What follows belongs to an exercise in optimizing a design on an open flow for small area; a production flow would make more cautious choices. RTL that was checked went through simulation tests only; none was proved equivalent to the original. The series may have gaps, and a smaller design here may also do less where the tests do not look. No functional check of the RTL was part of runs 6 to 9. The clock cells of runs 15 to 17 come from the design's own scripts or RTL, not from TritonCTS. No driver is modelled on the clock port, so clock power and skew are understated where the tree is cut down; a real chip needs a root buffer or a tree. Power is estimated from default activity; no workload was simulated.

**design/flow/design.v**
```verilog
module DE1_SoC(HEX0, HEX1, HEX2, HEX3, HEX4, HEX5, KEY, SW, GPIO_1, CLOCK_50);
  output [6:0] HEX0;
  wire [6:0] HEX0;
  output [6:0] HEX1;
  wire [6:0] HEX1;
  output [6:0] HEX2;
  wire [6:0] HEX2;
  output [6:0] HEX3;
  wire [6:0] HEX3;
  output [6:0] HEX4;
  wire [6:0] HEX4;
  output [6:0] HEX5;
  wire [6:0] HEX5;
  input [3:0] KEY;
  wire [3:0] KEY;
  input [9:0] SW;
  wire [9:0] SW;
  output [35:0] GPIO_1;
  wire [35:0] GPIO_1;
  input CLOCK_50;
  wire CLOCK_50;
  wire [2:0] _0000_;
  wire _0001_;
  wire [3:0] _0002_;
  wire _0003_;
  wire _0004_;
  wire _0005_;
  wire _0006_;
  wire _0007_;
  wire _0008_;
  wire _0009_;
  wire _0010_;
  wire _0011_;
  wire _0012_;
  wire _0013_;
  wire _0014_;
  wire _0015_;
  wire _0016_;
  wire _0017_;
  wire _0018_;
  wire _0019_;
  wire _0020_;
  wire _0021_;
  wire _0022_;
  wire _0023_;
  wire _0024_;
  wire _0025_;
  wire _0026_;
  wire _0027_;
  wire _0028_;
  wire _0029_;
  wire _0030_;
  wire _0031_;
  wire _0032_;
  wire _0033_;
  wire _0034_;
  wire _0035_;
  wire _0036_;
  wire _0037_;
  wire _0038_;
  wire _0039_;
  wire _0040_;
  wire _0041_;
  wire _0042_;
  wire _0043_;
  wire _0044_;
  wire _0045_;
  wire _0046_;
  wire _0047_;
  wire _0048_;
  wire _0049_;
  wire _0050_;
  wire _0051_;
  wire _0052_;
  wire _0053_;
  wire _0054_;
  wire _0055_;
  wire _0056_;
  wire _0057_;
  wire _0058_;
  wire _0059_;
  wire _0060_;
  wire _0061_;
  wire _0062_;
  wire _0063_;
  wire _0064_;
  wire _0065_;
  wire _0066_;
  wire _0067_;
  wire _0068_;
  wire _0069_;
  wire _0070_;
  wire _0071_;
  wire _0072_;
  wire _0073_;
  wire _0074_;
  wire _0075_;
  wire _0076_;
  wire _0077_;
  wire _0078_;
  wire _0079_;
  wire _0080_;
  wire _0081_;
  wire _0082_;
  wire _0083_;
  wire _0084_;
  wire _0085_;
  wire _0086_;
  wire _0087_;
  wire _0088_;
  wire _0089_;
  wire _0090_;
  wire _0091_;
  wire _0092_;
  wire _0093_;
  wire _0094_;
  wire _0095_;
  wire _0096_;
  wire _0097_;
  wire _0098_;
  wire _0099_;
  wire _0100_;
  wire _0101_;
  wire _0102_;
  wire _0103_;
  wire _0104_;
  wire _0105_;
  wire _0106_;
  wire _0107_;
  wire _0108_;
  wire _0109_;
  wire _0110_;
  wire _0111_;
  wire _0112_;
  wire _0113_;
  wire _0114_;
  wire _0115_;
  wire _0116_;
  wire _0117_;
  wire _0118_;
  wire _0119_;
  wire _0120_;
  wire _0121_;
  wire _0122_;
  wire _0123_;
  wire _0124_;
  wire _0125_;
  wire _0126_;
  wire _0127_;
  wire _0128_;
  wire _0129_;
  wire _0130_;
  wire _0131_;
  wire _0132_;
  wire _0133_;
  wire _0134_;
  wire _0135_;
  wire _0136_;
  wire _0137_;
  wire _0138_;
  wire _0139_;
  wire _0140_;
  wire _0141_;
  wire _0142_;
  wire _0143_;
  wire _0144_;
  wire _0145_;
  wire _0146_;
  wire _0147_;
  wire _0148_;
  wire _0149_;
  wire _0150_;
  wire _0151_;
  wire _0152_;
  wire _0153_;
  wire _0154_;
  wire _0155_;
  wire _0156_;
  wire _0157_;
  wire _0158_;
  wire _0159_;
  wire _0160_;
  wire _0161_;
  wire _0162_;
  wire _0163_;
  wire _0164_;
  wire _0165_;
  wire _0166_;
  wire _0167_;
  wire _0168_;
  wire _0169_;
  wire _0170_;
  wire _0171_;
  wire _0172_;
  wire _0173_;
  wire _0174_;
  wire _0175_;
  wire _0176_;
  wire _0177_;
  wire _0178_;
  wire _0179_;
  wire _0180_;
  wire _0181_;
  wire _0182_;
  wire _0183_;
  wire _0184_;
  wire _0185_;
  wire _0186_;
  wire _0187_;
  wire _0188_;
  wire _0189_;
  wire _0190_;
  wire _0191_;
  wire _0192_;
  wire _0193_;
  wire _0194_;
  wire _0195_;
  wire _0196_;
  wire _0197_;
  wire _0198_;
  wire _0199_;
  wire _0200_;
  wire _0201_;
  wire _0202_;
  wire _0203_;
  wire _0204_;
  wire _0205_;
  wire _0206_;
  wire _0207_;
  wire _0208_;
  wire _0209_;
  wire _0210_;
  wire _0211_;
  wire _0212_;
  wire _0213_;
  wire _0214_;
  wire _0215_;
  wire _0216_;
  wire _0217_;
  wire _0218_;
  wire _0219_;
  wire _0220_;
  wire _0221_;
  wire _0222_;
  wire _0223_;
  wire _0224_;
  wire _0225_;
  wire _0226_;
  wire _0227_;
  wire _0228_;
  wire _0229_;
  wire _0230_;
  wire _0231_;
  wire _0232_;
  wire _0233_;
  wire _0234_;
  wire _0235_;
  wire _0236_;
  wire _0237_;
  wire _0238_;
  wire _0239_;
  wire _0240_;
  wire _0241_;
  wire _0242_;
  wire _0243_;
  wire _0244_;
  wire _0245_;
  wire _0246_;
  wire _0247_;
  wire _0248_;
  wire _0249_;
  wire _0250_;
  wire _0251_;
  wire _0252_;
  wire _0253_;
  wire _0254_;
  wire _0255_;
  wire _0256_;
  wire _0257_;
  wire _0258_;
  wire _0259_;
  wire _0260_;
  wire _0261_;
  wire _0262_;
  wire _0263_;
  wire _0264_;
  wire _0265_;
  wire _0266_;
  wire _0267_;
  wire _0268_;
  wire _0269_;
  wire _0270_;
  wire _0271_;
  wire _0272_;
  wire _0273_;
  wire _0274_;
  wire _0275_;
  wire _0276_;
  wire _0277_;
  wire _0278_;
  wire _0279_;
  wire _0280_;
  wire _0281_;
  wire _0282_;
  wire _0283_;
  wire _0284_;
  wire _0285_;
  wire _0286_;
  wire _0287_;
  wire _0288_;
  wire _0289_;
  wire _0290_;
  wire _0291_;
  wire _0292_;
  wire _0293_;
  wire _0294_;
  wire _0295_;
  wire _0296_;
  wire _0297_;
  wire _0298_;
  wire _0299_;
  wire _0300_;
  wire _0301_;
  wire _0302_;
  wire _0303_;
  wire _0304_;
  wire _0305_;
  wire _0306_;
  wire _0307_;
  wire _0308_;
  wire _0309_;
  wire _0310_;
  wire _0311_;
  wire _0312_;
  wire _0313_;
  wire _0314_;
  wire _0315_;
  wire _0316_;
  wire _0317_;
  wire _0318_;
  wire _0319_;
  wire _0320_;
  wire _0321_;
  wire _0322_;
  wire _0323_;
  wire _0324_;
  wire _0325_;
  wire _0326_;
  wire _0327_;
  wire _0328_;
  wire _0329_;
  wire _0330_;
  wire _0331_;
  wire _0332_;
  wire _0333_;
  wire _0334_;
  wire _0335_;
  wire _0336_;
  wire _0337_;
  wire _0338_;
  wire _0339_;
  wire _0340_;
  wire _0341_;
  wire _0342_;
  wire _0343_;
  wire _0344_;
  wire _0345_;
  wire _0346_;
  wire _0347_;
  wire _0348_;
  wire _0349_;
  wire _0350_;
  wire _0351_;
  wire _0352_;
  wire _0353_;
  wire _0354_;
  wire _0355_;
  wire _0356_;
  wire _0357_;
  wire _0358_;
  wire _0359_;
  wire _0360_;
  wire _0361_;
  wire _0362_;
  wire _0363_;
  wire _0364_;
  wire _0365_;
  wire _0366_;
  wire _0367_;
  wire _0368_;
  wire _0369_;
  wire _0370_;
  wire _0371_;
  wire _0372_;
  wire _0373_;
  wire _0374_;
  wire _0375_;
  wire _0376_;
  wire _0377_;
  wire _0378_;
  wire _0379_;
  wire _0380_;
  wire _0381_;
  wire _0382_;
  wire _0383_;
  wire _0384_;
  wire _0385_;
  wire _0386_;
  wire _0387_;
  wire _0388_;
  wire _0389_;
  wire _0390_;
  wire _0391_;
  wire _0392_;
  wire _0393_;
  wire _0394_;
  wire _0395_;
  wire _0396_;
  wire _0397_;
  wire _0398_;
  wire _0399_;
  wire _0400_;
  wire _0401_;
  wire _0402_;
  wire _0403_;
  wire _0404_;
  wire _0405_;
  wire _0406_;
  wire _0407_;
  wire _0408_;
  wire _0409_;
  wire _0410_;
  wire _0411_;
  wire _0412_;
  wire _0413_;
  wire _0414_;
  wire _0415_;
  wire _0416_;
  wire _0417_;
  wire _0418_;
  wire _0419_;
  wire _0420_;
  wire _0421_;
  wire _0422_;
  wire _0423_;
  wire _0424_;
  wire _0425_;
  wire _0426_;
  wire _0427_;
  wire _0428_;
  wire _0429_;
  wire _0430_;
  wire _0431_;
  wire _0432_;
  wire _0433_;
  wire _0434_;
  wire _0435_;
  wire _0436_;
  wire _0437_;
  wire _0438_;
  wire _0439_;
  wire _0440_;
  wire _0441_;
  wire _0442_;
  wire _0443_;
  wire _0444_;
  wire _0445_;
  wire _0446_;
  wire _0447_;
  wire _0448_;
  wire _0449_;
  wire _0450_;
  wire _0451_;
  wire _0452_;
  wire _0453_;
  wire _0454_;
  wire _0455_;
  wire _0456_;
  wire _0457_;
  wire _0458_;
  wire _0459_;
  wire _0460_;
  wire _0461_;
  wire _0462_;
  wire _0463_;
  wire _0464_;
  wire _0465_;
  wire _0466_;
  wire _0467_;
  wire _0468_;
  wire _0469_;
  wire _0470_;
  wire _0471_;
  wire _0472_;
  wire _0473_;
  wire _0474_;
  wire [1:0] _0475_;
  wire [1:0] _0476_;
  wire [1:0] _0477_;
  wire [1:0] _0478_;
  wire [3:0] _0479_;
  wire [3:0] _0480_;
  reg [3:0] a;
  reg [15:0] bird;
  reg [2:0] count;
  reg [3:0] d0;
  reg [3:0] d1;
  reg [3:0] d2;
  reg [3:0] \gc[0] ;
  reg [3:0] \gc[1] ;
  reg [3:0] \gc[2] ;
  reg [3:0] \gc[3] ;
  reg [1:0] \gp[0] ;
  reg [1:0] \gp[1] ;
  reg [1:0] \gp[2] ;
  reg [1:0] \gp[3] ;
  wire \grp[0].own ;
  wire \grp[1].own ;
  wire \grp[2].own ;
  reg \grp[3].inc ;
  wire \grp[3].own ;
  wire i1;
  wire i2;
  wire incr;
  reg incr_buf;
  reg incr_prev;
  reg kprev;
  reg [9:0] lfsr;
  reg [6:0] m109;
  reg [3:0] m13;
  reg [2:0] m7;
  reg on;
  wire scroll;
  reg stop_buf;
  assign _0061_ = 4'h8 >> { d0[0], d0[1] };
  assign _0062_ = 4'h2 >> { _0061_, d0[2] };
  assign _0063_ = 4'h1 >> { d0[0], d0[1] };
  assign _0064_ = 4'h1 >> { _0063_, d0[3] };
  assign HEX0[5] = 4'h4 >> { _0064_, _0062_ };
  assign _0065_ = 4'h1 >> { _0063_, _0061_ };
  assign _0066_ = 4'h2 >> { _0065_, d0[2] };
  assign _0067_ = 4'h1 >> { _0066_, d0[0] };
  assign _0068_ = 4'h1 >> { _0061_, d0[2] };
  assign _0069_ = 4'h8 >> { _0068_, d0[0] };
  assign _0070_ = 4'h2 >> { _0069_, d0[3] };
  assign HEX0[4] = 4'h1 >> { _0070_, _0067_ };
  assign HEX0[2] = 4'h2 >> { HEX0[4], HEX0[5] };
  assign _0071_ = 4'h8 >> { _0061_, d0[2] };
  assign _0051_ = 4'h1 >> { _0071_, _0068_ };
  assign _0072_ = 4'h1 >> { _0051_, d0[3] };
  assign HEX0[6] = 4'h4 >> { _0072_, HEX0[2] };
  assign _0073_ = 4'h1 >> { \gp[2] [0], \gp[2] [1] };
  assign _0074_ = 4'h8 >> { \gp[2] [0], \gp[2] [1] };
  assign _0476_[1] = 4'he >> { _0074_, _0073_ };
  assign _0075_ = 4'h8 >> { d2[0], d2[1] };
  assign _0076_ = 4'h2 >> { _0075_, d2[2] };
  assign _0077_ = 4'h1 >> { _0076_, d2[3] };
  assign _0078_ = 4'h1 >> { d2[0], d2[1] };
  assign HEX2[5] = 4'h2 >> { _0078_, _0077_ };
  assign _0079_ = 4'h1 >> { _0078_, _0075_ };
  assign _0080_ = 4'h4 >> { d2[1], d2[2] };
  assign HEX2[6] = 4'h2 >> { _0080_, _0077_ };
  assign _0081_ = 4'h2 >> { HEX2[6], _0079_ };
  assign _0082_ = 4'h2 >> d2[3:2];
  assign _0083_ = 4'h1 >> { _0082_, _0079_ };
  assign HEX2[3] = 4'h1 >> { _0083_, _0081_ };
  assign _0084_ = 4'h1 >> { \gp[3] [0], \gp[3] [1] };
  assign _0085_ = 4'h8 >> { \gp[3] [0], \gp[3] [1] };
  assign _0475_[1] = 4'he >> { _0085_, _0084_ };
  assign HEX2[1] = 4'h8 >> { _0082_, _0079_ };
  assign _0086_ = 4'h1 >> { SW[0], SW[2] };
  assign HEX5[6] = 4'h4 >> { _0086_, SW[1] };
  assign _0087_ = 4'h8 >> { SW[0], SW[2] };
  assign HEX5[5] = 4'h7 >> { _0087_, SW[1] };
  assign HEX5[0] = 4'hb >> { HEX5[5], HEX5[6] };
  assign _0088_ = 4'h1 >> count[2:1];
  assign _0020_ = 4'h4 >> { _0088_, count[0] };
  assign _0089_ = 4'h8 >> { count[0], count[1] };
  assign _0090_ = 4'h1 >> { count[0], count[1] };
  assign _0091_ = 4'h1 >> { _0090_, SW[9] };
  assign _0092_ = 4'h4 >> { _0091_, _0089_ };
  assign _0093_ = 4'h1 >> { _0088_, SW[9] };
  assign _0094_ = 4'h1 >> { _0093_, HEX5[0] };
  assign _0000_[1] = 4'h1 >> { _0094_, _0092_ };
  assign _0095_ = 4'h8 >> { _0086_, SW[1] };
  assign _0096_ = 4'h1 >> { _0086_, SW[1] };
  assign _0097_ = 4'h4 >> { _0096_, _0087_ };
  assign HEX5[4] = 4'h1 >> { _0097_, _0095_ };
  assign _0098_ = 4'h8 >> { HEX5[4], _0094_ };
  assign _0099_ = 4'h2 >> { SW[9], count[0] };
  assign _0000_[0] = 4'h1 >> { _0099_, _0098_ };
  assign _0100_ = 4'h4 >> { lfsr[0], lfsr[3] };
  assign _0101_ = 4'h4 >> { lfsr[6], lfsr[9] };
  assign _0102_ = 4'h8 >> { _0101_, _0100_ };
  assign _0103_ = 4'h2 >> { lfsr[6], lfsr[9] };
  assign _0104_ = 4'h2 >> { lfsr[0], lfsr[3] };
  assign _0024_ = 4'h1 >> { _0104_, _0100_ };
  assign _0105_ = 4'h1 >> { _0103_, _0101_ };
  assign _0106_ = 4'h4 >> { _0105_, _0024_ };
  assign _0107_ = 4'h1 >> { _0106_, _0103_ };
  assign _0108_ = 4'h1 >> { _0107_, _0100_ };
  assign _0109_ = 4'h1 >> { _0108_, _0102_ };
  assign _0110_ = 4'h8 >> { _0109_, lfsr[1] };
  assign _0111_ = 4'h1 >> { _0109_, lfsr[1] };
  assign _0112_ = 4'h1 >> { _0111_, _0110_ };
  assign _0113_ = 4'h4 >> { lfsr[7], lfsr[4] };
  assign _0114_ = 4'h2 >> { lfsr[7], lfsr[4] };
  assign _0115_ = 4'h1 >> { _0114_, _0113_ };
  assign _0116_ = 4'h4 >> { _0115_, _0112_ };
  assign _0117_ = 4'h2 >> { _0115_, _0112_ };
  assign _0118_ = 4'h1 >> { _0117_, _0116_ };
  assign _0119_ = 4'h2 >> { _0105_, _0024_ };
  assign _0120_ = 4'h1 >> { _0119_, _0106_ };
  assign _0121_ = 4'h4 >> { lfsr[8], lfsr[5] };
  assign _0122_ = 4'h2 >> { lfsr[8], lfsr[5] };
  assign _0123_ = 4'h2 >> { _0122_, lfsr[2] };
  assign _0124_ = 4'h1 >> { _0123_, _0121_ };
  assign _0125_ = 4'h4 >> { _0124_, _0120_ };
  assign _0126_ = 4'h1 >> { _0110_, _0102_ };
  assign _0127_ = 4'h1 >> { _0122_, _0121_ };
  assign _0128_ = 4'h2 >> { _0127_, lfsr[2] };
  assign _0129_ = 4'h4 >> { _0127_, lfsr[2] };
  assign _0130_ = 4'h1 >> { _0129_, _0128_ };
  assign _0131_ = 4'h8 >> { _0130_, _0126_ };
  assign _0132_ = 4'h1 >> { _0130_, _0126_ };
  assign _0133_ = 4'h1 >> { _0132_, _0131_ };
  assign _0134_ = 4'h1 >> { _0116_, _0114_ };
  assign _0135_ = 4'h2 >> { _0134_, _0133_ };
  assign _0136_ = 4'h1 >> { _0135_, _0131_ };
  assign _0137_ = 4'h2 >> { _0136_, _0125_ };
  assign _0138_ = 4'h4 >> { _0137_, _0118_ };
  assign _0139_ = 4'h4 >> { _0134_, _0133_ };
  assign _0140_ = 4'h1 >> { _0139_, _0135_ };
  assign _0141_ = 4'h4 >> { _0140_, _0138_ };
  assign _0142_ = 4'h2 >> { _0124_, _0120_ };
  assign _0143_ = 4'h8 >> { _0142_, _0136_ };
  assign _0144_ = 4'h8 >> { _0143_, _0118_ };
  assign _0145_ = 4'h2 >> { _0140_, _0138_ };
  assign _0146_ = 4'h1 >> { _0145_, _0144_ };
  assign _0002_[2] = 4'h4 >> { _0146_, _0141_ };
  assign _0147_ = 4'h4 >> { _0144_, _0140_ };
  assign _0148_ = 4'h2 >> { _0137_, _0118_ };
  assign _0149_ = 4'h1 >> { _0143_, _0138_ };
  assign _0150_ = 4'h4 >> { _0149_, _0148_ };
  assign _0002_[1] = 4'he >> { _0150_, _0147_ };
  assign _0151_ = 4'h1 >> { _0142_, _0125_ };
  assign _0152_ = 4'h4 >> { _0151_, _0136_ };
  assign _0002_[3] = 4'h1 >> { _0002_[1], _0146_ };
  assign _0153_ = 4'h2 >> { _0151_, _0136_ };
  assign _0154_ = 4'h4 >> { _0153_, _0002_[3] };
  assign _0002_[0] = 4'he >> { _0154_, _0152_ };
  assign HEX2[2] = 4'h4 >> { HEX2[5], d2[0] };
  assign _0155_ = 4'h2 >> { GPIO_1[35], GPIO_1[33] };
  assign _0156_ = 4'h8 >> GPIO_1[33:32];
  assign _0157_ = 4'h1 >> { _0156_, GPIO_1[34] };
  assign _0158_ = 4'h8 >> { _0157_, _0155_ };
  assign _0159_ = 4'h8 >> { _0158_, on };
  assign GPIO_1[1] = 4'h8 >> { _0159_, bird[14] };
  assign _0160_ = 4'h8 >> { _0158_, bird[13] };
  assign _0161_ = 4'h1 >> { on, GPIO_1[33] };
  assign _0162_ = 4'h4 >> { _0161_, GPIO_1[35] };
  assign _0163_ = 4'h8 >> { _0162_, GPIO_1[32] };
  assign _0164_ = 4'h4 >> { _0161_, GPIO_1[34] };
  assign _0165_ = 4'h2 >> GPIO_1[35:34];
  assign _0166_ = 4'h1 >> { on, GPIO_1[32] };
  assign _0167_ = 4'h4 >> { _0166_, _0165_ };
  assign _0168_ = 4'h1 >> { _0167_, _0164_ };
  assign _0169_ = 4'h4 >> { _0168_, _0163_ };
  assign GPIO_1[2] = 4'hb >> { _0169_, _0160_ };
  assign _0170_ = 4'h4 >> GPIO_1[35:34];
  assign _0171_ = 4'h8 >> { _0170_, GPIO_1[33] };
  assign _0172_ = 4'h8 >> GPIO_1[35:34];
  assign _0173_ = 4'h2 >> { _0172_, GPIO_1[32] };
  assign _0174_ = 4'h1 >> { _0173_, on };
  assign _0175_ = 4'h8 >> { _0172_, GPIO_1[33] };
  assign _0176_ = 4'h2 >> { _0175_, _0174_ };
  assign _0177_ = 4'h4 >> { _0176_, _0171_ };
  assign _0178_ = 4'h8 >> { _0158_, bird[12] };
  assign GPIO_1[3] = 4'he >> { _0178_, _0177_ };
  assign _0179_ = 4'h8 >> { _0161_, GPIO_1[35] };
  assign _0180_ = 4'h1 >> { _0179_, _0166_ };
  assign _0181_ = 4'h8 >> { _0158_, bird[11] };
  assign GPIO_1[4] = 4'hd >> { _0181_, _0180_ };
  assign _0182_ = 4'h2 >> { _0171_, _0166_ };
  assign _0183_ = 4'h8 >> { _0158_, bird[10] };
  assign GPIO_1[5] = 4'he >> { _0183_, _0182_ };
  assign _0184_ = 4'h8 >> { _0158_, bird[9] };
  assign _0185_ = 4'h4 >> { _0180_, _0164_ };
  assign GPIO_1[6] = 4'hb >> { _0185_, _0184_ };
  assign GPIO_1[7] = 4'h8 >> { _0159_, bird[8] };
  assign GPIO_1[8] = 4'h8 >> { _0159_, bird[7] };
  assign _0186_ = 4'h8 >> { _0159_, bird[6] };
  assign _0187_ = 4'h1 >> GPIO_1[35:34];
  assign _0188_ = 4'h2 >> { _0187_, _0174_ };
  assign _0189_ = 4'h8 >> { _0180_, _0164_ };
  assign _0190_ = 4'h1 >> { _0189_, _0188_ };
  assign GPIO_1[9] = 4'hb >> { _0190_, _0186_ };
  assign _0191_ = 4'h8 >> { _0158_, bird[5] };
  assign GPIO_1[10] = 4'he >> { _0191_, _0176_ };
  assign _0192_ = 4'h8 >> { _0158_, bird[4] };
  assign _0193_ = 4'h1 >> { _0174_, _0162_ };
  assign GPIO_1[11] = 4'hb >> { _0193_, _0192_ };
  assign _0194_ = 4'h4 >> { _0176_, _0158_ };
  assign _0195_ = 4'h8 >> { _0159_, bird[3] };
  assign GPIO_1[12] = 4'he >> { _0195_, _0194_ };
  assign _0196_ = 4'h1 >> GPIO_1[33:32];
  assign _0480_[1] = 4'h1 >> { _0196_, _0156_ };
  assign _0197_ = 4'h8 >> { _0158_, bird[2] };
  assign _0198_ = 4'h2 >> { _0155_, GPIO_1[32] };
  assign _0199_ = 4'h1 >> { _0198_, _0175_ };
  assign _0200_ = 4'h4 >> { _0199_, _0158_ };
  assign _0201_ = 4'h1 >> { _0200_, on };
  assign GPIO_1[13] = 4'he >> { _0201_, _0197_ };
  assign GPIO_1[14] = 4'h8 >> { _0159_, bird[1] };
  assign GPIO_1[15] = 4'h8 >> { _0159_, bird[0] };
  assign _0202_ = 4'h4 >> { _0187_, \gp[0] [1] };
  assign _0203_ = 4'h4 >> { _0172_, \gp[3] [1] };
  assign _0204_ = 4'h1 >> { _0203_, _0202_ };
  assign _0205_ = 4'h4 >> { _0170_, \gp[2] [1] };
  assign _0206_ = 4'h4 >> { _0165_, \gp[1] [1] };
  assign _0207_ = 4'h1 >> { _0206_, _0205_ };
  assign _0208_ = 4'h8 >> { _0207_, _0204_ };
  assign _0209_ = 4'h1 >> { _0208_, GPIO_1[33] };
  assign _0210_ = 4'h8 >> { _0208_, GPIO_1[33] };
  assign _0211_ = 4'h1 >> { _0210_, _0209_ };
  assign _0212_ = 4'h4 >> { _0170_, \gp[2] [0] };
  assign _0213_ = 4'h4 >> { _0165_, \gp[1] [0] };
  assign _0214_ = 4'h1 >> { _0213_, _0212_ };
  assign _0215_ = 4'h4 >> { _0172_, \gp[3] [0] };
  assign _0216_ = 4'h4 >> { _0187_, \gp[0] [0] };
  assign _0217_ = 4'h1 >> { _0216_, _0215_ };
  assign _0218_ = 4'h8 >> { _0217_, _0214_ };
  assign _0219_ = 4'h1 >> { _0218_, GPIO_1[32] };
  assign _0220_ = 4'h8 >> { _0218_, GPIO_1[32] };
  assign _0221_ = 4'h1 >> { _0220_, _0219_ };
  assign _0222_ = 4'h2 >> { _0221_, on };
  assign _0223_ = 4'h4 >> { _0222_, _0211_ };
  assign _0224_ = 4'h4 >> { _0165_, \gc[1] [3] };
  assign _0225_ = 4'h4 >> { _0172_, \gc[3] [3] };
  assign _0226_ = 4'h1 >> { _0225_, _0224_ };
  assign _0227_ = 4'h4 >> { _0170_, \gc[2] [3] };
  assign _0228_ = 4'h4 >> { _0187_, \gc[0] [3] };
  assign _0229_ = 4'h1 >> { _0228_, _0227_ };
  assign _0230_ = 4'h8 >> { _0229_, _0226_ };
  assign GPIO_1[19] = 4'h2 >> { _0230_, _0223_ };
  assign _0231_ = 4'h4 >> { _0172_, \gc[3] [0] };
  assign _0232_ = 4'h4 >> { _0187_, \gc[0] [0] };
  assign _0233_ = 4'h1 >> { _0232_, _0231_ };
  assign _0234_ = 4'h4 >> { _0170_, \gc[2] [0] };
  assign _0235_ = 4'h4 >> { _0165_, \gc[1] [0] };
  assign _0236_ = 4'h1 >> { _0235_, _0234_ };
  assign _0237_ = 4'h8 >> { _0236_, _0233_ };
  assign _0238_ = 4'h4 >> { _0187_, \gc[0] [2] };
  assign _0239_ = 4'h4 >> { _0170_, \gc[2] [2] };
  assign _0240_ = 4'h1 >> { _0239_, _0238_ };
  assign _0241_ = 4'h4 >> { _0165_, \gc[1] [2] };
  assign _0242_ = 4'h4 >> { _0172_, \gc[3] [2] };
  assign _0243_ = 4'h1 >> { _0242_, _0241_ };
  assign _0244_ = 4'h8 >> { _0243_, _0240_ };
  assign _0245_ = 4'h4 >> { _0187_, \gc[0] [1] };
  assign _0246_ = 4'h4 >> { _0170_, \gc[2] [1] };
  assign _0247_ = 4'h1 >> { _0246_, _0245_ };
  assign _0248_ = 4'h4 >> { _0165_, \gc[1] [1] };
  assign _0249_ = 4'h4 >> { _0172_, \gc[3] [1] };
  assign _0250_ = 4'h1 >> { _0249_, _0248_ };
  assign _0251_ = 4'h8 >> { _0250_, _0247_ };
  assign _0252_ = 4'h1 >> { _0251_, _0244_ };
  assign _0253_ = 4'h4 >> { _0252_, _0237_ };
  assign _0254_ = 4'h8 >> { _0253_, _0223_ };
  assign GPIO_1[16] = 4'he >> { _0254_, GPIO_1[19] };
  assign _0255_ = 4'h8 >> { _0251_, _0237_ };
  assign _0256_ = 4'h8 >> { _0255_, _0244_ };
  assign GPIO_1[20] = 4'h2 >> { _0256_, GPIO_1[19] };
  assign _0257_ = 4'h8 >> { _0251_, _0244_ };
  assign GPIO_1[21] = 4'h2 >> { _0257_, GPIO_1[19] };
  assign _0258_ = 4'h8 >> { _0244_, _0237_ };
  assign GPIO_1[22] = 4'h2 >> { _0258_, GPIO_1[21] };
  assign GPIO_1[23] = 4'h2 >> { _0244_, GPIO_1[19] };
  assign _0259_ = 4'h4 >> { GPIO_1[23], _0255_ };
  assign GPIO_1[24] = 4'he >> { _0259_, _0254_ };
  assign _0260_ = 4'h1 >> { _0256_, _0252_ };
  assign GPIO_1[25] = 4'h2 >> { _0260_, GPIO_1[16] };
  assign _0261_ = 4'h1 >> { _0257_, _0254_ };
  assign GPIO_1[26] = 4'h2 >> { _0261_, GPIO_1[16] };
  assign GPIO_1[27] = 4'h2 >> { GPIO_1[22], GPIO_1[16] };
  assign GPIO_1[28] = 4'h2 >> { GPIO_1[23], GPIO_1[16] };
  assign GPIO_1[29] = 4'h2 >> { _0259_, GPIO_1[16] };
  assign _0262_ = 4'h4 >> { _0252_, _0230_ };
  assign GPIO_1[30] = 4'h2 >> { _0262_, GPIO_1[16] };
  assign _0263_ = 4'h8 >> { GPIO_1[16], _0237_ };
  assign GPIO_1[31] = 4'he >> { _0263_, GPIO_1[30] };
  assign _0264_ = 4'h4 >> { _0075_, d2[2] };
  assign _0059_ = 4'he >> { _0264_, _0076_ };
  assign _0265_ = 4'h4 >> { d2[0], d2[2] };
  assign _0266_ = 4'h8 >> { _0265_, d2[3] };
  assign _0058_ = 4'h2 >> { _0266_, _0079_ };
  assign _0267_ = 4'h8 >> d1[1:0];
  assign _0268_ = 4'h2 >> { _0267_, d1[2] };
  assign _0269_ = 4'h4 >> { _0267_, d1[2] };
  assign _0055_ = 4'he >> { _0269_, _0268_ };
  assign _0270_ = 4'h1 >> d1[2:1];
  assign _0271_ = 4'h8 >> { _0270_, d1[0] };
  assign _0272_ = 4'h8 >> { _0271_, d1[3] };
  assign _0273_ = 4'h1 >> d1[1:0];
  assign _0274_ = 4'h1 >> { _0273_, _0267_ };
  assign _0054_ = 4'h4 >> { _0274_, _0272_ };
  assign _0275_ = 4'h8 >> { _0069_, d0[3] };
  assign _0050_ = 4'h2 >> { _0275_, _0065_ };
  assign _0276_ = 4'h4 >> m7[2:1];
  assign _0277_ = 4'h4 >> { _0276_, m7[0] };
  assign _0278_ = 4'h1 >> { m109[4], m109[5] };
  assign _0279_ = 4'h4 >> { _0278_, m109[1] };
  assign _0280_ = 4'h4 >> { m109[6], m109[0] };
  assign _0281_ = 4'h1 >> { m109[2], m109[3] };
  assign _0282_ = 4'h8 >> { _0281_, _0280_ };
  assign _0283_ = 4'h8 >> { _0282_, _0279_ };
  assign _0284_ = 4'h8 >> { _0283_, _0277_ };
  assign _0285_ = 4'h8 >> { _0284_, bird[13] };
  assign _0286_ = 4'h1 >> { kprev, KEY[3] };
  assign _0287_ = 4'h8 >> { _0286_, bird[15] };
  assign _0288_ = 4'h1 >> { _0287_, bird[14] };
  assign _0289_ = 4'h4 >> { _0288_, _0285_ };
  assign _0290_ = 4'h8 >> { _0286_, bird[14] };
  assign _0291_ = 4'h8 >> { _0284_, bird[14] };
  assign _0292_ = 4'h1 >> { _0291_, _0290_ };
  assign _0030_ = 4'h4 >> { _0292_, _0289_ };
  assign _0293_ = 4'h8 >> { _0284_, bird[12] };
  assign _0294_ = 4'h1 >> { _0290_, bird[13] };
  assign _0295_ = 4'h4 >> { _0294_, _0293_ };
  assign _0296_ = 4'h8 >> { _0286_, bird[13] };
  assign _0297_ = 4'h1 >> { _0296_, _0285_ };
  assign _0029_ = 4'h4 >> { _0297_, _0295_ };
  assign _0298_ = 4'h8 >> { _0284_, bird[11] };
  assign _0299_ = 4'h1 >> { _0296_, bird[12] };
  assign _0300_ = 4'h4 >> { _0299_, _0298_ };
  assign _0301_ = 4'h8 >> { _0286_, bird[12] };
  assign _0302_ = 4'h1 >> { _0301_, _0293_ };
  assign _0028_ = 4'h4 >> { _0302_, _0300_ };
  assign _0303_ = 4'h8 >> { _0284_, bird[10] };
  assign _0304_ = 4'h1 >> { _0301_, bird[11] };
  assign _0305_ = 4'h4 >> { _0304_, _0303_ };
  assign _0306_ = 4'h8 >> { _0286_, bird[11] };
  assign _0307_ = 4'h1 >> { _0306_, _0298_ };
  assign _0027_ = 4'h4 >> { _0307_, _0305_ };
  assign _0308_ = 4'h8 >> { _0284_, bird[9] };
  assign _0309_ = 4'h1 >> { _0306_, bird[10] };
  assign _0310_ = 4'h4 >> { _0309_, _0308_ };
  assign _0311_ = 4'h8 >> { _0286_, bird[10] };
  assign _0312_ = 4'h1 >> { _0311_, _0303_ };
  assign _0026_ = 4'h4 >> { _0312_, _0310_ };
  assign _0313_ = 4'h8 >> { _0284_, bird[8] };
  assign _0314_ = 4'h1 >> { _0311_, bird[9] };
  assign _0315_ = 4'h4 >> { _0314_, _0313_ };
  assign _0316_ = 4'h8 >> { _0286_, bird[9] };
  assign _0317_ = 4'h1 >> { _0316_, _0308_ };
  assign _0040_ = 4'h4 >> { _0317_, _0315_ };
  assign _0318_ = 4'h8 >> { _0284_, bird[7] };
  assign _0319_ = 4'h1 >> { _0316_, bird[8] };
  assign _0320_ = 4'h4 >> { _0319_, _0318_ };
  assign _0321_ = 4'h8 >> { _0286_, bird[8] };
  assign _0322_ = 4'h1 >> { _0321_, _0313_ };
  assign _0039_ = 4'h4 >> { _0322_, _0320_ };
  assign _0323_ = 4'h8 >> { _0284_, bird[6] };
  assign _0324_ = 4'h1 >> { _0321_, bird[7] };
  assign _0325_ = 4'h4 >> { _0324_, _0323_ };
  assign _0326_ = 4'h8 >> { _0286_, bird[7] };
  assign _0327_ = 4'h1 >> { _0326_, _0318_ };
  assign _0038_ = 4'h4 >> { _0327_, _0325_ };
  assign _0328_ = 4'h8 >> { _0284_, bird[5] };
  assign _0329_ = 4'h1 >> { _0326_, bird[6] };
  assign _0330_ = 4'h4 >> { _0329_, _0328_ };
  assign _0331_ = 4'h8 >> { _0286_, bird[6] };
  assign _0332_ = 4'h1 >> { _0331_, _0323_ };
  assign _0037_ = 4'h4 >> { _0332_, _0330_ };
  assign _0333_ = 4'h8 >> { _0284_, bird[4] };
  assign _0334_ = 4'h1 >> { _0331_, bird[5] };
  assign _0335_ = 4'h4 >> { _0334_, _0333_ };
  assign _0336_ = 4'h8 >> { _0286_, bird[5] };
  assign _0337_ = 4'h1 >> { _0336_, _0328_ };
  assign _0036_ = 4'h4 >> { _0337_, _0335_ };
  assign _0338_ = 4'h8 >> { _0284_, bird[3] };
  assign _0339_ = 4'h1 >> { _0336_, bird[4] };
  assign _0340_ = 4'h4 >> { _0339_, _0338_ };
  assign _0341_ = 4'h8 >> { _0286_, bird[4] };
  assign _0342_ = 4'h1 >> { _0341_, _0333_ };
  assign _0035_ = 4'h4 >> { _0342_, _0340_ };
  assign _0343_ = 4'h8 >> { _0284_, bird[2] };
  assign _0344_ = 4'h1 >> { _0341_, bird[3] };
  assign _0345_ = 4'h4 >> { _0344_, _0343_ };
  assign _0346_ = 4'h8 >> { _0286_, bird[3] };
  assign _0347_ = 4'h1 >> { _0346_, _0338_ };
  assign _0034_ = 4'h4 >> { _0347_, _0345_ };
  assign _0348_ = 4'h8 >> { _0284_, bird[1] };
  assign _0349_ = 4'h1 >> { _0346_, bird[2] };
  assign _0350_ = 4'h4 >> { _0349_, _0348_ };
  assign _0351_ = 4'h8 >> { _0286_, bird[2] };
  assign _0352_ = 4'h1 >> { _0351_, _0343_ };
  assign _0033_ = 4'h4 >> { _0352_, _0350_ };
  assign _0353_ = 4'h8 >> { _0284_, bird[0] };
  assign _0354_ = 4'h1 >> { _0351_, bird[1] };
  assign _0355_ = 4'h4 >> { _0354_, _0353_ };
  assign _0356_ = 4'h8 >> { _0286_, bird[1] };
  assign _0357_ = 4'h1 >> { _0356_, _0348_ };
  assign _0032_ = 4'h4 >> { _0357_, _0355_ };
  assign _0358_ = 4'h1 >> { _0356_, bird[0] };
  assign _0359_ = 4'h1 >> { _0286_, _0284_ };
  assign _0360_ = 4'h2 >> { _0359_, bird[0] };
  assign _0025_ = 4'h1 >> { _0360_, _0358_ };
  assign _0361_ = 4'h2 >> { \gp[0] [0], \gp[0] [1] };
  assign _0362_ = 4'h4 >> { \gp[0] [0], \gp[0] [1] };
  assign _0478_[1] = 4'h1 >> { _0362_, _0361_ };
  assign _0363_ = 4'h1 >> { _0069_, _0066_ };
  assign HEX0[3] = 4'h1 >> { _0363_, d0[3] };
  assign HEX0[1] = 4'h8 >> { _0064_, _0062_ };
  assign _0364_ = 4'h2 >> m13[2:1];
  assign _0365_ = 4'h2 >> { _0364_, m13[3] };
  assign _0366_ = 4'h1 >> { m13[2], m13[0] };
  assign _0367_ = 4'h8 >> { _0366_, _0156_ };
  assign _0368_ = 4'h8 >> { _0367_, _0277_ };
  assign scroll = 4'h8 >> { _0368_, _0365_ };
  assign _0369_ = 4'h8 >> { _0156_, GPIO_1[34] };
  assign _0370_ = 4'h1 >> { _0369_, GPIO_1[35] };
  assign _0371_ = 4'h8 >> { _0175_, GPIO_1[32] };
  assign _0480_[3] = 4'h1 >> { _0371_, _0370_ };
  assign _0372_ = 4'h8 >> { _0267_, d1[2] };
  assign _0373_ = 4'h1 >> { _0372_, _0270_ };
  assign HEX1[6] = 4'h1 >> { _0373_, d1[3] };
  assign _0374_ = 4'h1 >> { _0273_, d1[3] };
  assign HEX1[5] = 4'h4 >> { _0374_, _0268_ };
  assign _0375_ = 4'h2 >> { _0270_, d1[3] };
  assign _0376_ = 4'h8 >> { _0273_, d1[2] };
  assign _0377_ = 4'h1 >> { _0376_, d1[0] };
  assign HEX1[4] = 4'h1 >> { _0377_, _0375_ };
  assign _0378_ = 4'h1 >> \gp[1] ;
  assign _0379_ = 4'h8 >> \gp[1] ;
  assign _0477_[1] = 4'he >> { _0379_, _0378_ };
  assign _0380_ = 4'h1 >> { _0372_, _0271_ };
  assign _0381_ = 4'h4 >> { _0380_, _0376_ };
  assign HEX1[3] = 4'h1 >> { _0381_, d1[3] };
  assign _0480_[2] = 4'h1 >> { _0369_, _0157_ };
  assign HEX1[2] = 4'h4 >> { HEX1[5], d1[0] };
  assign HEX1[1] = 4'h8 >> { _0374_, _0268_ };
  assign HEX1[0] = 4'h4 >> { HEX1[3], d1[1] };
  assign HEX2[0] = 4'h4 >> { HEX2[3], d2[1] };
  assign _0048_ = 4'hb >> { _0378_, \gc[1] [0] };
  assign _0006_ = 4'he >> { scroll, SW[9] };
  assign _0047_ = 4'hb >> { _0378_, \gc[1] [3] };
  assign _0382_ = 4'h8 >> { \gc[2] [0], \gc[2] [3] };
  assign \grp[2].own  = 4'h1 >> { _0382_, _0073_ };
  assign _0383_ = 4'h4 >> { scroll, SW[9] };
  assign _0384_ = 4'h8 >> { \gc[3] [0], \gc[3] [3] };
  assign _0385_ = 4'h2 >> { _0384_, _0084_ };
  assign _0386_ = 4'h1 >> { _0385_, \grp[2].own  };
  assign _0007_ = 4'h2 >> { _0386_, _0383_ };
  assign _0008_ = 4'h4 >> { _0007_, \grp[2].own  };
  assign _0009_ = 4'h2 >> { \grp[2].own , scroll };
  assign _0046_ = 4'hb >> { _0073_, \gc[2] [0] };
  assign \grp[3].own  = 4'h1 >> { _0384_, _0084_ };
  assign _0387_ = 4'h1 >> { \grp[3].own , \grp[3].inc  };
  assign _0010_ = 4'h2 >> { _0387_, _0383_ };
  assign _0045_ = 4'hb >> { _0073_, \gc[2] [3] };
  assign _0011_ = 4'h4 >> { _0010_, \grp[3].own  };
  assign _0012_ = 4'h2 >> { \grp[3].own , scroll };
  assign _0388_ = 4'h8 >> { _0099_, _0088_ };
  assign _0013_ = 4'h8 >> { _0388_, scroll };
  assign _0389_ = 4'h1 >> { \gp[0] [0], \gp[0] [1] };
  assign _0390_ = 4'h8 >> { \gc[0] [0], \gc[0] [3] };
  assign \grp[0].own  = 4'h1 >> { _0390_, _0389_ };
  assign _0044_ = 4'hb >> { _0084_, \gc[3] [0] };
  assign _0391_ = 4'h8 >> { \gc[1] [0], \gc[1] [3] };
  assign _0392_ = 4'h2 >> { _0391_, _0378_ };
  assign _0393_ = 4'h1 >> { _0392_, \grp[0].own  };
  assign _0014_ = 4'h2 >> { _0393_, _0383_ };
  assign _0043_ = 4'hb >> { _0084_, \gc[3] [3] };
  assign _0015_ = 4'h4 >> { _0014_, \grp[0].own  };
  assign _0016_ = 4'h2 >> { \grp[0].own , scroll };
  assign \grp[1].own  = 4'h1 >> { _0391_, _0378_ };
  assign _0394_ = 4'h2 >> { _0382_, _0073_ };
  assign _0395_ = 4'h1 >> { _0394_, \grp[1].own  };
  assign _0017_ = 4'h2 >> { _0395_, _0383_ };
  assign _0042_ = 4'hd >> { a[0], \grp[3].inc  };
  assign _0018_ = 4'h4 >> { _0017_, \grp[1].own  };
  assign _0041_ = 4'hd >> { a[3], \grp[3].inc  };
  assign GPIO_1[0] = 4'h8 >> { _0159_, bird[15] };
  assign _0396_ = 4'h1 >> { _0265_, _0082_ };
  assign _0397_ = 4'h1 >> { _0396_, d2[1] };
  assign _0398_ = 4'h2 >> { d2[3], d2[0] };
  assign HEX2[4] = 4'he >> { _0398_, _0397_ };
  assign _0399_ = 4'h2 >> { _0059_, d2[0] };
  assign _0400_ = 4'h2 >> { _0399_, d2[3] };
  assign _0401_ = 4'h8 >> { _0082_, _0075_ };
  assign _0060_ = 4'he >> { _0401_, _0400_ };
  assign _0402_ = 4'h1 >> { _0372_, d1[3] };
  assign _0403_ = 4'h2 >> { _0380_, d1[3] };
  assign _0056_ = 4'h1 >> { _0403_, _0402_ };
  assign HEX0[0] = 4'h4 >> { HEX0[3], d0[1] };
  assign _0404_ = 4'h1 >> { _0071_, _0070_ };
  assign _0405_ = 4'h8 >> { _0071_, d0[3] };
  assign _0052_ = 4'h1 >> { _0405_, _0404_ };
  assign incr = 4'h2 >> { incr_prev, incr_buf };
  assign i1 = 4'h8 >> { incr, _0275_ };
  assign i2 = 4'h8 >> { i1, _0272_ };
  assign _0406_ = 4'h1 >> { bird[11], bird[12] };
  assign _0407_ = 4'h1 >> { bird[9], bird[10] };
  assign _0408_ = 4'h4 >> { _0407_, bird[8] };
  assign _0409_ = 4'h8 >> { _0408_, _0406_ };
  assign _0410_ = 4'h1 >> { _0409_, \gc[0] [3] };
  assign _0411_ = 4'h1 >> { bird[2], bird[3] };
  assign _0412_ = 4'h1 >> { bird[0], bird[1] };
  assign _0413_ = 4'h8 >> { _0412_, _0411_ };
  assign _0414_ = 4'h4 >> { _0413_, bird[4] };
  assign _0415_ = 4'h2 >> { _0414_, \gc[0] [3] };
  assign _0416_ = 4'h2 >> { \gc[0] [0], bird[7] };
  assign _0417_ = 4'h1 >> { bird[6], bird[7] };
  assign _0418_ = 4'h1 >> { _0417_, \gc[0] [1] };
  assign _0419_ = 4'h1 >> { _0418_, _0416_ };
  assign _0420_ = 4'h4 >> { _0419_, _0415_ };
  assign _0421_ = 4'h4 >> { _0420_, _0410_ };
  assign _0422_ = 4'h8 >> \gc[0] [1:0];
  assign _0423_ = 4'h2 >> { \gc[0] [0], bird[9] };
  assign _0424_ = 4'h1 >> { _0423_, bird[10] };
  assign _0425_ = 4'h1 >> { _0424_, \gc[0] [1] };
  assign _0426_ = 4'h1 >> { _0425_, bird[11] };
  assign _0427_ = 4'h1 >> { _0426_, _0422_ };
  assign _0428_ = 4'h4 >> { \gc[0] [2], bird[12] };
  assign _0429_ = 4'h4 >> { _0428_, _0427_ };
  assign _0430_ = 4'h1 >> { _0429_, _0421_ };
  assign _0431_ = 4'h1 >> \gc[0] [1:0];
  assign _0432_ = 4'h8 >> { \gc[0] [2], bird[4] };
  assign _0433_ = 4'h1 >> { _0432_, bird[0] };
  assign _0434_ = 4'h1 >> { _0433_, _0431_ };
  assign _0435_ = 4'h1 >> { bird[13], bird[14] };
  assign _0436_ = 4'h4 >> { _0435_, bird[15] };
  assign _0437_ = 4'h8 >> { _0422_, bird[2] };
  assign _0438_ = 4'h8 >> { \gc[0] [1], bird[1] };
  assign _0439_ = 4'h1 >> { _0438_, _0437_ };
  assign _0440_ = 4'h8 >> { _0439_, _0436_ };
  assign _0441_ = 4'h4 >> { _0440_, _0434_ };
  assign _0442_ = 4'h8 >> { _0422_, bird[6] };
  assign _0443_ = 4'h2 >> { _0442_, _0413_ };
  assign _0444_ = 4'h2 >> { _0443_, \gc[0] [2] };
  assign _0445_ = 4'h4 >> { _0431_, \gc[0] [2] };
  assign _0446_ = 4'h8 >> \gc[0] [2:1];
  assign _0447_ = 4'h1 >> { _0446_, _0445_ };
  assign _0448_ = 4'h2 >> { _0447_, bird[5] };
  assign _0449_ = 4'h1 >> { _0448_, _0444_ };
  assign _0450_ = 4'h8 >> { _0449_, _0441_ };
  assign _0451_ = 4'h4 >> { _0450_, _0430_ };
  assign _0452_ = 4'h2 >> { _0445_, \gc[0] [3] };
  assign _0453_ = 4'h2 >> { _0452_, _0361_ };
  assign _0454_ = 4'h4 >> { _0453_, _0451_ };
  assign _0455_ = 4'h4 >> { _0417_, bird[5] };
  assign _0456_ = 4'h8 >> { _0455_, _0436_ };
  assign _0457_ = 4'h8 >> { _0456_, _0414_ };
  assign _0458_ = 4'h8 >> { _0457_, _0409_ };
  assign _0459_ = 4'h1 >> { _0458_, _0454_ };
  assign _0460_ = 4'h8 >> { _0361_, on };
  assign _0461_ = 4'h4 >> { _0460_, _0390_ };
  assign _0005_ = 4'h8 >> { _0461_, _0459_ };
  assign _0004_ = 4'h2 >> { _0459_, on };
  assign _0003_ = 4'h2 >> { stop_buf, on };
  assign _0462_ = 4'h1 >> { _0291_, bird[15] };
  assign _0463_ = 4'h2 >> { _0359_, bird[15] };
  assign _0031_ = 4'h1 >> { _0463_, _0462_ };
  assign _0464_ = 4'h2 >> { _0278_, m109[1] };
  assign _0465_ = 4'h1 >> { _0464_, _0279_ };
  assign _0466_ = 4'h2 >> { m109[6], m109[0] };
  assign _0467_ = 4'h1 >> { _0466_, _0280_ };
  assign _0468_ = 4'h2 >> { _0467_, _0465_ };
  assign _0469_ = 4'h4 >> { _0467_, _0465_ };
  assign _0023_ = 4'he >> { _0469_, _0468_ };
  assign _0470_ = 4'h4 >> { _0364_, m13[3] };
  assign _0022_ = 4'h1 >> { _0470_, _0365_ };
  assign _0471_ = 4'h2 >> m7[2:1];
  assign _0021_ = 4'h1 >> { _0471_, _0276_ };
  assign _0472_ = 4'h8 >> { _0091_, count[2] };
  assign _0473_ = 4'h1 >> { _0020_, SW[9] };
  assign _0474_ = 4'h2 >> { _0473_, HEX5[5] };
  assign _0000_[2] = 4'he >> { _0474_, _0472_ };
  assign _0019_ = 4'h2 >> { \grp[1].own , scroll };
  assign _0476_[0] = 2'h1 >> \gp[2] [0];
  assign _0479_[0] = 2'h1 >> GPIO_1[32];
  assign _0475_[0] = 2'h1 >> \gp[3] [0];
  assign _0478_[0] = 2'h1 >> \gp[0] [0];
  assign _0057_ = 2'h1 >> d2[0];
  assign _0053_ = 2'h1 >> d1[0];
  assign _0049_ = 2'h1 >> d0[0];
  assign HEX5[2] = 2'h1 >> HEX5[4];
  assign _0477_[0] = 2'h1 >> \gp[1] [0];
  assign _0001_ = 2'h1 >> KEY[3];
  always @(posedge CLOCK_50)
    if (SW[9]) \gc[2] [0] <= 1'h1;
    else if (_0009_) \gc[2] [0] <= _0044_;
  always @(posedge CLOCK_50)
    if (SW[9]) \gc[2] [3] <= 1'h1;
    else if (_0009_) \gc[2] [3] <= _0043_;
  always @(posedge CLOCK_50)
    if (_0008_) \gc[2] [1] <= \gc[3] [1];
  always @(posedge CLOCK_50)
    if (_0008_) \gc[2] [2] <= \gc[3] [2];
  always @(posedge CLOCK_50)
    if (SW[9]) m13[0] <= 1'h0;
    else m13[0] <= _0022_;
  always @(posedge CLOCK_50)
    if (SW[9]) m13[1] <= 1'h0;
    else m13[1] <= m13[0];
  always @(posedge CLOCK_50)
    if (SW[9]) m13[2] <= 1'h0;
    else m13[2] <= m13[1];
  always @(posedge CLOCK_50)
    if (SW[9]) m13[3] <= 1'h0;
    else m13[3] <= m13[2];
  always @(posedge CLOCK_50)
    if (SW[9]) m7[0] <= 1'h0;
    else m7[0] <= _0021_;
  always @(posedge CLOCK_50)
    if (SW[9]) m7[1] <= 1'h0;
    else m7[1] <= m7[0];
  always @(posedge CLOCK_50)
    if (SW[9]) m7[2] <= 1'h0;
    else m7[2] <= m7[1];
  always @(posedge CLOCK_50)
    if (SW[9]) bird[0] <= 1'h0;
    else bird[0] <= _0025_;
  always @(posedge CLOCK_50)
    if (SW[9]) bird[1] <= 1'h0;
    else bird[1] <= _0032_;
  always @(posedge CLOCK_50)
    if (SW[9]) bird[2] <= 1'h0;
    else bird[2] <= _0033_;
  always @(posedge CLOCK_50)
    if (SW[9]) bird[3] <= 1'h0;
    else bird[3] <= _0034_;
  always @(posedge CLOCK_50)
    if (SW[9]) bird[4] <= 1'h0;
    else bird[4] <= _0035_;
  always @(posedge CLOCK_50)
    if (SW[9]) bird[5] <= 1'h0;
    else bird[5] <= _0036_;
  always @(posedge CLOCK_50)
    if (SW[9]) bird[6] <= 1'h0;
    else bird[6] <= _0037_;
  always @(posedge CLOCK_50)
    if (SW[9]) bird[7] <= 1'h0;
    else bird[7] <= _0038_;
  always @(posedge CLOCK_50)
    if (SW[9]) bird[8] <= 1'h0;
    else bird[8] <= _0039_;
  always @(posedge CLOCK_50)
    if (SW[9]) bird[9] <= 1'h0;
    else bird[9] <= _0040_;
  always @(posedge CLOCK_50)
    if (SW[9]) bird[10] <= 1'h1;
    else bird[10] <= _0026_;
  always @(posedge CLOCK_50)
    if (SW[9]) bird[11] <= 1'h0;
    else bird[11] <= _0027_;
  always @(posedge CLOCK_50)
    if (SW[9]) bird[12] <= 1'h0;
    else bird[12] <= _0028_;
  always @(posedge CLOCK_50)
    if (SW[9]) bird[13] <= 1'h0;
    else bird[13] <= _0029_;
  always @(posedge CLOCK_50)
    if (SW[9]) bird[14] <= 1'h0;
    else bird[14] <= _0030_;
  always @(posedge CLOCK_50)
    if (SW[9]) bird[15] <= 1'h0;
    else bird[15] <= _0031_;
  always @(posedge CLOCK_50)
    if (SW[9]) lfsr[0] <= 1'h0;
    else lfsr[0] <= lfsr[1];
  always @(posedge CLOCK_50)
    if (SW[9]) lfsr[1] <= 1'h0;
    else lfsr[1] <= lfsr[2];
  always @(posedge CLOCK_50)
    if (SW[9]) lfsr[2] <= 1'h0;
    else lfsr[2] <= lfsr[3];
  always @(posedge CLOCK_50)
    if (SW[9]) lfsr[3] <= 1'h0;
    else lfsr[3] <= lfsr[4];
  always @(posedge CLOCK_50)
    if (SW[9]) lfsr[4] <= 1'h0;
    else lfsr[4] <= lfsr[5];
  always @(posedge CLOCK_50)
    if (SW[9]) lfsr[5] <= 1'h0;
    else lfsr[5] <= lfsr[6];
  always @(posedge CLOCK_50)
    if (SW[9]) lfsr[6] <= 1'h0;
    else lfsr[6] <= lfsr[7];
  always @(posedge CLOCK_50)
    if (SW[9]) lfsr[7] <= 1'h0;
    else lfsr[7] <= lfsr[8];
  always @(posedge CLOCK_50)
    if (SW[9]) lfsr[8] <= 1'h0;
    else lfsr[8] <= lfsr[9];
  always @(posedge CLOCK_50)
    if (SW[9]) lfsr[9] <= 1'h0;
    else lfsr[9] <= _0024_;
  always @(posedge CLOCK_50)
    if (SW[9]) \grp[3].inc  <= 1'h0;
    else if (scroll) \grp[3].inc  <= _0020_;
  reg \GPIO_1_reg[32] ;
  always @(posedge CLOCK_50)
    if (SW[9]) \GPIO_1_reg[32]  <= 1'h0;
    else \GPIO_1_reg[32]  <= _0479_[0];
  assign GPIO_1[32] = \GPIO_1_reg[32] ;
  reg \GPIO_1_reg[33] ;
  always @(posedge CLOCK_50)
    if (SW[9]) \GPIO_1_reg[33]  <= 1'h0;
    else \GPIO_1_reg[33]  <= _0480_[1];
  assign GPIO_1[33] = \GPIO_1_reg[33] ;
  reg \GPIO_1_reg[34] ;
  always @(posedge CLOCK_50)
    if (SW[9]) \GPIO_1_reg[34]  <= 1'h0;
    else \GPIO_1_reg[34]  <= _0480_[2];
  assign GPIO_1[34] = \GPIO_1_reg[34] ;
  reg \GPIO_1_reg[35] ;
  always @(posedge CLOCK_50)
    if (SW[9]) \GPIO_1_reg[35]  <= 1'h0;
    else \GPIO_1_reg[35]  <= _0480_[3];
  assign GPIO_1[35] = \GPIO_1_reg[35] ;
  always @(posedge CLOCK_50)
    if (_0006_) count[0] <= _0000_[0];
  always @(posedge CLOCK_50)
    if (_0006_) count[1] <= _0000_[1];
  always @(posedge CLOCK_50)
    if (_0006_) count[2] <= _0000_[2];
  always @(posedge CLOCK_50)
    if (SW[9]) m109[0] <= 1'h0;
    else m109[0] <= _0023_;
  always @(posedge CLOCK_50)
    if (SW[9]) m109[1] <= 1'h0;
    else m109[1] <= m109[0];
  always @(posedge CLOCK_50)
    if (SW[9]) m109[2] <= 1'h0;
    else m109[2] <= m109[1];
  always @(posedge CLOCK_50)
    if (SW[9]) m109[3] <= 1'h0;
    else m109[3] <= m109[2];
  always @(posedge CLOCK_50)
    if (SW[9]) m109[4] <= 1'h0;
    else m109[4] <= m109[3];
  always @(posedge CLOCK_50)
    if (SW[9]) m109[5] <= 1'h0;
    else m109[5] <= m109[4];
  always @(posedge CLOCK_50)
    if (SW[9]) m109[6] <= 1'h0;
    else m109[6] <= m109[5];
  always @(posedge CLOCK_50)
    incr_prev <= incr_buf;
  always @(posedge CLOCK_50)
    kprev <= _0001_;
  always @(posedge CLOCK_50)
    if (_0014_)
      if (!\grp[0].own ) \gp[0] [0] <= 1'h1;
      else \gp[0] [0] <= _0478_[0];
  always @(posedge CLOCK_50)
    if (_0014_)
      if (!\grp[0].own ) \gp[0] [1] <= 1'h1;
      else \gp[0] [1] <= _0478_[1];
  always @(posedge CLOCK_50)
    if (_0017_)
      if (!\grp[1].own ) \gp[1] [0] <= 1'h1;
      else \gp[1] [0] <= _0477_[0];
  always @(posedge CLOCK_50)
    if (_0017_)
      if (!\grp[1].own ) \gp[1] [1] <= 1'h1;
      else \gp[1] [1] <= _0477_[1];
  always @(posedge CLOCK_50)
    if (_0007_)
      if (!\grp[2].own ) \gp[2] [0] <= 1'h1;
      else \gp[2] [0] <= _0476_[0];
  always @(posedge CLOCK_50)
    if (_0007_)
      if (!\grp[2].own ) \gp[2] [1] <= 1'h1;
      else \gp[2] [1] <= _0476_[1];
  always @(posedge CLOCK_50)
    if (_0010_)
      if (!\grp[3].own ) \gp[3] [0] <= 1'h1;
      else \gp[3] [0] <= _0475_[0];
  always @(posedge CLOCK_50)
    if (_0010_)
      if (!\grp[3].own ) \gp[3] [1] <= 1'h1;
      else \gp[3] [1] <= _0475_[1];
  always @(posedge CLOCK_50)
    if (SW[9]) \gc[1] [0] <= 1'h1;
    else if (_0019_) \gc[1] [0] <= _0046_;
  always @(posedge CLOCK_50)
    if (SW[9]) \gc[1] [3] <= 1'h1;
    else if (_0019_) \gc[1] [3] <= _0045_;
  always @(posedge CLOCK_50)
    if (_0018_) \gc[1] [1] <= \gc[2] [1];
  always @(posedge CLOCK_50)
    if (_0018_) \gc[1] [2] <= \gc[2] [2];
  always @(posedge CLOCK_50)
    if (SW[9]) \gc[0] [0] <= 1'h1;
    else if (_0016_) \gc[0] [0] <= _0048_;
  always @(posedge CLOCK_50)
    if (SW[9]) \gc[0] [3] <= 1'h1;
    else if (_0016_) \gc[0] [3] <= _0047_;
  always @(posedge CLOCK_50)
    if (_0015_) \gc[0] [1] <= \gc[1] [1];
  always @(posedge CLOCK_50)
    if (_0015_) \gc[0] [2] <= \gc[1] [2];
  always @(posedge CLOCK_50)
    if (SW[9]) d0[0] <= 1'h0;
    else if (incr) d0[0] <= _0049_;
  always @(posedge CLOCK_50)
    if (SW[9]) d0[1] <= 1'h0;
    else if (incr) d0[1] <= _0050_;
  always @(posedge CLOCK_50)
    if (SW[9]) d0[2] <= 1'h0;
    else if (incr) d0[2] <= _0051_;
  always @(posedge CLOCK_50)
    if (SW[9]) d0[3] <= 1'h0;
    else if (incr) d0[3] <= _0052_;
  always @(posedge CLOCK_50)
    if (SW[9]) d1[0] <= 1'h0;
    else if (i1) d1[0] <= _0053_;
  always @(posedge CLOCK_50)
    if (SW[9]) d1[1] <= 1'h0;
    else if (i1) d1[1] <= _0054_;
  always @(posedge CLOCK_50)
    if (SW[9]) d1[2] <= 1'h0;
    else if (i1) d1[2] <= _0055_;
  always @(posedge CLOCK_50)
    if (SW[9]) d1[3] <= 1'h0;
    else if (i1) d1[3] <= _0056_;
  always @(posedge CLOCK_50)
    if (SW[9]) d2[0] <= 1'h0;
    else if (i2) d2[0] <= _0057_;
  always @(posedge CLOCK_50)
    if (SW[9]) d2[1] <= 1'h0;
    else if (i2) d2[1] <= _0058_;
  always @(posedge CLOCK_50)
    if (SW[9]) d2[2] <= 1'h0;
    else if (i2) d2[2] <= _0059_;
  always @(posedge CLOCK_50)
    if (SW[9]) d2[3] <= 1'h0;
    else if (i2) d2[3] <= _0060_;
  always @(posedge CLOCK_50)
    if (SW[9]) on <= 1'h1;
    else on <= _0003_;
  always @(posedge CLOCK_50)
    if (SW[9]) stop_buf <= 1'h0;
    else stop_buf <= _0004_;
  always @(posedge CLOCK_50)
    if (SW[9]) incr_buf <= 1'h0;
    else incr_buf <= _0005_;
  always @(posedge CLOCK_50)
    if (_0013_) a[0] <= _0002_[0];
  always @(posedge CLOCK_50)
    if (_0013_) a[1] <= _0002_[1];
  always @(posedge CLOCK_50)
    if (_0013_) a[2] <= _0002_[2];
  always @(posedge CLOCK_50)
    if (_0013_) a[3] <= _0002_[3];
  always @(posedge CLOCK_50)
    if (SW[9]) \gc[3] [0] <= 1'h1;
    else if (_0012_) \gc[3] [0] <= _0042_;
  always @(posedge CLOCK_50)
    if (SW[9]) \gc[3] [3] <= 1'h1;
    else if (_0012_) \gc[3] [3] <= _0041_;
  always @(posedge CLOCK_50)
    if (_0011_) \gc[3] [1] <= a[1];
  always @(posedge CLOCK_50)
    if (_0011_) \gc[3] [2] <= a[2];
  assign _0480_[0] = _0479_[0];
  assign _0479_[3:1] = GPIO_1[35:33];
  assign GPIO_1[18:17] = { GPIO_1[16], GPIO_1[16] };
  assign { HEX5[3], HEX5[1] } = { HEX5[0], 1'h0 };
  assign HEX4 = 7'h7f;
  assign HEX3 = 7'h7f;
endmodule
```
**design/flow/run.sh**
```bash
#!/bin/bash
# synth_recipe.tcl (not shown) runs the flow's synth.tcl, then flattens the netlist and writes it again
# the make line also repeats each setting of config.mk as NAME=value (left out here)
make -C /OpenROAD-flow-scripts/flow DESIGN_CONFIG=/design/flow/config.mk WORK_HOME=/design/flow/orfs CLKGATE_MAP_FILE= SYNTH_SCRIPT=/design/flow/synth_recipe.tcl finish
```
**design/flow/config.mk**
```make
export PLATFORM = sky130hd
export DESIGN_NAME = DE1_SoC
export DESIGN_NICKNAME = DE1_SoC
export VERILOG_FILES = /design/flow/design.v
export SDC_FILE = /design/flow/constraint.sdc
export NUM_CORES = 4
export LEC_CHECK = 0
export CAP_MARGIN = 20
export CORE_MARGIN = 2
export CORE_UTILIZATION = 70
export SLEW_MARGIN = 20
```
**design/flow/constraint.sdc**
```tcl
create_clock -name core_clock -period 6.5 [get_ports {CLOCK_50}]
set_input_delay 1.3000 -clock core_clock [delete_from_list [all_inputs] [get_ports {CLOCK_50}]]
set_output_delay 1.3000 -clock core_clock [all_outputs]
set_load 0.01 [all_outputs]
```
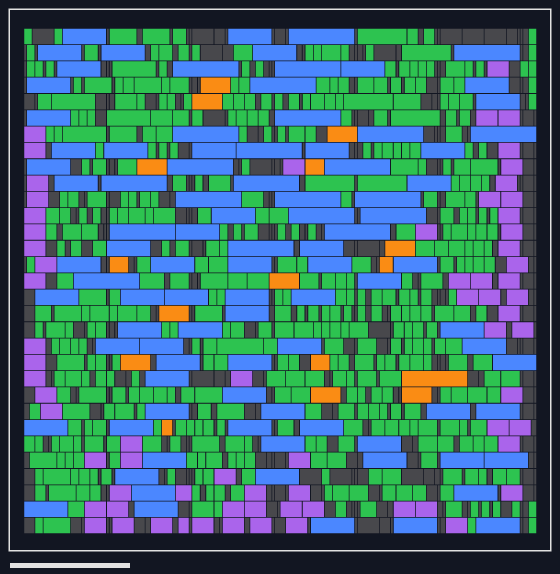
Fig. 1. Cell classes on the final placement (run 1).
Scale bar: 20 µm. Fill, decap, tap and diode cells in grey.
class	colour	cells	share of their area
remaining logic cells	green	464	49%
remaining buffers and delay cells	purple	69	12%
clock drivers and dummy loads	orange	16	3.5%
registers	blue	93	36%
post-route cell area: 5950 µm²
Final Util: 82.5%
Seq area share: 35.2%
Core ar.: 7210 µm²

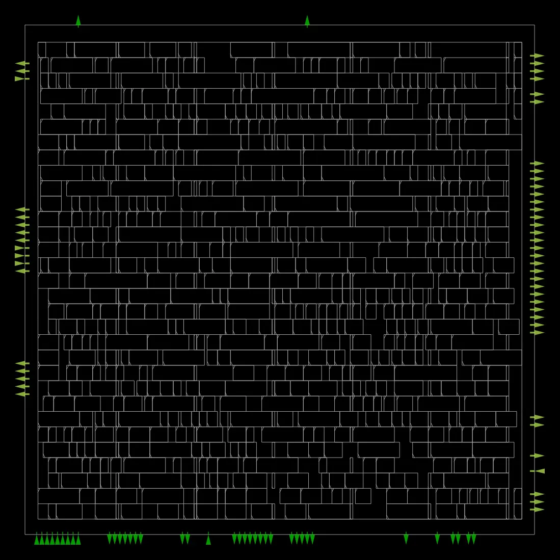
Fig. 2. Cell outlines without signal wires (run 1).
n_taps: 99
row cnt: 31
Fill cells: 465

==> run_results.csv, run 1 <==
group,metric,value,unit
run_status,outcome,"finished clean",
run,maxCapViolations,0,
timing,fmax,223,MHz
critical_path,crit_cells,5,
pwr,switchingPower,0.000288,W
finish,dominant_cells,"multi-input gates",
global_routing,grt-ovfl-total,0,
clocking,clk_pin_slew,0.09,ns
timing,fin_setup_tns,0,ns
pwr,sequentialPowerShare,54.9,%
drt,first_pass_iters,5,
finish,drive_gt1_share,5.45,%
logic_synthesis,syn_inst,597,
finish,multi_input_area_share,45.0,%
global_routing,grt_pass1_wl,18900,µm
finish,nNetsFinal,677,
critical_path,reg2regPathDepth,13,
logic_synthesis,synth.distinct_cells,65,
floorplanning,die_area,8120,µm²
clocking,cts_hold_buf,0,
timing,finalHoldViolCount,0,
timing,whs,0.365,ns
logic_synthesis,yosys_register_bits,93,
placement,port_buffers,68,
min_path,min_from,"incr_buf$_SDFF_PP0_",
min_path,whs_endpoint,"incr_prev$_DFF_P_",
critical_path,r2r_end,"a[0]$_SDFFCE_PP1P_",
clocking,post-cts-setup-buffers,0,
logic_synthesis,ys_seq_area_share,40.3,%
global_routing,grt_max_degree,64,
critical_path,path_buf_inv,1,
critical_path,cp_slowest_cell,"dfxtp_1",
clocking,ctsResizeCount,0,
finish,mostFrequentLayoutCell,"dfxtp_1",
finish,reg_top3,"bird (16), gc (16), lfsr (10)",
logic_synthesis,synth_top_family_by_area,"simple AND/OR/NAND/NOR gates",
floorplanning,start_util,71.9,%
clocking,cts_sinks,93,
timing,fin_crit_sh,69.0,%
critical_path,crit_path_start_kind,"flip-flop",
logic_synthesis,synth-xor-area-share,3.04,%
finish,numSequentialCells,93,
finish,clockBufferCount,10,
placement,placed_area,5740,µm²
pwr,p_leak,2.16,nW
min_path,hold_path_depth,0,
logic_synthesis,ys_warn_count,1,
global_routing,grt_pass1_vias,4096,
drt,drtIter0Drc,368,
critical_path,crit_start,"GPIO_1_reg[34]$_SDFF_PP0_",
logic_synthesis,synth-adder-area-share,6.61,%
timing,slew_headroom,39.9,%
logic_synthesis,synthMuxAreaShare,2.99,%
min_path,hold_class,"reg2reg",
critical_path,crit_fanout,19,
critical_path,r2r_slack,3.42,ns
global_routing,antenna_found_initial,0,
drt,drt-total-wl,11400,µm
critical_path,worstPathCellList,"mux4_2 > xnor2_1 > nand3_2 > nor2_1 > clkdlybuf4s50_1",
floorplanning,die_x,90.1,µm
finish,seqCellArea,2090,µm²
drt,num_vias,4442,
timing,tightestPinTransition,0.895,ns
finish,n_all_inverters,45,
logic_synthesis,synth-edff-count,23,
critical_path,crit_required,5.20,ns
timing,slew_violations,0,
critical_path,critPathTopFamily,"flip-flops",
critical_path,reg2reg_from,"lfsr[3]$_SDFF_PP0_",
pwr,powerDensity,190,nW/µm²
floorplanning,die_h,90.1,µm
finish,nMultiInputCombCells,419,
clocking,clock_path_buffers,2,
floorplanning,pin_count,93,
drt,final_antenna_net_count,0,
finish,final-clk-cell-share,3.45,%
critical_path,worstSetupPathType,"reg2out",
logic_synthesis,synth-simple-area-share,20.5,%
clocking,cts_buffers,9,
critical_path,cp_slowest_stage_delay,0.87,ns
pwr,ir_drop,0.000161,V
logic_synthesis,async_reset_ff_share,0,%
placement,dp.cells,725,
logic_synthesis,ys.flop_type,"dfxtp_1",
pwr,combPwrFrac,9.3,%
drt,wl_per_cell,15.3,µm
finish,antenna_cells_inserted,0,
logic_synthesis,synth-compound-area-share,17.3,%
critical_path,crit_path_end,"GPIO_1[18]",
timing,period_needed,4.49,ns
finish,nonClkBufAreaFrac,11.5,%
finish,final_cell_mix,"dfxtp_1 (70), clkdlybuf4s50_1 (67), nor2_1 (64), nand2_1 (48), inv_1 (44)",
clocking,htree_num_levels,3,
pwr,power,0.00113,W
finish,multi_input_area,2680,µm²
placement,dpl.hpwl,8160,µm
timing,rsz0062_at_grt,"no",
logic_synthesis,synth_area,5190,µm²
critical_path,critPathCaptureType,"primary output",
drt,remaining_drc_errors,0,
pwr,swShare,25.5,%
clocking,cts_root_buf,"clkbuf_8",
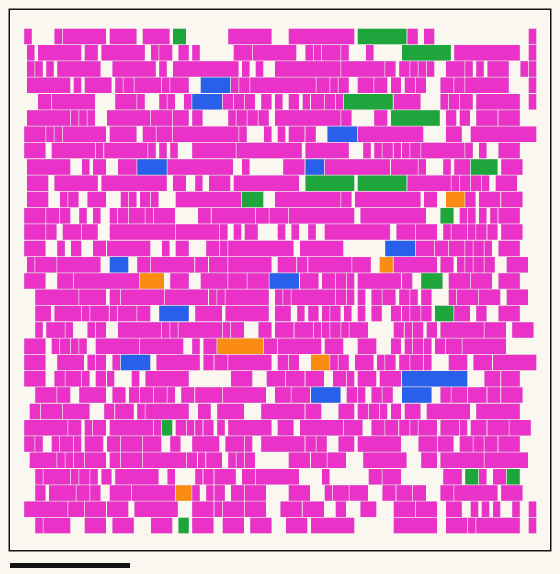
Fig. 3. Cell sizes after repair (run 1).
Scale bar: 20 µm.
size	colour	cells	share
x1 and smaller	magenta	607	95%
x3 and x4	orange	6	0.93%
x6 and larger	blue	13	2.0%
x2	green	16	2.5%
Plain + repair buffers: 69
area grow syn2layout: 14.7%
worst setup margin: 2.01 ns

## run 1: synth_stat cells (20+ instances only)
master    number  area (µm²)
dfxtp_1       70        1400
nor2_1        65         244
nand2_1       48         180
inv_1         44         165
a21oi_1       40         200
o21ai_0       39         195
buf_4         23         173
edfxtp_1      23         691
ha_1          21         263
nor3_1        20         100
## run 1: layer usage
layer | wire (µm) | track usage (%) | up-vias | share of wire (%)
li1 | - | - | 2141 | -
met1 | 4600 | 34.3 | 2090 | 40
met2 | 5790 | 49.3 | 182 | 51
met3 | 693 | 6.04 | 29 | 6.1
met4 | 283 | 10.3 | 0 | 2.5
met5 | 0 | 0 | - | 0
## run 1: power groups by stage
stage	logic (W)	clock network [W]	registers [W]
after global placement	0.0000986	0	0.000632
after detailed placement	0.000104	0	0.000633
after floorplan	0.0000879	0	0.000624
final	0.000105	0.000404	0.000620
after CTS	0.000105	0.000410	0.000620
after global routing	0.000116	0.000434	0.000623
--- run 2 (diff from run 1) ---
--- a/design/flow/config.mk
+++ b/design/flow/config.mk
@@ -10,2 +10,4 @@
 export CORE_UTILIZATION = 70
+export CTS_BUF_LIST = sky130_fd_sc_hd__clkbuf_4 sky130_fd_sc_hd__clkbuf_8
+export CTS_CLUSTER_SIZE = 40
 export SLEW_MARGIN = 20
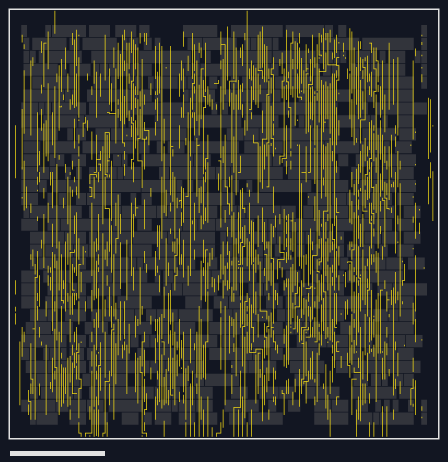
Fig. 4. Signal wires on met2 (run 2).
Scale bar: 20 µm.
longest straight run	32.0 µm
nets with wire on the layer	591
main direction	vertical
share of all routed wire	51%
DRT Wirelength: 11400 µm
Vias: 4442
GR Layer Usage met2: 49.3%

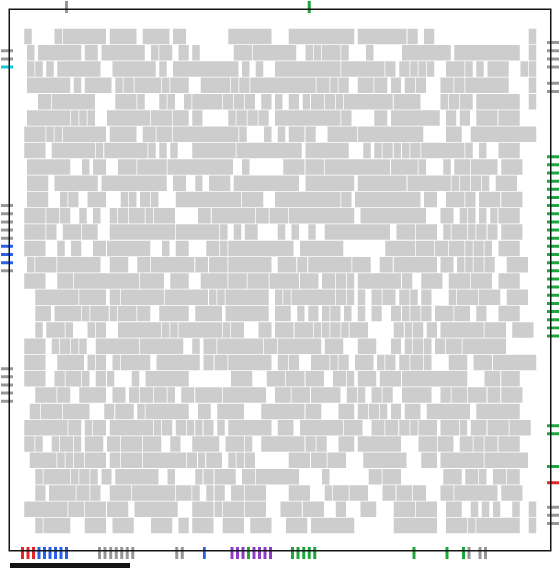
Fig. 5. Pin placement (run 2).
Scale bar: 20 µm. Pins as bars across the die edge, other pins in grey.
port	colour	pins	direction	edge
`CLOCK_50`	cyan	1	input	left
`HEX2`	purple	7	output	bottom
`GPIO_1`	green	36	output	26 right, 9 bottom, 1 top
`KEY`	red	4	input	3 bottom, 1 right
`SW`	blue	10	input	7 bottom, 3 left
all pins by edge	38 bottom, 36 right, 17 left, 2 top
number of I/O port buffers: 68
Die Y: 90.1 µm
Die W: 90.1 µm

==> run 2 against run 1 <==
Worst setup slack is the same. Routed wire length unchanged. Cell count is the same. Global-route usage is the same. Area after synthesis did not move. Sequential share of layout area unchanged. Still clean.
==> run_results.csv, run 2 <==
group,metric,value,unit
floorplanning,pin_count,93,
pwr,power.group.top,"sequential cells",
min_path,hold_class,"reg2reg",
floorplanning,coreArea,7210,µm²
clocking,post-cts-setup-buffers,0,
logic_synthesis,synth-adder-area-share,6.61,%
logic_synthesis,async_reset_ff_share,0,%
clocking,clock_path_buffers,2,
logic_synthesis,synth_top_area_share,27.0,%
logic_synthesis,synth-compound-area-share,17.3,%
pwr,powerSeq,0.000620,W
critical_path,cp_slowest_cell,"dfxtp_1",
logic_synthesis,synth.distinct_cells,65,
finish,antenna_cells_inserted,0,
run_status,outcome,"finished clean",
logic_synthesis,synth-edff-count,23,
critical_path,crit_fanout,19,
logic_synthesis,synth_top_family_by_area,"simple AND/OR/NAND/NOR gates",
timing,rsz0062_at_grt,"no",
logic_synthesis,syn_inst,597,
timing,setup_violations,0,
clocking,cts_root_buf,"clkbuf_8",
critical_path,crit_required,5.20,ns
finish,nNetsFinal,677,
drt,drtIter0Drc,368,
pwr,clockPowerShare,35.8,%
drt,first_pass_iters,5,
critical_path,critPathTopFamily,"flip-flops",
critical_path,worstSetupPathType,"reg2out",
critical_path,critPathCaptureType,"primary output",
finish,n_fill_cell,465,
logic_synthesis,ys.flop_type,"dfxtp_1",
global_routing,grt_pass1_wl,18900,µm
critical_path,cp_data_arrival_time,3.19,ns
logic_synthesis,ys_seq_area_share,40.3,%
drt,remaining_drc_errors,0,
pwr,sequentialPowerShare,54.9,%
timing,fin_crit_sh,69.0,%
clocking,ctsResizeCount,0,
clocking,cts_tree,"built",
pwr,p_int,0.000841,W
floorplanning,start_util,71.9,%
critical_path,worstPathCellList,"mux4_2 > xnor2_1 > nand3_2 > nor2_1 > clkdlybuf4s50_1",
timing,finalHoldViolCount,0,
placement,dpl.hpwl,8160,µm
logic_synthesis,synth-xor-area-share,3.04,%
pwr,power,0.00113,W
timing,tightestPinTransition,0.895,ns
clocking,cts_sinks,93,
timing,whs,0.365,ns
logic_synthesis,yosys_register_bits,93,
logic_synthesis,avgSynthCellArea,8.69,µm²
pwr,p_clk,0.000404,W
logic_synthesis,ys_warn_count,1,
finish,postLayoutCoreUtil,82.5,%
pwr,swShare,25.5,%
logic_synthesis,synth_common_cells,"dfxtp_1 (70), nor2_1 (65), nand2_1 (48)",
global_routing,grt_pass1_vias,4096,
finish,mostFrequentLayoutCell,"dfxtp_1",
floorplanning,die_area,8120,µm²
critical_path,crit_path_start_kind,"flip-flop",
clocking,htree_num_levels,3,
timing,fmax,223,MHz
pwr,powerDensity,190,nW/µm²
critical_path,path_buf_inv,1,
global_routing,grt-ovfl-total,0,
finish,final_cell_mix,"dfxtp_1 (70), clkdlybuf4s50_1 (67), nor2_1 (64), nand2_1 (48), inv_1 (44)",
global_routing,antenna_found_initial,0,
pwr,switchingPower,0.000288,W
run,maxCapViolations,0,
drt,wl_per_cell,15.3,µm
timing,fin_worst_skew,0.0104,ns
finish,reg_top3,"bird (16), gc (16), lfsr (10)",
global_routing,grt_max_degree,64,
critical_path,cp_slowest_stage_delay,0.87,ns
logic_synthesis,synth-simple-area-share,20.5,%
logic_synthesis,yosys.area.top_type,"dfxtp_1",
placement,globalplace.congestion,0.862,
logic_synthesis,synth_area_leaders,"dfxtp_1 (27%), edfxtp_1 (13%), ha_1 (5.1%), nor2_1 (4.7%), a21oi_1 (3.9%)",
drt,final_antenna_net_count,0,
timing,fin_setup_tns,0,ns
placement,dp.cells,725,
pwr,ir_drop,0.000161,V
clocking,clk_pin_slew,0.09,ns
clocking,clock_latency,0.36,ns
pwr,p_leak,2.16,nW
clocking,cts_buffers,9,
timing,slew_violations,0,
global_routing,grt_usage,28.2,%
timing,slew_headroom,39.9,%
finish,layout.cells.non_filler,741,
finish,drive_gt1_share,5.45,%
logic_synthesis,synthMuxAreaShare,2.99,%
pwr,combinationalPower,0.000105,W
logic_synthesis,yosysMostFrequentCell,"dfxtp_1",
logic_synthesis,synth_area,5190,µm²
pwr,combPwrFrac,9.3,%
clocking,cts_hold_buf,0,
timing,period_needed,4.49,ns
drt,routed_via_density,5.99,
critical_path,r2r_slack,3.42,ns
finish,area_growth,14.7,%
floorplanning,row_count,31,
==> run 2: cell counts in the layout (fill, tap and decap cells not counted) <==
No cell type changed its count.
==> run 2: area by class of cell <==
cell class	count	area [µm²]	share of cell area, %
timing repair buffer	69	683	11.5
tap	99	124	2.08
clock buffer	10	138	2.31
sequential	93	2090	35.2
multi-input combinational	419	2680	45.0
inverter	45	169	2.84
clock inverter	6	67.6	1.14
==> run 2: routing by layer <==
layer / share of wire [%] / global-route usage (%)
met1: 40 / 34.3
met5: 0 / 0
met2: 51 / 49.3
met4: 2.5 / 10.3
met3: 6.1 / 6.04
==> run 2: path summary, 6_finish.rpt <==
check,from,to,cells past startpoint
setup / recovery,GPIO_1_reg[34]$_SDFF_PP0_,GPIO_1[18],5
hold / removal,incr_buf$_SDFF_PP0_,incr_prev$_DFF_P_,0
setup reg to reg,lfsr[3]$_SDFF_PP0_,a[0]$_SDFFCE_PP1P_,13
hold reg to reg,incr_buf$_SDFF_PP0_,incr_prev$_DFF_P_,0
==> run 2: per-stage QoR <==
stage,setup slack (ns),cell area [µm²]
global placement,2.41,5740
finish,2.01,5950
CTS,2.00,5950
floorplan,3.18,5240
global route,1.85,5950
detailed placement,2.35,5740
--- run 3 (diff from run 2) ---
==> design/flow/flow/run.sh (new file) <==
#!/bin/bash
# The standard layout, with each port buffered by the smallest buffer cell.
set -euo pipefail
export BUFFER_PORTS_ARGS="-buffer_cell sky130_fd_sc_hd__buf_1"
bash standard.sh > standard.log 2>&1
==> design/flow/standard.sh (new file) <==
#!/bin/bash
# synth_recipe.tcl (not shown) runs the flow's synth.tcl, then flattens the netlist and writes it again
# the make line also repeats each setting of config.mk as NAME=value (left out here)
make -C /OpenROAD-flow-scripts/flow DESIGN_CONFIG=/design/flow/config.mk WORK_HOME=/design/flow/orfs CLKGATE_MAP_FILE= SYNTH_SCRIPT=/design/flow/synth_recipe.tcl "${@:-finish}"
--- a/design/flow/config.mk
+++ b/design/flow/config.mk
@@ -10,4 +10,2 @@
 export CORE_UTILIZATION = 70
-export CTS_BUF_LIST = sky130_fd_sc_hd__clkbuf_4 sky130_fd_sc_hd__clkbuf_8
-export CTS_CLUSTER_SIZE = 40
 export SLEW_MARGIN = 20
removed: design/flow/run.sh
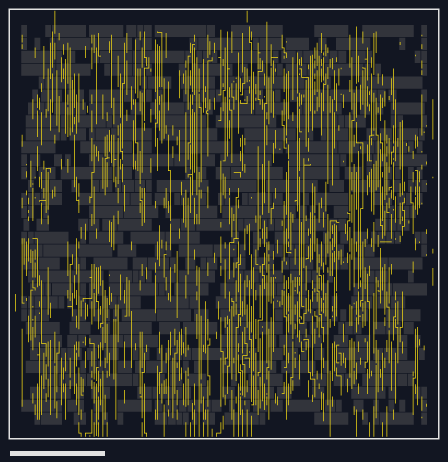
Fig. 6. Signal wires on met2 (run 3).
Scale bar: 20 µm.
nets with wire on the layer	575
wire length on this layer	5150 µm
Vias: 4369
DRT Wirelength: 10600 µm
GR Layer Usage met2: 44.6%

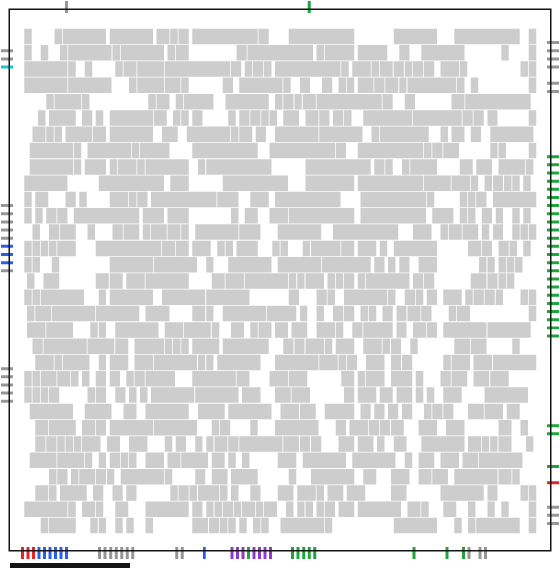
Fig. 7. Pin placement (run 3).
Scale bar: 20 µm. Pins as bars across the die edge, other pins in grey.
port	colour	pins	direction	edge
`CLOCK_50`	cyan	1	input	left
`HEX2`	purple	7	output	bottom
`GPIO_1`	green	36	output	26 right, 9 bottom, 1 top
`KEY`	red	4	input	3 bottom, 1 right
`SW`	blue	10	input	7 bottom, 3 left

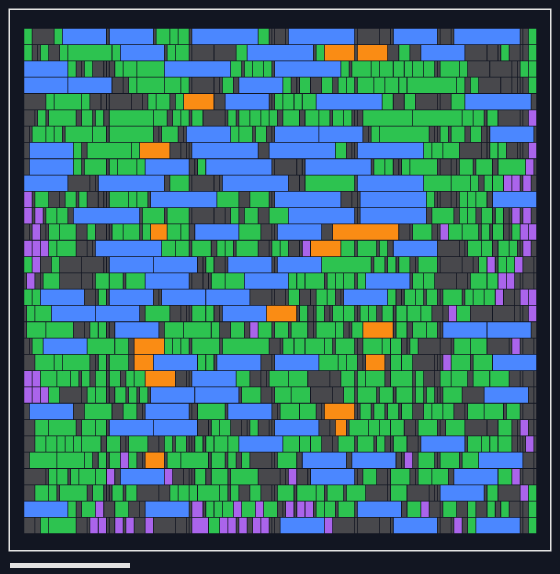
Fig. 8. Cell classes on the final placement (run 3).
Scale bar: 20 µm. Fill, decap, tap and diode cells in grey.
class	colour	cells	share of their area
clock drivers and dummy loads	orange	16	3.8%
remaining buffers and delay cells	purple	69	4.9%
remaining logic cells	green	464	53%
registers	blue	93	39%
post-route cell area: 5530 µm²
Final Util: 76.7%
Seq area share: 37.8%

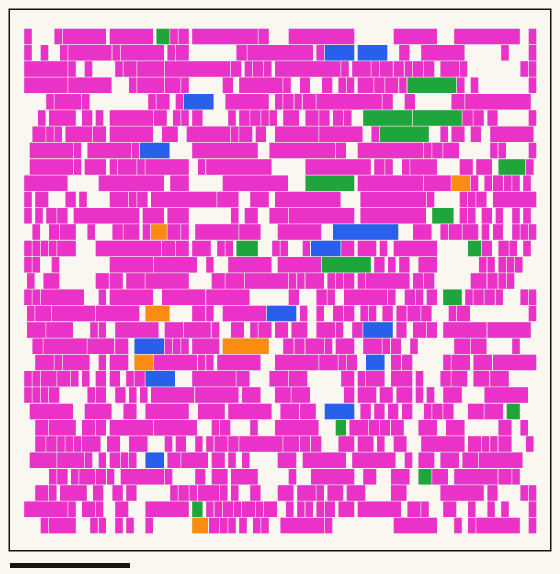
Fig. 9. Cell sizes after repair (run 3).
Scale bar: 20 µm.
size	colour	cells	share
x2	green	16	2.5%
x6 and larger	blue	13	2.0%
x3 and x4	orange	6	0.93%
x1 and smaller	magenta	607	95%
worst setup margin: 2.49 ns
area grow syn2layout: 6.63%

==> run 3 against run 2 <==
Sequential share of layout area increased by 2.7 points. Count of clock-buffer cells in the layout unchanged. Design area decreased by 7.0%. Sequential power about the same. Clock skew increased by 0.00085 ns. Area after synthesis unchanged. Combinational power decreased by 11%. Maximum frequency increased by 12%. Clock power about the same. Register-to-register slack about the same. Routed wire length decreased by 7.1%.
==> run_results.csv, run 3 <==
group,metric,value,unit
finish,layout.cells.non_filler,741,
timing,setup_violations,0,
logic_synthesis,synthMuxAreaShare,2.99,%
timing,fin_worst_skew,0.0113,ns
timing,period_needed,4.01,ns
pwr,ir_drop,0.000144,V
timing,fmax,250,MHz
drt,drtIter0Drc,377,
critical_path,worstPathCellList,"mux4_2 > or2_4 > nor2_2 > nor2_1 > a211oi_2 > buf_1",
global_routing,grt_max_degree,64,
global_routing,grt_pass1_vias,3946,
timing,slew_violations,0,
timing,rsz0062_at_grt,"no",
logic_synthesis,synth_area,5190,µm²
clocking,cts_tree,"built",
finish,reg_top3,"bird (16), gc (16), lfsr (10)",
logic_synthesis,synth_top_family_by_area,"simple AND/OR/NAND/NOR gates",
clocking,post-cts-setup-buffers,0,
finish,seqCellArea,2090,µm²
logic_synthesis,synth-simple-area-share,20.5,%
critical_path,reg2regPathDepth,13,
placement,dpl.hpwl,7510,µm
logic_synthesis,yosys_register_bits,93,
logic_synthesis,synth-compound-area-share,17.3,%
min_path,hold_class,"reg2reg",
global_routing,grt_util_met1,35.7,%
clocking,cts_hold_buf,0,
critical_path,crit_required,5.20,ns
critical_path,crit_path_start_kind,"flip-flop",
timing,whs,0.374,ns
global_routing,grt-ovfl-total,0,
clocking,clk_pin_slew,0.09,ns
run,maxCapViolations,0,
logic_synthesis,avgSynthCellArea,8.69,µm²
drt,first_pass_iters,5,
logic_synthesis,synth.distinct_cells,65,
logic_synthesis,ys_warn_count,1,
floorplanning,die_x,90.1,µm
global_routing,grt_pass1_wl,18100,µm
placement,dp.cells,725,
clocking,cts_sinks,93,
floorplanning,row_count,31,
logic_synthesis,ys_seq_area_share,40.3,%
logic_synthesis,async_reset_ff_share,0,%
logic_synthesis,synth-xor-area-share,3.04,%
logic_synthesis,synth_area_leaders,"dfxtp_1 (27%), edfxtp_1 (13%), ha_1 (5.1%), nor2_1 (4.7%), a21oi_1 (3.9%)",
critical_path,crit_cells,6,
floorplanning,coreArea,7210,µm²
global_routing,grt_usage,26.7,%
critical_path,cp_slowest_cell,"dfxtp_1",
run_status,outcome,"finished clean",
clocking,cts_root_buf,"clkbuf_8",
placement,pre_cts_ws,2.87,ns
critical_path,path_buf_inv,1,
clocking,htree_num_levels,3,
critical_path,critPathTopFamily,"flip-flops",
critical_path,critPathCaptureType,"primary output",
critical_path,worstSetupPathType,"reg2out",
finish,n_fill_cell,544,
global_routing,use_met3,5.11,%
placement,port_buffers,68,
global_routing,busiest_layer,"met2",
min_path,hold_path_depth,0,
placement,globalplace.congestion,0.833,
floorplanning,die_h,90.1,µm
logic_synthesis,yosysMostFrequentCell,"dfxtp_1",
global_routing,antenna_found_initial,0,
placement,placed_area,5320,µm²
drt,final_antenna_net_count,0,
pwr,p_leak,2.00,nW
finish,drive_gt1_share,5.45,%
floorplanning,pin_count,93,
drt,routed_via_density,5.90,
critical_path,cp_data_arrival_time,2.71,ns
timing,fin_setup_tns,0,ns
finish,final_cell_mix,"dfxtp_1 (70), buf_1 (67), nor2_1 (64), nand2_1 (48), inv_1 (44)",
drt,remaining_drc_errors,0,
finish,antenna_cells_inserted,0,
clocking,clock_path_buffers,2,
timing,fin_crit_sh,61.6,%
finish,multi_input_area,2680,µm²
finish,nNetsFinal,677,
timing,tightestPinTransition,0.872,ns
floorplanning,start_util,71.9,%
timing,slew_headroom,41.4,%
logic_synthesis,ys.flop_type,"dfxtp_1",
clocking,cts_buffers,9,
timing,finalHoldViolCount,0,
logic_synthesis,synth_top_area_share,27.0,%
critical_path,cp_slowest_stage_delay,0.83,ns
clocking,clock_latency,0.36,ns
drt,wl_per_cell,14.2,µm
floorplanning,die_area,8120,µm²
logic_synthesis,synth_common_cells,"dfxtp_1 (70), nor2_1 (65), nand2_1 (48)",
logic_synthesis,syn_inst,597,
pwr,power,0.00112,W
logic_synthesis,synth-adder-area-share,6.61,%
logic_synthesis,synth-edff-count,23,
logic_synthesis,yosys.area.top_type,"dfxtp_1",
critical_path,crit_fanout,20,
pwr,powerDensity,202,nW/µm²
clocking,ctsResizeCount,0,
finish,mostFrequentLayoutCell,"dfxtp_1",
run 3: area by class of cell:
| class | instances | area share (%) |
|---|---|---|
| Sequential cell | 93 | 37.8 |
| Clock inverter | 6 | 1.24 |
| Timing Repair Buffer | 69 | 4.77 |
| Inverter | 45 | 3.05 |
| Multi-Input combinational cell | 419 | 48.4 |
| Tap cell | 99 | 2.24 |
| Clock buffer | 10 | 2.49 |
run 3: path summary, 6_finish.rpt:
check	slack [ns]	from	to
setup / recovery	2.49	GPIO_1_reg[35]$_SDFF_PP0_	GPIO_1[30]
hold / removal	0.37	incr_buf$_SDFF_PP0_	incr_prev$_DFF_P_
setup reg to reg	3.42	lfsr[3]$_SDFF_PP0_	a[0]$_SDFFCE_PP1P_
hold reg to reg	0.37	incr_buf$_SDFF_PP0_	incr_prev$_DFF_P_
run 3: metal layers:
layer  vias up  part of all wire, %
met5         -                    0
met4         0                  1.2
met2       170                   49
met1      2046                   43
li1       2139                    -
met3        14                  6.6
run 3: power by group:
part / switching [W] / internal [W] / leakage [nW]
Sequential: 0.0000160 / 0.000604 / 0.777
Combinational: 0.0000582 / 0.0000355 / 1.12
Clock: 0.000213 / 0.000191 / 0.103
Total: 0.000288 / 0.000831 / 2.00
--- run 4 (diff from run 3) ---
==> design/flow/flow/run.sh (replaced) <==
#!/bin/bash
set -euo pipefail
export BUFFER_PORTS_ARGS="-buffer_cell sky130_fd_sc_hd__buf_1"
export CTS_ARGS="-sink_clustering_enable -repair_clock_nets -sink_clustering_size 100 -sink_clustering_max_diameter 1000 -buf_list {sky130_fd_sc_hd__clkbuf_16}"
bash standard.sh > standard.log 2>&1
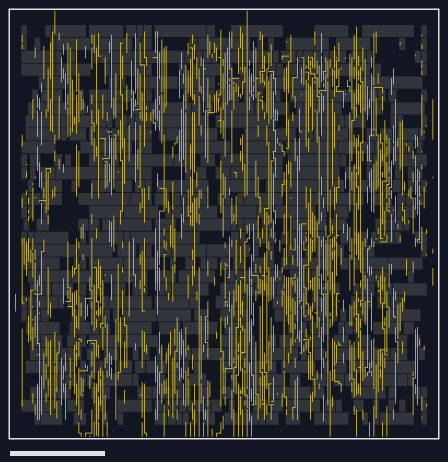
Fig. 10. Signal wires on met2 (run 4).
Scale bar: 20 µm.
nets with wire on the layer	576
longest straight run	38.7 µm
Vias: 4364
DRT Wirelength: 10800 µm
GR Layer Usage met2: 45.5%

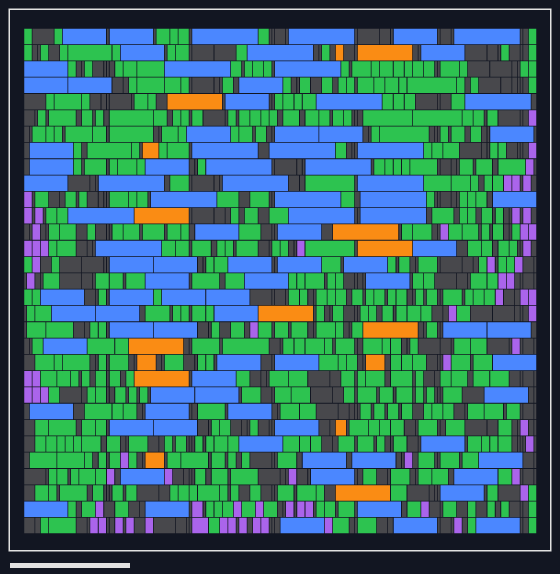
Fig. 11. Cell classes on the final placement (run 4).
Scale bar: 20 µm. Fill, decap, tap and diode cells in grey.
class	colour	cells	share of their area
remaining logic cells	green	464	52%
registers	blue	93	38%
clock drivers and dummy loads	orange	16	5.4%
remaining buffers and delay cells	purple	69	4.8%
Seq area share: 37.2%
post-route cell area: 5620 µm²
Final Util: 78.0%

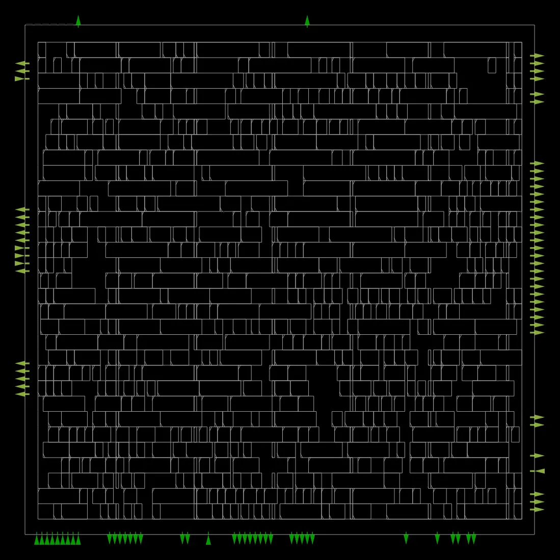
Fig. 12. Cell outlines without signal wires (run 4).
Final Non-Filler Cells: 741
seq_cells: 93
Fill cells: 520

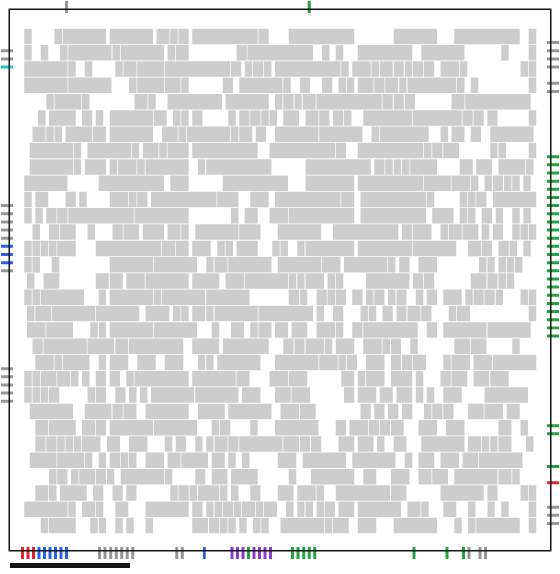
Fig. 13. Pin placement (run 4).
Scale bar: 20 µm. Pins as bars across the die edge, other pins in grey.
port	colour	pins	direction	edge
`HEX2`	purple	7	output	bottom
`SW`	blue	10	input	7 bottom, 3 left
`CLOCK_50`	cyan	1	input	left
`GPIO_1`	green	36	output	26 right, 9 bottom, 1 top
`KEY`	red	4	input	3 bottom, 1 right
all pins by edge	38 bottom, 36 right, 17 left, 2 top

==> run 4 against run 3 <==
Design area rose by 1.7%. Core utilization rose by 1.3 points. Clock power rose by 31%. Still clean. Synthesized cell count did not move. Sequential share of layout area fell by 0.61 points. Die area did not move. Largest cell class unchanged. Sequential cell count did not move.
==> run_results.csv, run 4 <==
group,metric,value,unit
run_status,outcome,"finished clean",
pwr,ir_drop,0.000163,V
critical_path,path_buf_inv,1,
pwr,combPwrFrac,7.6,%
pwr,swShare,24.7,%
timing,rsz0062_at_grt,"no",
pwr,powerSeq,0.000621,W
timing,whs,0.367,ns
placement,placed_area,5320,µm²
critical_path,cp_slowest_stage_delay,0.81,ns
pwr,switchingPower,0.000307,W
critical_path,worstSetupPathType,"reg2out",
timing,fin_worst_skew,0.00719,ns
timing,fmax,252,MHz
floorplanning,die_h,90.1,µm
pwr,powerDensity,222,nW/µm²
min_path,hold_class,"reg2reg",
pwr,p_leak,2.04,nW
timing,tightestPinTransition,0.919,ns
drt,first_pass_iters,5,
clocking,clk_pin_slew,0.06,ns
timing,finalWorstSetupSlack,2.52,ns
floorplanning,start_util,71.9,%
logic_synthesis,async_reset_ff_share,0,%
timing,setup_violations,0,
floorplanning,coreArea,7210,µm²
placement,port_buffers,68,
critical_path,crit_path_start_kind,"flip-flop",
logic_synthesis,synth-xor-area-share,3.04,%
logic_synthesis,synth-simple-area-share,20.5,%
placement,pre_cts_ws,2.87,ns
critical_path,worstPathCellList,"mux4_2 > or2_4 > nor2_2 > nor2_1 > a211oi_2 > buf_1",
global_routing,grt-ovfl-total,0,
global_routing,antenna_found_initial,0,
logic_synthesis,synth-edff-count,23,
floorplanning,pin_count,93,
logic_synthesis,avgSynthCellArea,8.69,µm²
logic_synthesis,synth_top_family_by_area,"simple AND/OR/NAND/NOR gates",
timing,fin_crit_sh,61.2,%
logic_synthesis,synth_area,5190,µm²
pwr,sequentialPowerShare,49.8,%
logic_synthesis,synth_top_area_share,27.0,%
critical_path,critPathCaptureType,"primary output",
logic_synthesis,synthMuxAreaShare,2.99,%
pwr,combinationalPower,0.0000944,W
global_routing,grt_max_degree,64,
critical_path,cp_data_arrival_time,2.68,ns
placement,dp.cells,725,
global_routing,grt_pass1_vias,3999,
timing,slew_violations,0,
drt,routed_via_density,5.89,
critical_path,cp_slowest_cell,"dfxtp_1",
clocking,htree_num_levels,3,
global_routing,grt_usage,27.3,%
clocking,cts_buffers,9,
pwr,p_clk,0.000532,W
clocking,post-cts-setup-buffers,0,
floorplanning,die_area,8120,µm²
logic_synthesis,yosys_register_bits,93,
critical_path,crit_start,"GPIO_1_reg[35]$_SDFF_PP0_",
logic_synthesis,synth_area_leaders,"dfxtp_1 (27%), edfxtp_1 (13%), ha_1 (5.1%), nor2_1 (4.7%), a21oi_1 (3.9%)",
drt,drtIter0Drc,371,
logic_synthesis,synth.distinct_cells,65,
finish,antenna_cells_inserted,0,
timing,period_needed,3.98,ns
clocking,clock_latency,0.34,ns
pwr,power,0.00125,W
logic_synthesis,yosys.area.top_type,"dfxtp_1",
global_routing,grt_pass1_wl,18300,µm
critical_path,reg2reg_from,"lfsr[3]$_SDFF_PP0_",
logic_synthesis,ys_seq_area_share,40.3,%
clocking,cts_tree,"built",
critical_path,crit_required,5.20,ns
clocking,ctsResizeCount,0,
finish,area_growth,8.39,%
floorplanning,row_count,31,
logic_synthesis,synth-adder-area-share,6.61,%
logic_synthesis,ys.flop_type,"dfxtp_1",
pwr,clockPowerShare,42.7,%
pwr,p_int,0.000940,W
finish,mostFrequentLayoutCell,"dfxtp_1",
run,maxCapViolations,0,
timing,fin_setup_tns,0,ns
clocking,cts_root_buf,"clkbuf_16",
logic_synthesis,yosysMostFrequentCell,"dfxtp_1",
critical_path,crit_fanout,20,
finish,reg_top3,"bird (16), gc (16), lfsr (10)",
clocking,clock_path_buffers,2,
logic_synthesis,syn_inst,597,
timing,slew_headroom,38.3,%
placement,dpl.hpwl,7510,µm
finish,final_cell_mix,"dfxtp_1 (70), buf_1 (67), nor2_1 (64), nand2_1 (48), inv_1 (44)",
critical_path,critPathTopFamily,"flip-flops",
placement,globalplace.congestion,0.833,
logic_synthesis,ys_warn_count,1,
drt,final_antenna_net_count,0,
timing,finalHoldViolCount,0,
logic_synthesis,synth_common_cells,"dfxtp_1 (70), nor2_1 (65), nand2_1 (48)",
clocking,cts_sinks,93,
pwr,power.group.top,"sequential cells",
finish,nNetsFinal,677,
finish,drive_gt1_share,5.30,%
drt,wl_per_cell,14.6,µm
min_path,min_from,"incr_buf$_SDFF_PP0_",
clocking,cts_hold_buf,0,
logic_synthesis,synth-compound-area-share,17.3,%
floorplanning,die_x,90.1,µm
drt,remaining_drc_errors,0,
-- run 4: layer usage --
layer  vias to the layer above  global-route usage [%]  part of all wire [%]
li1                       2147                       -                     -
met1                      2049                    35.8                    44
met2                       149                    45.5                    49
met3                        19                    4.11                   6.1
met4                         0                    10.9                   1.8
met5                         -                       0                     0
-- run 4: worst paths after layout --
| check | slack, ns | cells past startpoint | end |
|---|---|---|---|
| min reg2reg | 0.37 | 0 | incr_prev$_DFF_P_ |
| min | 0.37 | 0 | incr_prev$_DFF_P_ |
| max reg2reg | 3.43 | 13 | a[0]$_SDFFCE_PP1P_ |
| max | 2.52 | 6 | GPIO_1[30] |
-- run 4: area by class of cell --
cell class	count	area, µm²	area share (%)
clock buffer	9	225	4.00
multi-input combinational	419	2680	47.6
sequential	93	2090	37.2
tap	99	124	2.20
timing repair buffer	69	264	4.69
inverter	45	169	3.00
clock inverter	7	72.6	1.29
-- run 4: worst reg2reg max path, delay by kind of cell (launching register included) --
kind	cells	cell delay, ns
adder cells (fa/ha/maj)	5	1.74
AND/OR/NAND/NOR	2	0.26
AO/OA/AOI/OAI	1	0.08
buffers and inverters	4	0.29
flip-flops	1	0.31
multiplexers	1	0.15
--- run 5 (diff from run 4) ---
==> design/flow/flow/run.sh (replaced) <==
#!/bin/bash
# The standard layout, with each port buffered by the smallest buffer cell and
# the clock sinks clustered into large groups.
set -euo pipefail
export BUFFER_PORTS_ARGS="-buffer_cell sky130_fd_sc_hd__buf_1"
export CTS_ARGS="-sink_clustering_enable -repair_clock_nets -sink_clustering_size 50 -sink_clustering_max_diameter 300"
bash standard.sh > standard.log 2>&1
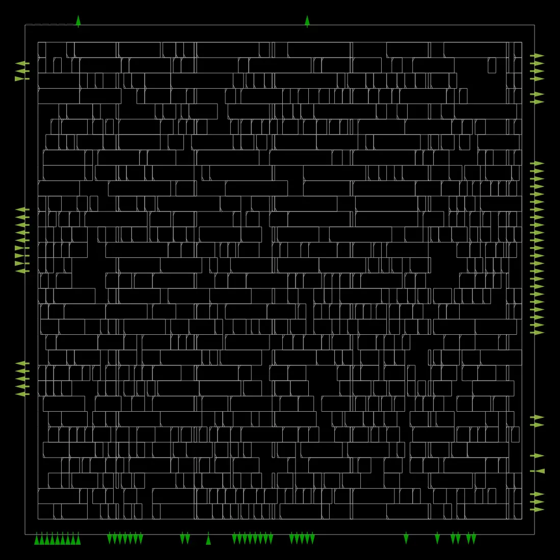
Fig. 14. Cell outlines without signal wires (run 5).
Seq area share: 37.8%
Final Util: 76.7%
Fill cells: 544

==> run 5 against run 4 <==
Still clean. Maximum frequency fell by 0.76%. Die area is the same. Clock power shrank 24%. Register-to-register slack hardly changed. Area after synthesis stayed put. Sequential power barely moved. Synthesized cell count did not move. Global-route usage fell by 0.54 points. Worst setup slack worse by 0.030 ns. Non-clock buffer count unchanged. First-iteration DRC count rose by 1.6%.
==> run_results.csv, run 5 <==
group,metric,value,unit
critical_path,crit_required,5.20,ns
logic_synthesis,ys.flop_type,"dfxtp_1",
critical_path,reg2regPathDepth,13,
logic_synthesis,ys_warn_count,1,
finish,multi_input_area_share,48.4,%
logic_synthesis,synth-adder-area-share,6.61,%
placement,port_buffers,68,
finish,numSequentialCells,93,
logic_synthesis,synth_top_area_share,27.0,%
finish,antenna_cells_inserted,0,
logic_synthesis,synth_area_leaders,"dfxtp_1 (27%), edfxtp_1 (13%), ha_1 (5.1%), nor2_1 (4.7%), a21oi_1 (3.9%)",
timing,fin_setup_tns,0,ns
logic_synthesis,synth-edff-count,23,
floorplanning,die_x,90.1,µm
pwr,switchingPower,0.000288,W
timing,rsz0062_at_grt,"no",
floorplanning,row_count,31,
pwr,swShare,25.7,%
run_status,outcome,"finished clean",
finish,nNetsFinal,677,
finish,fin_area,5530,µm²
drt,drt-met1-wl,4580,µm
logic_synthesis,synth.distinct_cells,65,
finish,nonClkBufAreaFrac,4.77,%
finish,dominant_cells,"multi-input gates",
finish,nMultiInputCombCells,419,
critical_path,cp_slowest_stage_delay,0.83,ns
critical_path,critPathTopFamily,"flip-flops",
clocking,cts_tree,"built",
global_routing,use_met3,5.11,%
global_routing,grt_pass1_wl,18100,µm
timing,fmax,250,MHz
finish,reg_top3,"bird (16), gc (16), lfsr (10)",
timing,setup_violations,0,
pwr,combPwrFrac,8.4,%
critical_path,worstSetupPathType,"reg2out",
drt,final_antenna_net_count,0,
critical_path,crit_path_start_kind,"flip-flop",
critical_path,crit_path_end,"GPIO_1[30]",
finish,multi_input_area,2680,µm²
logic_synthesis,avgSynthCellArea,8.69,µm²
critical_path,cp_slowest_cell,"dfxtp_1",
logic_synthesis,async_reset_ff_share,0,%
critical_path,crit_start,"GPIO_1_reg[35]$_SDFF_PP0_",
global_routing,busiest_layer,"met2",
timing,finalHoldViolCount,0,
clocking,clock_path_buffers,2,
clocking,htree_num_levels,3,
floorplanning,coreArea,7210,µm²
timing,period_needed,4.01,ns
global_routing,grt_max_degree,64,
global_routing,grt_usage,26.7,%
pwr,sequentialPowerShare,55.4,%
logic_synthesis,synth-compound-area-share,17.3,%
floorplanning,taps,99,
drt,drtIter0Drc,377,
clocking,cts_sinks,93,
timing,slew_headroom,41.4,%
logic_synthesis,synthMuxAreaShare,2.99,%
critical_path,r2r_end,"a[0]$_SDFFCE_PP1P_",
critical_path,r2r_slack,3.42,ns
run,maxCapViolations,0,
finish,final_cell_mix,"dfxtp_1 (70), buf_1 (67), nor2_1 (64), nand2_1 (48), inv_1 (44)",
placement,dp.cells,725,
timing,finalWorstSetupSlack,2.49,ns
pwr,powerDensity,202,nW/µm²
finish,drive_gt1_share,5.45,%
logic_synthesis,ys_seq_area_share,40.3,%
clocking,clock_latency,0.36,ns
finish,layout.cells.non_filler,741,
global_routing,grt-ovfl-total,0,
pwr,ir_drop,0.000144,V
clocking,clk_pin_slew,0.09,ns
logic_synthesis,synth_top_family_by_area,"simple AND/OR/NAND/NOR gates",
critical_path,reg2reg_from,"lfsr[3]$_SDFF_PP0_",
drt,wl_met3,701,µm
logic_synthesis,syn_inst,597,
clocking,post-cts-setup-buffers,0,
global_routing,grt_util_met1,35.7,%
drt,met2_wirelength,5150,µm
logic_synthesis,synth_area,5190,µm²
logic_synthesis,synth-simple-area-share,20.5,%
critical_path,cp_data_arrival_time,2.71,ns
drt,wl_per_cell,14.2,µm
drt,num_vias,4369,
global_routing,grt_pass1_vias,3946,
floorplanning,die_area,8120,µm²
timing,slew_violations,0,
drt,first_pass_iters,5,
logic_synthesis,yosys.area.top_type,"dfxtp_1",
timing,fin_crit_sh,61.6,%
timing,tightestPinTransition,0.872,ns
floorplanning,start_util,71.9,%
logic_synthesis,synth_common_cells,"dfxtp_1 (70), nor2_1 (65), nand2_1 (48)",
finish,clockBufferCount,10,
drt,routed_via_density,5.90,
placement,pre_cts_ws,2.87,ns
clocking,cts_buffers,9,
drt,drt-total-wl,10600,µm
floorplanning,pin_count,93,
critical_path,crit_fanout,20,
finish,area_growth,6.63,%
min_path,hold_class,"reg2reg",
finish,n_all_inverters,45,
timing,fin_worst_skew,0.0113,ns
global_routing,antenna_found_initial,0,
placement,globalplace.congestion,0.833,
critical_path,path_buf_inv,1,
clocking,cts_root_buf,"clkbuf_8",
finish,seqCellArea,2090,µm²
logic_synthesis,synth-xor-area-share,3.04,%
logic_synthesis,yosys_register_bits,93,
pwr,clockPowerShare,36.2,%
critical_path,crit_cells,6,
placement,placed_area,5320,µm²
min_path,hold_path_depth,0,
clocking,cts_hold_buf,0,
critical_path,critPathCaptureType,"primary output",
pwr,p_int,0.000831,W
placement,dpl.hpwl,7510,µm
clocking,ctsResizeCount,0,
drt,highest_layer,"met4",
critical_path,worstPathCellList,"mux4_2 > or2_4 > nor2_2 > nor2_1 > a211oi_2 > buf_1",
drt,remaining_drc_errors,0,
finish,buffers,69,
floorplanning,die_h,90.1,µm
finish,final-clk-cell-share,3.73,%
global_routing,use_met2,44.6,%
pwr,p_leak,2.00,nW
logic_synthesis,yosysMostFrequentCell,"dfxtp_1",
finish,mostFrequentLayoutCell,"dfxtp_1",
==> run 5: how the worst min path moves through the flow <==
stage                              startpoint                end  slack (ns)
after floorplan           incr_buf$_SDFF_PP0_  incr_prev$_DFF_P_        0.32
after global placement    incr_buf$_SDFF_PP0_  incr_prev$_DFF_P_        0.33
after detailed placement  incr_buf$_SDFF_PP0_  incr_prev$_DFF_P_        0.34
after CTS                 incr_buf$_SDFF_PP0_  incr_prev$_DFF_P_        0.37
after global routing      incr_buf$_SDFF_PP0_  incr_prev$_DFF_P_        0.37
final                     incr_buf$_SDFF_PP0_  incr_prev$_DFF_P_        0.37
==> run 5: power by group through the flow <==
stage | registers, W | clock network (W) | logic [W]
floorplan | 0.000624 | 0 | 0.0000879
global placement | 0.000632 | 0 | 0.0000883
detailed placement | 0.000633 | 0 | 0.0000922
CTS | 0.000620 | 0.000408 | 0.0000932
global route | 0.000623 | 0.000433 | 0.000105
finish | 0.000620 | 0.000405 | 0.0000937
==> run 5: stage by stage <==
stage	hold WS, ns	power [W]
after floorplan	0.324	0.000712
after global placement	0.334	0.000720
after detailed placement	0.343	0.000725
after CTS	0.372	0.00112
after global routing	0.368	0.00116
final	0.374	0.00112
--- run 6 (changed files replaced; the others as in run 5) ---
removed: design/flow/flow/run.sh
removed: design/flow/standard.sh
==> design/flow/design.v <==
module D_FF_R (q, d, clk, reset);
	input logic d, clk, reset;
	output logic q;
	always_ff @(posedge clk) begin
		if (reset)
			q <= 0;
		else
			q <= d;
	end
endmodule 
module LFSR (clk, out, reset);
	input logic clk, reset;
	output logic [9:0] out;
	logic xnor_out;
	xnor xn1 (xnor_out, out[3], out[0]);
	D_FF_R dff1 (.d(xnor_out), .q(out[9]), .clk, .reset);
	D_FF_R dff2 (.d(out[9]), .q(out[8]), .clk, .reset);
	D_FF_R dff3 (.d(out[8]), .q(out[7]), .clk, .reset);
	D_FF_R dff4 (.d(out[7]), .q(out[6]), .clk, .reset);
	D_FF_R dff5 (.d(out[6]), .q(out[5]), .clk, .reset);
	D_FF_R dff6 (.d(out[5]), .q(out[4]), .clk, .reset);
	D_FF_R dff7 (.d(out[4]), .q(out[3]), .clk, .reset);
	D_FF_R dff8 (.d(out[3]), .q(out[2]), .clk, .reset);
	D_FF_R dff9 (.d(out[2]), .q(out[1]), .clk, .reset);
	D_FF_R dff10 (.d(out[1]), .q(out[0]), .clk, .reset);
endmodule 
module bird_light (in, fall, uplit, downlit, out, clk, reset);
	input logic in, fall, uplit, downlit, clk, reset;
	output logic out;
	enum logic {off, lit} ps, ns;
	always_comb begin
		case(ps)
			off: if (in & downlit) ns = lit;
				  else if (fall & uplit) ns = lit;
				  else ns = off;
			lit: if (in | fall) ns = off;
				  else ns = lit;
		endcase
	end
	always_comb begin
		case(ps)
			off: out = 1'b0;
			lit: out = 1'b1;
		endcase
	end
	always_ff @(posedge clk) begin
		if (reset)
			ps <= off;
		else
			ps <= ns;
	end
endmodule
module bird_light_center (in, fall, uplit, downlit, out, clk, reset);
	input logic in, fall, uplit, downlit, clk, reset;
	output logic out;
	enum logic {off, lit} ps, ns;
	always_comb begin
		case(ps)
			off: if (in & downlit) ns = lit;
				  else if (fall & uplit) ns = lit;
				  else ns = off;
			lit: if (in | fall) ns = off;
				  else ns = lit;
		endcase
	end
	always_comb begin
		case(ps)
			off: out = 1'b0;
			lit: out = 1'b1;
		endcase
	end
	always_ff @(posedge clk) begin
		if (reset)
			ps <= lit;
		else
			ps <= ns;
	end
endmodule
module bird (lights, push, fall, clk, reset);
	input logic push, fall, clk, reset;
	output logic [15:0] lights;
	bird_light bl0 (.in(push), .fall, .uplit(1'b0), .downlit(lights[1]), .out(lights[0]), .clk, .reset);
	bird_light bl1 (.in(push), .fall, .uplit(lights[0]), .downlit(lights[2]), .out(lights[1]), .clk, .reset);
	bird_light bl2 (.in(push), .fall, .uplit(lights[1]), .downlit(lights[3]), .out(lights[2]), .clk, .reset);
	bird_light bl3 (.in(push), .fall, .uplit(lights[2]), .downlit(lights[4]), .out(lights[3]), .clk, .reset);
	bird_light bl4 (.in(push), .fall, .uplit(lights[3]), .downlit(lights[5]), .out(lights[4]), .clk, .reset);
	bird_light bl5 (.in(push), .fall, .uplit(lights[4]), .downlit(lights[6]), .out(lights[5]), .clk, .reset);
	bird_light bl6 (.in(push), .fall, .uplit(lights[5]), .downlit(lights[7]), .out(lights[6]), .clk, .reset);
	bird_light bl7 (.in(push), .fall, .uplit(lights[6]), .downlit(lights[8]), .out(lights[7]), .clk, .reset);
	bird_light bl8 (.in(push), .fall, .uplit(lights[7]), .downlit(lights[9]), .out(lights[8]), .clk, .reset);
	bird_light bl9 (.in(push), .fall, .uplit(lights[8]), .downlit(lights[10]), .out(lights[9]), .clk, .reset);
	bird_light_center blA (.in(push), .fall, .uplit(lights[9]), .downlit(lights[11]), .out(lights[10]), .clk, .reset);
	bird_light blB (.in(push), .fall, .uplit(lights[10]), .downlit(lights[12]), .out(lights[11]), .clk, .reset);
	bird_light blC (.in(push), .fall, .uplit(lights[11]), .downlit(lights[13]), .out(lights[12]), .clk, .reset);
	bird_light blD (.in(push), .fall, .uplit(lights[12]), .downlit(lights[14]), .out(lights[13]), .clk, .reset);
	bird_light blE (.in(push), .fall, .uplit(lights[13]), .downlit(lights[15]), .out(lights[14]), .clk, .reset);
	bird_light blF (.in(push), .fall, .uplit(lights[14]), .downlit(1'b0), .out(lights[15]), .clk, .reset);
endmodule
module input_processing (A, out, clk);
	input logic A, clk;
	output logic out;
	enum logic {none, hold} ps, ns;
	always_comb begin
		case(ps)
			none: if (A) ns = hold;
					else ns = none;
			hold: if (A) ns = hold;
					else ns = none;
		endcase
	end
	always_comb begin
		case (ps)
			none: if (A) out = 1'b1;
					else out = 1'b0;
			hold: out = 1'b0;
		endcase
	end
	always_ff @(posedge clk) begin
			ps <= ns;
	end
endmodule 
module clock_counter #(parameter CYCLE = 762) (clk_in, enable, reset);
	input logic clk_in, reset;
	output logic enable;
	integer count;
	always_ff @(posedge clk_in) begin
		if (count == 0 | reset)
			count <= CYCLE;
		else
			count <= count - 1;
	end
	assign enable = (count == 0);
endmodule 
module column_driver (pattern_in, out, clk, enable, reset);
	input logic enable, clk, reset;
	input logic [15:0] pattern_in;
	output logic [15:0][15:0] out;
	always_ff @(posedge clk) begin
		if (reset)
			out <= '0;
		else if (enable) begin
			out[15] <= pattern_in;
			out[14] <= out[15];
			out[13] <= out[14];
			out[12] <= out[13];
			out[11] <= out[12];
			out[10] <= out[11];
			out[9] <= out[10];
			out[8] <= out[9];
			out[7] <= out[8];
			out[6] <= out[7];
			out[5] <= out[6];
			out[4] <= out[5];
			out[3] <= out[4];
			out[2] <= out[3];
			out[1] <= out[2];
			out[0] <= out[1];
		end
		else
			out <= out;
	end
endmodule 
module pattern_generator (difficulty_in, out, clk, enable, reset);
	input logic enable, clk, reset;
	input logic [2:0] difficulty_in;
	output logic [15:0] out;
	logic [9:0] in;
	LFSR l1 (.out(in), .clk, .reset);
	integer a, count, i, difficulty;
	always_comb begin
		case (difficulty_in)
			3'b000: difficulty = 7;
			3'b001: difficulty = 5;
			3'b010: difficulty = 5;
			3'b011: difficulty = 4;
			3'b100: difficulty = 5;
			3'b101: difficulty = 4;
			3'b110: difficulty = 4;
			3'b111: difficulty = 3;
			default: difficulty = 7;
		endcase
	end
	always_ff @(posedge clk) begin
		if (reset) begin
			out <= '0;
			count <= difficulty;
		end
		else if (enable & count == 0) begin
			count <= difficulty;
			for (i = 0; i < 16; i++) begin
				if (i < a | i > (a + 4)) 
					out[i] <= 1'b1;
				else
					out[i] <= 1'b0;
			end
		end
		else if (enable & count == 1) begin  
			a <= in % 9;
			count <= count - 1;
		end
		else if (enable) begin
			count <= count - 1;
			out <= '0;
		end
	end
endmodule
module score_keeper(green_in, red_in, stop, incr, clk, reset);
	input logic [15:0] green_in, red_in;
	input logic clk, reset;
	output logic stop, incr;
	logic incr_buffer, stop_buffer, collision;
	integer i;
	input_processing skprocess1 (.A(incr_buffer), .out(incr), .clk);
	input_processing skprocess2 (.A(stop_buffer), .out(stop), .clk);
	always_comb begin
		collision = 0;
		for (i = 0; i < 16; i++)
			if (green_in[i] & red_in[i])
				collision = 1;
	end
	always_ff @(posedge clk) begin
		if (reset) begin
			incr_buffer <= 0;
			stop_buffer <= 0;
		end
		else if (collision == 1 | red_in == 0) begin
			stop_buffer <= 1;
			incr_buffer <= 0;
		end
		else if (green_in[15] == 1) begin
			stop_buffer <= 0;
			incr_buffer <= 1;
		end
		else begin
			incr_buffer <= 0;
			stop_buffer <= 0;
		end
	end
endmodule
 module single_hex_driver (incr, carryout, hexout, clk, reset);
	input logic incr, reset, clk;
	output logic [6:0] hexout;
	output logic carryout;
	enum logic [3:0] {zero, one, two, three, four, five, six, seven, eight, nine} ps, ns;
	logic [6:0] hex0, hex1, hex2, hex3, hex4, hex5, hex6, hex7, hex8, hex9;
	assign hex0 = 7'b1000000;  
	assign hex1 = 7'b1111001;  
	assign hex2 = 7'b0100100;  
	assign hex3 = 7'b0110000;  
	assign hex4 = 7'b0011001;  
	assign hex5 = 7'b0010010;  
	assign hex6 = 7'b0000010;  
	assign hex7 = 7'b1111000;  
	assign hex8 = 7'b0000000;  
	assign hex9 = 7'b0010000;  
	always_comb begin
		case(ps)
			zero: if (incr) ns = one;
					else ns = zero;
			one: if (incr) ns = two;
					else ns = one;
			two: if (incr) ns = three;
					else ns = two;
			three: if (incr) ns = four;
					else ns = three;
			four: if (incr) ns = five;
					else ns = four;
			five: if (incr) ns = six;
					else ns = five;
			six: if (incr) ns = seven;
					else ns = six;
			seven: if (incr) ns = eight;
					else ns = seven;
			eight: if (incr) ns = nine;
					else ns = eight;
			nine: if (incr) ns = zero;
					else ns = nine;
			default: ns = zero;
		endcase
	end
	always_comb begin
		case(ps)
			zero: hexout = hex0;
			one: hexout = hex1;
			two: hexout = hex2;
			three: hexout = hex3;
			four: hexout = hex4;
			five: hexout = hex5;
			six: hexout = hex6;
			seven: hexout = hex7;
			eight: hexout = hex8;
			nine: hexout = hex9;
			default: hexout = hex0;
		endcase
	end
	always_comb begin
		case(ps)
			nine: if (incr) carryout = 1'b1;
					else carryout = 1'b0;
			default: carryout = 1'b0;
		endcase
	end
	always_ff @(posedge clk) begin
		if (reset)
			ps <= zero;
		else
			ps <= ns;
	end
 endmodule 
module difficulty_display (in, out);
	input logic [2:0] in;
	output logic [6:0] out;
	logic [6:0] hex1, hex2, hex3, hex4;
	assign hex1 = 7'b1111001;  
	assign hex2 = 7'b0100100;  
	assign hex3 = 7'b0110000;  
	assign hex4 = 7'b0011001;  
	always_comb begin
		case (in)
			3'b000: out = hex1;
			3'b001: out = hex2;
			3'b010: out = hex2;
			3'b011: out = hex3;
			3'b100: out = hex2;
			3'b101: out = hex3;
			3'b110: out = hex3;
			3'b111: out = hex4;
			default: out = hex1;
		endcase
	end
endmodule 
module screen_controller(pipe_in, bird_in, switch, red_out, green_out, clk, reset);
	input logic switch, clk, reset;
	input logic [15:0] bird_in;
	input logic [15:0][15:0] pipe_in;
	output logic [15:0][15:0] red_out, green_out;
	enum logic {on, off} ps, ns;
	logic [15:0][15:0] end_screen, running_screen;
	assign running_screen[00] = 0;
	assign running_screen[01] = 0;
	assign running_screen[02] = bird_in;
	assign running_screen[03] = 0;
	assign running_screen[04] = 0;
	assign running_screen[05] = 0;
	assign running_screen[06] = 0;
	assign running_screen[07] = 0;
	assign running_screen[08] = 0;
	assign running_screen[09] = 0;
   assign running_screen[10] = 0;
	assign running_screen[11] = 0;
	assign running_screen[12] = 0;
	assign running_screen[13] = 0;
	assign running_screen[14] = 0;
	assign running_screen[15] = 0;
	assign end_screen[00] = 16'b0011111000111000;
	assign end_screen[01] = 16'b0010001001010100;
	assign end_screen[02] = 16'b0011111000110100;
	assign end_screen[03] = 16'b0000000000000000;
	assign end_screen[04] = 16'b0001111001111000;
	assign end_screen[05] = 16'b0010000000010100;
	assign end_screen[06] = 16'b0001111001111000;
	assign end_screen[07] = 16'b0000000000000000;
	assign end_screen[08] = 16'b0011111001111000;
	assign end_screen[09] = 16'b0010101000000100;
   assign end_screen[10] = 16'b0010101001111000;
	assign end_screen[11] = 16'b0000000000000100;
	assign end_screen[12] = 16'b0011111001111000;
	assign end_screen[13] = 16'b0001101001111100;
	assign end_screen[14] = 16'b0010111001010100;
	assign end_screen[15] = 16'b0000000001010100;
	always_comb begin
		case(ps)
			on: if (switch) ns = off;
				 else ns = on;
			off: ns = off;
		endcase
	end
	always_comb begin
		case(ps)
			on: red_out = running_screen;
			off: red_out = end_screen;
		endcase
	end
	always_comb begin
		case(ps)
			on: green_out = pipe_in;
			default: green_out = '0;
		endcase
	end
	always_ff @(posedge clk) begin
		if (reset)
			ps <= on;
		else
			ps <= ns;
	end
endmodule 
module LEDDriver #(parameter FREQDIV = 0) (GPIO_1, RedPixels, GrnPixels, EnableCount, CLK, RST);
    output logic [35:0] GPIO_1;
    input logic [15:0][15:0] RedPixels ;
    input logic [15:0][15:0] GrnPixels ;
    input logic EnableCount, CLK, RST;
    reg [(FREQDIV + 3):0] Counter;
    logic [3:0] RowSelect;
    assign RowSelect = Counter[(FREQDIV + 3):FREQDIV];
    always_ff @(posedge CLK)
    begin
        if(RST) Counter <= 'b0;
        else if(EnableCount) Counter <= Counter + 1'b1;
    end
    assign GPIO_1[35:32] = RowSelect;
    assign GPIO_1[31:16] = { GrnPixels[RowSelect][0], GrnPixels[RowSelect][1], GrnPixels[RowSelect][2], GrnPixels[RowSelect][3], GrnPixels[RowSelect][4], GrnPixels[RowSelect][5], GrnPixels[RowSelect][6], GrnPixels[RowSelect][7], GrnPixels[RowSelect][8], GrnPixels[RowSelect][9], GrnPixels[RowSelect][10], GrnPixels[RowSelect][11], GrnPixels[RowSelect][12], GrnPixels[RowSelect][13], GrnPixels[RowSelect][14], GrnPixels[RowSelect][15] };
    assign GPIO_1[15:0] = { RedPixels[RowSelect][0], RedPixels[RowSelect][1], RedPixels[RowSelect][2], RedPixels[RowSelect][3], RedPixels[RowSelect][4], RedPixels[RowSelect][5], RedPixels[RowSelect][6], RedPixels[RowSelect][7], RedPixels[RowSelect][8], RedPixels[RowSelect][9], RedPixels[RowSelect][10], RedPixels[RowSelect][11], RedPixels[RowSelect][12], RedPixels[RowSelect][13], RedPixels[RowSelect][14], RedPixels[RowSelect][15] };
endmodule
module DE1_SoC (HEX0, HEX1, HEX2, HEX3, HEX4, HEX5, KEY, SW, GPIO_1, CLOCK_50);
    output logic [6:0]  HEX0, HEX1, HEX2, HEX3, HEX4, HEX5;
    input  logic [3:0]  KEY;
    input  logic [9:0]  SW;
    output logic [35:0] GPIO_1;
    input logic CLOCK_50;
    assign HEX3 = '1;
    assign HEX4 = '1;
	 logic SYSTEM_CLOCK;
	 assign SYSTEM_CLOCK = CLOCK_50;
	 logic [15:0][15:0]RedPixels;  
    logic [15:0][15:0]GrnPixels;  
	 logic RST;                    
	 assign RST = SW[9];
	 LEDDriver Driver (.CLK(SYSTEM_CLOCK), .RST, .EnableCount(1'b1), .RedPixels, .GrnPixels, .GPIO_1);
	logic playerout;
	input_processing ip1 (.A(~KEY[3]), .clk(SYSTEM_CLOCK), .out(playerout));
	logic enable1, enable2;
	clock_counter cc1 (.clk_in(SYSTEM_CLOCK), .enable(enable1), .reset(RST));
	clock_counter #(363) cc2 (.clk_in(SYSTEM_CLOCK), .enable(enable2), .reset(RST));
	logic [15:0] bird_out;
	bird b1 (.lights(bird_out), .push(playerout), .fall(enable1), .clk(SYSTEM_CLOCK), .reset(RST));
	logic stop_game, incr;
	score_keeper sk1 (.green_in(GrnPixels[2][15:0]), .red_in(RedPixels[2][15:0]), .stop(stop_game), .incr, .clk(SYSTEM_CLOCK), .reset(RST));
	logic hex0out, hex1out, hex2out;
	single_hex_driver hd1 (.incr, .carryout(hex0out), .hexout(HEX0), .clk(SYSTEM_CLOCK), .reset(RST));
	single_hex_driver hd2 (.incr(hex0out), .carryout(hex1out), .hexout(HEX1), .clk(SYSTEM_CLOCK), .reset(RST));
	single_hex_driver hd3 (.incr(hex1out), .carryout(hex2out), .hexout(HEX2), .clk(SYSTEM_CLOCK), .reset(RST));
	difficulty_display dd1 (.in(SW[2:0]), .out(HEX5));
	logic [15:0] pattern;
	logic [15:0][15:0] column_out;
	pattern_generator pg1 (.out(pattern), .difficulty_in(SW[2:0]), .clk(SYSTEM_CLOCK), .enable(enable2), .reset(RST));
	column_driver cd1 (.pattern_in(pattern), .out(column_out), .clk(SYSTEM_CLOCK), .enable(enable2), .reset(RST));
	screen_controller sc1 (.pipe_in(column_out), .bird_in(bird_out), .switch(stop_game), .red_out(RedPixels), .green_out(GrnPixels), .clk(SYSTEM_CLOCK), .reset(RST));
endmodule
==> design/flow/run.sh <==
#!/bin/bash
# synth_recipe.tcl (not shown) runs the flow's synth.tcl, then flattens the netlist and writes it again
# the make line also repeats each setting of config.mk as NAME=value (left out here)
make -C /OpenROAD-flow-scripts/flow DESIGN_CONFIG=/design/flow/config.mk WORK_HOME=/design/flow/orfs CLKGATE_MAP_FILE= SYNTH_SCRIPT=/design/flow/synth_recipe.tcl finish
==> design/flow/config.mk <==
export PLATFORM = sky130hd
export DESIGN_NAME = DE1_SoC
export DESIGN_NICKNAME = DE1_SoC
export VERILOG_FILES = /design/flow/design.v
export SDC_FILE = /design/flow/constraint.sdc
export NUM_CORES = 4
export LEC_CHECK = 0
export CAP_MARGIN = 20
export CORE_MARGIN = 2
export CORE_UTILIZATION = 40
export SLEW_MARGIN = 20
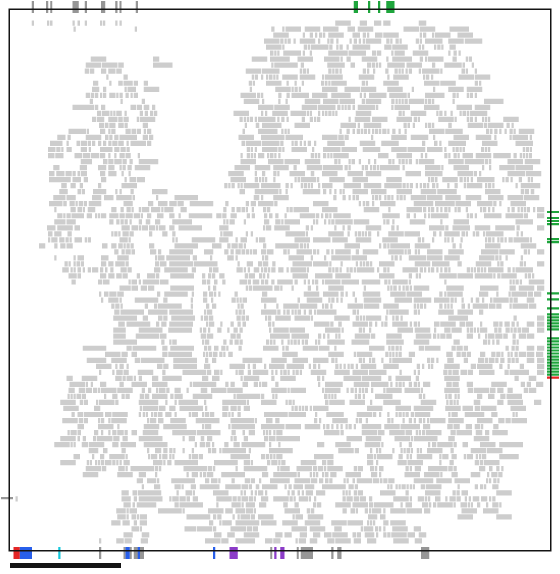
Fig. 15. Pin placement (run 6).
Scale bar: 50 µm. Pins as bars across the die edge, other pins in grey.
port	colour	pins	direction	edge
`GPIO_1`	green	36	output	28 right, 8 top
`CLOCK_50`	cyan	1	input	bottom
`KEY`	red	4	input	3 bottom, 1 right
`SW`	blue	10	input	bottom
`HEX2`	purple	7	output	bottom
Die Y: 244 µm
Die W: 244 µm

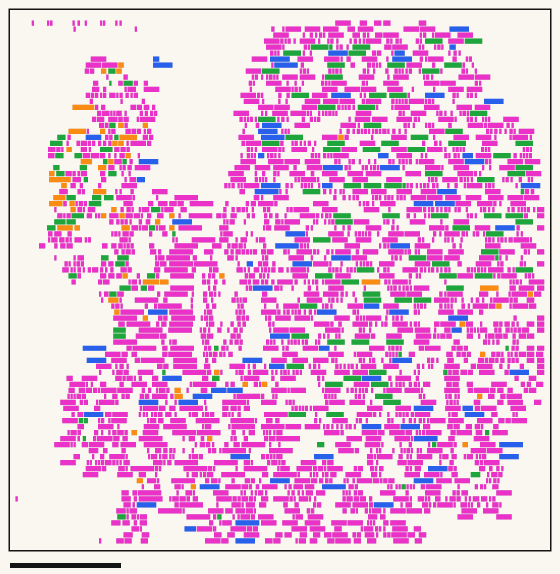
Fig. 16. Cell sizes after repair (run 6).
Scale bar: 50 µm.
size	colour	cells	share	most used
x1 and smaller	magenta	2419	90%	nand2_1
x2	green	136	5.0%	mux4_2
x3 and x4	orange	58	2.2%	buf_4
x6 and larger	blue	82	3.0%	clkbuf_16
Plain + repair buffers: 109
area grow syn2layout: 13.9%
post-route cell area: 26200 µm²
worst setup margin: 0.311 ns

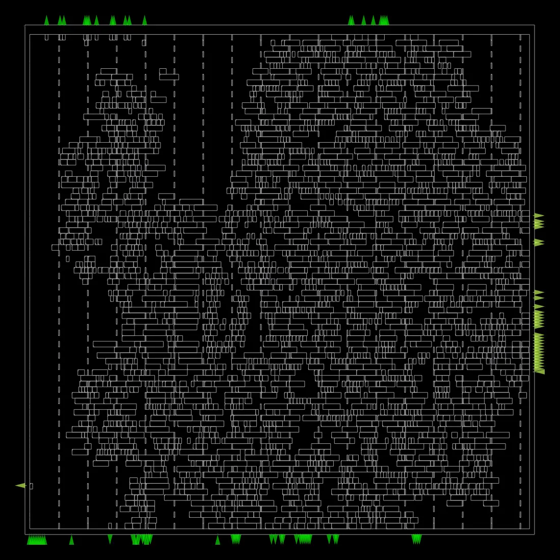
Fig. 17. Cell outlines without signal wires (run 6).
n_taps: 756
Final Util: 46.3%
Final Non-Filler Cells: 3451
Seq area share: 38.3%
row cnt: 87

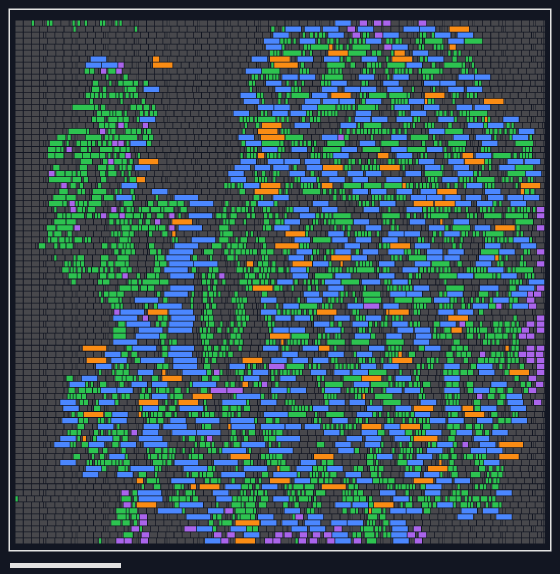
Fig. 18. Cell classes on the final placement (run 6).
Scale bar: 50 µm. Fill, decap, tap and diode cells in grey.
class	colour	cells	share of their area
registers	blue	469	40%
clock drivers and dummy loads	orange	100	7.5%
remaining logic cells	green	2017	49%
remaining buffers and delay cells	purple	109	4.1%
Core ar.: 56600 µm²

==> run 6 against run 5 <==
Core utilization down 30 points. Synthesized cell count grew to 4.4 times the previous value. Total power grew to 6.4 times the previous value. Routed wire length increased to 4.8 times the previous value. Worst hold slack worse by 0.030 ns. Critical path type is now reg2reg. Critical endpoint is now pg1.a[9]$_DFFE_PP_. Highest routed layer unchanged.
==> run_results.csv, run 6 <==
group,metric,value,unit
finish,antenna_cells_inserted,0,
critical_path,crit_fanout,7,
critical_path,crit_required,6.84,ns
timing,tightestPinTransition,1.32,ns
placement,placed_area,24300,µm²
logic_synthesis,synthMuxAreaShare,8.66,%
global_routing,busiest_layer,"met2",
logic_synthesis,synth-compound-area-share,15.6,%
clocking,clock_path_buffers,3,
clocking,ctsResizeCount,0,
timing,slew_violations,0,
global_routing,antenna_found_initial,0,
pwr,combPwrFrac,12.1,%
global_routing,use_met2,28.9,%
clocking,htree_num_levels,2,
logic_synthesis,synth-xor-area-share,4.07,%
critical_path,crit_path_start_kind,"flip-flop",
finish,drive_gt1_share,10.2,%
drt,first_pass_iters,8,
logic_synthesis,ys.flop_type,"dfxtp_1",
logic_synthesis,synth-adder-area-share,1.98,%
logic_synthesis,synth_area_leaders,"dfxtp_1 (35%), nand2_1 (10%), edfxtp_1 (8.3%), mux4_2 (7.6%), a21oi_1 (7.3%)",
critical_path,cp_slowest_stage_delay,0.43,ns
floorplanning,die_area,59500,µm²
timing,rsz0062_at_grt,"yes",
clocking,cts_tree,"built",
floorplanning,pin_count,93,
critical_path,critPathTopFamily,"compound AO/OA/AOI/OAI gates",
logic_synthesis,avgSynthCellArea,8.67,µm²
drt,num_vias,18400,
logic_synthesis,synth.distinct_cells,105,
pwr,switchingPower,0.00179,W
timing,fin_crit_sh,95.2,%
logic_synthesis,async_reset_ff_share,0,%
run_status,outcome,"finished clean",
min_path,hold_class,"reg2reg",
logic_synthesis,synth-simple-area-share,22.0,%
global_routing,grt_util_met1,22.5,%
finish,top_register,"cd1.out",
drt,wl_met3,1900,µm
pwr,p_int,0.00533,W
logic_synthesis,synth_area,23000,µm²
timing,finalHoldViolCount,0,
logic_synthesis,yosys_register_bits,469,
clocking,cts_buffers,53,
finish,final_cell_mix,"nand2_1 (618), dfxtp_1 (403), a21oi_1 (334), nor2_1 (217), mux4_2 (78)",
pwr,power,0.00712,W
logic_synthesis,synth-edff-count,64,
clocking,cts_root_buf,"clkbuf_16",
logic_synthesis,synth_common_cells,"nand2_1 (619), dfxtp_1 (405), a21oi_1 (334)",
pwr,powerDensity,271,nW/µm²
critical_path,critPathMostFrequentCell,"ha_1",
clocking,cts_sinks,469,
global_routing,grt_pass1_vias,17370,
placement,globalplace.congestion,0.873,
drt,highest_layer,"met4",
critical_path,critPathCaptureType,"flip-flop",
logic_synthesis,yosysMostFrequentCell,"nand2_1",
drt,met2_wirelength,24700,µm
critical_path,path_buf_inv,1,
timing,setup_violations,0,
drt,remaining_drc_errors,0,
global_routing,grt_max_degree,259,
pwr,sequentialPowerShare,42.8,%
global_routing,grt-ovfl-total,0,
placement,dpl.hpwl,32300,µm
clocking,clk_pin_slew,0.06,ns
global_routing,grt_usage,17.0,%
critical_path,cp_slowest_cell,"mux2i_4",
pwr,powerSeq,0.00305,W
global_routing,use_met3,2.50,%
drt,final_antenna_net_count,0,
pwr,swShare,25.2,%
pwr,power.group.top,"clock",
timing,slew_headroom,11.9,%
logic_synthesis,synth_top_area_share,35.2,%
run,maxCapViolations,0,
placement,port_buffers,68,
timing,period_needed,6.19,ns
clocking,post-cts-setup-buffers,0,
pwr,clockPowerShare,45.1,%
drt,drt-met1-wl,23600,µm
pwr,ir_drop,0.000176,V
drt,drtIter0Drc,1245,
pwr,combinationalPower,0.000858,W
clocking,clock_latency,0.59,ns
floorplanning,start_util,40.7,%
critical_path,worstPathCellList,"nor3_2 > inv_1 > ha_1 > nand2b_1 > o21ai_1 > and2_1 > mux2i_4 > nor2_8 > maj3_2 > mux2_2 > a31o_2 > a211oi_4 > o31ai_1 > ha_1 > or3_4 > a21oi_2 > xnor2_1 > ha_1 > o31ai_1 > a22oi_2 > a21boi_2 > a21o_1 > a211o_1",
critical_path,worstSetupPathType,"reg2reg",
timing,fin_worst_skew,0.0115,ns
logic_synthesis,ys_warn_count,13,
logic_synthesis,yosys.area.top_type,"dfxtp_1",
timing,fmax,162,MHz
drt,routed_via_density,5.33,
logic_synthesis,ys_seq_area_share,43.6,%
timing,whs,0.344,ns
finish,mostFrequentLayoutCell,"nand2_1",
logic_synthesis,syn_inst,2654,
pwr,p_clk,0.00321,W
logic_synthesis,synth_top_family_by_area,"simple AND/OR/NAND/NOR gates",
drt,wl_per_cell,14.8,µm
finish,nNetsFinal,2699,
pwr,p_leak,8.77,nW
global_routing,grt_pass1_wl,86100,µm
critical_path,cp_data_arrival_time,6.53,ns
finish,largest_reg_flops,256,
drt,drt-total-wl,51200,µm
clocking,cts_hold_buf,0,
## run 6: worst paths after layout
| path | from | endpoint | slack, ns | cells after the start |
|---|---|---|---|---|
| worst max-delay path | pg1.l1.dff2.q$_SDFF_PP0_ | pg1.a[9]$_DFFE_PP_ | 0.31 | 23 |
| worst min-delay path | sk1.incr_buffer$_SDFF_PP0_ | sk1.skprocess1.ps$_DFF_P_ | 0.34 | 0 |
| worst min register to register | sk1.incr_buffer$_SDFF_PP0_ | sk1.skprocess1.ps$_DFF_P_ | 0.34 | 0 |
| worst max register to register | pg1.l1.dff2.q$_SDFF_PP0_ | pg1.a[9]$_DFFE_PP_ | 0.31 | 23 |
## run 6: metrics by stage
| step | setup TNS, ns | setup slack, ns | std cells |
|---|---|---|---|
| floorplan | 0 | 0.560 | 2667 |
| global placement | 0 | 0.305 | 3347 |
| detailed placement | 0 | 0.219 | 3347 |
| CTS | 0 | 0.198 | 3447 |
| global route | -0.0781 | -0.0226 | 3451 |
| finish | 0 | 0.311 | 3451 |
## run 6: cell type report
cell class	count	area (µm²)
fill	5351	30400
multi-input combinational	1976	12100
sequential	469	10000
clock buffer	70	1500
timing repair buffer	109	1040
tap	756	946
clock inverter	30	400
inverter	41	154
## Run 7: files that changed since run 6, shown whole
==> design/flow/design.v <==
module DE1_SoC (HEX0, HEX1, HEX2, HEX3, HEX4, HEX5, KEY, SW, GPIO_1, CLOCK_50);
    output logic [6:0]  HEX0, HEX1, HEX2, HEX3, HEX4, HEX5;
    input  logic [3:0]  KEY;
    input  logic [9:0]  SW;
    output logic [35:0] GPIO_1;
    input  logic CLOCK_50;
    logic clk, rst;
    assign clk = CLOCK_50;
    assign rst = SW[9];
    assign HEX3 = '1;
    assign HEX4 = '1;
    logic [3:0] row;
    always_ff @(posedge clk) row <= rst ? 4'd0 : row + 4'd1;
    logic kprev, push;
    always_ff @(posedge clk) kprev <= ~KEY[3];
    assign push = ~KEY[3] & ~kprev;
    logic [9:0] c1;
    logic [8:0] c2;
    logic fall, scroll;
    assign fall = (c1 == 10'd0);
    assign scroll = (c2 == 9'd0);
    always_ff @(posedge clk) begin
        c1 <= (rst | fall) ? 10'd762 : c1 - 10'd1;
        c2 <= (rst | scroll) ? 9'd363 : c2 - 9'd1;
    end
    logic [15:0] bird, up, down;
    assign up = {bird[14:0], 1'b0};     
    assign down = {1'b0, bird[15:1]};   
    always_ff @(posedge clk) begin
        if (rst) bird <= 16'h0400;
        else bird <= (bird & ~{16{push | fall}}) |
                     (~bird & (({16{push}} & down) | ({16{fall}} & up)));
    end
    logic [9:0] lfsr;
    always_ff @(posedge clk) lfsr <= rst ? 10'd0 : {~(lfsr[3] ^ lfsr[0]), lfsr[9:1]};
    logic [2:0] diff, count;
    logic [3:0] a;
    logic pv;   
    always_comb begin
        case (SW[2:0])
            3'd0: diff = 3'd7;
            3'd1, 3'd2, 3'd4: diff = 3'd5;
            3'd3, 3'd5, 3'd6: diff = 3'd4;
            default: diff = 3'd3;
        endcase
    end
    function automatic logic [3:0] mod9(input logic [9:0] x);
        logic signed [5:0] t;
        t = $signed({3'b0, x[2:0]}) - $signed({3'b0, x[5:3]}) + $signed({3'b0, x[8:6]}) - $signed({5'b0, x[9]});
        if (t < 0) t = t + 6'sd9;
        else if (t >= 6'sd9) t = t - 6'sd9;
        mod9 = t[3:0];
    endfunction
    always_ff @(posedge clk) begin
        if (rst) begin
            count <= diff;
            pv <= 1'b0;
        end else if (scroll) begin
            pv <= (count == 3'd0);
            count <= (count == 3'd0) ? diff : count - 3'd1;
            if (count == 3'd1) a <= mod9(lfsr);
        end
    end
    logic [1:0] gp [0:3];
    logic [3:0] gc [0:3];
    logic [3:0] ne;
    genvar g;
    generate
        for (g = 0; g < 4; g++) begin : grp
            logic own, inc;
            logic [3:0] icode;
            assign ne[g] = ~(gc[g][3] & gc[g][0]);
            assign own = ne[g] & (gp[g] != 2'd0);
            if (g < 3) begin : mid
                assign inc = ne[g+1] & (gp[g+1] == 2'd0);
                assign icode = gc[g+1];
            end else begin : top
                assign inc = pv;
                assign icode = a;
            end
            always_ff @(posedge clk) begin
                if (rst) begin
                    gc[g][3] <= 1'b1;
                    gc[g][0] <= 1'b1;
                end else if (scroll) begin
                    if (own) gp[g] <= gp[g] - 2'd1;
                    else if (inc) begin
                        gp[g] <= 2'd3;
                        gc[g] <= icode;
                    end else begin
                        gc[g][3] <= 1'b1;
                        gc[g][0] <= 1'b1;
                    end
                end
            end
        end
    endgenerate
    localparam logic [255:0] PATS = {
        16'b0000000000000000, 16'b0000000000000000, 16'b0000000000000000, 16'b0000000000000000,
        16'b0000000000000000, 16'b0000000000000000, 16'b0000000000000000, 16'b1110000011111111,
        16'b1111000001111111, 16'b1111100000111111, 16'b1111110000011111, 16'b1111111000001111,
        16'b1111111100000111, 16'b1111111110000011, 16'b1111111111000001, 16'b1111111111100000};
    function automatic logic [15:0] pipe_pat(input logic [3:0] c);
        pipe_pat = PATS[16 * c +: 16];
    endfunction
    logic on, stop_buf, incr_buf, incr_prev, incr;
    logic col2, dead;
    assign col2 = ne[0] & (gp[0] == 2'd2);
    assign dead = ((gp[0] == 2'd2) & |(pipe_pat(gc[0]) & bird)) | (bird == 16'd0);
    assign incr = incr_buf & ~incr_prev;
    always_ff @(posedge clk) begin
        incr_prev <= incr_buf;
        if (rst) begin
            on <= 1'b1;
            stop_buf <= 1'b0;
            incr_buf <= 1'b0;
        end else begin
            on <= on & ~stop_buf;
            stop_buf <= on & dead;
            incr_buf <= on & ~dead & col2;
        end
    end
    logic [3:0] d0, d1, d2;
    logic i1, i2;
    assign i1 = incr & (d0 == 4'd9);
    assign i2 = i1 & (d1 == 4'd9);
    always_ff @(posedge clk) begin
        if (rst) begin
            d0 <= 4'd0; d1 <= 4'd0; d2 <= 4'd0;
        end else begin
            if (incr) d0 <= (d0 == 4'd9) ? 4'd0 : d0 + 4'd1;
            if (i1) d1 <= (d1 == 4'd9) ? 4'd0 : d1 + 4'd1;
            if (i2) d2 <= (d2 == 4'd9) ? 4'd0 : d2 + 4'd1;
        end
    end
    localparam logic [69:0] SEGS = {7'b0010000, 7'b0000000, 7'b1111000, 7'b0000010,
        7'b0010010, 7'b0011001, 7'b0110000, 7'b0100100, 7'b1111001, 7'b1000000};
    function automatic logic [6:0] seg(input logic [3:0] d);
        seg = SEGS[7 * d +: 7];
    endfunction
    assign HEX0 = seg(d0);
    assign HEX1 = seg(d1);
    assign HEX2 = seg(d2);
    always_comb begin
        case (SW[2:0])
            3'd0: HEX5 = 7'b1111001;
            3'd1, 3'd2, 3'd4: HEX5 = 7'b0100100;
            3'd3, 3'd5, 3'd6: HEX5 = 7'b0110000;
            default: HEX5 = 7'b0011001;
        endcase
    end
    logic [15:0] green, red, ends;
    logic [1:0] sg;
    assign sg = row[3:2];
    assign green = (on & (gp[sg] == row[1:0])) ? pipe_pat(gc[sg]) : 16'd0;
    localparam logic [255:0] ENDS = {
        16'b0000000001010100, 16'b0010111001010100, 16'b0001101001111100, 16'b0011111001111000,
        16'b0000000000000100, 16'b0010101001111000, 16'b0010101000000100, 16'b0011111001111000,
        16'b0000000000000000, 16'b0001111001111000, 16'b0010000000010100, 16'b0001111001111000,
        16'b0000000000000000, 16'b0011111000110100, 16'b0010001001010100, 16'b0011111000111000};
    assign ends = ENDS[16 * row +: 16];
    assign red = on ? ((row == 4'd2) ? bird : 16'd0) : ends;
    assign GPIO_1[35:32] = row;
    genvar j;
    generate
        for (j = 0; j < 16; j++) begin : px
            assign GPIO_1[31 - j] = green[j];
            assign GPIO_1[15 - j] = red[j];
        end
    endgenerate
endmodule
==> design/flow/config.mk <==
export PLATFORM = sky130hd
export DESIGN_NAME = DE1_SoC
export DESIGN_NICKNAME = DE1_SoC
export VERILOG_FILES = /design/flow/design.v
export SDC_FILE = /design/flow/constraint.sdc
export NUM_CORES = 4
export LEC_CHECK = 0
export ABC_AREA = 1
export CAP_MARGIN = 20
export CORE_MARGIN = 2
export CORE_UTILIZATION = 40
export SLEW_MARGIN = 20
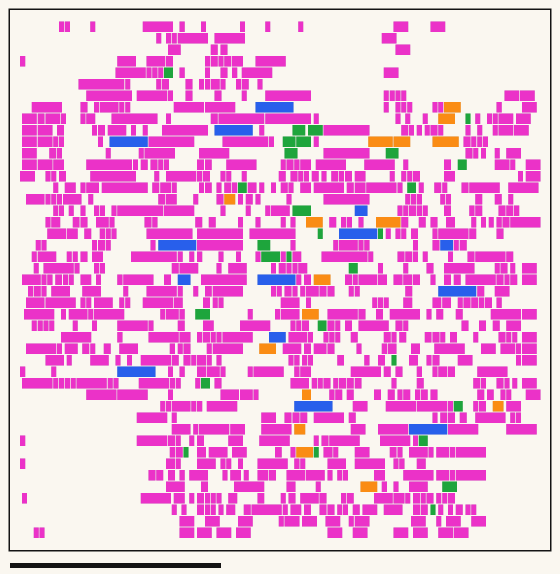
Fig. 19. Cell sizes after repair (run 7).
Scale bar: 50 µm.
size	colour	cells	share	most used
x1 and smaller	magenta	842	94%	nand2_1
x2	green	28	3.1%	inv_2
x6 and larger	blue	14	1.6%	clkbuf_16
x3 and x4	orange	16	1.8%	nand2_4
post-route cell area: 7160 µm²
area grow syn2layout: 16.9%
Plain + repair buffers: 70
worst setup margin: 2.29 ns

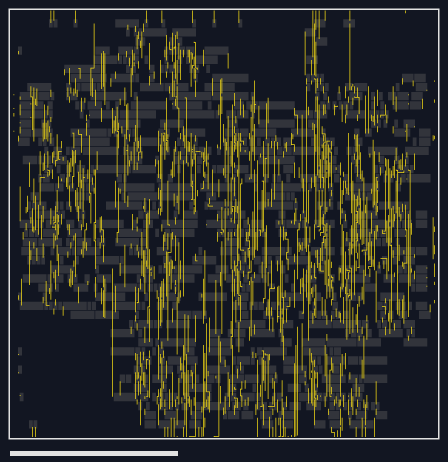
Fig. 20. Signal wires on met2 (run 7).
Scale bar: 50 µm.
share of all routed wire	46%
longest straight run	43.0 µm
main direction	vertical
wire length on this layer	5850 µm
GR Layer Usage met2: 26.4%
DRT Wirelength: 12700 µm
Vias: 5186

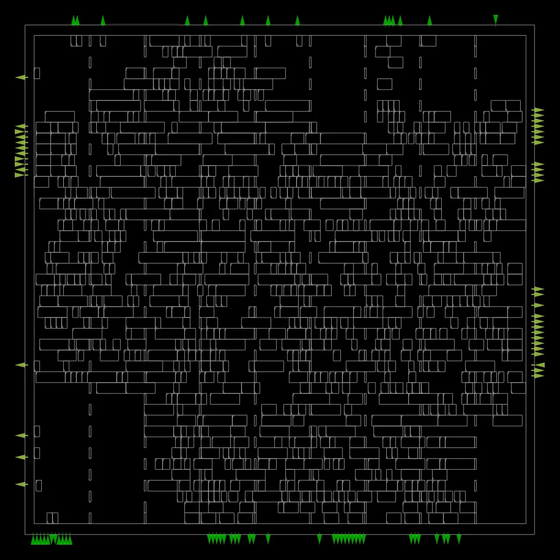
Fig. 21. Cell outlines without signal wires (run 7).
Final Util: 47.5%
Seq area share: 30.6%
n_taps: 188
Fill cells: 1544

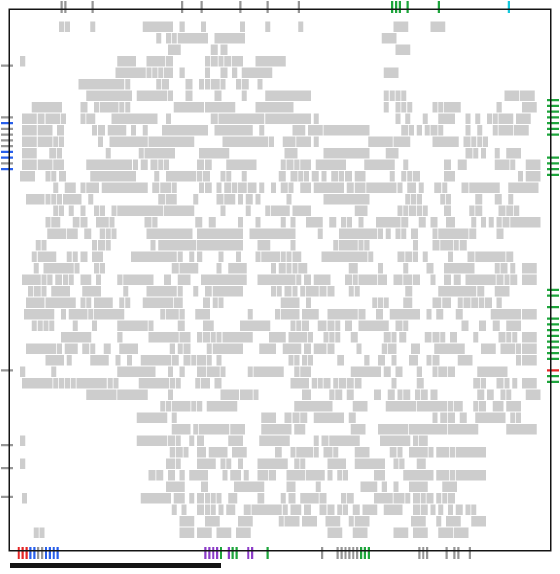
Fig. 22. Pin placement (run 7).
Scale bar: 50 µm. Pins as bars across the die edge, other pins in grey.
port	colour	pins	direction	edge
`KEY`	red	4	input	3 bottom, 1 right
`SW`	blue	10	input	6 bottom, 4 left
`HEX2`	purple	7	output	bottom
`GPIO_1`	green	36	output	24 right, 7 bottom, 5 top
`CLOCK_50`	cyan	1	input	top
Die W: 128 µm
Die Y: 128 µm

==> run 7 against run 6 <==
Still clean on timing, DRC and antenna. Global-route usage fell by 0.75 points. Sequential power shrank 79%. Clock skew fell by 0.0044 ns. Routed wire length down 75%. Critical path depth shrank 18. Combinational power fell by about 80%. Synthesized cell count shrank 69%. Largest power group is now sequential cells. Highest routed layer unchanged.
==> run_results.csv, run 7 <==
group,metric,value,unit
critical_path,crit_cells,5,
finish,n_all_inverters,137,
clocking,htree_num_levels,3,
run_status,outcome,"finished clean",
logic_synthesis,synth_top_area_share,24.5,%
clocking,ctsResizeCount,0,
finish,mostFrequentLayoutCell,"nand2_1",
pwr,p_clk,0.000525,W
timing,setup_violations,0,
timing,finalHoldViolCount,0,
pwr,power.group.top,"sequential cells",
logic_synthesis,yosys_register_bits,98,
drt,final_antenna_net_count,0,
clocking,clock_latency,0.35,ns
logic_synthesis,ys.flop_type,"dfxtp_1",
drt,wl_met3,443,µm
clocking,cts_buffers,9,
pwr,ir_drop,0.000113,V
timing,fin_crit_sh,64.7,%
floorplanning,coreArea,15100,µm²
drt,drt-met1-wl,6240,µm
global_routing,grt_max_degree,27,
finish,drive_gt1_share,6.44,%
finish,final_cell_mix,"nand2_1 (154), inv_1 (126), nor2_1 (89), dfxtp_1 (75), o21ai_0 (70)",
timing,period_needed,4.21,ns
global_routing,busiest_layer,"met2",
finish,numSequentialCells,98,
placement,pre_cts_ws,2.29,ns
drt,routed_via_density,4.77,
critical_path,worstSetupPathType,"in2out",
timing,fin_worst_skew,0.00710,ns
logic_synthesis,ys_warn_count,3,
placement,placed_area,6860,µm²
timing,tightestPinTransition,0.653,ns
clocking,cts_hold_buf,0,
floorplanning,row_count,45,
clocking,cts_root_buf,"clkbuf_16",
logic_synthesis,yosys.area.top_type,"dfxtp_1",
finish,nNetsFinal,955,
logic_synthesis,syn_inst,834,
drt,highest_layer,"met4",
critical_path,worstPathCellList,"clkdlybuf4s50_1 > inv_1 > nand2_1 > o21ai_0 > clkdlybuf4s50_1",
drt,first_pass_iters,4,
run,maxCapViolations,0,
pwr,p_int,0.000987,W
logic_synthesis,synth_area,6120,µm²
pwr,powerDensity,188,nW/µm²
pwr,combinationalPower,0.000171,W
timing,rsz0062_at_grt,"no",
finish,layout.cells.non_filler,1088,
floorplanning,die_area,16300,µm²
global_routing,grt_pass1_wl,21600,µm
logic_synthesis,async_reset_ff_share,0,%
clocking,clk_pin_slew,0.07,ns
placement,dp.cells,1071,
critical_path,critPathTopFamily,"buffers and inverters",
logic_synthesis,avgSynthCellArea,7.34,µm²
global_routing,grt_util_met1,21.8,%
critical_path,reg2regPathDepth,16,
placement,dpl.hpwl,9720,µm
finish,nMultiInputCombCells,579,
pwr,clockPowerShare,39.1,%
[run 7: cell count changes in the layout (fill, tap and decap cells not counted), moves of 41 or more]
cell | previous run | this run
xnor2_1 | 70 | 3
nor3_1 | 51 | 8
edfxtp_1 | 64 | 23
dfxtp_1 | 403 | 75
nor2_1 | 217 | 89
nand2_1 | 618 | 154
mux4_2 | 78 | 0
inv_1 | 39 | 126
a21oi_1 | 334 | 62
clkbuf_16 | 55 | 10
[run 7: kinds of logic (layout without fill, tap and decap cells)]
kind of cell | after synthesis | count (layout) | share of synthesized area [%]
compound gates | 166 | 166 | 15.4
xor+xnor | 9 | 9 | 1.29
other cells | 2 | 15 | 0.123
buf+inv | 170 | 223 | 12.4
flops | 98 | 98 | 35.8
simple gates | 344 | 344 | 25.5
fa+ha+maj | 45 | 45 | 9.56
[run 7: final timing paths]
check	start	to	slack [ns]
min	incr_buf$_SDFF_PP0_	incr_prev$_DFF_P_	0.36
max reg2reg	lfsr[0]$_SDFF_PP0_	a[3]$_DFFE_PP_	3.48
min reg2reg	incr_buf$_SDFF_PP0_	incr_prev$_DFF_P_	0.36
max	SW[0]	HEX5[0]	2.29
--- run 8 (diff from run 7) ---
--- a/design/flow/design.v
+++ b/design/flow/design.v
@@ -16,11 +16,20 @@
     assign push = ~KEY[3] & ~kprev;
-    logic [9:0] c1;
-    logic [8:0] c2;
-    logic fall, scroll;
-    assign fall = (c1 == 10'd0);
-    assign scroll = (c2 == 9'd0);
+    logic [2:0] m7;
+    logic [3:0] m13;
+    logic [6:0] m109;
+    logic fall, scroll, t7;
     always_ff @(posedge clk) begin
-        c1 <= (rst | fall) ? 10'd762 : c1 - 10'd1;
-        c2 <= (rst | scroll) ? 9'd363 : c2 - 9'd1;
+        if (rst) begin
+            m7 <= 3'd0;
+            m13 <= 4'd0;
+            m109 <= 7'd0;
+        end else begin
+            m7 <= {m7[1:0], ~(m7[1] ^ m7[2])};
+            m13 <= {m13[2:0], ~(m13[2] ^ m13[3] ^ (m13[1] | m13[2]))};
+            m109 <= {m109[5:0], ~(m109[0] ^ m109[1] ^ m109[6] ^ (m109[4] | m109[5]))};
+        end
     end
+    assign t7 = (m7 == 3'b100);
+    assign fall = t7 & (m109 == 7'b1000000);
+    assign scroll = t7 & (m13 == 4'b1000) & (row[1:0] == 2'd3);
     logic [15:0] bird, up, down;
--- a/design/flow/config.mk
+++ b/design/flow/config.mk
@@ -7,3 +7,2 @@
 export LEC_CHECK = 0
-export ABC_AREA = 1
 export CAP_MARGIN = 20
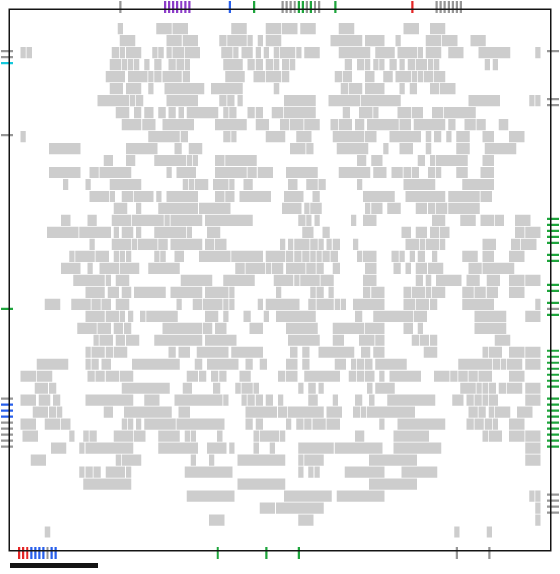
Fig. 23. Pin placement (run 8).
Scale bar: 20 µm. Pins as bars across the die edge, other pins in grey.
port	colour	pins	direction	edge
`HEX2`	purple	7	output	top
`CLOCK_50`	cyan	1	input	left
`GPIO_1`	green	36	output	27 right, 5 top, 3 bottom, 1 left
`KEY`	red	4	input	3 bottom, 1 top
`SW`	blue	10	input	6 bottom, 3 left, 1 top
all pins by edge	35 right, 29 top, 15 bottom, 14 left
Die W: 123 µm
Die Y: 123 µm

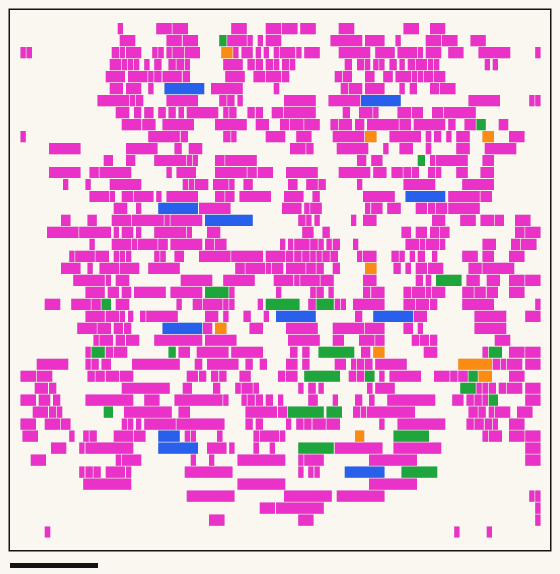
Fig. 24. Cell sizes after repair (run 8).
Scale bar: 20 µm.
size	colour	cells	share
x1 and smaller	magenta	648	94%
x6 and larger	blue	11	1.6%
x2	green	23	3.3%
x3 and x4	orange	9	1.3%
area grow syn2layout: 17.7%
Plain + repair buffers: 72
worst setup margin: 2.08 ns

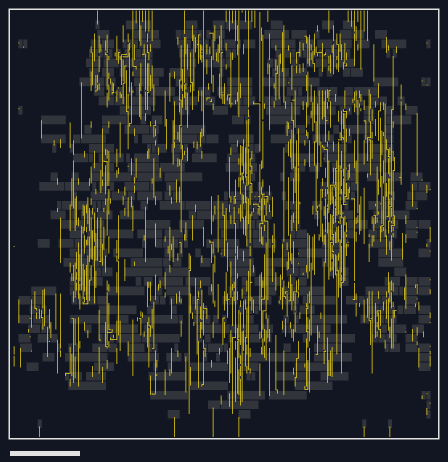
Fig. 25. Signal wires on met2 (run 8).
Scale bar: 20 µm.
longest straight run	41.0 µm
share of all routed wire	46%
DRT Wirelength: 12000 µm
Vias: 4609

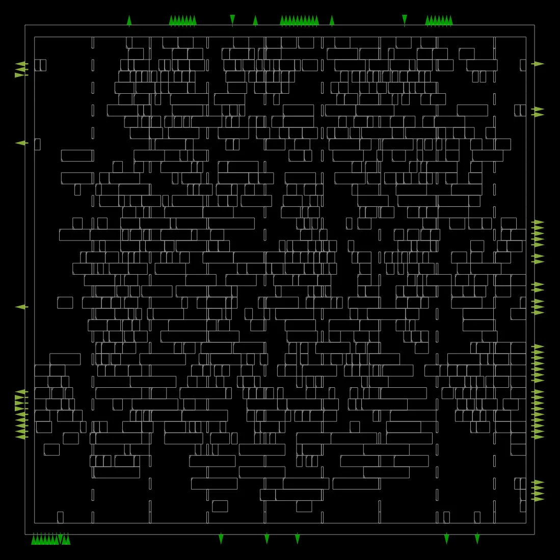
Fig. 26. Cell outlines without signal wires (run 8).
Seq area share: 31.6%
Core ar.: 13800 µm²
n_taps: 180
row cnt: 43
Final Util: 47.9%

==> run 8 against run 7 <==
Still clean on timing, DRC and antenna. Non-clock buffer count grew 2. Sequential share of layout area grew 1.0 points. Combinational power shrank 15%. Count of clock-buffer cells in the layout shrank 2. Core utilization grew 0.41 points. Via count shrank 11%. Total power shrank 3.9%. Worst setup slack lost 0.22 ns. Sequential power shrank 3.9%. Critical endpoint is now GPIO_1[20].
==> run_results.csv, run 8 <==
group,metric,value,unit
pwr,powerDensity,195,nW/µm²
finish,fin_area,6620,µm²
global_routing,use_met2,27.1,%
timing,period_needed,4.42,ns
timing,rsz0062_at_grt,"no",
clocking,cts_buffers,9,
pwr,combinationalPower,0.000145,W
critical_path,crit_start,"row[3]$_SDFF_PP0_",
placement,globalplace.congestion,0.847,
min_path,min_from,"incr_buf$_SDFF_PP0_",
critical_path,worstSetupPathType,"reg2out",
clocking,ctsResizeCount,0,
floorplanning,die_area,15000,µm²
pwr,p_clk,0.000524,W
global_routing,busiest_layer,"met2",
min_path,hold_class,"reg2reg",
timing,fin_worst_skew,0.00475,ns
run_status,outcome,"finished clean",
logic_synthesis,async_reset_ff_share,0,%
clocking,htree_num_levels,3,
global_routing,grt_max_degree,61,
logic_synthesis,avgSynthCellArea,8.73,µm²
critical_path,crit_path_start_kind,"flip-flop",
drt,final_antenna_net_count,0,
pwr,clockPowerShare,40.6,%
clocking,cts_tree,"built",
timing,fin_crit_sh,68.0,%
logic_synthesis,ys.flop_type,"dfxtp_1",
finish,multi_input_area,3110,µm²
timing,fin_setup_tns,0,ns
drt,remaining_drc_errors,0,
pwr,switchingPower,0.000313,W
pwr,power.group.top,"sequential cells",
logic_synthesis,ys_warn_count,3,
placement,pre_cts_ws,2.05,ns
pwr,sequentialPowerShare,48.1,%
pwr,p_int,0.000978,W
critical_path,critPathTopFamily,"flip-flops",
logic_synthesis,synth_area_leaders,"dfxtp_1 (25%), edfxtp_1 (12%), ha_1 (9.3%), a21oi_1 (4.3%), nor2_1 (4.3%)",
clocking,cts_root_buf,"clkbuf_16",
floorplanning,start_util,40.7,%
critical_path,reg2reg_from,"lfsr[0]$_SDFF_PP0_",
drt,first_pass_iters,4,
clocking,clock_latency,0.34,ns
logic_synthesis,syn_inst,644,
clocking,post-cts-setup-buffers,0,
critical_path,worstPathCellList,"mux4_2 > xnor2_1 > nand3_2 > or2_4 > a31oi_4 > clkdlybuf4s50_1",
finish,n_fill_cell,1311,
logic_synthesis,synth_top_area_share,24.9,%
global_routing,grt_pass1_vias,4236,
critical_path,critPathCaptureType,"primary output",
finish,mostFrequentLayoutCell,"dfxtp_1",
global_routing,use_met3,2.70,%
logic_synthesis,synth_area,5620,µm²
finish,nNetsFinal,746,
run,maxCapViolations,0,
pwr,powerSeq,0.000622,W
logic_synthesis,ys_seq_area_share,37.2,%
drt,drtIter0Drc,301,
critical_path,path_buf_inv,1,
placement,port_buffers,68,
global_routing,grt_util_met1,22.0,%
pwr,ir_drop,0.000140,V
finish,final_cell_mix,"dfxtp_1 (69), clkdlybuf4s50_1 (67), nor2_1 (64), inv_1 (49)",
pwr,p_leak,2.46,nW
timing,setup_violations,0,
drt,wl_per_cell,13.8,µm
critical_path,crit_fanout,27,
placement,dpl.hpwl,8720,µm
clocking,clk_pin_slew,0.06,ns
floorplanning,pin_count,93,
timing,finalHoldViolCount,0,
placement,placed_area,6310,µm²
global_routing,grt_pass1_wl,20100,µm
clocking,cts_hold_buf,0,
finish,drive_gt1_share,6.22,%
timing,tightestPinTransition,0.812,ns
global_routing,grt-ovfl-total,0,
drt,routed_via_density,5.29,
clocking,cts_sinks,93,
logic_synthesis,yosys_register_bits,93,
critical_path,cp_slowest_cell,"dfxtp_2",
logic_synthesis,yosys.area.top_type,"dfxtp_1",
[run 8: cell type report]
class,count,area share (%)
multi-input cells,461,47.0
flip-flops and latches,93,31.6
repair buffers,72,10.7
clock buffers,10,3.61
well taps,180,3.40
inverters,49,2.78
clock inverters,6,0.926
[run 8: final timing paths]
check,endpoint,slack [ns],cells past startpoint
setup / recovery,GPIO_1[20],2.08,6
hold / removal,incr_prev$_DFF_P_,0.36,0
hold reg to reg,incr_prev$_DFF_P_,0.36,0
setup reg to reg,a[2]$_DFFE_PP_,2.92,13
[run 8: metrics by stage]
stage | util (%) | hold slack, ns | std cells
after floorplan | - | 0.324 | 657
after global placement | 45.6 | 0.336 | 854
after detailed placement | 45.6 | 0.337 | 854
after CTS | 47.8 | 0.357 | 870
after global routing | 47.9 | 0.374 | 871
final | 47.9 | 0.355 | 871
[run 8: logic make-up after synthesis]
family,synth area share [%]
flops,37.2
simple gates,19.3
buf+inv,8.37
xor+xnor,2.65
other cells,0.134
mux,3.49
compound gates,18.1
fa+ha+maj,10.8
[run 8: routing by layer]
metal  vias to the layer above  part of all wire (%)
li1                       2326                     -
met1                      2162                    47
met2                       108                    46
met3                        13                   4.4
met4                         0                   1.9
met5                         -                     0
--- run 9 (diff from run 8) ---
--- a/design/flow/design.v
+++ b/design/flow/design.v
@@ -94,7 +94,5 @@
                 end else if (scroll) begin
-                    if (own) gp[g] <= gp[g] - 2'd1;
-                    else if (inc) begin
-                        gp[g] <= 2'd3;
-                        gc[g] <= icode;
-                    end else begin
+                    gp[g] <= inc ? 2'd3 : gp[g] - 2'd1;
+                    if (inc) gc[g] <= icode;
+                    else if (!own) begin
                         gc[g][3] <= 1'b1;
==> design/flow/flow/run.sh (new file) <==
#!/bin/bash
# The standard layout (standard.sh), with three changes:
#  - synthesis uses flow/synth.tcl (ABC with &deepsyn, no adder extraction);
#  - each port is buffered with the smallest buffer cell;
#  - clock tree synthesis inserts no dummy loads.
set -euo pipefail
here=$(pwd)
export FLOW_ABC_SCRIPT=$here/flow/deep.abc
export BUFFER_PORTS_ARGS="-buffer_cell sky130_fd_sc_hd__buf_1"
export CTS_ARGS="-sink_clustering_enable -repair_clock_nets -dont_use_dummy_load"
sed "s#SYNTH_SCRIPT=[^ ]*#SYNTH_SCRIPT=$here/flow/synth.tcl#" standard.sh > own_standard.sh
bash own_standard.sh > standard.log 2>&1
==> design/flow/flow/deep.abc (new file) <==
strash
dc2
&get -n
&deepsyn -T 60
&put
dch -f
map -a
topo
==> design/flow/flow/synth.tcl (new file) <==
# The standard synthesis script (synth_recipe.tcl), except that Yosys's
# extract_fa is skipped and ABC maps with flow/deep.abc (&deepsyn), so that
# all combinational logic is optimised by ABC. Registers are unchanged.
proc synth {args} { yosys synth -nofsm -noshare {*}$args }
proc extract_fa {args} { }
proc abc {args} {
  set i [lsearch -exact $args -script]
  if {$i >= 0} { lset args [expr {$i + 1}] $::env(FLOW_ABC_SCRIPT) }
  yosys abc {*}$args
}
source $::env(SCRIPTS_DIR)/synth.tcl
# left out here: clear keep_hierarchy, flatten, clean up, hide names made inside functions, write 1_2_yosys.v
==> design/flow/standard.sh (new file) <==
#!/bin/bash
# synth_recipe.tcl (not shown) runs the flow's synth.tcl, then flattens the netlist and writes it again
# the make line also repeats each setting of config.mk as NAME=value (left out here)
make -C /OpenROAD-flow-scripts/flow DESIGN_CONFIG=/design/flow/config.mk WORK_HOME=/design/flow/orfs CLKGATE_MAP_FILE= SYNTH_SCRIPT=/design/flow/synth_recipe.tcl "${@:-finish}"
--- a/design/flow/config.mk
+++ b/design/flow/config.mk
@@ -9,3 +9,3 @@
 export CORE_MARGIN = 2
-export CORE_UTILIZATION = 40
+export CORE_UTILIZATION = 70
 export SLEW_MARGIN = 20
removed: design/flow/run.sh
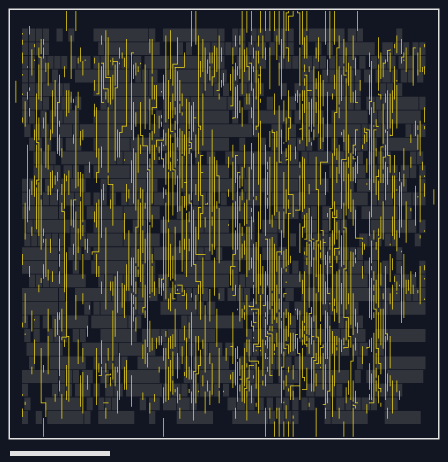
Fig. 27. Signal wires on met2 (run 9).
Scale bar: 20 µm.
nets with wire on the layer	614
main direction	vertical
wire length on this layer	4850 µm
share of all routed wire	48%
longest straight run	34.7 µm
DRT Wirelength: 10100 µm
GR Layer Usage met2: 46.9%
Vias: 4507

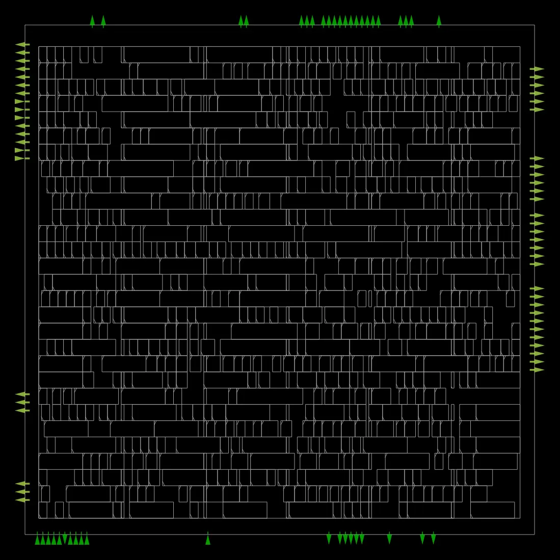
Fig. 28. Cell outlines without signal wires (run 9).
Final Util: 79.0%
n_taps: 77

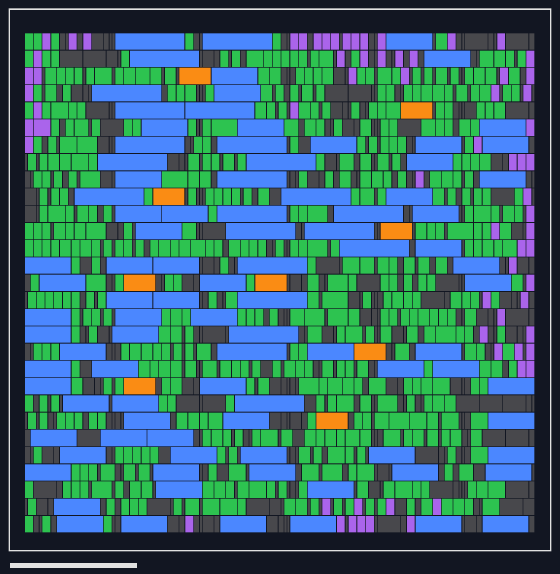
Fig. 29. Cell classes on the final placement (run 9).
Scale bar: 20 µm. Fill, decap, tap and diode cells in grey.
class	colour	cells	share of their area
remaining logic cells	green	535	50%
registers	blue	93	43%
remaining buffers and delay cells	purple	69	5.3%
clock-net drivers	orange	9	2.5%
row cnt: 29
post-route cell area: 5010 µm²
Seq area share: 41.7%
Core ar.: 6350 µm²

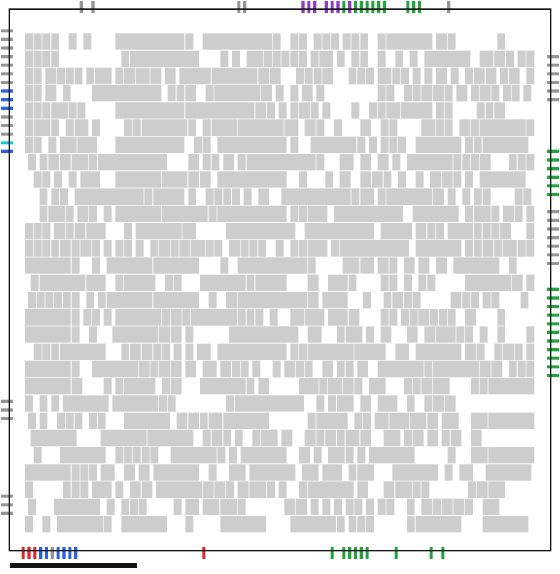
Fig. 30. Pin placement (run 9).
Scale bar: 20 µm. Pins as bars across the die edge, other pins in grey.
port	colour	pins	direction	edge
`KEY`	red	4	input	bottom
`CLOCK_50`	cyan	1	input	left
`GPIO_1`	green	36	output	17 right, 10 top, 9 bottom
`HEX2`	purple	7	output	top
`SW`	blue	10	input	6 bottom, 4 left
Die Y: 85.2 µm
Die W: 85.2 µm

==> run 9 against run 8 <==
Critical path type unchanged. Highest routed layer unchanged. Count of clock-buffer cells in the layout shrank 1. Register-to-register slack got worse by 0.20 ns. Sequential power up 8.5%.
==> run_results.csv, run 9 <==
group,metric,value,unit
run_status,outcome,"finished clean",
logic_synthesis,avgSynthCellArea,7.29,µm²
logic_synthesis,synth_area,4620,µm²
logic_synthesis,ys_seq_area_share,45.3,%
timing,slew_violations,0,
logic_synthesis,synth_top_area_share,30.4,%
logic_synthesis,yosysMostFrequentCell,"nor2_1",
global_routing,grt_util_met1,38.2,%
global_routing,grt-ovfl-total,0,
drt,drtIter0Drc,299,
timing,tightestPinTransition,0.890,ns
run,maxCapViolations,0,
timing,fin_setup_tns,0,ns
drt,routed_via_density,5.76,
critical_path,r2r_end,"gc[0][2]$_DFFE_PP_",
logic_synthesis,async_reset_ff_share,0,%
timing,setup_violations,0,
clocking,clock_path_buffers,2,
logic_synthesis,synth-compound-area-share,16.6,%
placement,port_buffers,68,
finish,final_cell_mix,"nor2_1 (144), clkinv_1 (108), nand2_1 (71), dfxtp_1 (70), buf_1 (68)",
drt,highest_layer,"met4",
global_routing,busiest_layer,"met2",
finish,n_fill_cell,480,
drt,wl_per_cell,12.9,µm
logic_synthesis,syn_inst,633,
clocking,cts_hold_buf,0,
drt,drt-met1-wl,4430,µm
clocking,post-cts-setup-buffers,0,
pwr,p_leak,1.89,nW
critical_path,crit_required,5.20,ns
finish,multi_input_area_share,40.6,%
critical_path,crit_path_end,"GPIO_1[24]",
finish,numSequentialCells,93,
critical_path,critPathCaptureType,"primary output",
finish,nNetsFinal,723,
logic_synthesis,synth.distinct_cells,32,
critical_path,reg2regPathDepth,10,
finish,multi_input_area,2030,µm²
finish,dominant_cells,"flip-flops and latches",
logic_synthesis,synth-simple-area-share,25.1,%
logic_synthesis,ys.flop_type,"dfxtp_1",
global_routing,grt_pass1_vias,3926,
timing,period_needed,4.46,ns
critical_path,cp_data_arrival_time,3.16,ns
drt,final_antenna_net_count,0,
placement,dpl.hpwl,7580,µm
critical_path,r2r_slack,2.72,ns
logic_synthesis,synth_area_leaders,"dfxtp_1 (30%), edfxtp_1 (15%), nor2_1 (12%), clkinv_1 (8.8%), nand2_1 (5.8%)",
logic_synthesis,yosys_register_bits,93,
critical_path,crit_path_start_kind,"flip-flop",
finish,antenna_cells_inserted,0,
global_routing,use_met3,3.89,%
logic_synthesis,synth-xor-area-share,1.14,%
logic_synthesis,synth-adder-area-share,0,%
finish,buffers,69,
clocking,cts_root_buf,"clkbuf_8",
global_routing,antenna_found_initial,0,
timing,fin_worst_skew,0.0325,ns
clocking,ctsResizeCount,0,
critical_path,crit_fanout,8,
clocking,cts_tree,"built",
timing,fmax,224,MHz
critical_path,reg2reg_from,"row[0]$_SDFF_PP0_",
clocking,cts_buffers,9,
critical_path,worstSetupPathType,"reg2out",
clocking,htree_num_levels,3,
logic_synthesis,synth_top_family_by_area,"simple AND/OR/NAND/NOR gates",
finish,nMultiInputCombCells,427,
timing,finalHoldViolCount,0,
global_routing,grt_usage,28.4,%
floorplanning,die_area,7260,µm²
global_routing,grt_pass1_wl,16900,µm
pwr,powerDensity,228,nW/µm²
drt,first_pass_iters,5,
clocking,clk_pin_slew,0.07,ns
critical_path,crit_start,"row[3]$_SDFF_PP0_",
timing,rsz0062_at_grt,"no",
floorplanning,pin_count,93,
finish,final-clk-cell-share,2.47,%
drt,met2_wirelength,4850,µm
floorplanning,start_util,72.7,%
logic_synthesis,synthMuxAreaShare,0,%
finish,mostFrequentLayoutCell,"nor2_1",
finish,area_growth,8.59,%
logic_synthesis,ys_warn_count,3,
finish,clockBufferCount,9,
finish,n_all_inverters,108,
drt,wl_met3,664,µm
min_path,whs_endpoint,"incr_prev$_DFF_P_",
clocking,cts_sinks,93,
logic_synthesis,synth-edff-count,23,
logic_synthesis,synth_common_cells,"nor2_1 (144), clkinv_1 (108), nand2_1 (71)",
timing,whs,0.401,ns
timing,fin_crit_sh,68.7,%
logic_synthesis,yosys.area.top_type,"dfxtp_1",
min_path,hold_path_depth,0,
finish,seqCellArea,2090,µm²
placement,globalplace.congestion,0.936,
global_routing,grt_max_degree,39,
min_path,hold_class,"reg2reg",
finish,reg_top3,"bird (16), gc (16), lfsr (10)",
drt,remaining_drc_errors,0,
clocking,clock_latency,0.36,ns
pwr,ir_drop,0.000197,V
timing,slew_headroom,40.4,%
finish,drive_gt1_share,2.55,%
finish,nonClkBufAreaFrac,5.24,%
min_path,min_from,"incr_buf$_SDFF_PP0_",
[run 9: cell types whose count changed in the layout (fill, tap and decap cells not counted), moves of 15 or more]
cell	previous run	this run
a211oi_1	19	2
a22oi_1	1	16
buf_1	0	68
clkdlybuf4s50_1	67	0
clkinv_1	0	108
ha_1	42	0
inv_1	49	0
nand2_1	48	71
nand3_1	11	26
nor2_1	64	144
nor2b_1	21	0
[run 9: metrics by stage]
stage	power (W)	utilization, %	setup slack, ns	cell area, µm²	cells
finish	0.00114	79.0	2.04	5010	783
detailed placement	0.000859	77.0	2.49	4890	774
global placement	0.000853	77.0	2.62	4890	774
global route	0.00120	79.0	1.76	5010	783
CTS	0.00115	79.0	2.12	5010	783
floorplan	0.000817	-	2.77	4670	646
[run 9: worst max-delay path, stage by stage (launching register included)]
cell,delay (ns)
dfxtp_1,0.48
clkinv_1,0.19
nor2_1,0.30
clkinv_1,0.20
nor2_1,0.13
a21oi_1,0.05
o221ai_1,0.10
xor2_1,0.17
o211ai_1,0.19
nor2_1,0.25
clkinv_1,0.21
nor3_1,0.28
or2_2,0.17
buf_1,0.14
[run 9: report_power, final]
part,switching (W),internal [W]
Combinational,0.000107,0.0000685
Sequential,0.0000485,0.000627
Clock,0.000169,0.000124
--- run 10 (diff from run 9) ---
--- a/design/flow/design.v
+++ b/design/flow/design.v
@@ -56,7 +56,7 @@
     function automatic logic [3:0] mod9(input logic [9:0] x);
-        logic signed [5:0] t;
-        t = $signed({3'b0, x[2:0]}) - $signed({3'b0, x[5:3]}) + $signed({3'b0, x[8:6]}) - $signed({5'b0, x[9]});
-        if (t < 0) t = t + 6'sd9;
-        else if (t >= 6'sd9) t = t - 6'sd9;
-        mod9 = t[3:0];
+        logic [4:0] u;
+        u = {2'b0, x[2:0]} + {2'b0, ~x[5:3]} + {2'b0, x[8:6]} + {4'b0, ~x[9]} + 5'd1;
+        if (u >= 5'd18) u = u - 5'd18;
+        else if (u >= 5'd9) u = u - 5'd9;
+        mod9 = u[3:0];
     endfunction
==> design/flow/flow/deep.abc (replaced) <==
strash
dc2
&get -n
&deepsyn -T 60
&put
dch -f
amap -m
topo
--- a/design/flow/config.mk
+++ b/design/flow/config.mk
@@ -9,3 +9,3 @@
 export CORE_MARGIN = 2
-export CORE_UTILIZATION = 70
+export CORE_UTILIZATION = 85
 export SLEW_MARGIN = 20
==> run 10 against run 9 <==
The run now fails in global placement without I/O (3_1_place_gp_skip_io). Synthesized cell count is 11% lower. Area after synthesis is 3.3% lower.
==> run_results.csv, run 10 <==
group,metric,value,unit
logic_synthesis,synth_common_cells,"nor2_1 (112), clkinv_1 (86), dfxtp_1 (70)",
logic_synthesis,synth_area_leaders,"dfxtp_1 (31%), edfxtp_1 (15%), nor2_1 (9.4%), clkinv_1 (7.2%), o21ai_0 (4.7%)",
run_status,stop_stage,"global placement without I/O (3_1_place_gp_skip_io)",
floorplanning,row_count,26,
floorplanning,die_h,76.5,µm
logic_synthesis,yosys_register_bits,93,
floorplanning,die_x,76.5,µm
logic_synthesis,syn_inst,565,
logic_synthesis,ys_warn_count,3,
logic_synthesis,synth_area,4470,µm²
run_status,error,"[ERROR GPL-0301] Utilization 101.988 % exceeds 100%.",
logic_synthesis,synth_top_area_share,31.4,%
logic_synthesis,ys.flop_type,"dfxtp_1",
logic_synthesis,synth.distinct_cells,35,
logic_synthesis,synth-edff-count,23,
floorplanning,start_util,88.0,%
logic_synthesis,avgSynthCellArea,7.91,µm²
run_status,outcome,"did not finish",
logic_synthesis,yosysMostFrequentCell,"nor2_1",
logic_synthesis,ys_seq_area_share,46.8,%
logic_synthesis,yosys.area.top_type,"dfxtp_1",
logic_synthesis,async_reset_ff_share,0,%
==> run 10: changes by cell type after synthesis, sizes merged, moves of 15 or more <==
| cell | before | now |
|---|---|---|
| nand3 | 26 | 3 |
| a22oi | 16 | 1 |
| o22ai | 11 | 29 |
| clkinv | 108 | 86 |
| nor2 | 144 | 112 |
| nand2 | 71 | 37 |
| o22a | 0 | 17 |
==> run 10: kinds of logic after synthesis <==
family,synth area share (%)
simple gates,19.6
other cells,0.168
compound gates,23.2
buf+inv,10.3
flops,46.8
--- run 11 (diff from run 10) ---
==> design/flow/flow/deep.abc (replaced) <==
strash
dc2
&get -n
&deepsyn -T 60
&put
dch -f
map -a
topo
--- a/design/flow/config.mk
+++ b/design/flow/config.mk
@@ -9,3 +9,3 @@
 export CORE_MARGIN = 2
-export CORE_UTILIZATION = 85
+export CORE_UTILIZATION = 70
 export SLEW_MARGIN = 20
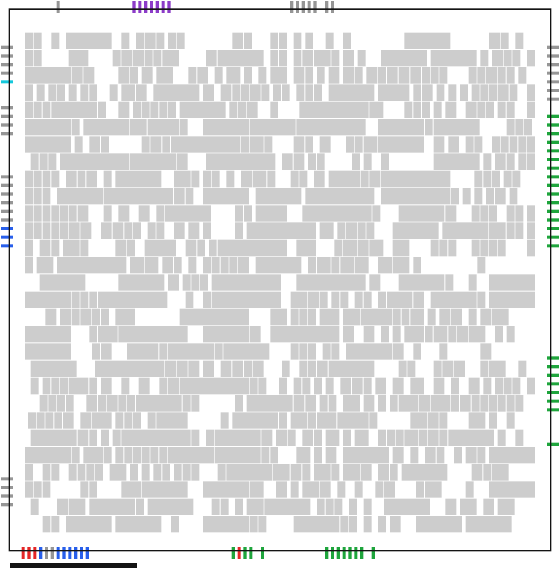
Fig. 31. Pin placement (run 11).
Scale bar: 20 µm. Pins as bars across the die edge, other pins in grey.
port	colour	pins	direction	edge
`SW`	blue	10	input	7 bottom, 3 left
`CLOCK_50`	cyan	1	input	left
`HEX2`	purple	7	output	top
`KEY`	red	4	input	bottom
`GPIO_1`	green	36	output	24 right, 12 bottom
Die Y: 85.1 µm
Die W: 85.1 µm

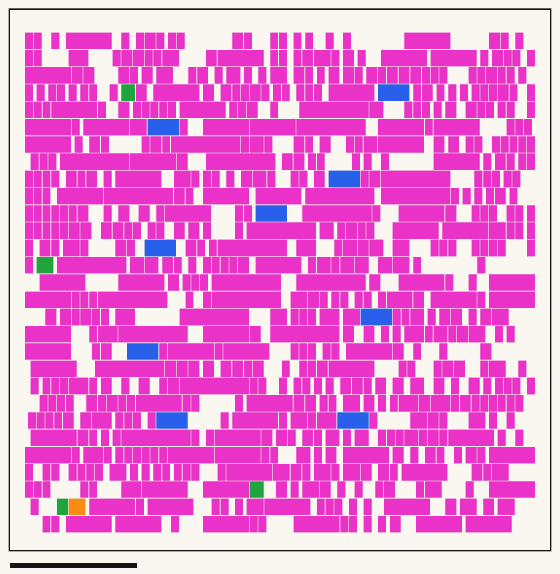
Fig. 32. Cell sizes after repair (run 11).
Scale bar: 20 µm.
size	colour	cells	share	most used
x6 and larger	blue	9	1.3%	clkbuf_8
x3 and x4	orange	1	0.14%	buf_4
x2	green	4	0.56%	or2_2
x1 and smaller	magenta	694	98%	nor2_1
worst setup margin: 2.19 ns
Plain + repair buffers: 69
area grow syn2layout: 8.64%
post-route cell area: 5000 µm²

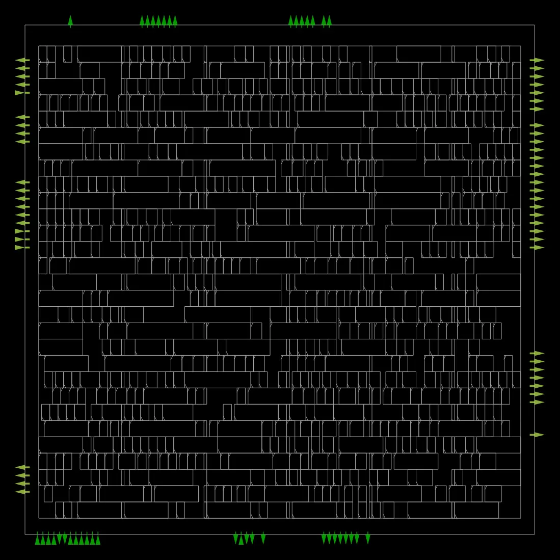
Fig. 33. Cell outlines without signal wires (run 11).
Final Util: 78.8%
Seq area share: 41.8%
Fill cells: 501

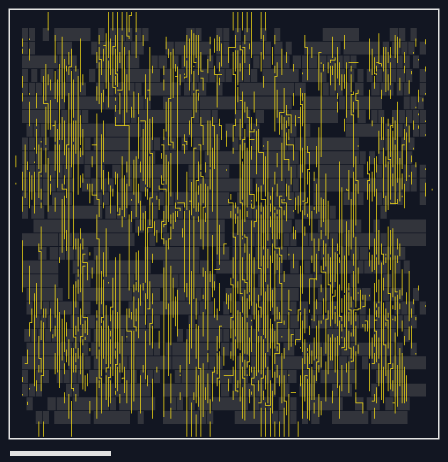
Fig. 34. Signal wires on met2 (run 11).
Scale bar: 20 µm.
wire length on this layer	5050 µm
share of all routed wire	49%
main direction	vertical
longest straight run	32.5 µm
nets with wire on the layer	601
Vias: 4369
DRT Wirelength: 10300 µm
GR Layer Usage met2: 50.1%

==> run 11 against run 10 <==
Now clean on timing, DRC and antenna. Synthesized cell count rose by 12%. Area after synthesis grew 3.1%.
==> run_results.csv, run 11 <==
group,metric,value,unit
run_status,outcome,"finished clean",
critical_path,crit_fanout,6,
floorplanning,pin_count,93,
critical_path,crit_path_end,"GPIO_1[24]",
global_routing,grt-ovfl-total,0,
clocking,cts_tree,"built",
timing,whs,0.374,ns
logic_synthesis,avgSynthCellArea,7.25,µm²
timing,setup_violations,0,
critical_path,crit_start,"row[2]$_SDFF_PP0_",
clocking,clock_latency,0.36,ns
logic_synthesis,synth_area_leaders,"dfxtp_1 (30%), edfxtp_1 (15%), nor2_1 (11%), clkinv_1 (9.4%), nand2_1 (5.7%)",
finish,final_cell_mix,"nor2_1 (138), clkinv_1 (115), nand2_1 (70), dfxtp_1 (70), buf_1 (67)",
drt,routed_via_density,5.57,
run,maxCapViolations,0,
pwr,sequentialPowerShare,59.0,%
critical_path,r2r_end,"gc[1][0]$_SDFFE_PP1P_",
floorplanning,row_count,29,
placement,port_buffers,68,
placement,placed_area,4880,µm²
logic_synthesis,yosys_register_bits,93,
drt,remaining_drc_errors,0,
drt,wl_met3,690,µm
critical_path,cp_data_arrival_time,3.01,ns
global_routing,grt_util_met1,36.1,%
placement,pre_cts_ws,2.71,ns
critical_path,reg2regPathDepth,10,
global_routing,busiest_layer,"met2",
placement,dp.cells,776,
clocking,cts_sinks,93,
timing,fin_worst_skew,0.0161,ns
min_path,hold_class,"reg2reg",
critical_path,worstSetupPathType,"reg2out",
drt,wl_per_cell,13.1,µm
pwr,swShare,28.9,%
pwr,p_leak,1.88,nW
min_path,hold_path_depth,0,
drt,first_pass_iters,5,
clocking,htree_num_levels,3,
drt,highest_layer,"met4",
timing,finalHoldViolCount,0,
critical_path,path_buf_inv,4,
critical_path,critPathMostFrequentCell,"nor2_1",
critical_path,crit_cells,13,
timing,period_needed,4.31,ns
finish,layout.cells.non_filler,785,
global_routing,grt_pass1_wl,17000,µm
timing,slew_violations,0,
logic_synthesis,synth_common_cells,"nor2_1 (138), clkinv_1 (115), dfxtp_1 (70), nand2_1 (70), a21oi_1 (47)",
drt,met2_wirelength,5050,µm
placement,dpl.hpwl,7690,µm
clocking,ctsResizeCount,0,
placement,globalplace.congestion,0.887,
drt,drtIter0Drc,324,
global_routing,grt_max_degree,42,
finish,reg_top3,"bird (16), gc (16), lfsr (10)",
pwr,power,0.00114,W
critical_path,critPathCaptureType,"primary output",
global_routing,use_met3,4.77,%
finish,mostFrequentLayoutCell,"nor2_1",
timing,tightestPinTransition,0.885,ns
pwr,p_int,0.000812,W
timing,rsz0062_at_grt,"no",
clocking,cts_buffers,9,
floorplanning,start_util,72.5,%
logic_synthesis,synth_area,4600,µm²
timing,fmax,232,MHz
finish,drive_gt1_share,1.98,%
global_routing,grt_usage,28.9,%
logic_synthesis,yosys.area.top_type,"dfxtp_1",
pwr,combPwrFrac,14.7,%
logic_synthesis,synth_top_area_share,30.4,%
pwr,ir_drop,0.000176,V
logic_synthesis,yosysMostFrequentCell,"nor2_1",
logic_synthesis,ys_seq_area_share,45.4,%
drt,drt-met1-wl,4390,µm
critical_path,reg2reg_from,"row[0]$_SDFF_PP0_",
critical_path,cp_slowest_stage_delay,0.44,ns
finish,nNetsFinal,725,
clocking,cts_hold_buf,0,
critical_path,critPathTopFamily,"simple AND/OR/NAND/NOR gates",
timing,fin_setup_tns,0,ns
critical_path,r2r_slack,3.24,ns
clocking,cts_root_buf,"clkbuf_8",
floorplanning,coreArea,6350,µm²
critical_path,crit_path_start_kind,"flip-flop",
pwr,clockPowerShare,26.3,%
floorplanning,die_area,7240,µm²
min_path,whs_endpoint,"incr_prev$_DFF_P_",
critical_path,worstPathCellList,"clkinv_1 > nor2_1 > clkinv_1 > o22ai_1 > nor2_1 > a21oi_1 > o211ai_1 > nor2_1 > clkinv_1 > nor2_1 > nand2_1 > nand2_1 > buf_1",
global_routing,antenna_found_initial,0,
logic_synthesis,async_reset_ff_share,0,%
clocking,clock_path_buffers,2,
timing,fin_crit_sh,66.3,%
logic_synthesis,synth.distinct_cells,30,
global_routing,grt_pass1_vias,3957,
logic_synthesis,syn_inst,635,
timing,slew_headroom,40.8,%
critical_path,cp_slowest_cell,"dfxtp_1",
clocking,post-cts-setup-buffers,0,
finish,antenna_cells_inserted,0,
logic_synthesis,synth-edff-count,23,
pwr,powerDensity,228,nW/µm²
pwr,switchingPower,0.000330,W
logic_synthesis,ys.flop_type,"dfxtp_1",
clocking,clk_pin_slew,0.09,ns
critical_path,crit_required,5.20,ns
min_path,min_from,"incr_buf$_SDFF_PP0_",
drt,final_antenna_net_count,0,
logic_synthesis,ys_warn_count,3,
run 11: cell count changes after synthesis, sizes merged, moves of 8 or more:
cell,delta
a211oi,-8
a21oi,+18
a22oi,+19
clkinv,+29
nand2,+33
nand3,+14
nor2,+26
o22a,-17
o22ai,-19
run 11: cell families after synthesis:
group	Yosys count	synth area share [%]
other cells	2	0.163
compound gates	134	17.1
xor+xnor	8	1.52
flops	93	45.4
simple gates	265	23.5
buf+inv	133	12.3
run 11: area by class of cell:
type / count / area (µm²) / share of cell area [%]
sequential: 93 / 2090 / 41.8
clock buffer: 9 / 124 / 2.48
tap: 77 / 96.3 / 1.93
multi-input combinational: 422 / 1990 / 39.9
inverter: 115 / 432 / 8.63
timing repair buffer: 69 / 264 / 5.28
run 11: power by group through the flow:
stage	Sequential (W)	Combinational (W)	Clock [W]
3_3_place_gp	0.000684	0.000157	0
6_report	0.000674	0.000168	0.000300
2_1_floorplan	0.000674	0.000132	0
3_5_place_dp	0.000686	0.000164	0
4_1_cts	0.000673	0.000165	0.000303
5_1_grt	0.000679	0.000192	0.000324
--- run 12 (diff from run 11) ---
--- a/design/flow/flow/run.sh
+++ b/design/flow/flow/run.sh
@@ -9,2 +9,3 @@
 export BUFFER_PORTS_ARGS="-buffer_cell sky130_fd_sc_hd__buf_1"
+export SKIP_REPAIR_TIE_FANOUT=1
 export CTS_ARGS="-sink_clustering_enable -repair_clock_nets -dont_use_dummy_load"
==> design/flow/flow/deep.abc (replaced) <==
strash
dc2
&get -n
&deepsyn -T 60
&put
dch -f
amap -m
topo
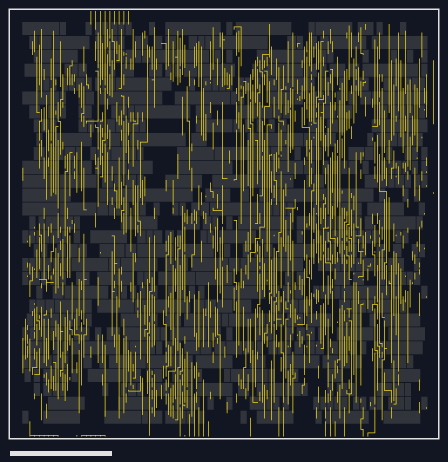
Fig. 35. Signal wires on met2 (run 12).
Scale bar: 20 µm.
nets with wire on the layer	564
longest straight run	31.6 µm
wire length on this layer	4830 µm
Vias: 4197
DRT Wirelength: 9890 µm
GR Layer Usage met2: 49.1%

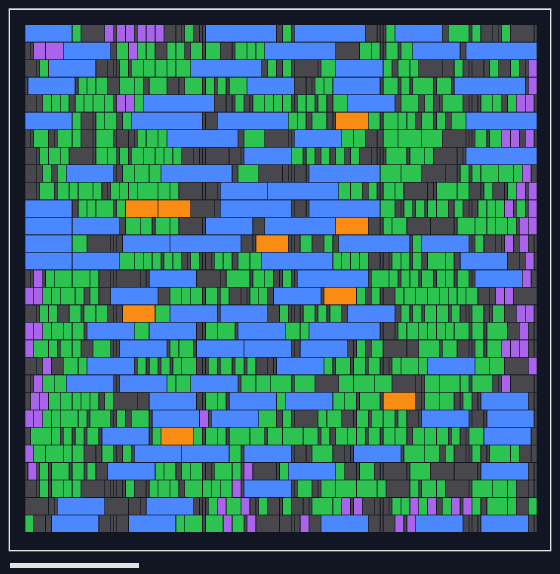
Fig. 36. Cell classes on the final placement (run 12).
Scale bar: 20 µm. Fill, decap, tap and diode cells in grey.
class	colour	cells	share of their area
remaining logic cells	green	454	47%
remaining buffers and delay cells	purple	69	5.6%
clock-net drivers	orange	9	2.6%
registers	blue	93	44%
Core ar.: 6280 µm²
Final Util: 76.7%
Seq area share: 43.4%
post-route cell area: 4820 µm²

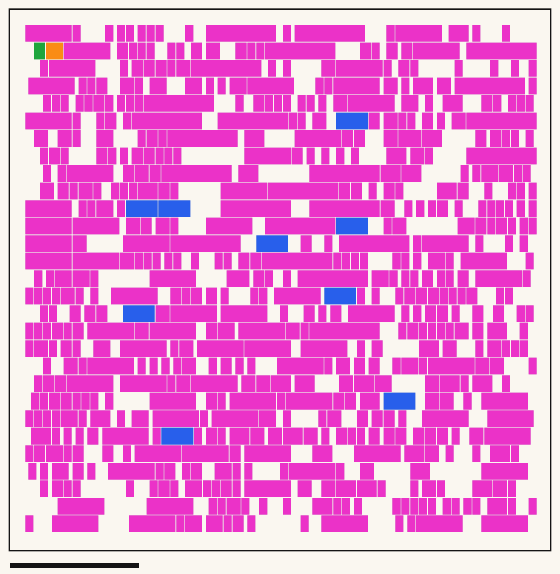
Fig. 37. Cell sizes after repair (run 12).
Scale bar: 20 µm.
size	colour	cells	share	most used
x6 and larger	blue	9	1.4%	clkbuf_8
x1 and smaller	magenta	614	98%	nor2_1
x2	green	1	0.16%	clkbuf_2
x3 and x4	orange	1	0.16%	buf_4
worst setup margin: 1.96 ns
area grow syn2layout: 7.82%

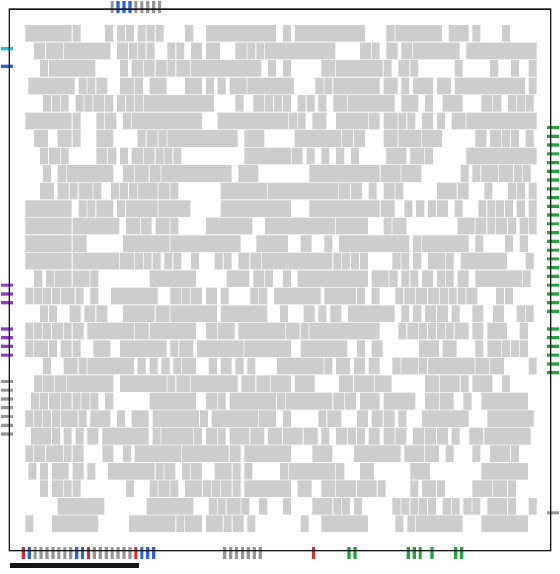
Fig. 38. Pin placement (run 12).
Scale bar: 20 µm. Pins as bars across the die edge, other pins in grey.
port	colour	pins	direction	edge
`SW`	blue	10	input	6 bottom, 3 top, 1 left
`CLOCK_50`	cyan	1	input	left
`KEY`	red	4	input	bottom
`HEX2`	purple	7	output	left
`GPIO_1`	green	36	output	28 right, 8 bottom
all pins by edge	39 bottom, 29 right, 16 left, 9 top
Die W: 83.9 µm
Die Y: 83.9 µm

==> run 12 against run 11 <==
Clock skew up 0.0070 ns. Largest power group unchanged. Routed wire length down 3.8%. Critical path type unchanged. Largest cell class unchanged. Design area down 3.7%. Critical path depth down 1. Count of clock-buffer cells in the layout unchanged. Combinational power down 46%.
==> run_results.csv, run 12 <==
group,metric,value,unit
pwr,p_leak,1.65,nW
timing,fin_worst_skew,0.0232,ns
drt,wl_met3,640,µm
logic_synthesis,avgSynthCellArea,7.91,µm²
pwr,swShare,24.1,%
finish,final_cell_mix,"nor2_1 (112), clkinv_1 (86), dfxtp_1 (70), buf_1 (67), o21ai_0 (42)",
critical_path,critPathCaptureType,"primary output",
critical_path,crit_start,"row[2]$_SDFF_PP0_",
logic_synthesis,async_reset_ff_share,0,%
global_routing,grt_max_degree,43,
drt,drtIter0Drc,257,
pwr,p_int,0.000755,W
timing,rsz0062_at_grt,"no",
global_routing,use_met3,4.35,%
finish,reg_top3,"bird (16), gc (16), lfsr (10)",
timing,period_needed,4.54,ns
clocking,cts_root_buf,"clkbuf_8",
critical_path,critPathTopFamily,"simple AND/OR/NAND/NOR gates",
critical_path,r2r_end,"gc[3][0]$_SDFFE_PP1P_",
global_routing,grt-ovfl-total,0,
logic_synthesis,yosys.area.top_type,"dfxtp_1",
critical_path,worstPathCellList,"clkinv_1 > nor2_1 > clkinv_1 > o221ai_1 > o21ai_0 > a211o_1 > nor3_1 > nor2_1 > clkinv_1 > o21ai_0 > o21ai_0 > buf_1",
drt,met2_wirelength,4830,µm
finish,nNetsFinal,642,
global_routing,antenna_found_initial,0,
global_routing,grt_usage,28.4,%
placement,globalplace.congestion,0.899,
clocking,clock_path_buffers,2,
drt,wl_per_cell,14.1,µm
finish,drive_gt1_share,1.76,%
clocking,htree_num_levels,3,
pwr,sequentialPowerShare,61.4,%
min_path,whs_endpoint,"incr_prev$_DFF_P_",
pwr,power,0.000995,W
pwr,switchingPower,0.000240,W
clocking,cts_buffers,9,
drt,remaining_drc_errors,0,
drt,first_pass_iters,4,
drt,routed_via_density,5.98,
floorplanning,pin_count,93,
timing,tightestPinTransition,0.868,ns
pwr,powerDensity,207,nW/µm²
global_routing,grt_util_met1,35.5,%
finish,n_fill_cell,496,
clocking,cts_sinks,93,
critical_path,crit_fanout,7,
logic_synthesis,yosysMostFrequentCell,"nor2_1",
critical_path,worstSetupPathType,"reg2out",
floorplanning,die_area,7040,µm²
pwr,clockPowerShare,29.6,%
critical_path,r2r_slack,2.80,ns
drt,final_antenna_net_count,0,
min_path,hold_path_depth,0,
global_routing,grt_pass1_wl,16500,µm
critical_path,cp_slowest_stage_delay,0.41,ns
placement,dp.cells,693,
logic_synthesis,syn_inst,565,
logic_synthesis,yosys_register_bits,93,
floorplanning,start_util,71.2,%
finish,mostFrequentLayoutCell,"nor2_1",
global_routing,grt_pass1_vias,3874,
placement,placed_area,4690,µm²
run,maxCapViolations,0,
logic_synthesis,ys_seq_area_share,46.8,%
logic_synthesis,ys.flop_type,"dfxtp_1",
drt,drt-met1-wl,4240,µm
critical_path,crit_path_end,"GPIO_1[31]",
logic_synthesis,synth_area,4470,µm²
logic_synthesis,synth_area_leaders,"dfxtp_1 (31%), edfxtp_1 (15%), nor2_1 (9.4%), clkinv_1 (7.2%), o21ai_0 (4.7%)",
clocking,cts_tree,"built",
timing,whs,0.363,ns
pwr,ir_drop,0.000164,V
placement,dpl.hpwl,7480,µm
min_path,hold_class,"reg2reg",
min_path,min_from,"incr_buf$_SDFF_PP0_",
placement,port_buffers,68,
clocking,cts_hold_buf,0,
critical_path,reg2reg_from,"row[0]$_SDFF_PP0_",
critical_path,cp_slowest_cell,"dfxtp_1",
finish,multi_input_area,1920,µm²
run_status,outcome,"finished clean",
critical_path,crit_path_start_kind,"flip-flop",
critical_path,crit_cells,12,
logic_synthesis,synth.distinct_cells,35,
clocking,clock_latency,0.35,ns
critical_path,reg2regPathDepth,10,
timing,slew_violations,0,
timing,finalHoldViolCount,0,
clocking,clk_pin_slew,0.08,ns
drt,highest_layer,"met4",
timing,setup_violations,0,
timing,fin_setup_tns,0,ns
finish,seqCellArea,2090,µm²
finish,antenna_cells_inserted,0,
logic_synthesis,synth_common_cells,"nor2_1 (112), clkinv_1 (86), dfxtp_1 (70)",
pwr,combPwrFrac,9.1,%
logic_synthesis,synth_top_area_share,31.4,%
timing,slew_headroom,42.1,%
clocking,post-cts-setup-buffers,0,
floorplanning,row_count,29,
logic_synthesis,synth-edff-count,23,
global_routing,busiest_layer,"met2",
timing,fin_crit_sh,69.8,%
finish,layout.cells.non_filler,702,
critical_path,path_buf_inv,4,
placement,pre_cts_ws,2.37,ns
timing,fmax,220,MHz
clocking,ctsResizeCount,0,
logic_synthesis,ys_warn_count,3,
critical_path,cp_data_arrival_time,3.24,ns
critical_path,crit_required,5.20,ns
## run 12: final cells by class
| cell class | instances | area share [%] |
|---|---|---|
| Sequential cell | 93 | 43.4 |
| Multi-Input combinational cell | 368 | 39.8 |
| Inverter | 86 | 6.70 |
| Timing Repair Buffer | 69 | 5.48 |
| Clock buffer | 9 | 2.57 |
| Tap cell | 77 | 2.00 |
## run 12: worst reg2reg max path, cell delays in order, from the launching register on
cell      delay, ns
dfxtp_1        0.45
clkinv_1       0.19
nor2_1         0.30
nand3_1        0.12
nor3_1         0.49
clkinv_1       0.26
nor2_1         0.69
clkinv_1       0.42
nor2_1         0.33
clkinv_1       0.15
o22a_1         0.21
## run 12: logic make-up after synthesis
| kind of cell | share of synthesized area (%) |
|---|---|
| flops | 46.8 |
| other cells | 0.168 |
| buf+inv | 10.3 |
| simple gates | 19.6 |
| compound gates | 23.2 |
## run 12: power by group through the flow
stage	Combinational, W	Clock, W	Sequential (W)
global placement	0.0000859	0	0.000623
floorplan	0.0000714	0	0.000622
detailed placement	0.0000894	0	0.000624
finish	0.0000902	0.000294	0.000610
CTS	0.0000898	0.000297	0.000610
global route	0.000102	0.000317	0.000612
--- run 13 (diff from run 12) ---
--- a/design/flow/design.v
+++ b/design/flow/design.v
@@ -104,9 +104,21 @@
     endgenerate
-    localparam logic [255:0] PATS = {
-        16'b0000000000000000, 16'b0000000000000000, 16'b0000000000000000, 16'b0000000000000000,
-        16'b0000000000000000, 16'b0000000000000000, 16'b0000000000000000, 16'b1110000011111111,
-        16'b1111000001111111, 16'b1111100000111111, 16'b1111110000011111, 16'b1111111000001111,
-        16'b1111111100000111, 16'b1111111110000011, 16'b1111111111000001, 16'b1111111111100000};
     function automatic logic [15:0] pipe_pat(input logic [3:0] c);
-        pipe_pat = PATS[16 * c +: 16];
+        logic [15:0] p;
+        p[0] = ~((~c[0] & ~c[1] & ~c[2] & ~c[3]) | (c[0] & c[3]));
+        p[1] = ~((~c[1] & ~c[2] & ~c[3]) | (c[0] & c[3]));
+        p[2] = (c[0] & c[1] & ~c[3]) | (~c[0] & c[3]) | (c[2] & ~c[3]);
+        p[3] = (c[2] & ~c[3]) | (~c[0] & c[3]);
+        p[4] = (~c[0] & c[3]) | (c[0] & c[2] & ~c[3]) | (c[1] & c[2] & ~c[3]);
+        p[5] = (~c[0] & ~c[1] & ~c[2]) | (c[1] & c[2] & ~c[3]);
+        p[6] = (~c[1] & ~c[2] & ~c[3]) | (c[0] & c[1] & c[2] & ~c[3]) | (~c[0] & c[3]);
+        p[7] = (~c[1] & ~c[2] & ~c[3]) | (~c[0] & ~c[2]);
+        p[8] = (~c[2] & ~c[3]);
+        p[9] = (~c[2] & ~c[3]) | (~c[0] & ~c[1] & ~c[3]);
+        p[10] = ~((c[1] & c[2]) | (c[3]));
+        p[11] = ~((c[0] & c[1] & c[2]) | (c[3]));
+        p[12] = (~c[3]);
+        p[13] = ~((c[0] & c[3]));
+        p[14] = ~((c[0] & c[3]));
+        p[15] = ~((c[0] & c[3]));
+        pipe_pat = p;
     endfunction
@@ -115,3 +127,3 @@
     assign col2 = ne[0] & (gp[0] == 2'd2);
-    assign dead = ((gp[0] == 2'd2) & |(pipe_pat(gc[0]) & bird)) | (bird == 16'd0);
+    assign dead = |(pipe_pat(gc[0] | {4{gp[0] != 2'd2}}) & bird) | (bird == 16'd0);
     assign incr = incr_buf & ~incr_prev;
@@ -129,20 +141,34 @@
     end
+    function automatic logic [6:0] seg(input logic [3:0] c);
+        seg[0] = ~((~c[3]) | (~c[1]) | (~c[0] & ~c[2]));
+        seg[1] = (~c[0] & ~c[1] & c[2]) | (~c[0] & ~c[3]);
+        seg[2] = (c[0] & ~c[1] & ~c[2]);
+        seg[3] = (c[1] & c[3]);
+        seg[4] = (c[1] & c[3]) | (~c[1] & c[2]);
+        seg[5] = (c[1] & ~c[2]) | (c[0] & c[3]);
+        seg[6] = ~((~c[1]) | (~c[0] & c[2]));
+    endfunction
+    function automatic logic [3:0] dnext(input logic [3:0] c);
+        dnext[0] = ~((~c[0] & c[1]) | (c[2] & c[3]));
+        dnext[1] = (~c[3]) | (~c[1] & c[2]);
+        dnext[2] = (~c[1]) | (c[2] & c[3]);
+        dnext[3] = (c[1]) | (c[0] & c[3]);
+    endfunction
+    function automatic logic dnine(input logic [3:0] c);
+        dnine = (~c[1] & ~c[3]);
+    endfunction
+    localparam logic [3:0] DZERO = 4'd7;
     logic [3:0] d0, d1, d2;
     logic i1, i2;
-    assign i1 = incr & (d0 == 4'd9);
-    assign i2 = i1 & (d1 == 4'd9);
-    always_ff @(posedge clk) begin
-        if (rst) begin
-            d0 <= 4'd0; d1 <= 4'd0; d2 <= 4'd0;
+    assign i1 = incr & dnine(d0);
+    assign i2 = i1 & dnine(d1);
+    always_ff @(posedge clk) begin
+        if (rst) begin
+            d0 <= DZERO; d1 <= DZERO; d2 <= DZERO;
         end else begin
-            if (incr) d0 <= (d0 == 4'd9) ? 4'd0 : d0 + 4'd1;
-            if (i1) d1 <= (d1 == 4'd9) ? 4'd0 : d1 + 4'd1;
-            if (i2) d2 <= (d2 == 4'd9) ? 4'd0 : d2 + 4'd1;
-        end
-    end
-    localparam logic [69:0] SEGS = {7'b0010000, 7'b0000000, 7'b1111000, 7'b0000010,
-        7'b0010010, 7'b0011001, 7'b0110000, 7'b0100100, 7'b1111001, 7'b1000000};
-    function automatic logic [6:0] seg(input logic [3:0] d);
-        seg = SEGS[7 * d +: 7];
-    endfunction
+            if (incr) d0 <= dnext(d0);
+            if (i1) d1 <= dnext(d1);
+            if (i2) d2 <= dnext(d2);
+        end
+    end
     assign HEX0 = seg(d0);
@@ -161,3 +187,3 @@
     assign sg = row[3:2];
-    assign green = (on & (gp[sg] == row[1:0])) ? pipe_pat(gc[sg]) : 16'd0;
+    assign green = pipe_pat(gc[sg] | {4{~on | (gp[sg] != row[1:0])}});
     localparam logic [255:0] ENDS = {
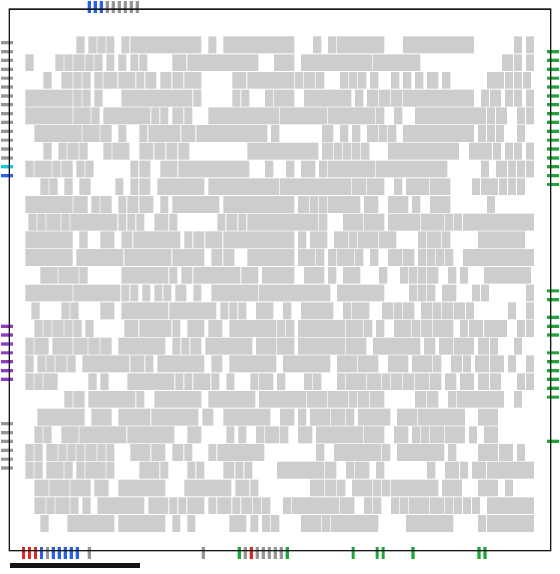
Fig. 39. Pin placement (run 13).
Scale bar: 20 µm. Pins as bars across the die edge, other pins in grey.
port	colour	pins	direction	edge
`CLOCK_50`	cyan	1	input	left
`SW`	blue	10	input	6 bottom, 3 top, 1 left
`GPIO_1`	green	36	output	28 right, 8 bottom
`HEX2`	purple	7	output	left
`KEY`	red	4	input	bottom
all pins by edge	29 left, 28 right, 27 bottom, 9 top
Die Y: 82.9 µm
Die W: 82.9 µm

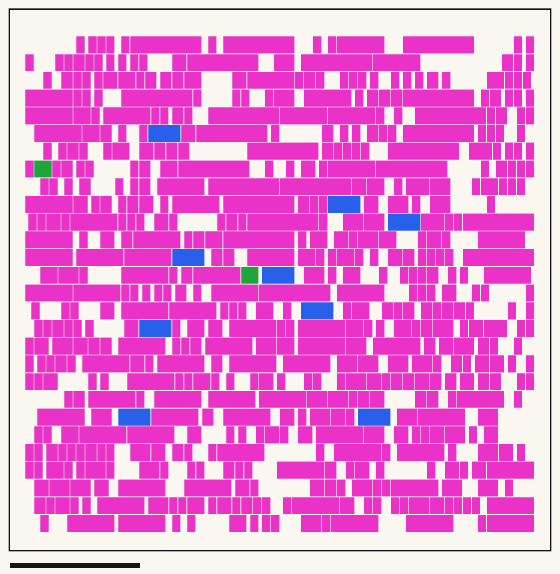
Fig. 40. Cell sizes after repair (run 13).
Scale bar: 20 µm.
size	colour	cells	share	most used
x1 and smaller	magenta	581	98%	nor2_1
x6 and larger	blue	9	1.5%	clkbuf_8
x3 and x4	green	2	0.34%	buf_4
Plain + repair buffers: 70
area grow syn2layout: 8.13%
post-route cell area: 4710 µm²
worst setup margin: 1.24 ns

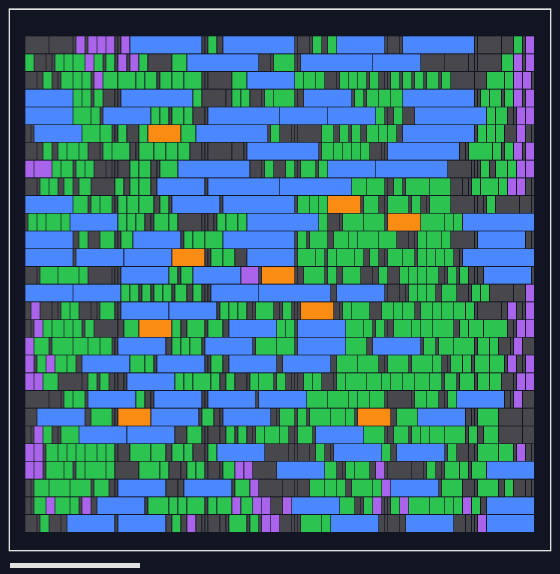
Fig. 41. Cell classes on the final placement (run 13).
Scale bar: 20 µm. Fill, decap, tap and diode cells in grey.
class	colour	cells	share of their area
clock-net drivers	orange	9	2.7%
remaining buffers and delay cells	purple	70	5.9%
remaining logic cells	green	420	46%
registers	blue	93	45%
row cnt: 28
Final Util: 79.1%

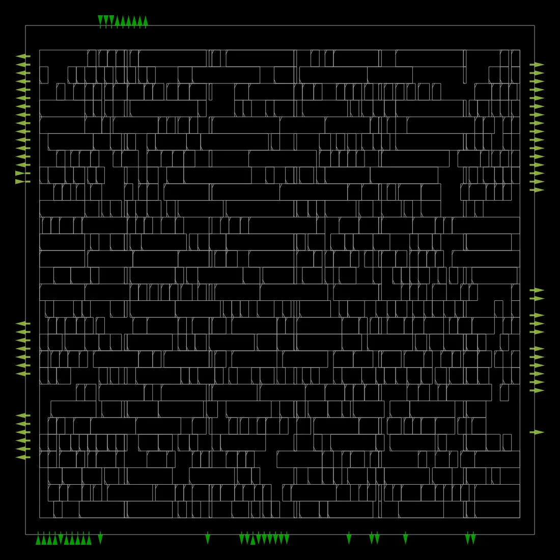
Fig. 42. Cell outlines without signal wires (run 13).
Core ar.: 5960 µm²
n_taps: 75
Final Non-Filler Cells: 667
Fill cells: 431
Seq area share: 44.4%

==> run 13 against run 12 <==
Still clean. Largest cell class unchanged. Total power rose by 1.6%. Global-route usage is 1.0 points lower. Worst hold slack about the same. Clock skew is 0.0035 ns lower. Largest power group unchanged. Core utilization grew 2.4 points. First-iteration DRC count is 33% higher.
==> run_results.csv, run 13 <==
group,metric,value,unit
critical_path,crit_fanout,7,
critical_path,reg2regPathDepth,15,
min_path,hold_path_depth,0,
clocking,cts_sinks,93,
critical_path,crit_required,5.20,ns
min_path,whs_endpoint,"incr_prev$_DFF_P_",
drt,drt-met1-wl,4090,µm
global_routing,grt_usage,27.3,%
finish,drive_gt1_share,1.86,%
critical_path,worstPathCellList,"clkinv_1 > nor2_1 > clkinv_1 > o22ai_1 > a221oi_1 > a221oi_1 > o211ai_1 > a2111oi_1 > clkinv_1 > nor2_1 > nand2_1 > clkinv_1 > nor2_1 > a21o_1 > buf_1",
critical_path,critPathMostFrequentCell,"clkinv_1",
critical_path,crit_start,"row[3]$_SDFF_PP0_",
logic_synthesis,ys_warn_count,3,
critical_path,path_buf_inv,5,
finish,final_cell_mix,"nor2_1 (101), clkinv_1 (81), dfxtp_1 (70), buf_1 (68), nand2_1 (38)",
placement,globalplace.congestion,0.870,
global_routing,grt_util_met1,35.6,%
global_routing,grt-ovfl-total,0,
critical_path,r2r_end,"a[2]$_DFFE_PP_",
timing,fin_worst_skew,0.0197,ns
min_path,hold_class,"reg2reg",
min_path,min_from,"incr_buf$_SDFF_PP0_",
logic_synthesis,avgSynthCellArea,8.20,µm²
clocking,cts_buffers,9,
floorplanning,start_util,73.1,%
timing,period_needed,5.26,ns
critical_path,r2r_slack,3.55,ns
logic_synthesis,synth-compound-area-share,23.8,%
pwr,powerDensity,215,nW/µm²
logic_synthesis,syn_inst,531,
finish,reg_top3,"bird (16), gc (16), lfsr (10)",
logic_synthesis,yosysMostFrequentCell,"nor2_1",
timing,rsz0062_at_grt,"no",
logic_synthesis,async_reset_ff_share,0,%
timing,slew_headroom,45.1,%
placement,pre_cts_ws,1.48,ns
clocking,clk_pin_slew,0.07,ns
pwr,p_leak,1.62,nW
drt,drt-total-wl,9460,µm
clocking,clock_path_buffers,2,
drt,num_vias,4022,
clocking,cts_hold_buf,0,
critical_path,critPathCaptureType,"primary output",
clocking,ctsResizeCount,0,
finish,mostFrequentLayoutCell,"nor2_1",
logic_synthesis,ys.flop_type,"dfxtp_1",
logic_synthesis,synth.distinct_cells,37,
finish,antenna_cells_inserted,0,
drt,final_antenna_net_count,0,
global_routing,antenna_found_initial,0,
timing,fmax,190,MHz
drt,wl_per_cell,14.2,µm
logic_synthesis,synth_area_leaders,"dfxtp_1 (32%), edfxtp_1 (16%), nor2_1 (8.7%), clkinv_1 (7.0%), o22ai_1 (4.7%)",
clocking,clock_latency,0.34,ns
logic_synthesis,synth-edff-count,23,
logic_synthesis,synth_area,4360,µm²
global_routing,use_met2,46.0,%
clocking,htree_num_levels,3,
critical_path,crit_path_end,"GPIO_1[29]",
drt,highest_layer,"met4",
global_routing,grt_pass1_vias,3648,
logic_synthesis,synth_common_cells,"nor2_1 (101), clkinv_1 (81), dfxtp_1 (70)",
critical_path,worstSetupPathType,"reg2out",
timing,slew_violations,0,
drt,remaining_drc_errors,0,
critical_path,critPathTopFamily,"compound AO/OA/AOI/OAI gates",
global_routing,use_met3,4.27,%
drt,wl_met3,626,µm
clocking,cts_root_buf,"clkbuf_8",
logic_synthesis,synth-simple-area-share,18.0,%
critical_path,cp_slowest_stage_delay,0.67,ns
placement,port_buffers,68,
drt,drtIter0Drc,342,
critical_path,reg2reg_from,"lfsr[1]$_SDFF_PP0_",
critical_path,crit_path_start_kind,"flip-flop",
drt,first_pass_iters,5,
placement,dpl.hpwl,6880,µm
finish,nNetsFinal,609,
critical_path,crit_cells,15,
timing,setup_violations,0,
logic_synthesis,ys_seq_area_share,48.0,%
critical_path,cp_data_arrival_time,3.96,ns
logic_synthesis,synth-xor-area-share,0,%
logic_synthesis,synth-adder-area-share,0,%
run,maxCapViolations,0,
global_routing,busiest_layer,"met2",
clocking,post-cts-setup-buffers,0,
drt,met2_wirelength,4560,µm
logic_synthesis,synth_top_family_by_area,"compound AO/OA/AOI/OAI gates",
floorplanning,die_area,6870,µm²
logic_synthesis,yosys_register_bits,93,
timing,tightestPinTransition,0.823,ns
critical_path,cp_slowest_cell,"a2111oi_1",
timing,finalHoldViolCount,0,
drt,routed_via_density,6.03,
logic_synthesis,synth_top_area_share,32.2,%
timing,fin_crit_sh,80.9,%
logic_synthesis,yosys.area.top_type,"dfxtp_1",
clocking,cts_tree,"built",
pwr,ir_drop,0.000186,V
timing,fin_setup_tns,0,ns
run_status,outcome,"finished clean",
floorplanning,pin_count,93,
logic_synthesis,synthMuxAreaShare,0,%
global_routing,grt_max_degree,35,
global_routing,grt_pass1_wl,15800,µm
[run 13: cell types whose count changed in the layout (fill, tap and decap cells not counted), sizes merged, moves of 4 or more]
cell,delta
clkinv,-5
nor4,-6
o21ai,-15
a21oi,-7
nor3,-7
a22oi,+4
o22a,+6
nor2,-11
a221oi,+4
o22ai,+4
[run 13: report_power, final]
group	leakage [nW]	switching, W	internal [W]	total, W
Combinational	0.776	0.0000731	0.0000340	0.000107
Clock	0.0647	0.000166	0.000124	0.000290
Sequential	0.779	0.00000942	0.000604	0.000614
[run 13: stage by stage]
stage,std cells,power (W),hold slack (ns),cell area (µm²)
6_report,667,0.00101,0.363,4710
5_1_grt,667,0.00105,0.364,4710
4_1_cts,667,0.00101,0.364,4710
3_5_place_dp,658,0.000731,0.365,4580
3_3_place_gp,658,0.000727,0.370,4580
2_1_floorplan,531,0.000707,0.332,4360
[run 13: final cells by class]
| type | instances | area [µm²] | area share (%) |
|---|---|---|---|
| flip-flops and latches | 93 | 2090 | 44.4 |
| well taps | 75 | 93.8 | 1.99 |
| inverters | 81 | 304 | 6.46 |
| multi-input cells | 339 | 1830 | 38.8 |
| repair buffers | 70 | 270 | 5.74 |
| clock buffers | 9 | 124 | 2.63 |
--- run 14 (diff from run 13) ---
--- a/design/flow/design.v
+++ b/design/flow/design.v
@@ -16,15 +16,21 @@
     assign push = ~KEY[3] & ~kprev;
-    logic [2:0] m7;
-    logic [3:0] m13;
-    logic [6:0] m109;
+    localparam logic [2:0] M7_INV = 3'b010;
+    localparam logic [3:0] M13_INV = 4'b1010;
+    localparam logic [6:0] M109_INV = 7'b1010101;
+    logic [2:0] m7, m7_q;
+    logic [3:0] m13, m13_q;
+    logic [6:0] m109, m109_q;
     logic fall, scroll, t7;
-    always_ff @(posedge clk) begin
-        if (rst) begin
-            m7 <= 3'd0;
-            m13 <= 4'd0;
-            m109 <= 7'd0;
+    assign m7 = m7_q ^ M7_INV;
+    assign m13 = m13_q ^ M13_INV;
+    assign m109 = m109_q ^ M109_INV;
+    always_ff @(posedge clk) begin
+        if (rst) begin
+            m7_q <= M7_INV;
+            m13_q <= M13_INV;
+            m109_q <= M109_INV;
         end else begin
-            m7 <= {m7[1:0], ~(m7[1] ^ m7[2])};
-            m13 <= {m13[2:0], ~(m13[2] ^ m13[3] ^ (m13[1] | m13[2]))};
-            m109 <= {m109[5:0], ~(m109[0] ^ m109[1] ^ m109[6] ^ (m109[4] | m109[5]))};
+            m7_q <= {m7[1:0], ~(m7[1] ^ m7[2])} ^ M7_INV;
+            m13_q <= {m13[2:0], ~(m13[2] ^ m13[3] ^ (m13[1] | m13[2]))} ^ M13_INV;
+            m109_q <= {m109[5:0], ~(m109[0] ^ m109[1] ^ m109[6] ^ (m109[4] | m109[5]))} ^ M109_INV;
         end
@@ -34,3 +40,4 @@
     assign scroll = t7 & (m13 == 4'b1000) & (row[1:0] == 2'd3);
-    logic [15:0] bird, up, down;
+    logic [15:0] bird, bird_n, up, down;
+    assign bird = ~bird_n;
     assign up = {bird[14:0], 1'b0};     
@@ -38,8 +45,10 @@
     always_ff @(posedge clk) begin
-        if (rst) bird <= 16'h0400;
-        else bird <= (bird & ~{16{push | fall}}) |
-                     (~bird & (({16{push}} & down) | ({16{fall}} & up)));
-    end
-    logic [9:0] lfsr;
-    always_ff @(posedge clk) lfsr <= rst ? 10'd0 : {~(lfsr[3] ^ lfsr[0]), lfsr[9:1]};
+        if (rst) bird_n <= ~16'h0400;
+        else bird_n <= ~((bird & ~{16{push | fall}}) |
+                         (~bird & (({16{push}} & down) | ({16{fall}} & up))));
+    end
+    localparam logic [9:0] LFSR_INV = 10'b1010101010;
+    logic [9:0] lfsr, lfsr_q;
+    assign lfsr = lfsr_q ^ LFSR_INV;
+    always_ff @(posedge clk) lfsr_q <= (rst ? 10'd0 : {~(lfsr[3] ^ lfsr[0]), lfsr[9:1]}) ^ LFSR_INV;
     logic [2:0] diff, count;
@@ -73,2 +82,3 @@
     logic [1:0] gp [0:3];
+    logic [1:0] gp_n [0:3];   
     logic [3:0] gc [0:3];
@@ -79,2 +89,3 @@
             logic own, inc;
+            assign gp[g] = ~gp_n[g];
             logic [3:0] icode;
@@ -94,3 +105,3 @@
                 end else if (scroll) begin
-                    gp[g] <= inc ? 2'd3 : gp[g] - 2'd1;
+                    gp_n[g] <= ~(inc ? 2'd3 : gp[g] - 2'd1);
                     if (inc) gc[g] <= icode;
--- a/design/flow/flow/run.sh
+++ b/design/flow/flow/run.sh
@@ -1,5 +1,8 @@
 #!/bin/bash
-# The standard layout (standard.sh), with three changes:
-#  - synthesis uses flow/synth.tcl (ABC with &deepsyn, no adder extraction);
+# The standard layout (standard.sh), with these changes:
+#  - synthesis uses flow/synth.tcl: no adder extraction, and ABC maps with
+#    flow/deep.abc (&deepsyn) for each seed in FLOW_ABC_SEEDS, keeping the
+#    smallest netlist (registers are the standard synthesis's);
 #  - each port is buffered with the smallest buffer cell;
+#  - one tie cell drives all constant outputs;
 #  - clock tree synthesis inserts no dummy loads.
@@ -8,2 +11,3 @@
 export FLOW_ABC_SCRIPT=$here/flow/deep.abc
+export FLOW_ABC_SEEDS="0 1 2 3"
 export BUFFER_PORTS_ARGS="-buffer_cell sky130_fd_sc_hd__buf_1"
==> design/flow/flow/deep.abc (replaced) <==
strash
dc2
&get -n
&deepsyn -T 30 -S SEED
&put
dch -f
amap -m
topo
==> design/flow/flow/synth.tcl (replaced) <==
# The standard synthesis script (synth_recipe.tcl), except that Yosys's
# extract_fa is skipped and ABC maps with flow/deep.abc (&deepsyn), run with
# several random seeds, keeping the smallest result. Registers are unchanged.
proc synth {args} { yosys synth -nofsm -noshare {*}$args }
proc extract_fa {args} { }
proc abc {args} {
  set i [lsearch -exact $args -script]
  set j [lsearch -exact $args -liberty]
  set lib [lindex $args [expr {$j + 1}]]
  set template [read [open $::env(FLOW_ABC_SCRIPT)]]
  set best -1
  design -save flow_pre_abc
  foreach seed $::env(FLOW_ABC_SEEDS) {
    design -load flow_pre_abc
    set script [file join $::env(OBJECTS_DIR) "flow_abc_$seed.abc"]
    set f [open $script w]
    puts $f [string map [list SEED $seed] $template]
    close $f
    set a $args
    lset a [expr {$i + 1}] $script
    yosys abc {*}$a
    set rpt [file join $::env(OBJECTS_DIR) "flow_abc_$seed.stat"]
    tee -q -o $rpt stat -liberty $lib
    regexp {Chip area for module[^:]*:\s*([0-9.]+)} [read [open $rpt]] -> area
    puts "ABC seed $seed: area $area"
    if {$best < 0 || $area < $best} {
      set best $area
      design -save flow_best_abc
    }
  }
  design -load flow_best_abc
  puts "ABC best area $best"
}
source $::env(SCRIPTS_DIR)/synth.tcl
# left out here: clear keep_hierarchy, flatten, clean up, hide names made inside functions, write 1_2_yosys.v
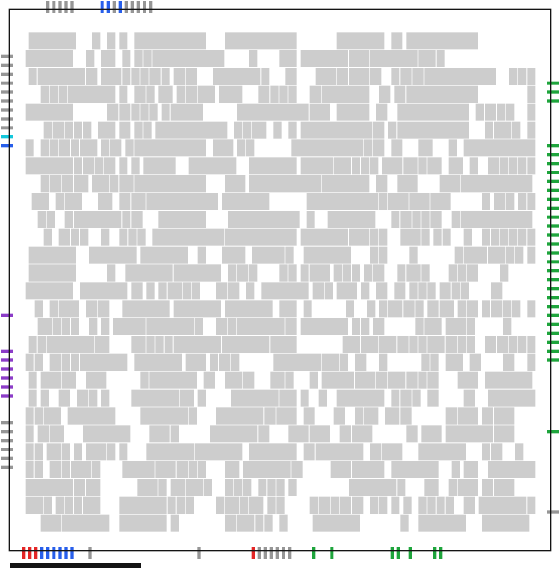
Fig. 43. Pin placement (run 14).
Scale bar: 20 µm. Pins as bars across the die edge, other pins in grey.
port	colour	pins	direction	edge
`GPIO_1`	green	36	output	29 right, 7 bottom
`HEX2`	purple	7	output	left
`KEY`	red	4	input	bottom
`SW`	blue	10	input	6 bottom, 3 top, 1 left
`CLOCK_50`	cyan	1	input	left
Die Y: 82.2 µm
Die W: 82.2 µm

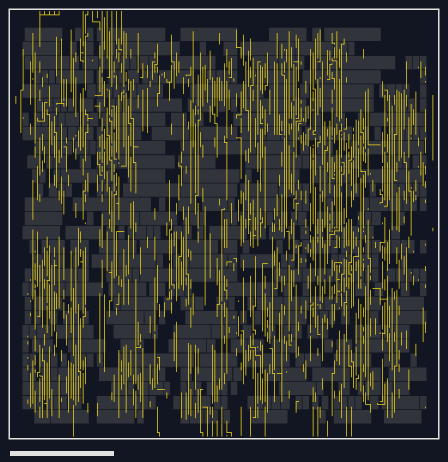
Fig. 44. Signal wires on met2 (run 14).
Scale bar: 20 µm.
wire length on this layer	4410 µm
main direction	vertical
longest straight run	28.6 µm
Vias: 3976
GR Layer Usage met2: 46.8%
DRT Wirelength: 9370 µm

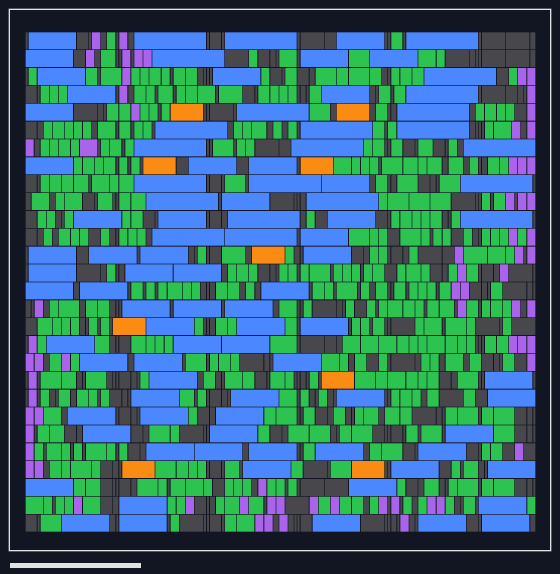
Fig. 45. Cell classes on the final placement (run 14).
Scale bar: 20 µm. Fill, decap, tap and diode cells in grey.
class	colour	cells	share of their area
remaining logic cells	green	403	45%
remaining buffers and delay cells	purple	69	5.8%
clock-net drivers	orange	9	2.7%
registers	blue	93	46%
Final Util: 78.1%
post-route cell area: 4630 µm²
Seq area share: 45.2%
Core ar.: 5920 µm²

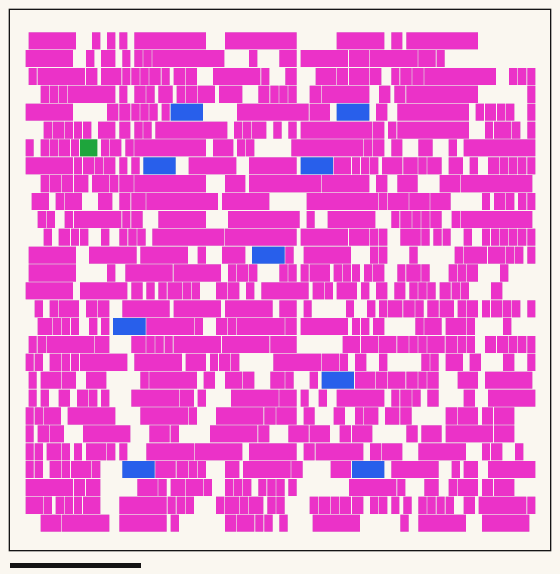
Fig. 46. Cell sizes after repair (run 14).
Scale bar: 20 µm.
size	colour	cells	share	most used
x1 and smaller	magenta	564	98%	nor2_1
x6 and larger	blue	9	1.6%	clkbuf_8
x3 and x4	green	1	0.17%	buf_4
area grow syn2layout: 8.07%
worst setup margin: 1.03 ns
Plain + repair buffers: 69

==> run 14 against run 13 <==
First-iteration DRC count shrank 29%. Worst hold slack lost 0.015 ns. Non-clock buffer count shrank 1. Area after synthesis shrank 1.7%. Critical endpoint unchanged. Clock skew grew 0.0018 ns. Worst setup slack lost 0.22 ns. Routed wire length shrank 0.94%. Sequential cell count is the same. Global-route usage grew 1.3 points.
==> run_results.csv, run 14 <==
group,metric,value,unit
placement,dpl.hpwl,6840,µm
finish,mostFrequentLayoutCell,"nor2_1",
timing,whs,0.348,ns
logic_synthesis,ys_seq_area_share,48.9,%
timing,fin_crit_sh,84.2,%
logic_synthesis,yosysMostFrequentCell,"nor2_1",
timing,finalHoldViolCount,0,
run_status,outcome,"finished clean",
logic_synthesis,ys.flop_type,"dfxtp_1",
clocking,clk_pin_slew,0.08,ns
pwr,combinationalPower,0.000250,W
timing,slew_violations,0,
timing,rsz0062_at_grt,"no",
critical_path,crit_required,5.20,ns
clocking,cts_sinks,93,
critical_path,reg2regPathDepth,8,
finish,seqCellArea,2090,µm²
pwr,clockPowerShare,23.3,%
logic_synthesis,synth_area_leaders,"dfxtp_1 (33%), edfxtp_1 (16%), nor2_1 (8.9%), o21ai_0 (5.8%), clkinv_1 (4.6%)",
finish,drive_gt1_share,1.74,%
pwr,ir_drop,0.000186,V
drt,wl_per_cell,14.4,µm
clocking,ctsResizeCount,0,
run,maxCapViolations,0,
finish,nMultiInputCombCells,350,
clocking,cts_buffers,9,
pwr,combPwrFrac,19.9,%
logic_synthesis,yosys.area.top_type,"dfxtp_1",
pwr,swShare,31.0,%
pwr,powerDensity,272,nW/µm²
floorplanning,row_count,28,
finish,nNetsFinal,591,
finish,final-clk-cell-share,2.68,%
finish,antenna_cells_inserted,0,
floorplanning,die_area,6760,µm²
critical_path,path_buf_inv,5,
logic_synthesis,synthMuxAreaShare,0,%
drt,first_pass_iters,4,
logic_synthesis,synth-compound-area-share,25.3,%
finish,reg_top3,"bird_n (16), gc (16), lfsr_q (10)",
drt,wl_met3,572,µm
finish,numSequentialCells,93,
timing,slew_headroom,20.0,%
finish,n_fill_cell,422,
drt,drtIter0Drc,242,
finish,dominant_cells,"flip-flops and latches",
drt,final_antenna_net_count,0,
logic_synthesis,synth-adder-area-share,0,%
critical_path,crit_path_end,"GPIO_1[29]",
placement,placed_area,4500,µm²
pwr,power,0.00126,W
pwr,p_clk,0.000293,W
drt,remaining_drc_errors,0,
timing,fmax,183,MHz
clocking,clock_latency,0.35,ns
finish,multi_input_area,1850,µm²
logic_synthesis,synth-xor-area-share,0,%
pwr,power.group.top,"sequential cells",
min_path,hold_class,"reg2reg",
timing,fin_setup_tns,0,ns
finish,n_all_inverters,53,
finish,clockBufferCount,9,
global_routing,grt_max_degree,30,
logic_synthesis,ys_warn_count,4,
logic_synthesis,yosys_register_bits,93,
logic_synthesis,synth_top_family_by_area,"compound AO/OA/AOI/OAI gates",
clocking,htree_num_levels,3,
pwr,p_leak,1.62,nW
global_routing,grt_util_met1,36.4,%
logic_synthesis,synth-edff-count,23,
logic_synthesis,synth_area,4280,µm²
pwr,p_int,0.000870,W
logic_synthesis,synth-simple-area-share,17.9,%
floorplanning,taps,75,
placement,port_buffers,68,
critical_path,crit_cells,15,
critical_path,cp_slowest_stage_delay,0.95,ns
critical_path,critPathTopFamily,"compound AO/OA/AOI/OAI gates",
logic_synthesis,async_reset_ff_share,0,%
clocking,cts_tree,"built",
critical_path,r2r_slack,3.09,ns
placement,dp.cells,640,
logic_synthesis,avgSynthCellArea,8.33,µm²
pwr,powerSeq,0.000716,W
critical_path,r2r_end,"gc[0][2]$_DFFE_PP_",
critical_path,worstSetupPathType,"reg2out",
floorplanning,pin_count,93,
global_routing,antenna_found_initial,0,
finish,final_cell_mix,"nor2_1 (102), dfxtp_1 (70), buf_1 (68), clkinv_1 (53), o21ai_0 (50)",
global_routing,grt_pass1_wl,15000,µm
critical_path,cp_slowest_cell,"a2111oi_0",
finish,layout.cells.non_filler,649,
clocking,post-cts-setup-buffers,0,
clocking,cts_hold_buf,0,
drt,routed_via_density,6.13,
critical_path,crit_start,"row[3]$_SDFF_PP0_",
timing,fin_worst_skew,0.0214,ns
placement,globalplace.congestion,0.921,
critical_path,reg2reg_from,"row[0]$_SDFF_PP0_",
==> run 14: worst register-to-register path, delay by kind of cell (launching register included) <==
kind                   cells  cell delay, ns
AOI/OAI and AO/OA          1            0.34
buffers and inverters      2            0.50
DFF                        1            0.48
and+or+nand+nor            5            1.78
==> run 14: worst min-delay path by stage <==
| stage | startpoint | end | slack, ns |
|---|---|---|---|
| floorplan | incr_buf$_SDFF_PP0_ | incr_prev$_DFF_P_ | 0.33 |
| global placement | incr_buf$_SDFF_PP0_ | incr_prev$_DFF_P_ | 0.34 |
| detailed placement | incr_buf$_SDFF_PP0_ | incr_prev$_DFF_P_ | 0.35 |
| CTS | incr_buf$_SDFF_PP0_ | incr_prev$_DFF_P_ | 0.35 |
| global route | incr_buf$_SDFF_PP0_ | incr_prev$_DFF_P_ | 0.35 |
| finish | incr_buf$_SDFF_PP0_ | incr_prev$_DFF_P_ | 0.35 |
==> run 14: cells by family after synthesis <==
| logic type | count (synthesis) |
|---|---|
| DFF | 93 |
| AOI/OAI and AO/OA | 166 |
| buffers and inverters | 71 |
| other | 2 |
| and+or+nand+nor | 182 |
--- run 15 (diff from run 14) ---
--- a/design/flow/flow/run.sh
+++ b/design/flow/flow/run.sh
@@ -7,3 +7,4 @@
 #  - one tie cell drives all constant outputs;
-#  - clock tree synthesis inserts no dummy loads.
+#  - the clock tree is flow/cts.tcl: the clock port drives MY_NBUF buffers,
+#    each driving one cluster of the registers.
 set -euo pipefail
@@ -14,4 +15,7 @@
 export SKIP_REPAIR_TIE_FANOUT=1
-export CTS_ARGS="-sink_clustering_enable -repair_clock_nets -dont_use_dummy_load"
+export MY_CLKBUF=sky130_fd_sc_hd__clkbuf_16
+export MY_NBUF=4
 sed "s#SYNTH_SCRIPT=[^ ]*#SYNTH_SCRIPT=$here/flow/synth.tcl#" standard.sh > own_standard.sh
+bash own_standard.sh place > standard_place.log 2>&1
+bash own_standard.sh run RUN_SCRIPT=$here/flow/cts.tcl > cts.log 2>&1
 bash own_standard.sh > standard.log 2>&1
==> design/flow/flow/cts.tcl (new file) <==
# Clock tree of NBUF buffers of type MY_CLKBUF, each driving one cluster of the
# clock sinks (k-means on the sink locations), all driven by the clock port.
source $::env(SCRIPTS_DIR)/load.tcl
erase_non_stage_variables cts
load_design 3_place.odb 3_place.sdc
set_dont_use $::env(DONT_USE_CELLS)
set block [ord::get_db_block]
set clk [$block findNet CLOCK_50]
$clk setSigType CLOCK
set k $::env(MY_NBUF)
set sinks {}
foreach it [$clk getITerms] {
  set bb [[$it getInst] getBBox]
  lappend sinks [list $it [expr {([$bb xMin] + [$bb xMax]) / 2.0}] [expr {([$bb yMin] + [$bb yMax]) / 2.0}]]
}
# k-means, seeded by sinks spread along the list sorted by x
set sorted [lsort -real -index 1 $sinks]
set n [llength $sorted]
set cent {}
for {set i 0} {$i < $k} {incr i} {
  set s [lindex $sorted [expr {int(($i + 0.5) * $n / $k)}]]
  lappend cent [list [lindex $s 1] [lindex $s 2]]
}
for {set iter 0} {$iter < 50} {incr iter} {
  set assign {}
  foreach s $sinks {
    set best 0; set bd 1e30
    for {set i 0} {$i < $k} {incr i} {
      set c [lindex $cent $i]
      set d [expr {pow([lindex $s 1] - [lindex $c 0], 2) + pow([lindex $s 2] - [lindex $c 1], 2)}]
      if {$d < $bd} { set bd $d; set best $i }
    }
    lappend assign $best
  }
  set newc {}
  for {set i 0} {$i < $k} {incr i} {
    set sx 0; set sy 0; set m 0
    foreach s $sinks a $assign { if {$a == $i} { set sx [expr {$sx + [lindex $s 1]}]; set sy [expr {$sy + [lindex $s 2]}]; incr m } }
    if {$m > 0} { lappend newc [list [expr {$sx / $m}] [expr {$sy / $m}]] } else { lappend newc [lindex $cent $i] }
  }
  set cent $newc
}
set master [[ord::get_db] findMaster $::env(MY_CLKBUF)]
for {set i 0} {$i < $k} {incr i} {
  set buf [odb::dbInst_create $block $master clkbuf_$i]
  set net [odb::dbNet_create $block clknet_$i]
  $net setSigType CLOCK
  set m 0
  foreach s $sinks a $assign { if {$a == $i} { set it [lindex $s 0]; $it disconnect; $it connect $net; incr m } }
  [$buf findITerm A] connect $clk
  [$buf findITerm X] connect $net
  set c [lindex $cent $i]
  $buf setLocation [expr {int([lindex $c 0])}] [expr {int([lindex $c 1])}]
  $buf setPlacementStatus PLACED
  puts "clock buffer $i drives $m sinks"
}
detailed_placement
set_propagated_clock [all_clocks]
estimate_parasitics -placement
report_clock_skew
orfs_write_db $::env(RESULTS_DIR)/4_1_cts.odb
orfs_write_sdc $::env(RESULTS_DIR)/4_cts.sdc
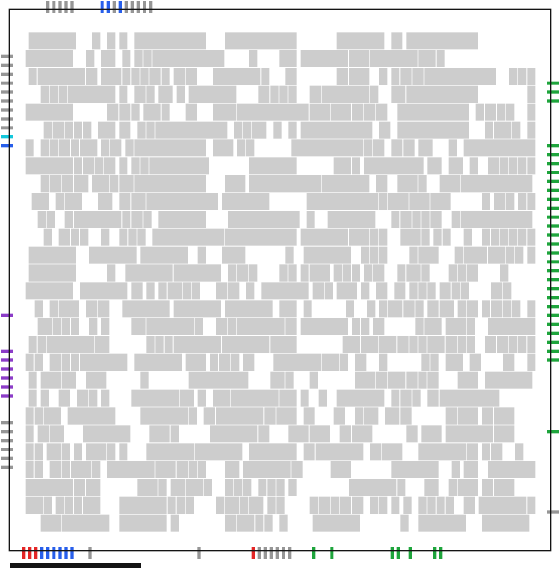
Fig. 47. Pin placement (run 15).
Scale bar: 20 µm. Pins as bars across the die edge, other pins in grey.
port	colour	pins	direction	edge
`SW`	blue	10	input	6 bottom, 3 top, 1 left
`HEX2`	purple	7	output	left
`CLOCK_50`	cyan	1	input	left
`GPIO_1`	green	36	output	29 right, 7 bottom
`KEY`	red	4	input	bottom
all pins by edge	30 right, 25 bottom, 24 left, 14 top

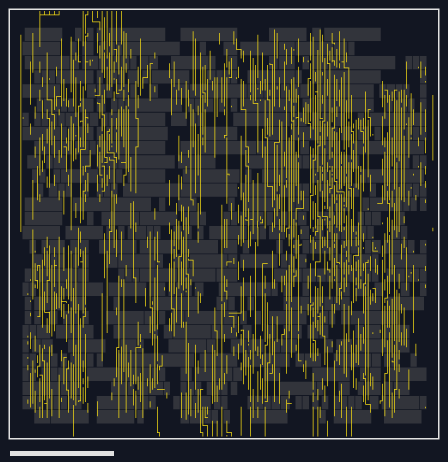
Fig. 48. Signal wires on met2 (run 15).
Scale bar: 20 µm.
wire length on this layer	4570 µm
longest straight run	37.7 µm
DRT Wirelength: 9440 µm
Vias: 3926
GR Layer Usage met2: 48.7%

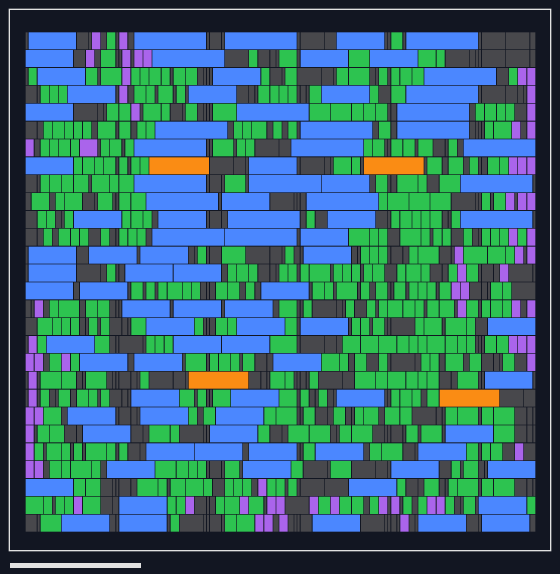
Fig. 49. Cell classes on the final placement (run 15).
Scale bar: 20 µm. Fill, decap, tap and diode cells in grey.
class	colour	cells	share of their area
registers	blue	93	46%
remaining logic cells	green	403	46%
remaining buffers and delay cells	purple	69	5.8%
clock-net drivers	orange	4	2.2%
Seq area share: 45.5%
Final Util: 77.7%
post-route cell area: 4600 µm²

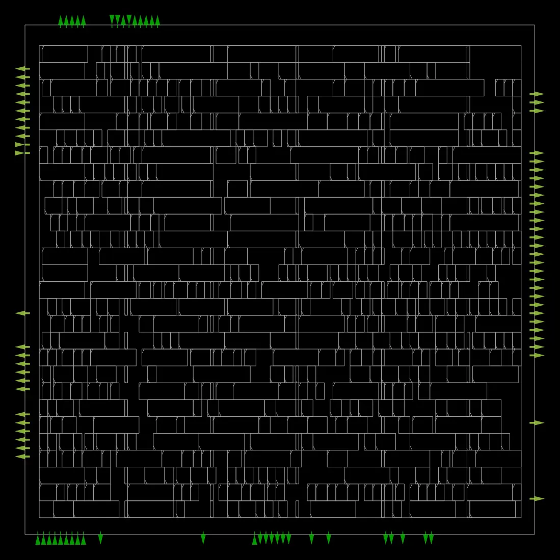
Fig. 50. Cell outlines without signal wires (run 15).
Final Non-Filler Cells: 644
Fill cells: 421

==> run 15 against run 14 <==
Design area decreased by 0.51%. Synthesized cell count unchanged. Maximum frequency increased by 2.3%. Critical path depth unchanged. Die area unchanged. Largest cell class unchanged.
==> run_results.csv, run 15 <==
group,metric,value,unit
logic_synthesis,synth-edff-count,23,
pwr,ir_drop,0.000203,V
finish,area_growth,7.51,%
pwr,power.group.top,"sequential cells",
timing,setup_violations,0,
finish,reg_top3,"bird_n (16), gc (16), lfsr_q (10)",
pwr,power,0.00122,W
run,maxCapViolations,0,
finish,multi_input_area_share,40.3,%
pwr,p_leak,1.61,nW
clocking,clk_pin_slew,0.10,ns
global_routing,grt-ovfl-total,0,
global_routing,grt_usage,27.5,%
pwr,powerSeq,0.000717,W
finish,nNetsFinal,586,
timing,fin_worst_skew,0.0380,ns
logic_synthesis,yosys.area.top_type,"dfxtp_1",
timing,fin_crit_sh,82.3,%
logic_synthesis,ys_warn_count,4,
global_routing,antenna_found_initial,0,
logic_synthesis,synth-adder-area-share,0,%
critical_path,reg2regPathDepth,8,
pwr,swShare,29.6,%
drt,routed_via_density,6.10,
drt,drtIter0Drc,212,
finish,mostFrequentLayoutCell,"nor2_1",
logic_synthesis,yosys_register_bits,93,
critical_path,worstPathCellList,"clkinv_1 > nor2_1 > clkinv_1 > o22ai_1 > nor2_1 > nand2_1 > o2111ai_1 > a2111oi_0 > clkinv_1 > nor2_1 > nand2_1 > clkinv_1 > nor2_1 > a21o_1 > buf_1",
critical_path,crit_required,5.20,ns
pwr,powerDensity,265,nW/µm²
clocking,clock_latency,0.17,ns
pwr,sequentialPowerShare,58.9,%
critical_path,crit_start,"row[3]$_SDFF_PP0_",
finish,nMultiInputCombCells,350,
critical_path,path_buf_inv,5,
finish,final_cell_mix,"nor2_1 (102), dfxtp_1 (70), buf_1 (68), clkinv_1 (53), o21ai_0 (50)",
finish,numSequentialCells,93,
floorplanning,pin_count,93,
global_routing,grt_pass1_wl,15100,µm
placement,dpl.hpwl,6840,µm
floorplanning,taps,75,
drt,remaining_drc_errors,0,
pwr,clockPowerShare,20.5,%
timing,finalHoldViolCount,0,
placement,globalplace.congestion,0.921,
floorplanning,start_util,72.3,%
finish,multi_input_area,1850,µm²
logic_synthesis,synth_area_leaders,"dfxtp_1 (33%), edfxtp_1 (16%), nor2_1 (8.9%), o21ai_0 (5.8%), clkinv_1 (4.6%)",
critical_path,crit_path_start_kind,"flip-flop",
pwr,p_int,0.000858,W
floorplanning,coreArea,5920,µm²
pwr,combinationalPower,0.000251,W
timing,slew_violations,0,
timing,tightestPinTransition,1.13,ns
logic_synthesis,synthMuxAreaShare,0,%
run_status,outcome,"finished clean",
floorplanning,die_h,82.2,µm
global_routing,grt_max_degree,31,
critical_path,cp_slowest_cell,"a2111oi_0",
logic_synthesis,synth-compound-area-share,25.3,%
logic_synthesis,async_reset_ff_share,0,%
logic_synthesis,synth_top_family_by_area,"compound AO/OA/AOI/OAI gates",
global_routing,grt_pass1_vias,3376,
timing,fmax,187,MHz
min_path,whs_endpoint,"incr_prev$_DFF_P_",
min_path,min_from,"incr_buf$_SDFF_PP0_",
logic_synthesis,ys.flop_type,"dfxtp_1",
critical_path,reg2reg_from,"row[0]$_SDFF_PP0_",
timing,rsz0062_at_grt,"no",
placement,port_buffers,68,
critical_path,crit_fanout,7,
critical_path,r2r_end,"gc[0][2]$_DFFE_PP_",
min_path,hold_path_depth,0,
drt,final_antenna_net_count,0,
logic_synthesis,synth_area,4280,µm²
pwr,combPwrFrac,20.6,%
logic_synthesis,yosysMostFrequentCell,"nor2_1",
logic_synthesis,syn_inst,514,
pwr,switchingPower,0.000360,W
timing,slew_headroom,22.7,%
critical_path,critPathTopFamily,"compound AO/OA/AOI/OAI gates",
drt,first_pass_iters,5,
finish,drive_gt1_share,0.879,%
finish,dominant_cells,"flip-flops and latches",
logic_synthesis,synth_common_cells,"nor2_1 (102), dfxtp_1 (70), clkinv_1 (53)",
drt,wl_per_cell,14.7,µm
critical_path,cp_slowest_stage_delay,0.92,ns
floorplanning,die_x,82.2,µm
logic_synthesis,ys_seq_area_share,48.9,%
critical_path,worstSetupPathType,"reg2out",
finish,n_all_inverters,53,
critical_path,r2r_slack,3.11,ns
critical_path,crit_cells,15,
logic_synthesis,synth-simple-area-share,17.9,%
critical_path,critPathCaptureType,"primary output",
critical_path,cp_data_arrival_time,4.05,ns
finish,antenna_cells_inserted,0,
min_path,hold_class,"reg2reg",
logic_synthesis,synth.distinct_cells,41,
floorplanning,row_count,28,
logic_synthesis,avgSynthCellArea,8.33,µm²
timing,fin_setup_tns,0,ns
logic_synthesis,synth_top_area_share,32.7,%
timing,period_needed,5.35,ns
logic_synthesis,synth-xor-area-share,0,%
floorplanning,die_area,6760,µm²
pwr,p_clk,0.000250,W
finish,seqCellArea,2090,µm²
==> run 15: cell count changes in the layout (fill, tap and decap cells not counted) <==
cell / previous run / this run
clkbuf_8: 9 / 0
clkbuf_16: 0 / 4
==> run 15: through the flow <==
step / setup WS [ns] / instance area [µm²] / hold WS, ns / instances
finish: 1.15 / 4600 / 0.368 / 644
global route: 0.819 / 4600 / 0.378 / 644
detailed placement: 1.60 / 4500 / 0.351 / 640
global placement: 1.88 / 4500 / 0.343 / 640
floorplan: 1.72 / 4280 / 0.332 / 514
==> run 15: worst max-delay path by stage <==
stage	endpoint	slack, ns
detailed placement	GPIO_1[29]	1.60
floorplan	GPIO_1[29]	1.72
global route	GPIO_1[29]	0.82
global placement	GPIO_1[29]	1.88
finish	GPIO_1[29]	1.15
==> run 15: metal layers <==
| metal | global-route usage, % | vias up | wire [µm] |
|---|---|---|---|
| met5 | 0 | - | 0 |
| met4 | 5.83 | 0 | 130 |
| met3 | 2.50 | 16 | 637 |
| met2 | 48.7 | 172 | 4570 |
| met1 | 36.6 | 1800 | 4100 |
| li1 | - | 1938 | - |
--- run 16 (diff from run 15) ---
--- a/design/flow/flow/cts.tcl
+++ b/design/flow/flow/cts.tcl
@@ -1,3 +1,4 @@
 # Clock tree of NBUF buffers of type MY_CLKBUF, each driving one cluster of the
-# clock sinks (k-means on the sink locations), all driven by the clock port.
+# clock sinks (k-means on the sink locations, with clusters of equal size),
+# all driven by the clock port.
 source $::env(SCRIPTS_DIR)/load.tcl
@@ -23,12 +24,21 @@
 }
-for {set iter 0} {$iter < 50} {incr iter} {
-  set assign {}
+set cap [expr {($n + $k - 1) / $k}]
+for {set iter 0} {$iter < 30} {incr iter} {
+  # balanced assignment: closest (sink, cluster) pairs first, at most cap sinks per cluster
+  set pairs {}
+  set si 0
   foreach s $sinks {
-    set best 0; set bd 1e30
     for {set i 0} {$i < $k} {incr i} {
       set c [lindex $cent $i]
-      set d [expr {pow([lindex $s 1] - [lindex $c 0], 2) + pow([lindex $s 2] - [lindex $c 1], 2)}]
-      if {$d < $bd} { set bd $d; set best $i }
+      lappend pairs [list [expr {pow([lindex $s 1] - [lindex $c 0], 2) + pow([lindex $s 2] - [lindex $c 1], 2)}] $si $i]
     }
-    lappend assign $best
+    incr si
+  }
+  set assign [lrepeat $n -1]
+  set fill [lrepeat $k 0]
+  foreach p [lsort -real -index 0 $pairs] {
+    lassign $p d si i
+    if {[lindex $assign $si] >= 0 || [lindex $fill $i] >= $cap} continue
+    lset assign $si $i
+    lset fill $i [expr {[lindex $fill $i] + 1}]
   }
--- a/design/flow/config.mk
+++ b/design/flow/config.mk
@@ -9,3 +9,3 @@
 export CORE_MARGIN = 2
-export CORE_UTILIZATION = 70
+export CORE_UTILIZATION = 80
 export SLEW_MARGIN = 20
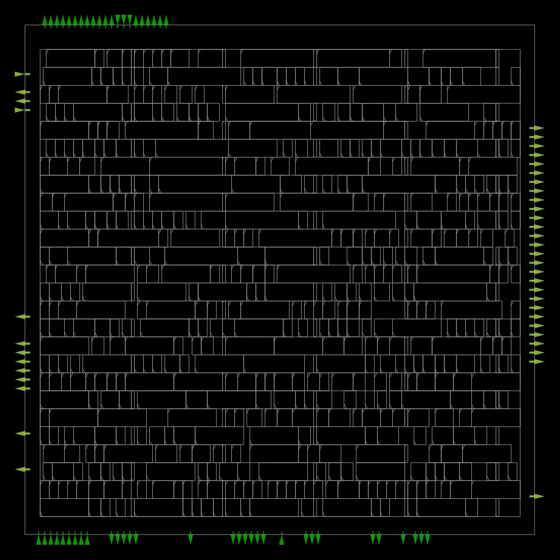
Fig. 51. Cell outlines without signal wires (run 16).
Core ar.: 5140 µm²
Final Non-Filler Cells: 640
Fill cells: 253
Seq area share: 45.4%

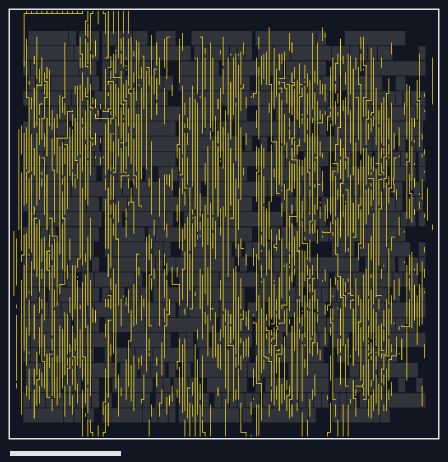
Fig. 52. Signal wires on met2 (run 16).
Scale bar: 20 µm.
share of all routed wire	51%
wire length on this layer	5240 µm
nets with wire on the layer	521
main direction	vertical
longest straight run	25.8 µm
Vias: 4131
DRT Wirelength: 10400 µm
GR Layer Usage met2: 64.3%

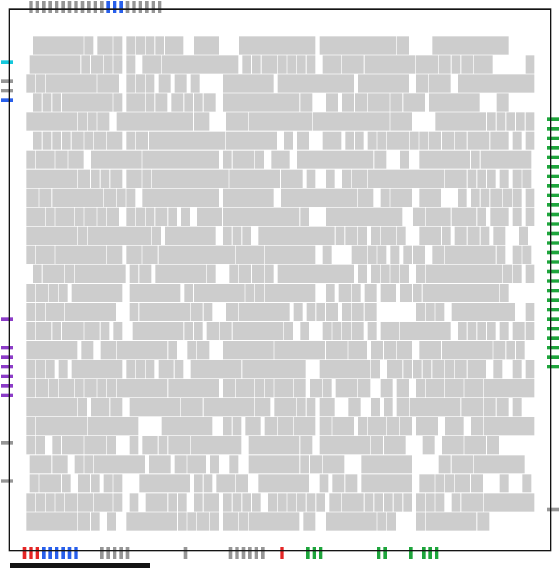
Fig. 53. Pin placement (run 16).
Scale bar: 20 µm. Pins as bars across the die edge, other pins in grey.
port	colour	pins	direction	edge
`HEX2`	purple	7	output	left
`KEY`	red	4	input	bottom
`CLOCK_50`	cyan	1	input	left
`GPIO_1`	green	36	output	27 right, 9 bottom
`SW`	blue	10	input	6 bottom, 3 top, 1 left
all pins by edge	31 bottom, 28 right, 21 top, 13 left
Die W: 77.1 µm
Die Y: 77.1 µm

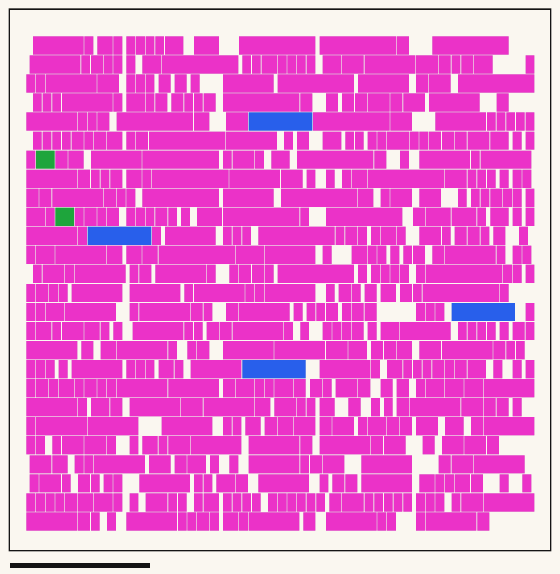
Fig. 54. Cell sizes after repair (run 16).
Scale bar: 20 µm.
size	colour	cells	share	most used
x6 and larger	blue	4	0.70%	clkbuf_16
x1 and smaller	magenta	564	99%	nor2_1
x3 and x4	green	2	0.35%	buf_4
post-route cell area: 4600 µm²
worst setup margin: 1.46 ns
area grow syn2layout: 7.57%

==> run 16 against run 15 <==
Still clean on timing, DRC and antenna. Sequential share of layout area barely moved. Clock skew is 0.028 ns lower. Clock power grew 2%. Area after synthesis unchanged. Combinational power rose by 5%. Critical path depth unchanged. Synthesized cell count stayed put. Via count is 5.2% higher. Cell count shrank 0.62%. Highest routed layer unchanged.
==> run_results.csv, run 16 <==
group,metric,value,unit
drt,highest_layer,"met4",
global_routing,grt_pass1_vias,3797,
finish,drive_gt1_share,1.05,%
logic_synthesis,synth_common_cells,"nor2_1 (102), dfxtp_1 (70), clkinv_1 (53)",
placement,pre_cts_ws,1.54,ns
placement,placed_area,4500,µm²
global_routing,grt_usage,34.9,%
finish,final_cell_mix,"nor2_1 (102), dfxtp_1 (70), buf_1 (68), clkinv_1 (53), o21ai_0 (50)",
pwr,power,0.00123,W
global_routing,use_met3,2.71,%
critical_path,r2r_slack,3.02,ns
critical_path,critPathCaptureType,"primary output",
drt,met2_wirelength,5240,µm
critical_path,worstPathCellList,"clkinv_1 > nor2_1 > clkinv_1 > o22ai_1 > nor2_1 > nand2_1 > o2111ai_1 > a2111oi_1 > clkinv_1 > nor2_1 > nand2_1 > clkinv_1 > nor2_1 > a21o_1 > buf_1",
timing,fin_crit_sh,77.6,%
placement,port_buffers,68,
pwr,power.group.top,"sequential cells",
logic_synthesis,synth.distinct_cells,41,
critical_path,crit_path_start_kind,"flip-flop",
pwr,sequentialPowerShare,58.0,%
critical_path,critPathTopFamily,"compound AO/OA/AOI/OAI gates",
clocking,clk_pin_slew,0.09,ns
critical_path,crit_fanout,7,
critical_path,crit_path_end,"GPIO_1[29]",
finish,antenna_cells_inserted,0,
pwr,ir_drop,0.000286,V
critical_path,cp_data_arrival_time,3.74,ns
min_path,hold_path_depth,0,
logic_synthesis,ys.flop_type,"dfxtp_1",
drt,final_antenna_net_count,0,
critical_path,crit_start,"row[3]$_SDFF_PP0_",
logic_synthesis,synth_area,4280,µm²
logic_synthesis,synth_top_area_share,32.7,%
timing,rsz0062_at_grt,"no",
logic_synthesis,synth_area_leaders,"dfxtp_1 (33%), edfxtp_1 (16%), nor2_1 (8.9%), o21ai_0 (5.8%), clkinv_1 (4.6%)",
pwr,clockPowerShare,20.6,%
finish,postLayoutCoreUtil,89.6,%
timing,tightestPinTransition,0.977,ns
global_routing,antenna_found_initial,0,
timing,period_needed,5.04,ns
run,maxCapViolations,0,
finish,mostFrequentLayoutCell,"nor2_1",
pwr,p_clk,0.000254,W
logic_synthesis,yosys_register_bits,93,
pwr,swShare,30.4,%
finish,reg_top3,"bird_n (16), gc (16), lfsr_q (10)",
pwr,p_leak,1.61,nW
placement,dp.cells,636,
timing,slew_violations,0,
critical_path,reg2regPathDepth,8,
finish,nNetsFinal,587,
logic_synthesis,synth-edff-count,23,
logic_synthesis,async_reset_ff_share,0,%
drt,wl_per_cell,16.2,µm
critical_path,crit_required,5.20,ns
placement,dpl.hpwl,7300,µm
min_path,whs_endpoint,"incr_prev$_DFF_P_",
drt,routed_via_density,6.45,
min_path,hold_class,"reg2reg",
timing,whs,0.368,ns
drt,first_pass_iters,5,
global_routing,grt-ovfl-total,0,
logic_synthesis,yosysMostFrequentCell,"nor2_1",
logic_synthesis,avgSynthCellArea,8.33,µm²
min_path,min_from,"incr_buf$_SDFF_PP0_",
timing,slew_headroom,34.6,%
logic_synthesis,ys_seq_area_share,48.9,%
global_routing,grt_util_met1,43.2,%
floorplanning,row_count,26,
logic_synthesis,yosys.area.top_type,"dfxtp_1",
pwr,combinationalPower,0.000264,W
global_routing,busiest_layer,"met2",
global_routing,grt_pass1_wl,17400,µm
run_status,outcome,"finished clean",
drt,drtIter0Drc,454,
placement,globalplace.congestion,0.947,
critical_path,path_buf_inv,5,
drt,remaining_drc_errors,0,
timing,finalHoldViolCount,0,
critical_path,crit_cells,15,
critical_path,cp_slowest_stage_delay,0.70,ns
pwr,powerDensity,268,nW/µm²
global_routing,grt_max_degree,30,
clocking,clock_latency,0.16,ns
pwr,switchingPower,0.000375,W
drt,wl_met3,913,µm
critical_path,r2r_end,"gc[2][1]$_DFFE_PP_",
critical_path,cp_slowest_cell,"a2111oi_1",
logic_synthesis,ys_warn_count,4,
pwr,combPwrFrac,21.4,%
pwr,powerSeq,0.000716,W
pwr,p_int,0.000858,W
critical_path,reg2reg_from,"row[0]$_SDFF_PP0_",
timing,setup_violations,0,
floorplanning,pin_count,93,
timing,fin_worst_skew,0.00964,ns
floorplanning,start_util,83.3,%
timing,fin_setup_tns,0,ns
logic_synthesis,syn_inst,514,
drt,drt-met1-wl,3850,µm
timing,fmax,198,MHz
critical_path,worstSetupPathType,"reg2out",
floorplanning,die_area,5950,µm²
## run 16: cell counts after synthesis
Identical to the previous run, type by type.
## run 16: logic make-up (layout without fill, tap and decap cells)
| kind of cell | count (synthesis) | count (layout) | synth area share, % |
|---|---|---|---|
| AND/OR/NAND/NOR | 182 | 182 | 17.9 |
| buffers and inverters | 71 | 127 | 7.80 |
| flip-flops | 93 | 93 | 48.9 |
| other | 2 | 2 | 0.175 |
| AO/OA/AOI/OAI | 166 | 166 | 25.3 |
## run 16: cell type report
| type | instances | area [µm²] |
|---|---|---|
| well taps | 70 | 87.6 |
| multi-input cells | 350 | 1860 |
| plain buffers | 4 | 100 |
| flip-flops and latches | 93 | 2090 |
| inverters | 53 | 199 |
| fillers | 253 | 536 |
| repair buffers | 70 | 270 |
## run 16: worst register-to-register path, stage by stage, from the launching register on
cell and delay [ns]:
dfxtp_1 0.47, clkinv_1 0.22, nor2_1 0.30, nand2_1 0.08, nor3_1 0.35, clkinv_1 0.32, nor2_1 0.81, nand3_1 0.30
a21oi_1 0.30
--- run 17 (diff from run 16) ---
--- a/design/flow/config.mk
+++ b/design/flow/config.mk
@@ -9,3 +9,3 @@
 export CORE_MARGIN = 2
-export CORE_UTILIZATION = 80
+export CORE_UTILIZATION = 70
 export SLEW_MARGIN = 20
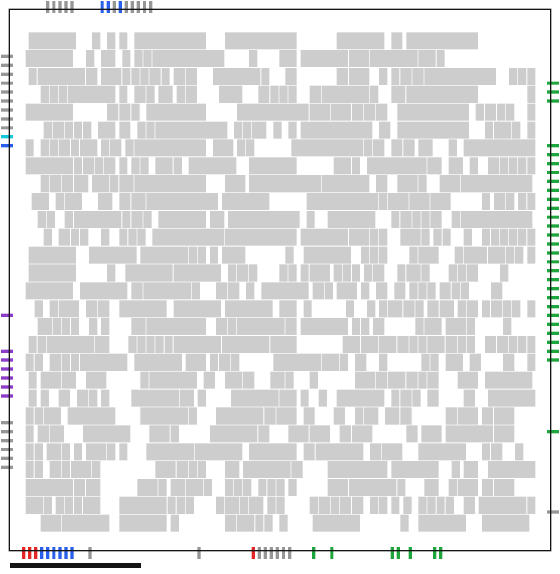
Fig. 55. Pin placement (run 17).
Scale bar: 20 µm. Pins as bars across the die edge, other pins in grey.
port	colour	pins	direction	edge
`CLOCK_50`	cyan	1	input	left
`HEX2`	purple	7	output	left
`GPIO_1`	green	36	output	29 right, 7 bottom
`KEY`	red	4	input	bottom
`SW`	blue	10	input	6 bottom, 3 top, 1 left
all pins by edge	30 right, 25 bottom, 24 left, 14 top
Die Y: 82.2 µm
Die W: 82.2 µm

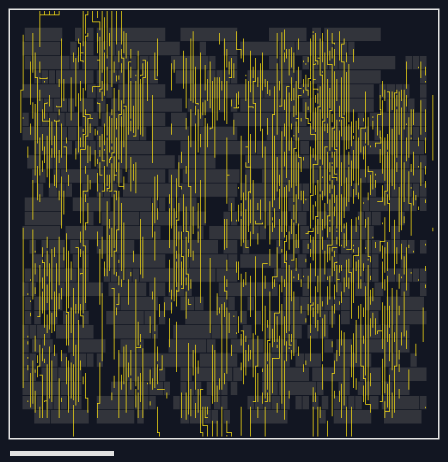
Fig. 56. Signal wires on met2 (run 17).
Scale bar: 20 µm.
nets with wire on the layer	496
longest straight run	30.6 µm
GR Layer Usage met2: 49.8%
DRT Wirelength: 9530 µm

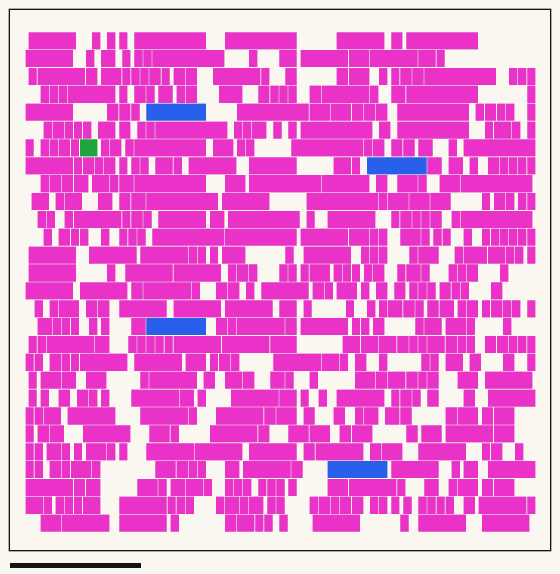
Fig. 57. Cell sizes after repair (run 17).
Scale bar: 20 µm.
size	colour	cells	share	most used
x3 and x4	green	1	0.18%	buf_4
x6 and larger	blue	4	0.70%	clkbuf_16
x1 and smaller	magenta	564	99%	nor2_1
worst setup margin: 1.16 ns
post-route cell area: 4600 µm²
area grow syn2layout: 7.51%

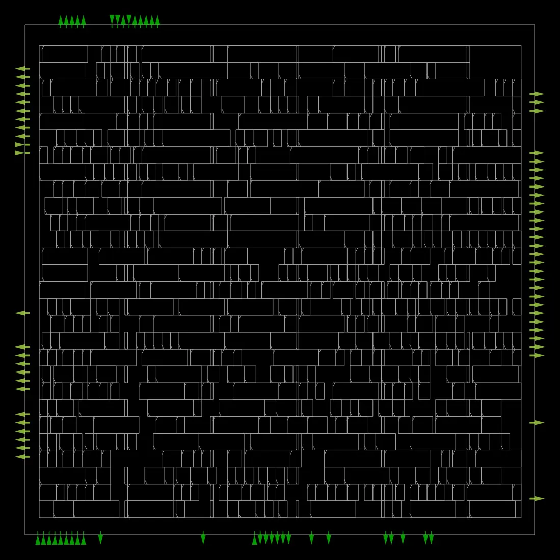
Fig. 58. Cell outlines without signal wires (run 17).
Fill cells: 417
Core ar.: 5920 µm²
Final Non-Filler Cells: 644
Seq area share: 45.5%

==> run 17 against run 16 <==
Critical path type unchanged. Cell count grew 0.63%. Register-to-register slack gained 0.06 ns. Design area hardly changed. Combinational power down 5%. Critical path depth stayed put. Still clean on timing, DRC and antenna. Clock skew increased by 0.0018 ns. Area after synthesis unchanged.
==> run_results.csv, run 17 <==
group,metric,value,unit
run_status,outcome,"finished clean",
clocking,clock_latency,0.16,ns
global_routing,grt_usage,27.8,%
floorplanning,die_area,6760,µm²
global_routing,grt_util_met1,36.8,%
timing,period_needed,5.34,ns
placement,dp.cells,640,
logic_synthesis,async_reset_ff_share,0,%
finish,reg_top3,"bird_n (16), gc (16), lfsr_q (10)",
logic_synthesis,syn_inst,514,
global_routing,use_met3,2.07,%
critical_path,critPathTopFamily,"compound AO/OA/AOI/OAI gates",
floorplanning,start_util,72.3,%
placement,port_buffers,68,
timing,tightestPinTransition,1.16,ns
drt,drtIter0Drc,260,
run,maxCapViolations,0,
finish,mostFrequentLayoutCell,"nor2_1",
logic_synthesis,synth_common_cells,"nor2_1 (102), dfxtp_1 (70), clkinv_1 (53)",
placement,globalplace.congestion,0.921,
drt,met2_wirelength,4610,µm
placement,dpl.hpwl,6840,µm
critical_path,crit_fanout,7,
timing,fmax,187,MHz
placement,placed_area,4500,µm²
pwr,power,0.00122,W
floorplanning,pin_count,93,
global_routing,busiest_layer,"met2",
critical_path,worstSetupPathType,"reg2out",
critical_path,crit_path_start_kind,"flip-flop",
global_routing,grt_pass1_wl,15200,µm
pwr,ir_drop,0.000213,V
logic_synthesis,synth.distinct_cells,41,
min_path,hold_class,"reg2reg",
floorplanning,row_count,28,
logic_synthesis,avgSynthCellArea,8.33,µm²
drt,wl_per_cell,14.8,µm
timing,fin_setup_tns,0,ns
drt,num_vias,3948,
logic_synthesis,yosys_register_bits,93,
global_routing,grt-ovfl-total,0,
timing,slew_headroom,21.0,%
pwr,powerDensity,265,nW/µm²
drt,final_antenna_net_count,0,
placement,pre_cts_ws,1.60,ns
drt,first_pass_iters,5,
finish,final_cell_mix,"nor2_1 (102), dfxtp_1 (70), buf_1 (68), clkinv_1 (53), o21ai_0 (50)",
finish,drive_gt1_share,0.879,%
finish,nNetsFinal,586,
logic_synthesis,synth_top_area_share,32.7,%
critical_path,path_buf_inv,5,
critical_path,crit_required,5.20,ns
logic_synthesis,ys_seq_area_share,48.9,%
critical_path,critPathCaptureType,"primary output",
drt,routed_via_density,6.13,
global_routing,grt_max_degree,30,
logic_synthesis,ys_warn_count,4,
timing,rsz0062_at_grt,"no",
pwr,p_leak,1.61,nW
logic_synthesis,yosys.area.top_type,"dfxtp_1",
timing,fin_worst_skew,0.0115,ns
drt,wl_met3,685,µm
logic_synthesis,synth-edff-count,23,
critical_path,cp_slowest_cell,"a2111oi_0",
logic_synthesis,synth_area_leaders,"dfxtp_1 (33%), edfxtp_1 (16%), nor2_1 (8.9%), o21ai_0 (5.8%), clkinv_1 (4.6%)",
critical_path,cp_slowest_stage_delay,0.92,ns
drt,highest_layer,"met4",
finish,multi_input_area,1850,µm²
finish,postLayoutCoreUtil,77.7,%
timing,slew_violations,0,
logic_synthesis,synth_area,4280,µm²
timing,whs,0.367,ns
logic_synthesis,ys.flop_type,"dfxtp_1",
global_routing,antenna_found_initial,0,
drt,remaining_drc_errors,0,
finish,seqCellArea,2090,µm²
critical_path,worstPathCellList,"clkinv_1 > nor2_1 > clkinv_1 > o22ai_1 > nor2_1 > nand2_1 > o2111ai_1 > a2111oi_0 > clkinv_1 > nor2_1 > nand2_1 > clkinv_1 > nor2_1 > a21o_1 > buf_1",
-- run 17: cell counts after synthesis --
Identical to the previous run, type by type.
-- run 17: cell families (layout without fill, tap and decap cells) --
kind of cell,count (synthesis),after routing,share of synthesized area [%]
other,2,2,0.175
AO/OA/AOI/OAI,166,166,25.3
buffers and inverters,71,126,7.80
flip-flops,93,93,48.9
AND/OR/NAND/NOR,182,182,17.9
-- run 17: cell type report --
class	instances	area share (%)
buffer	4	2.18
timing repair buffer	69	5.71
tap	75	2.04
multi-input combinational	350	40.3
sequential	93	45.5
inverter	53	4.32
-- run 17: power by group --
group          leakage, nW  switching [W]  internal [W]
Combinational        0.774       0.000148      0.000102
Clock               0.0493       0.000140      0.000113
Sequential           0.782      0.0000728      0.000643
-- run 17: final timing paths --
kind	slack (ns)	cells past startpoint	endpoint	start
max reg2reg	3.08	8	gc[0][2]$_DFFE_PP_	row[0]$_SDFF_PP0_
max	1.16	15	GPIO_1[29]	row[3]$_SDFF_PP0_
min reg2reg	0.37	0	incr_prev$_DFF_P_	incr_buf$_SDFF_PP0_
min	0.37	0	incr_prev$_DFF_P_	incr_buf$_SDFF_PP0_

-- static timing again, ports no longer ideal --
How much do the figures lean on ideal ports? The routed layouts below were timed once more, with nothing changed but the port constraints.
Step 1 assumes that a clkbuf_16 drives the clock port and a buf_2 every other input.
Step 2 times the ports against the registers' clock, not the clock port: input delays grow and output delays shrink by t, the midpoint of the rising clock arrivals with the driver on.
Slacks: no drivers / after step 1 / after step 2; pairs: no drivers / after step 1.
| run | t (ns) | slack for setup (ns) | slew at the worst register clock pin (ns) | worst data-port slew with drivers (ns) | cell pins on the clock port's net |
|---|---|---|---|---|---|
| run 1 | 0.390 | 2.013 / 1.981 / 2.335 | 0.09 / 0.09 | 0.03 | 1 |
| run 2 | 0.390 | 2.013 / 1.981 / 2.335 | 0.09 / 0.09 | 0.03 | 1 |
| run 3 | 0.391 | 2.494 / 2.460 / 2.850 | 0.10 / 0.10 | 0.03 | 1 |
| run 4 | 0.379 | 2.524 / 2.486 / 2.865 | 0.07 / 0.07 | 0.03 | 1 |
| run 5 | 0.391 | 2.494 / 2.460 / 2.850 | 0.10 / 0.10 | 0.03 | 1 |
| run 6 | 0.641 | 0.311 / 0.311 / 0.311 | 0.06 / 0.06 | 0.06 | 1 |
| run 7 | 0.394 | 2.294 / 2.274 / 2.274 | 0.07 / 0.07 | 0.04 | 1 |
| run 8 | 0.383 | 2.078 / 2.036 / 2.256 | 0.06 / 0.06 | 0.04 | 1 |
| run 9 | 0.371 | 2.037 / 2.009 / 2.381 | 0.10 / 0.10 | 0.03 | 1 |
| run 11 | 0.378 | 2.192 / 2.163 / 2.541 | 0.09 / 0.09 | 0.03 | 1 |
| run 12 | 0.371 | 1.964 / 1.935 / 2.306 | 0.09 / 0.09 | 0.03 | 1 |
| run 13 | 0.361 | 1.244 / 1.217 / 1.578 | 0.08 / 0.08 | 0.03 | 1 |
| run 14 | 0.368 | 1.029 / 1.001 / 1.369 | 0.09 / 0.09 | 0.03 | 1 |
| run 15 | 0.222 | 1.152 / 1.080 / 1.302 | 0.11 / 0.11 | 0.03 | 4 |
| run 16 | 0.227 | 1.455 / 1.380 / 1.607 | 0.09 / 0.09 | 0.03 | 4 |
| run 17 | 0.228 | 1.162 / 1.085 / 1.313 | 0.09 / 0.09 | 0.03 | 4 |
After both steps every run listed still meets setup and hold. For run 7, which loses most, drivers alone change the setup slack by -0.020 ns; drivers and shift together by -0.020 ns.
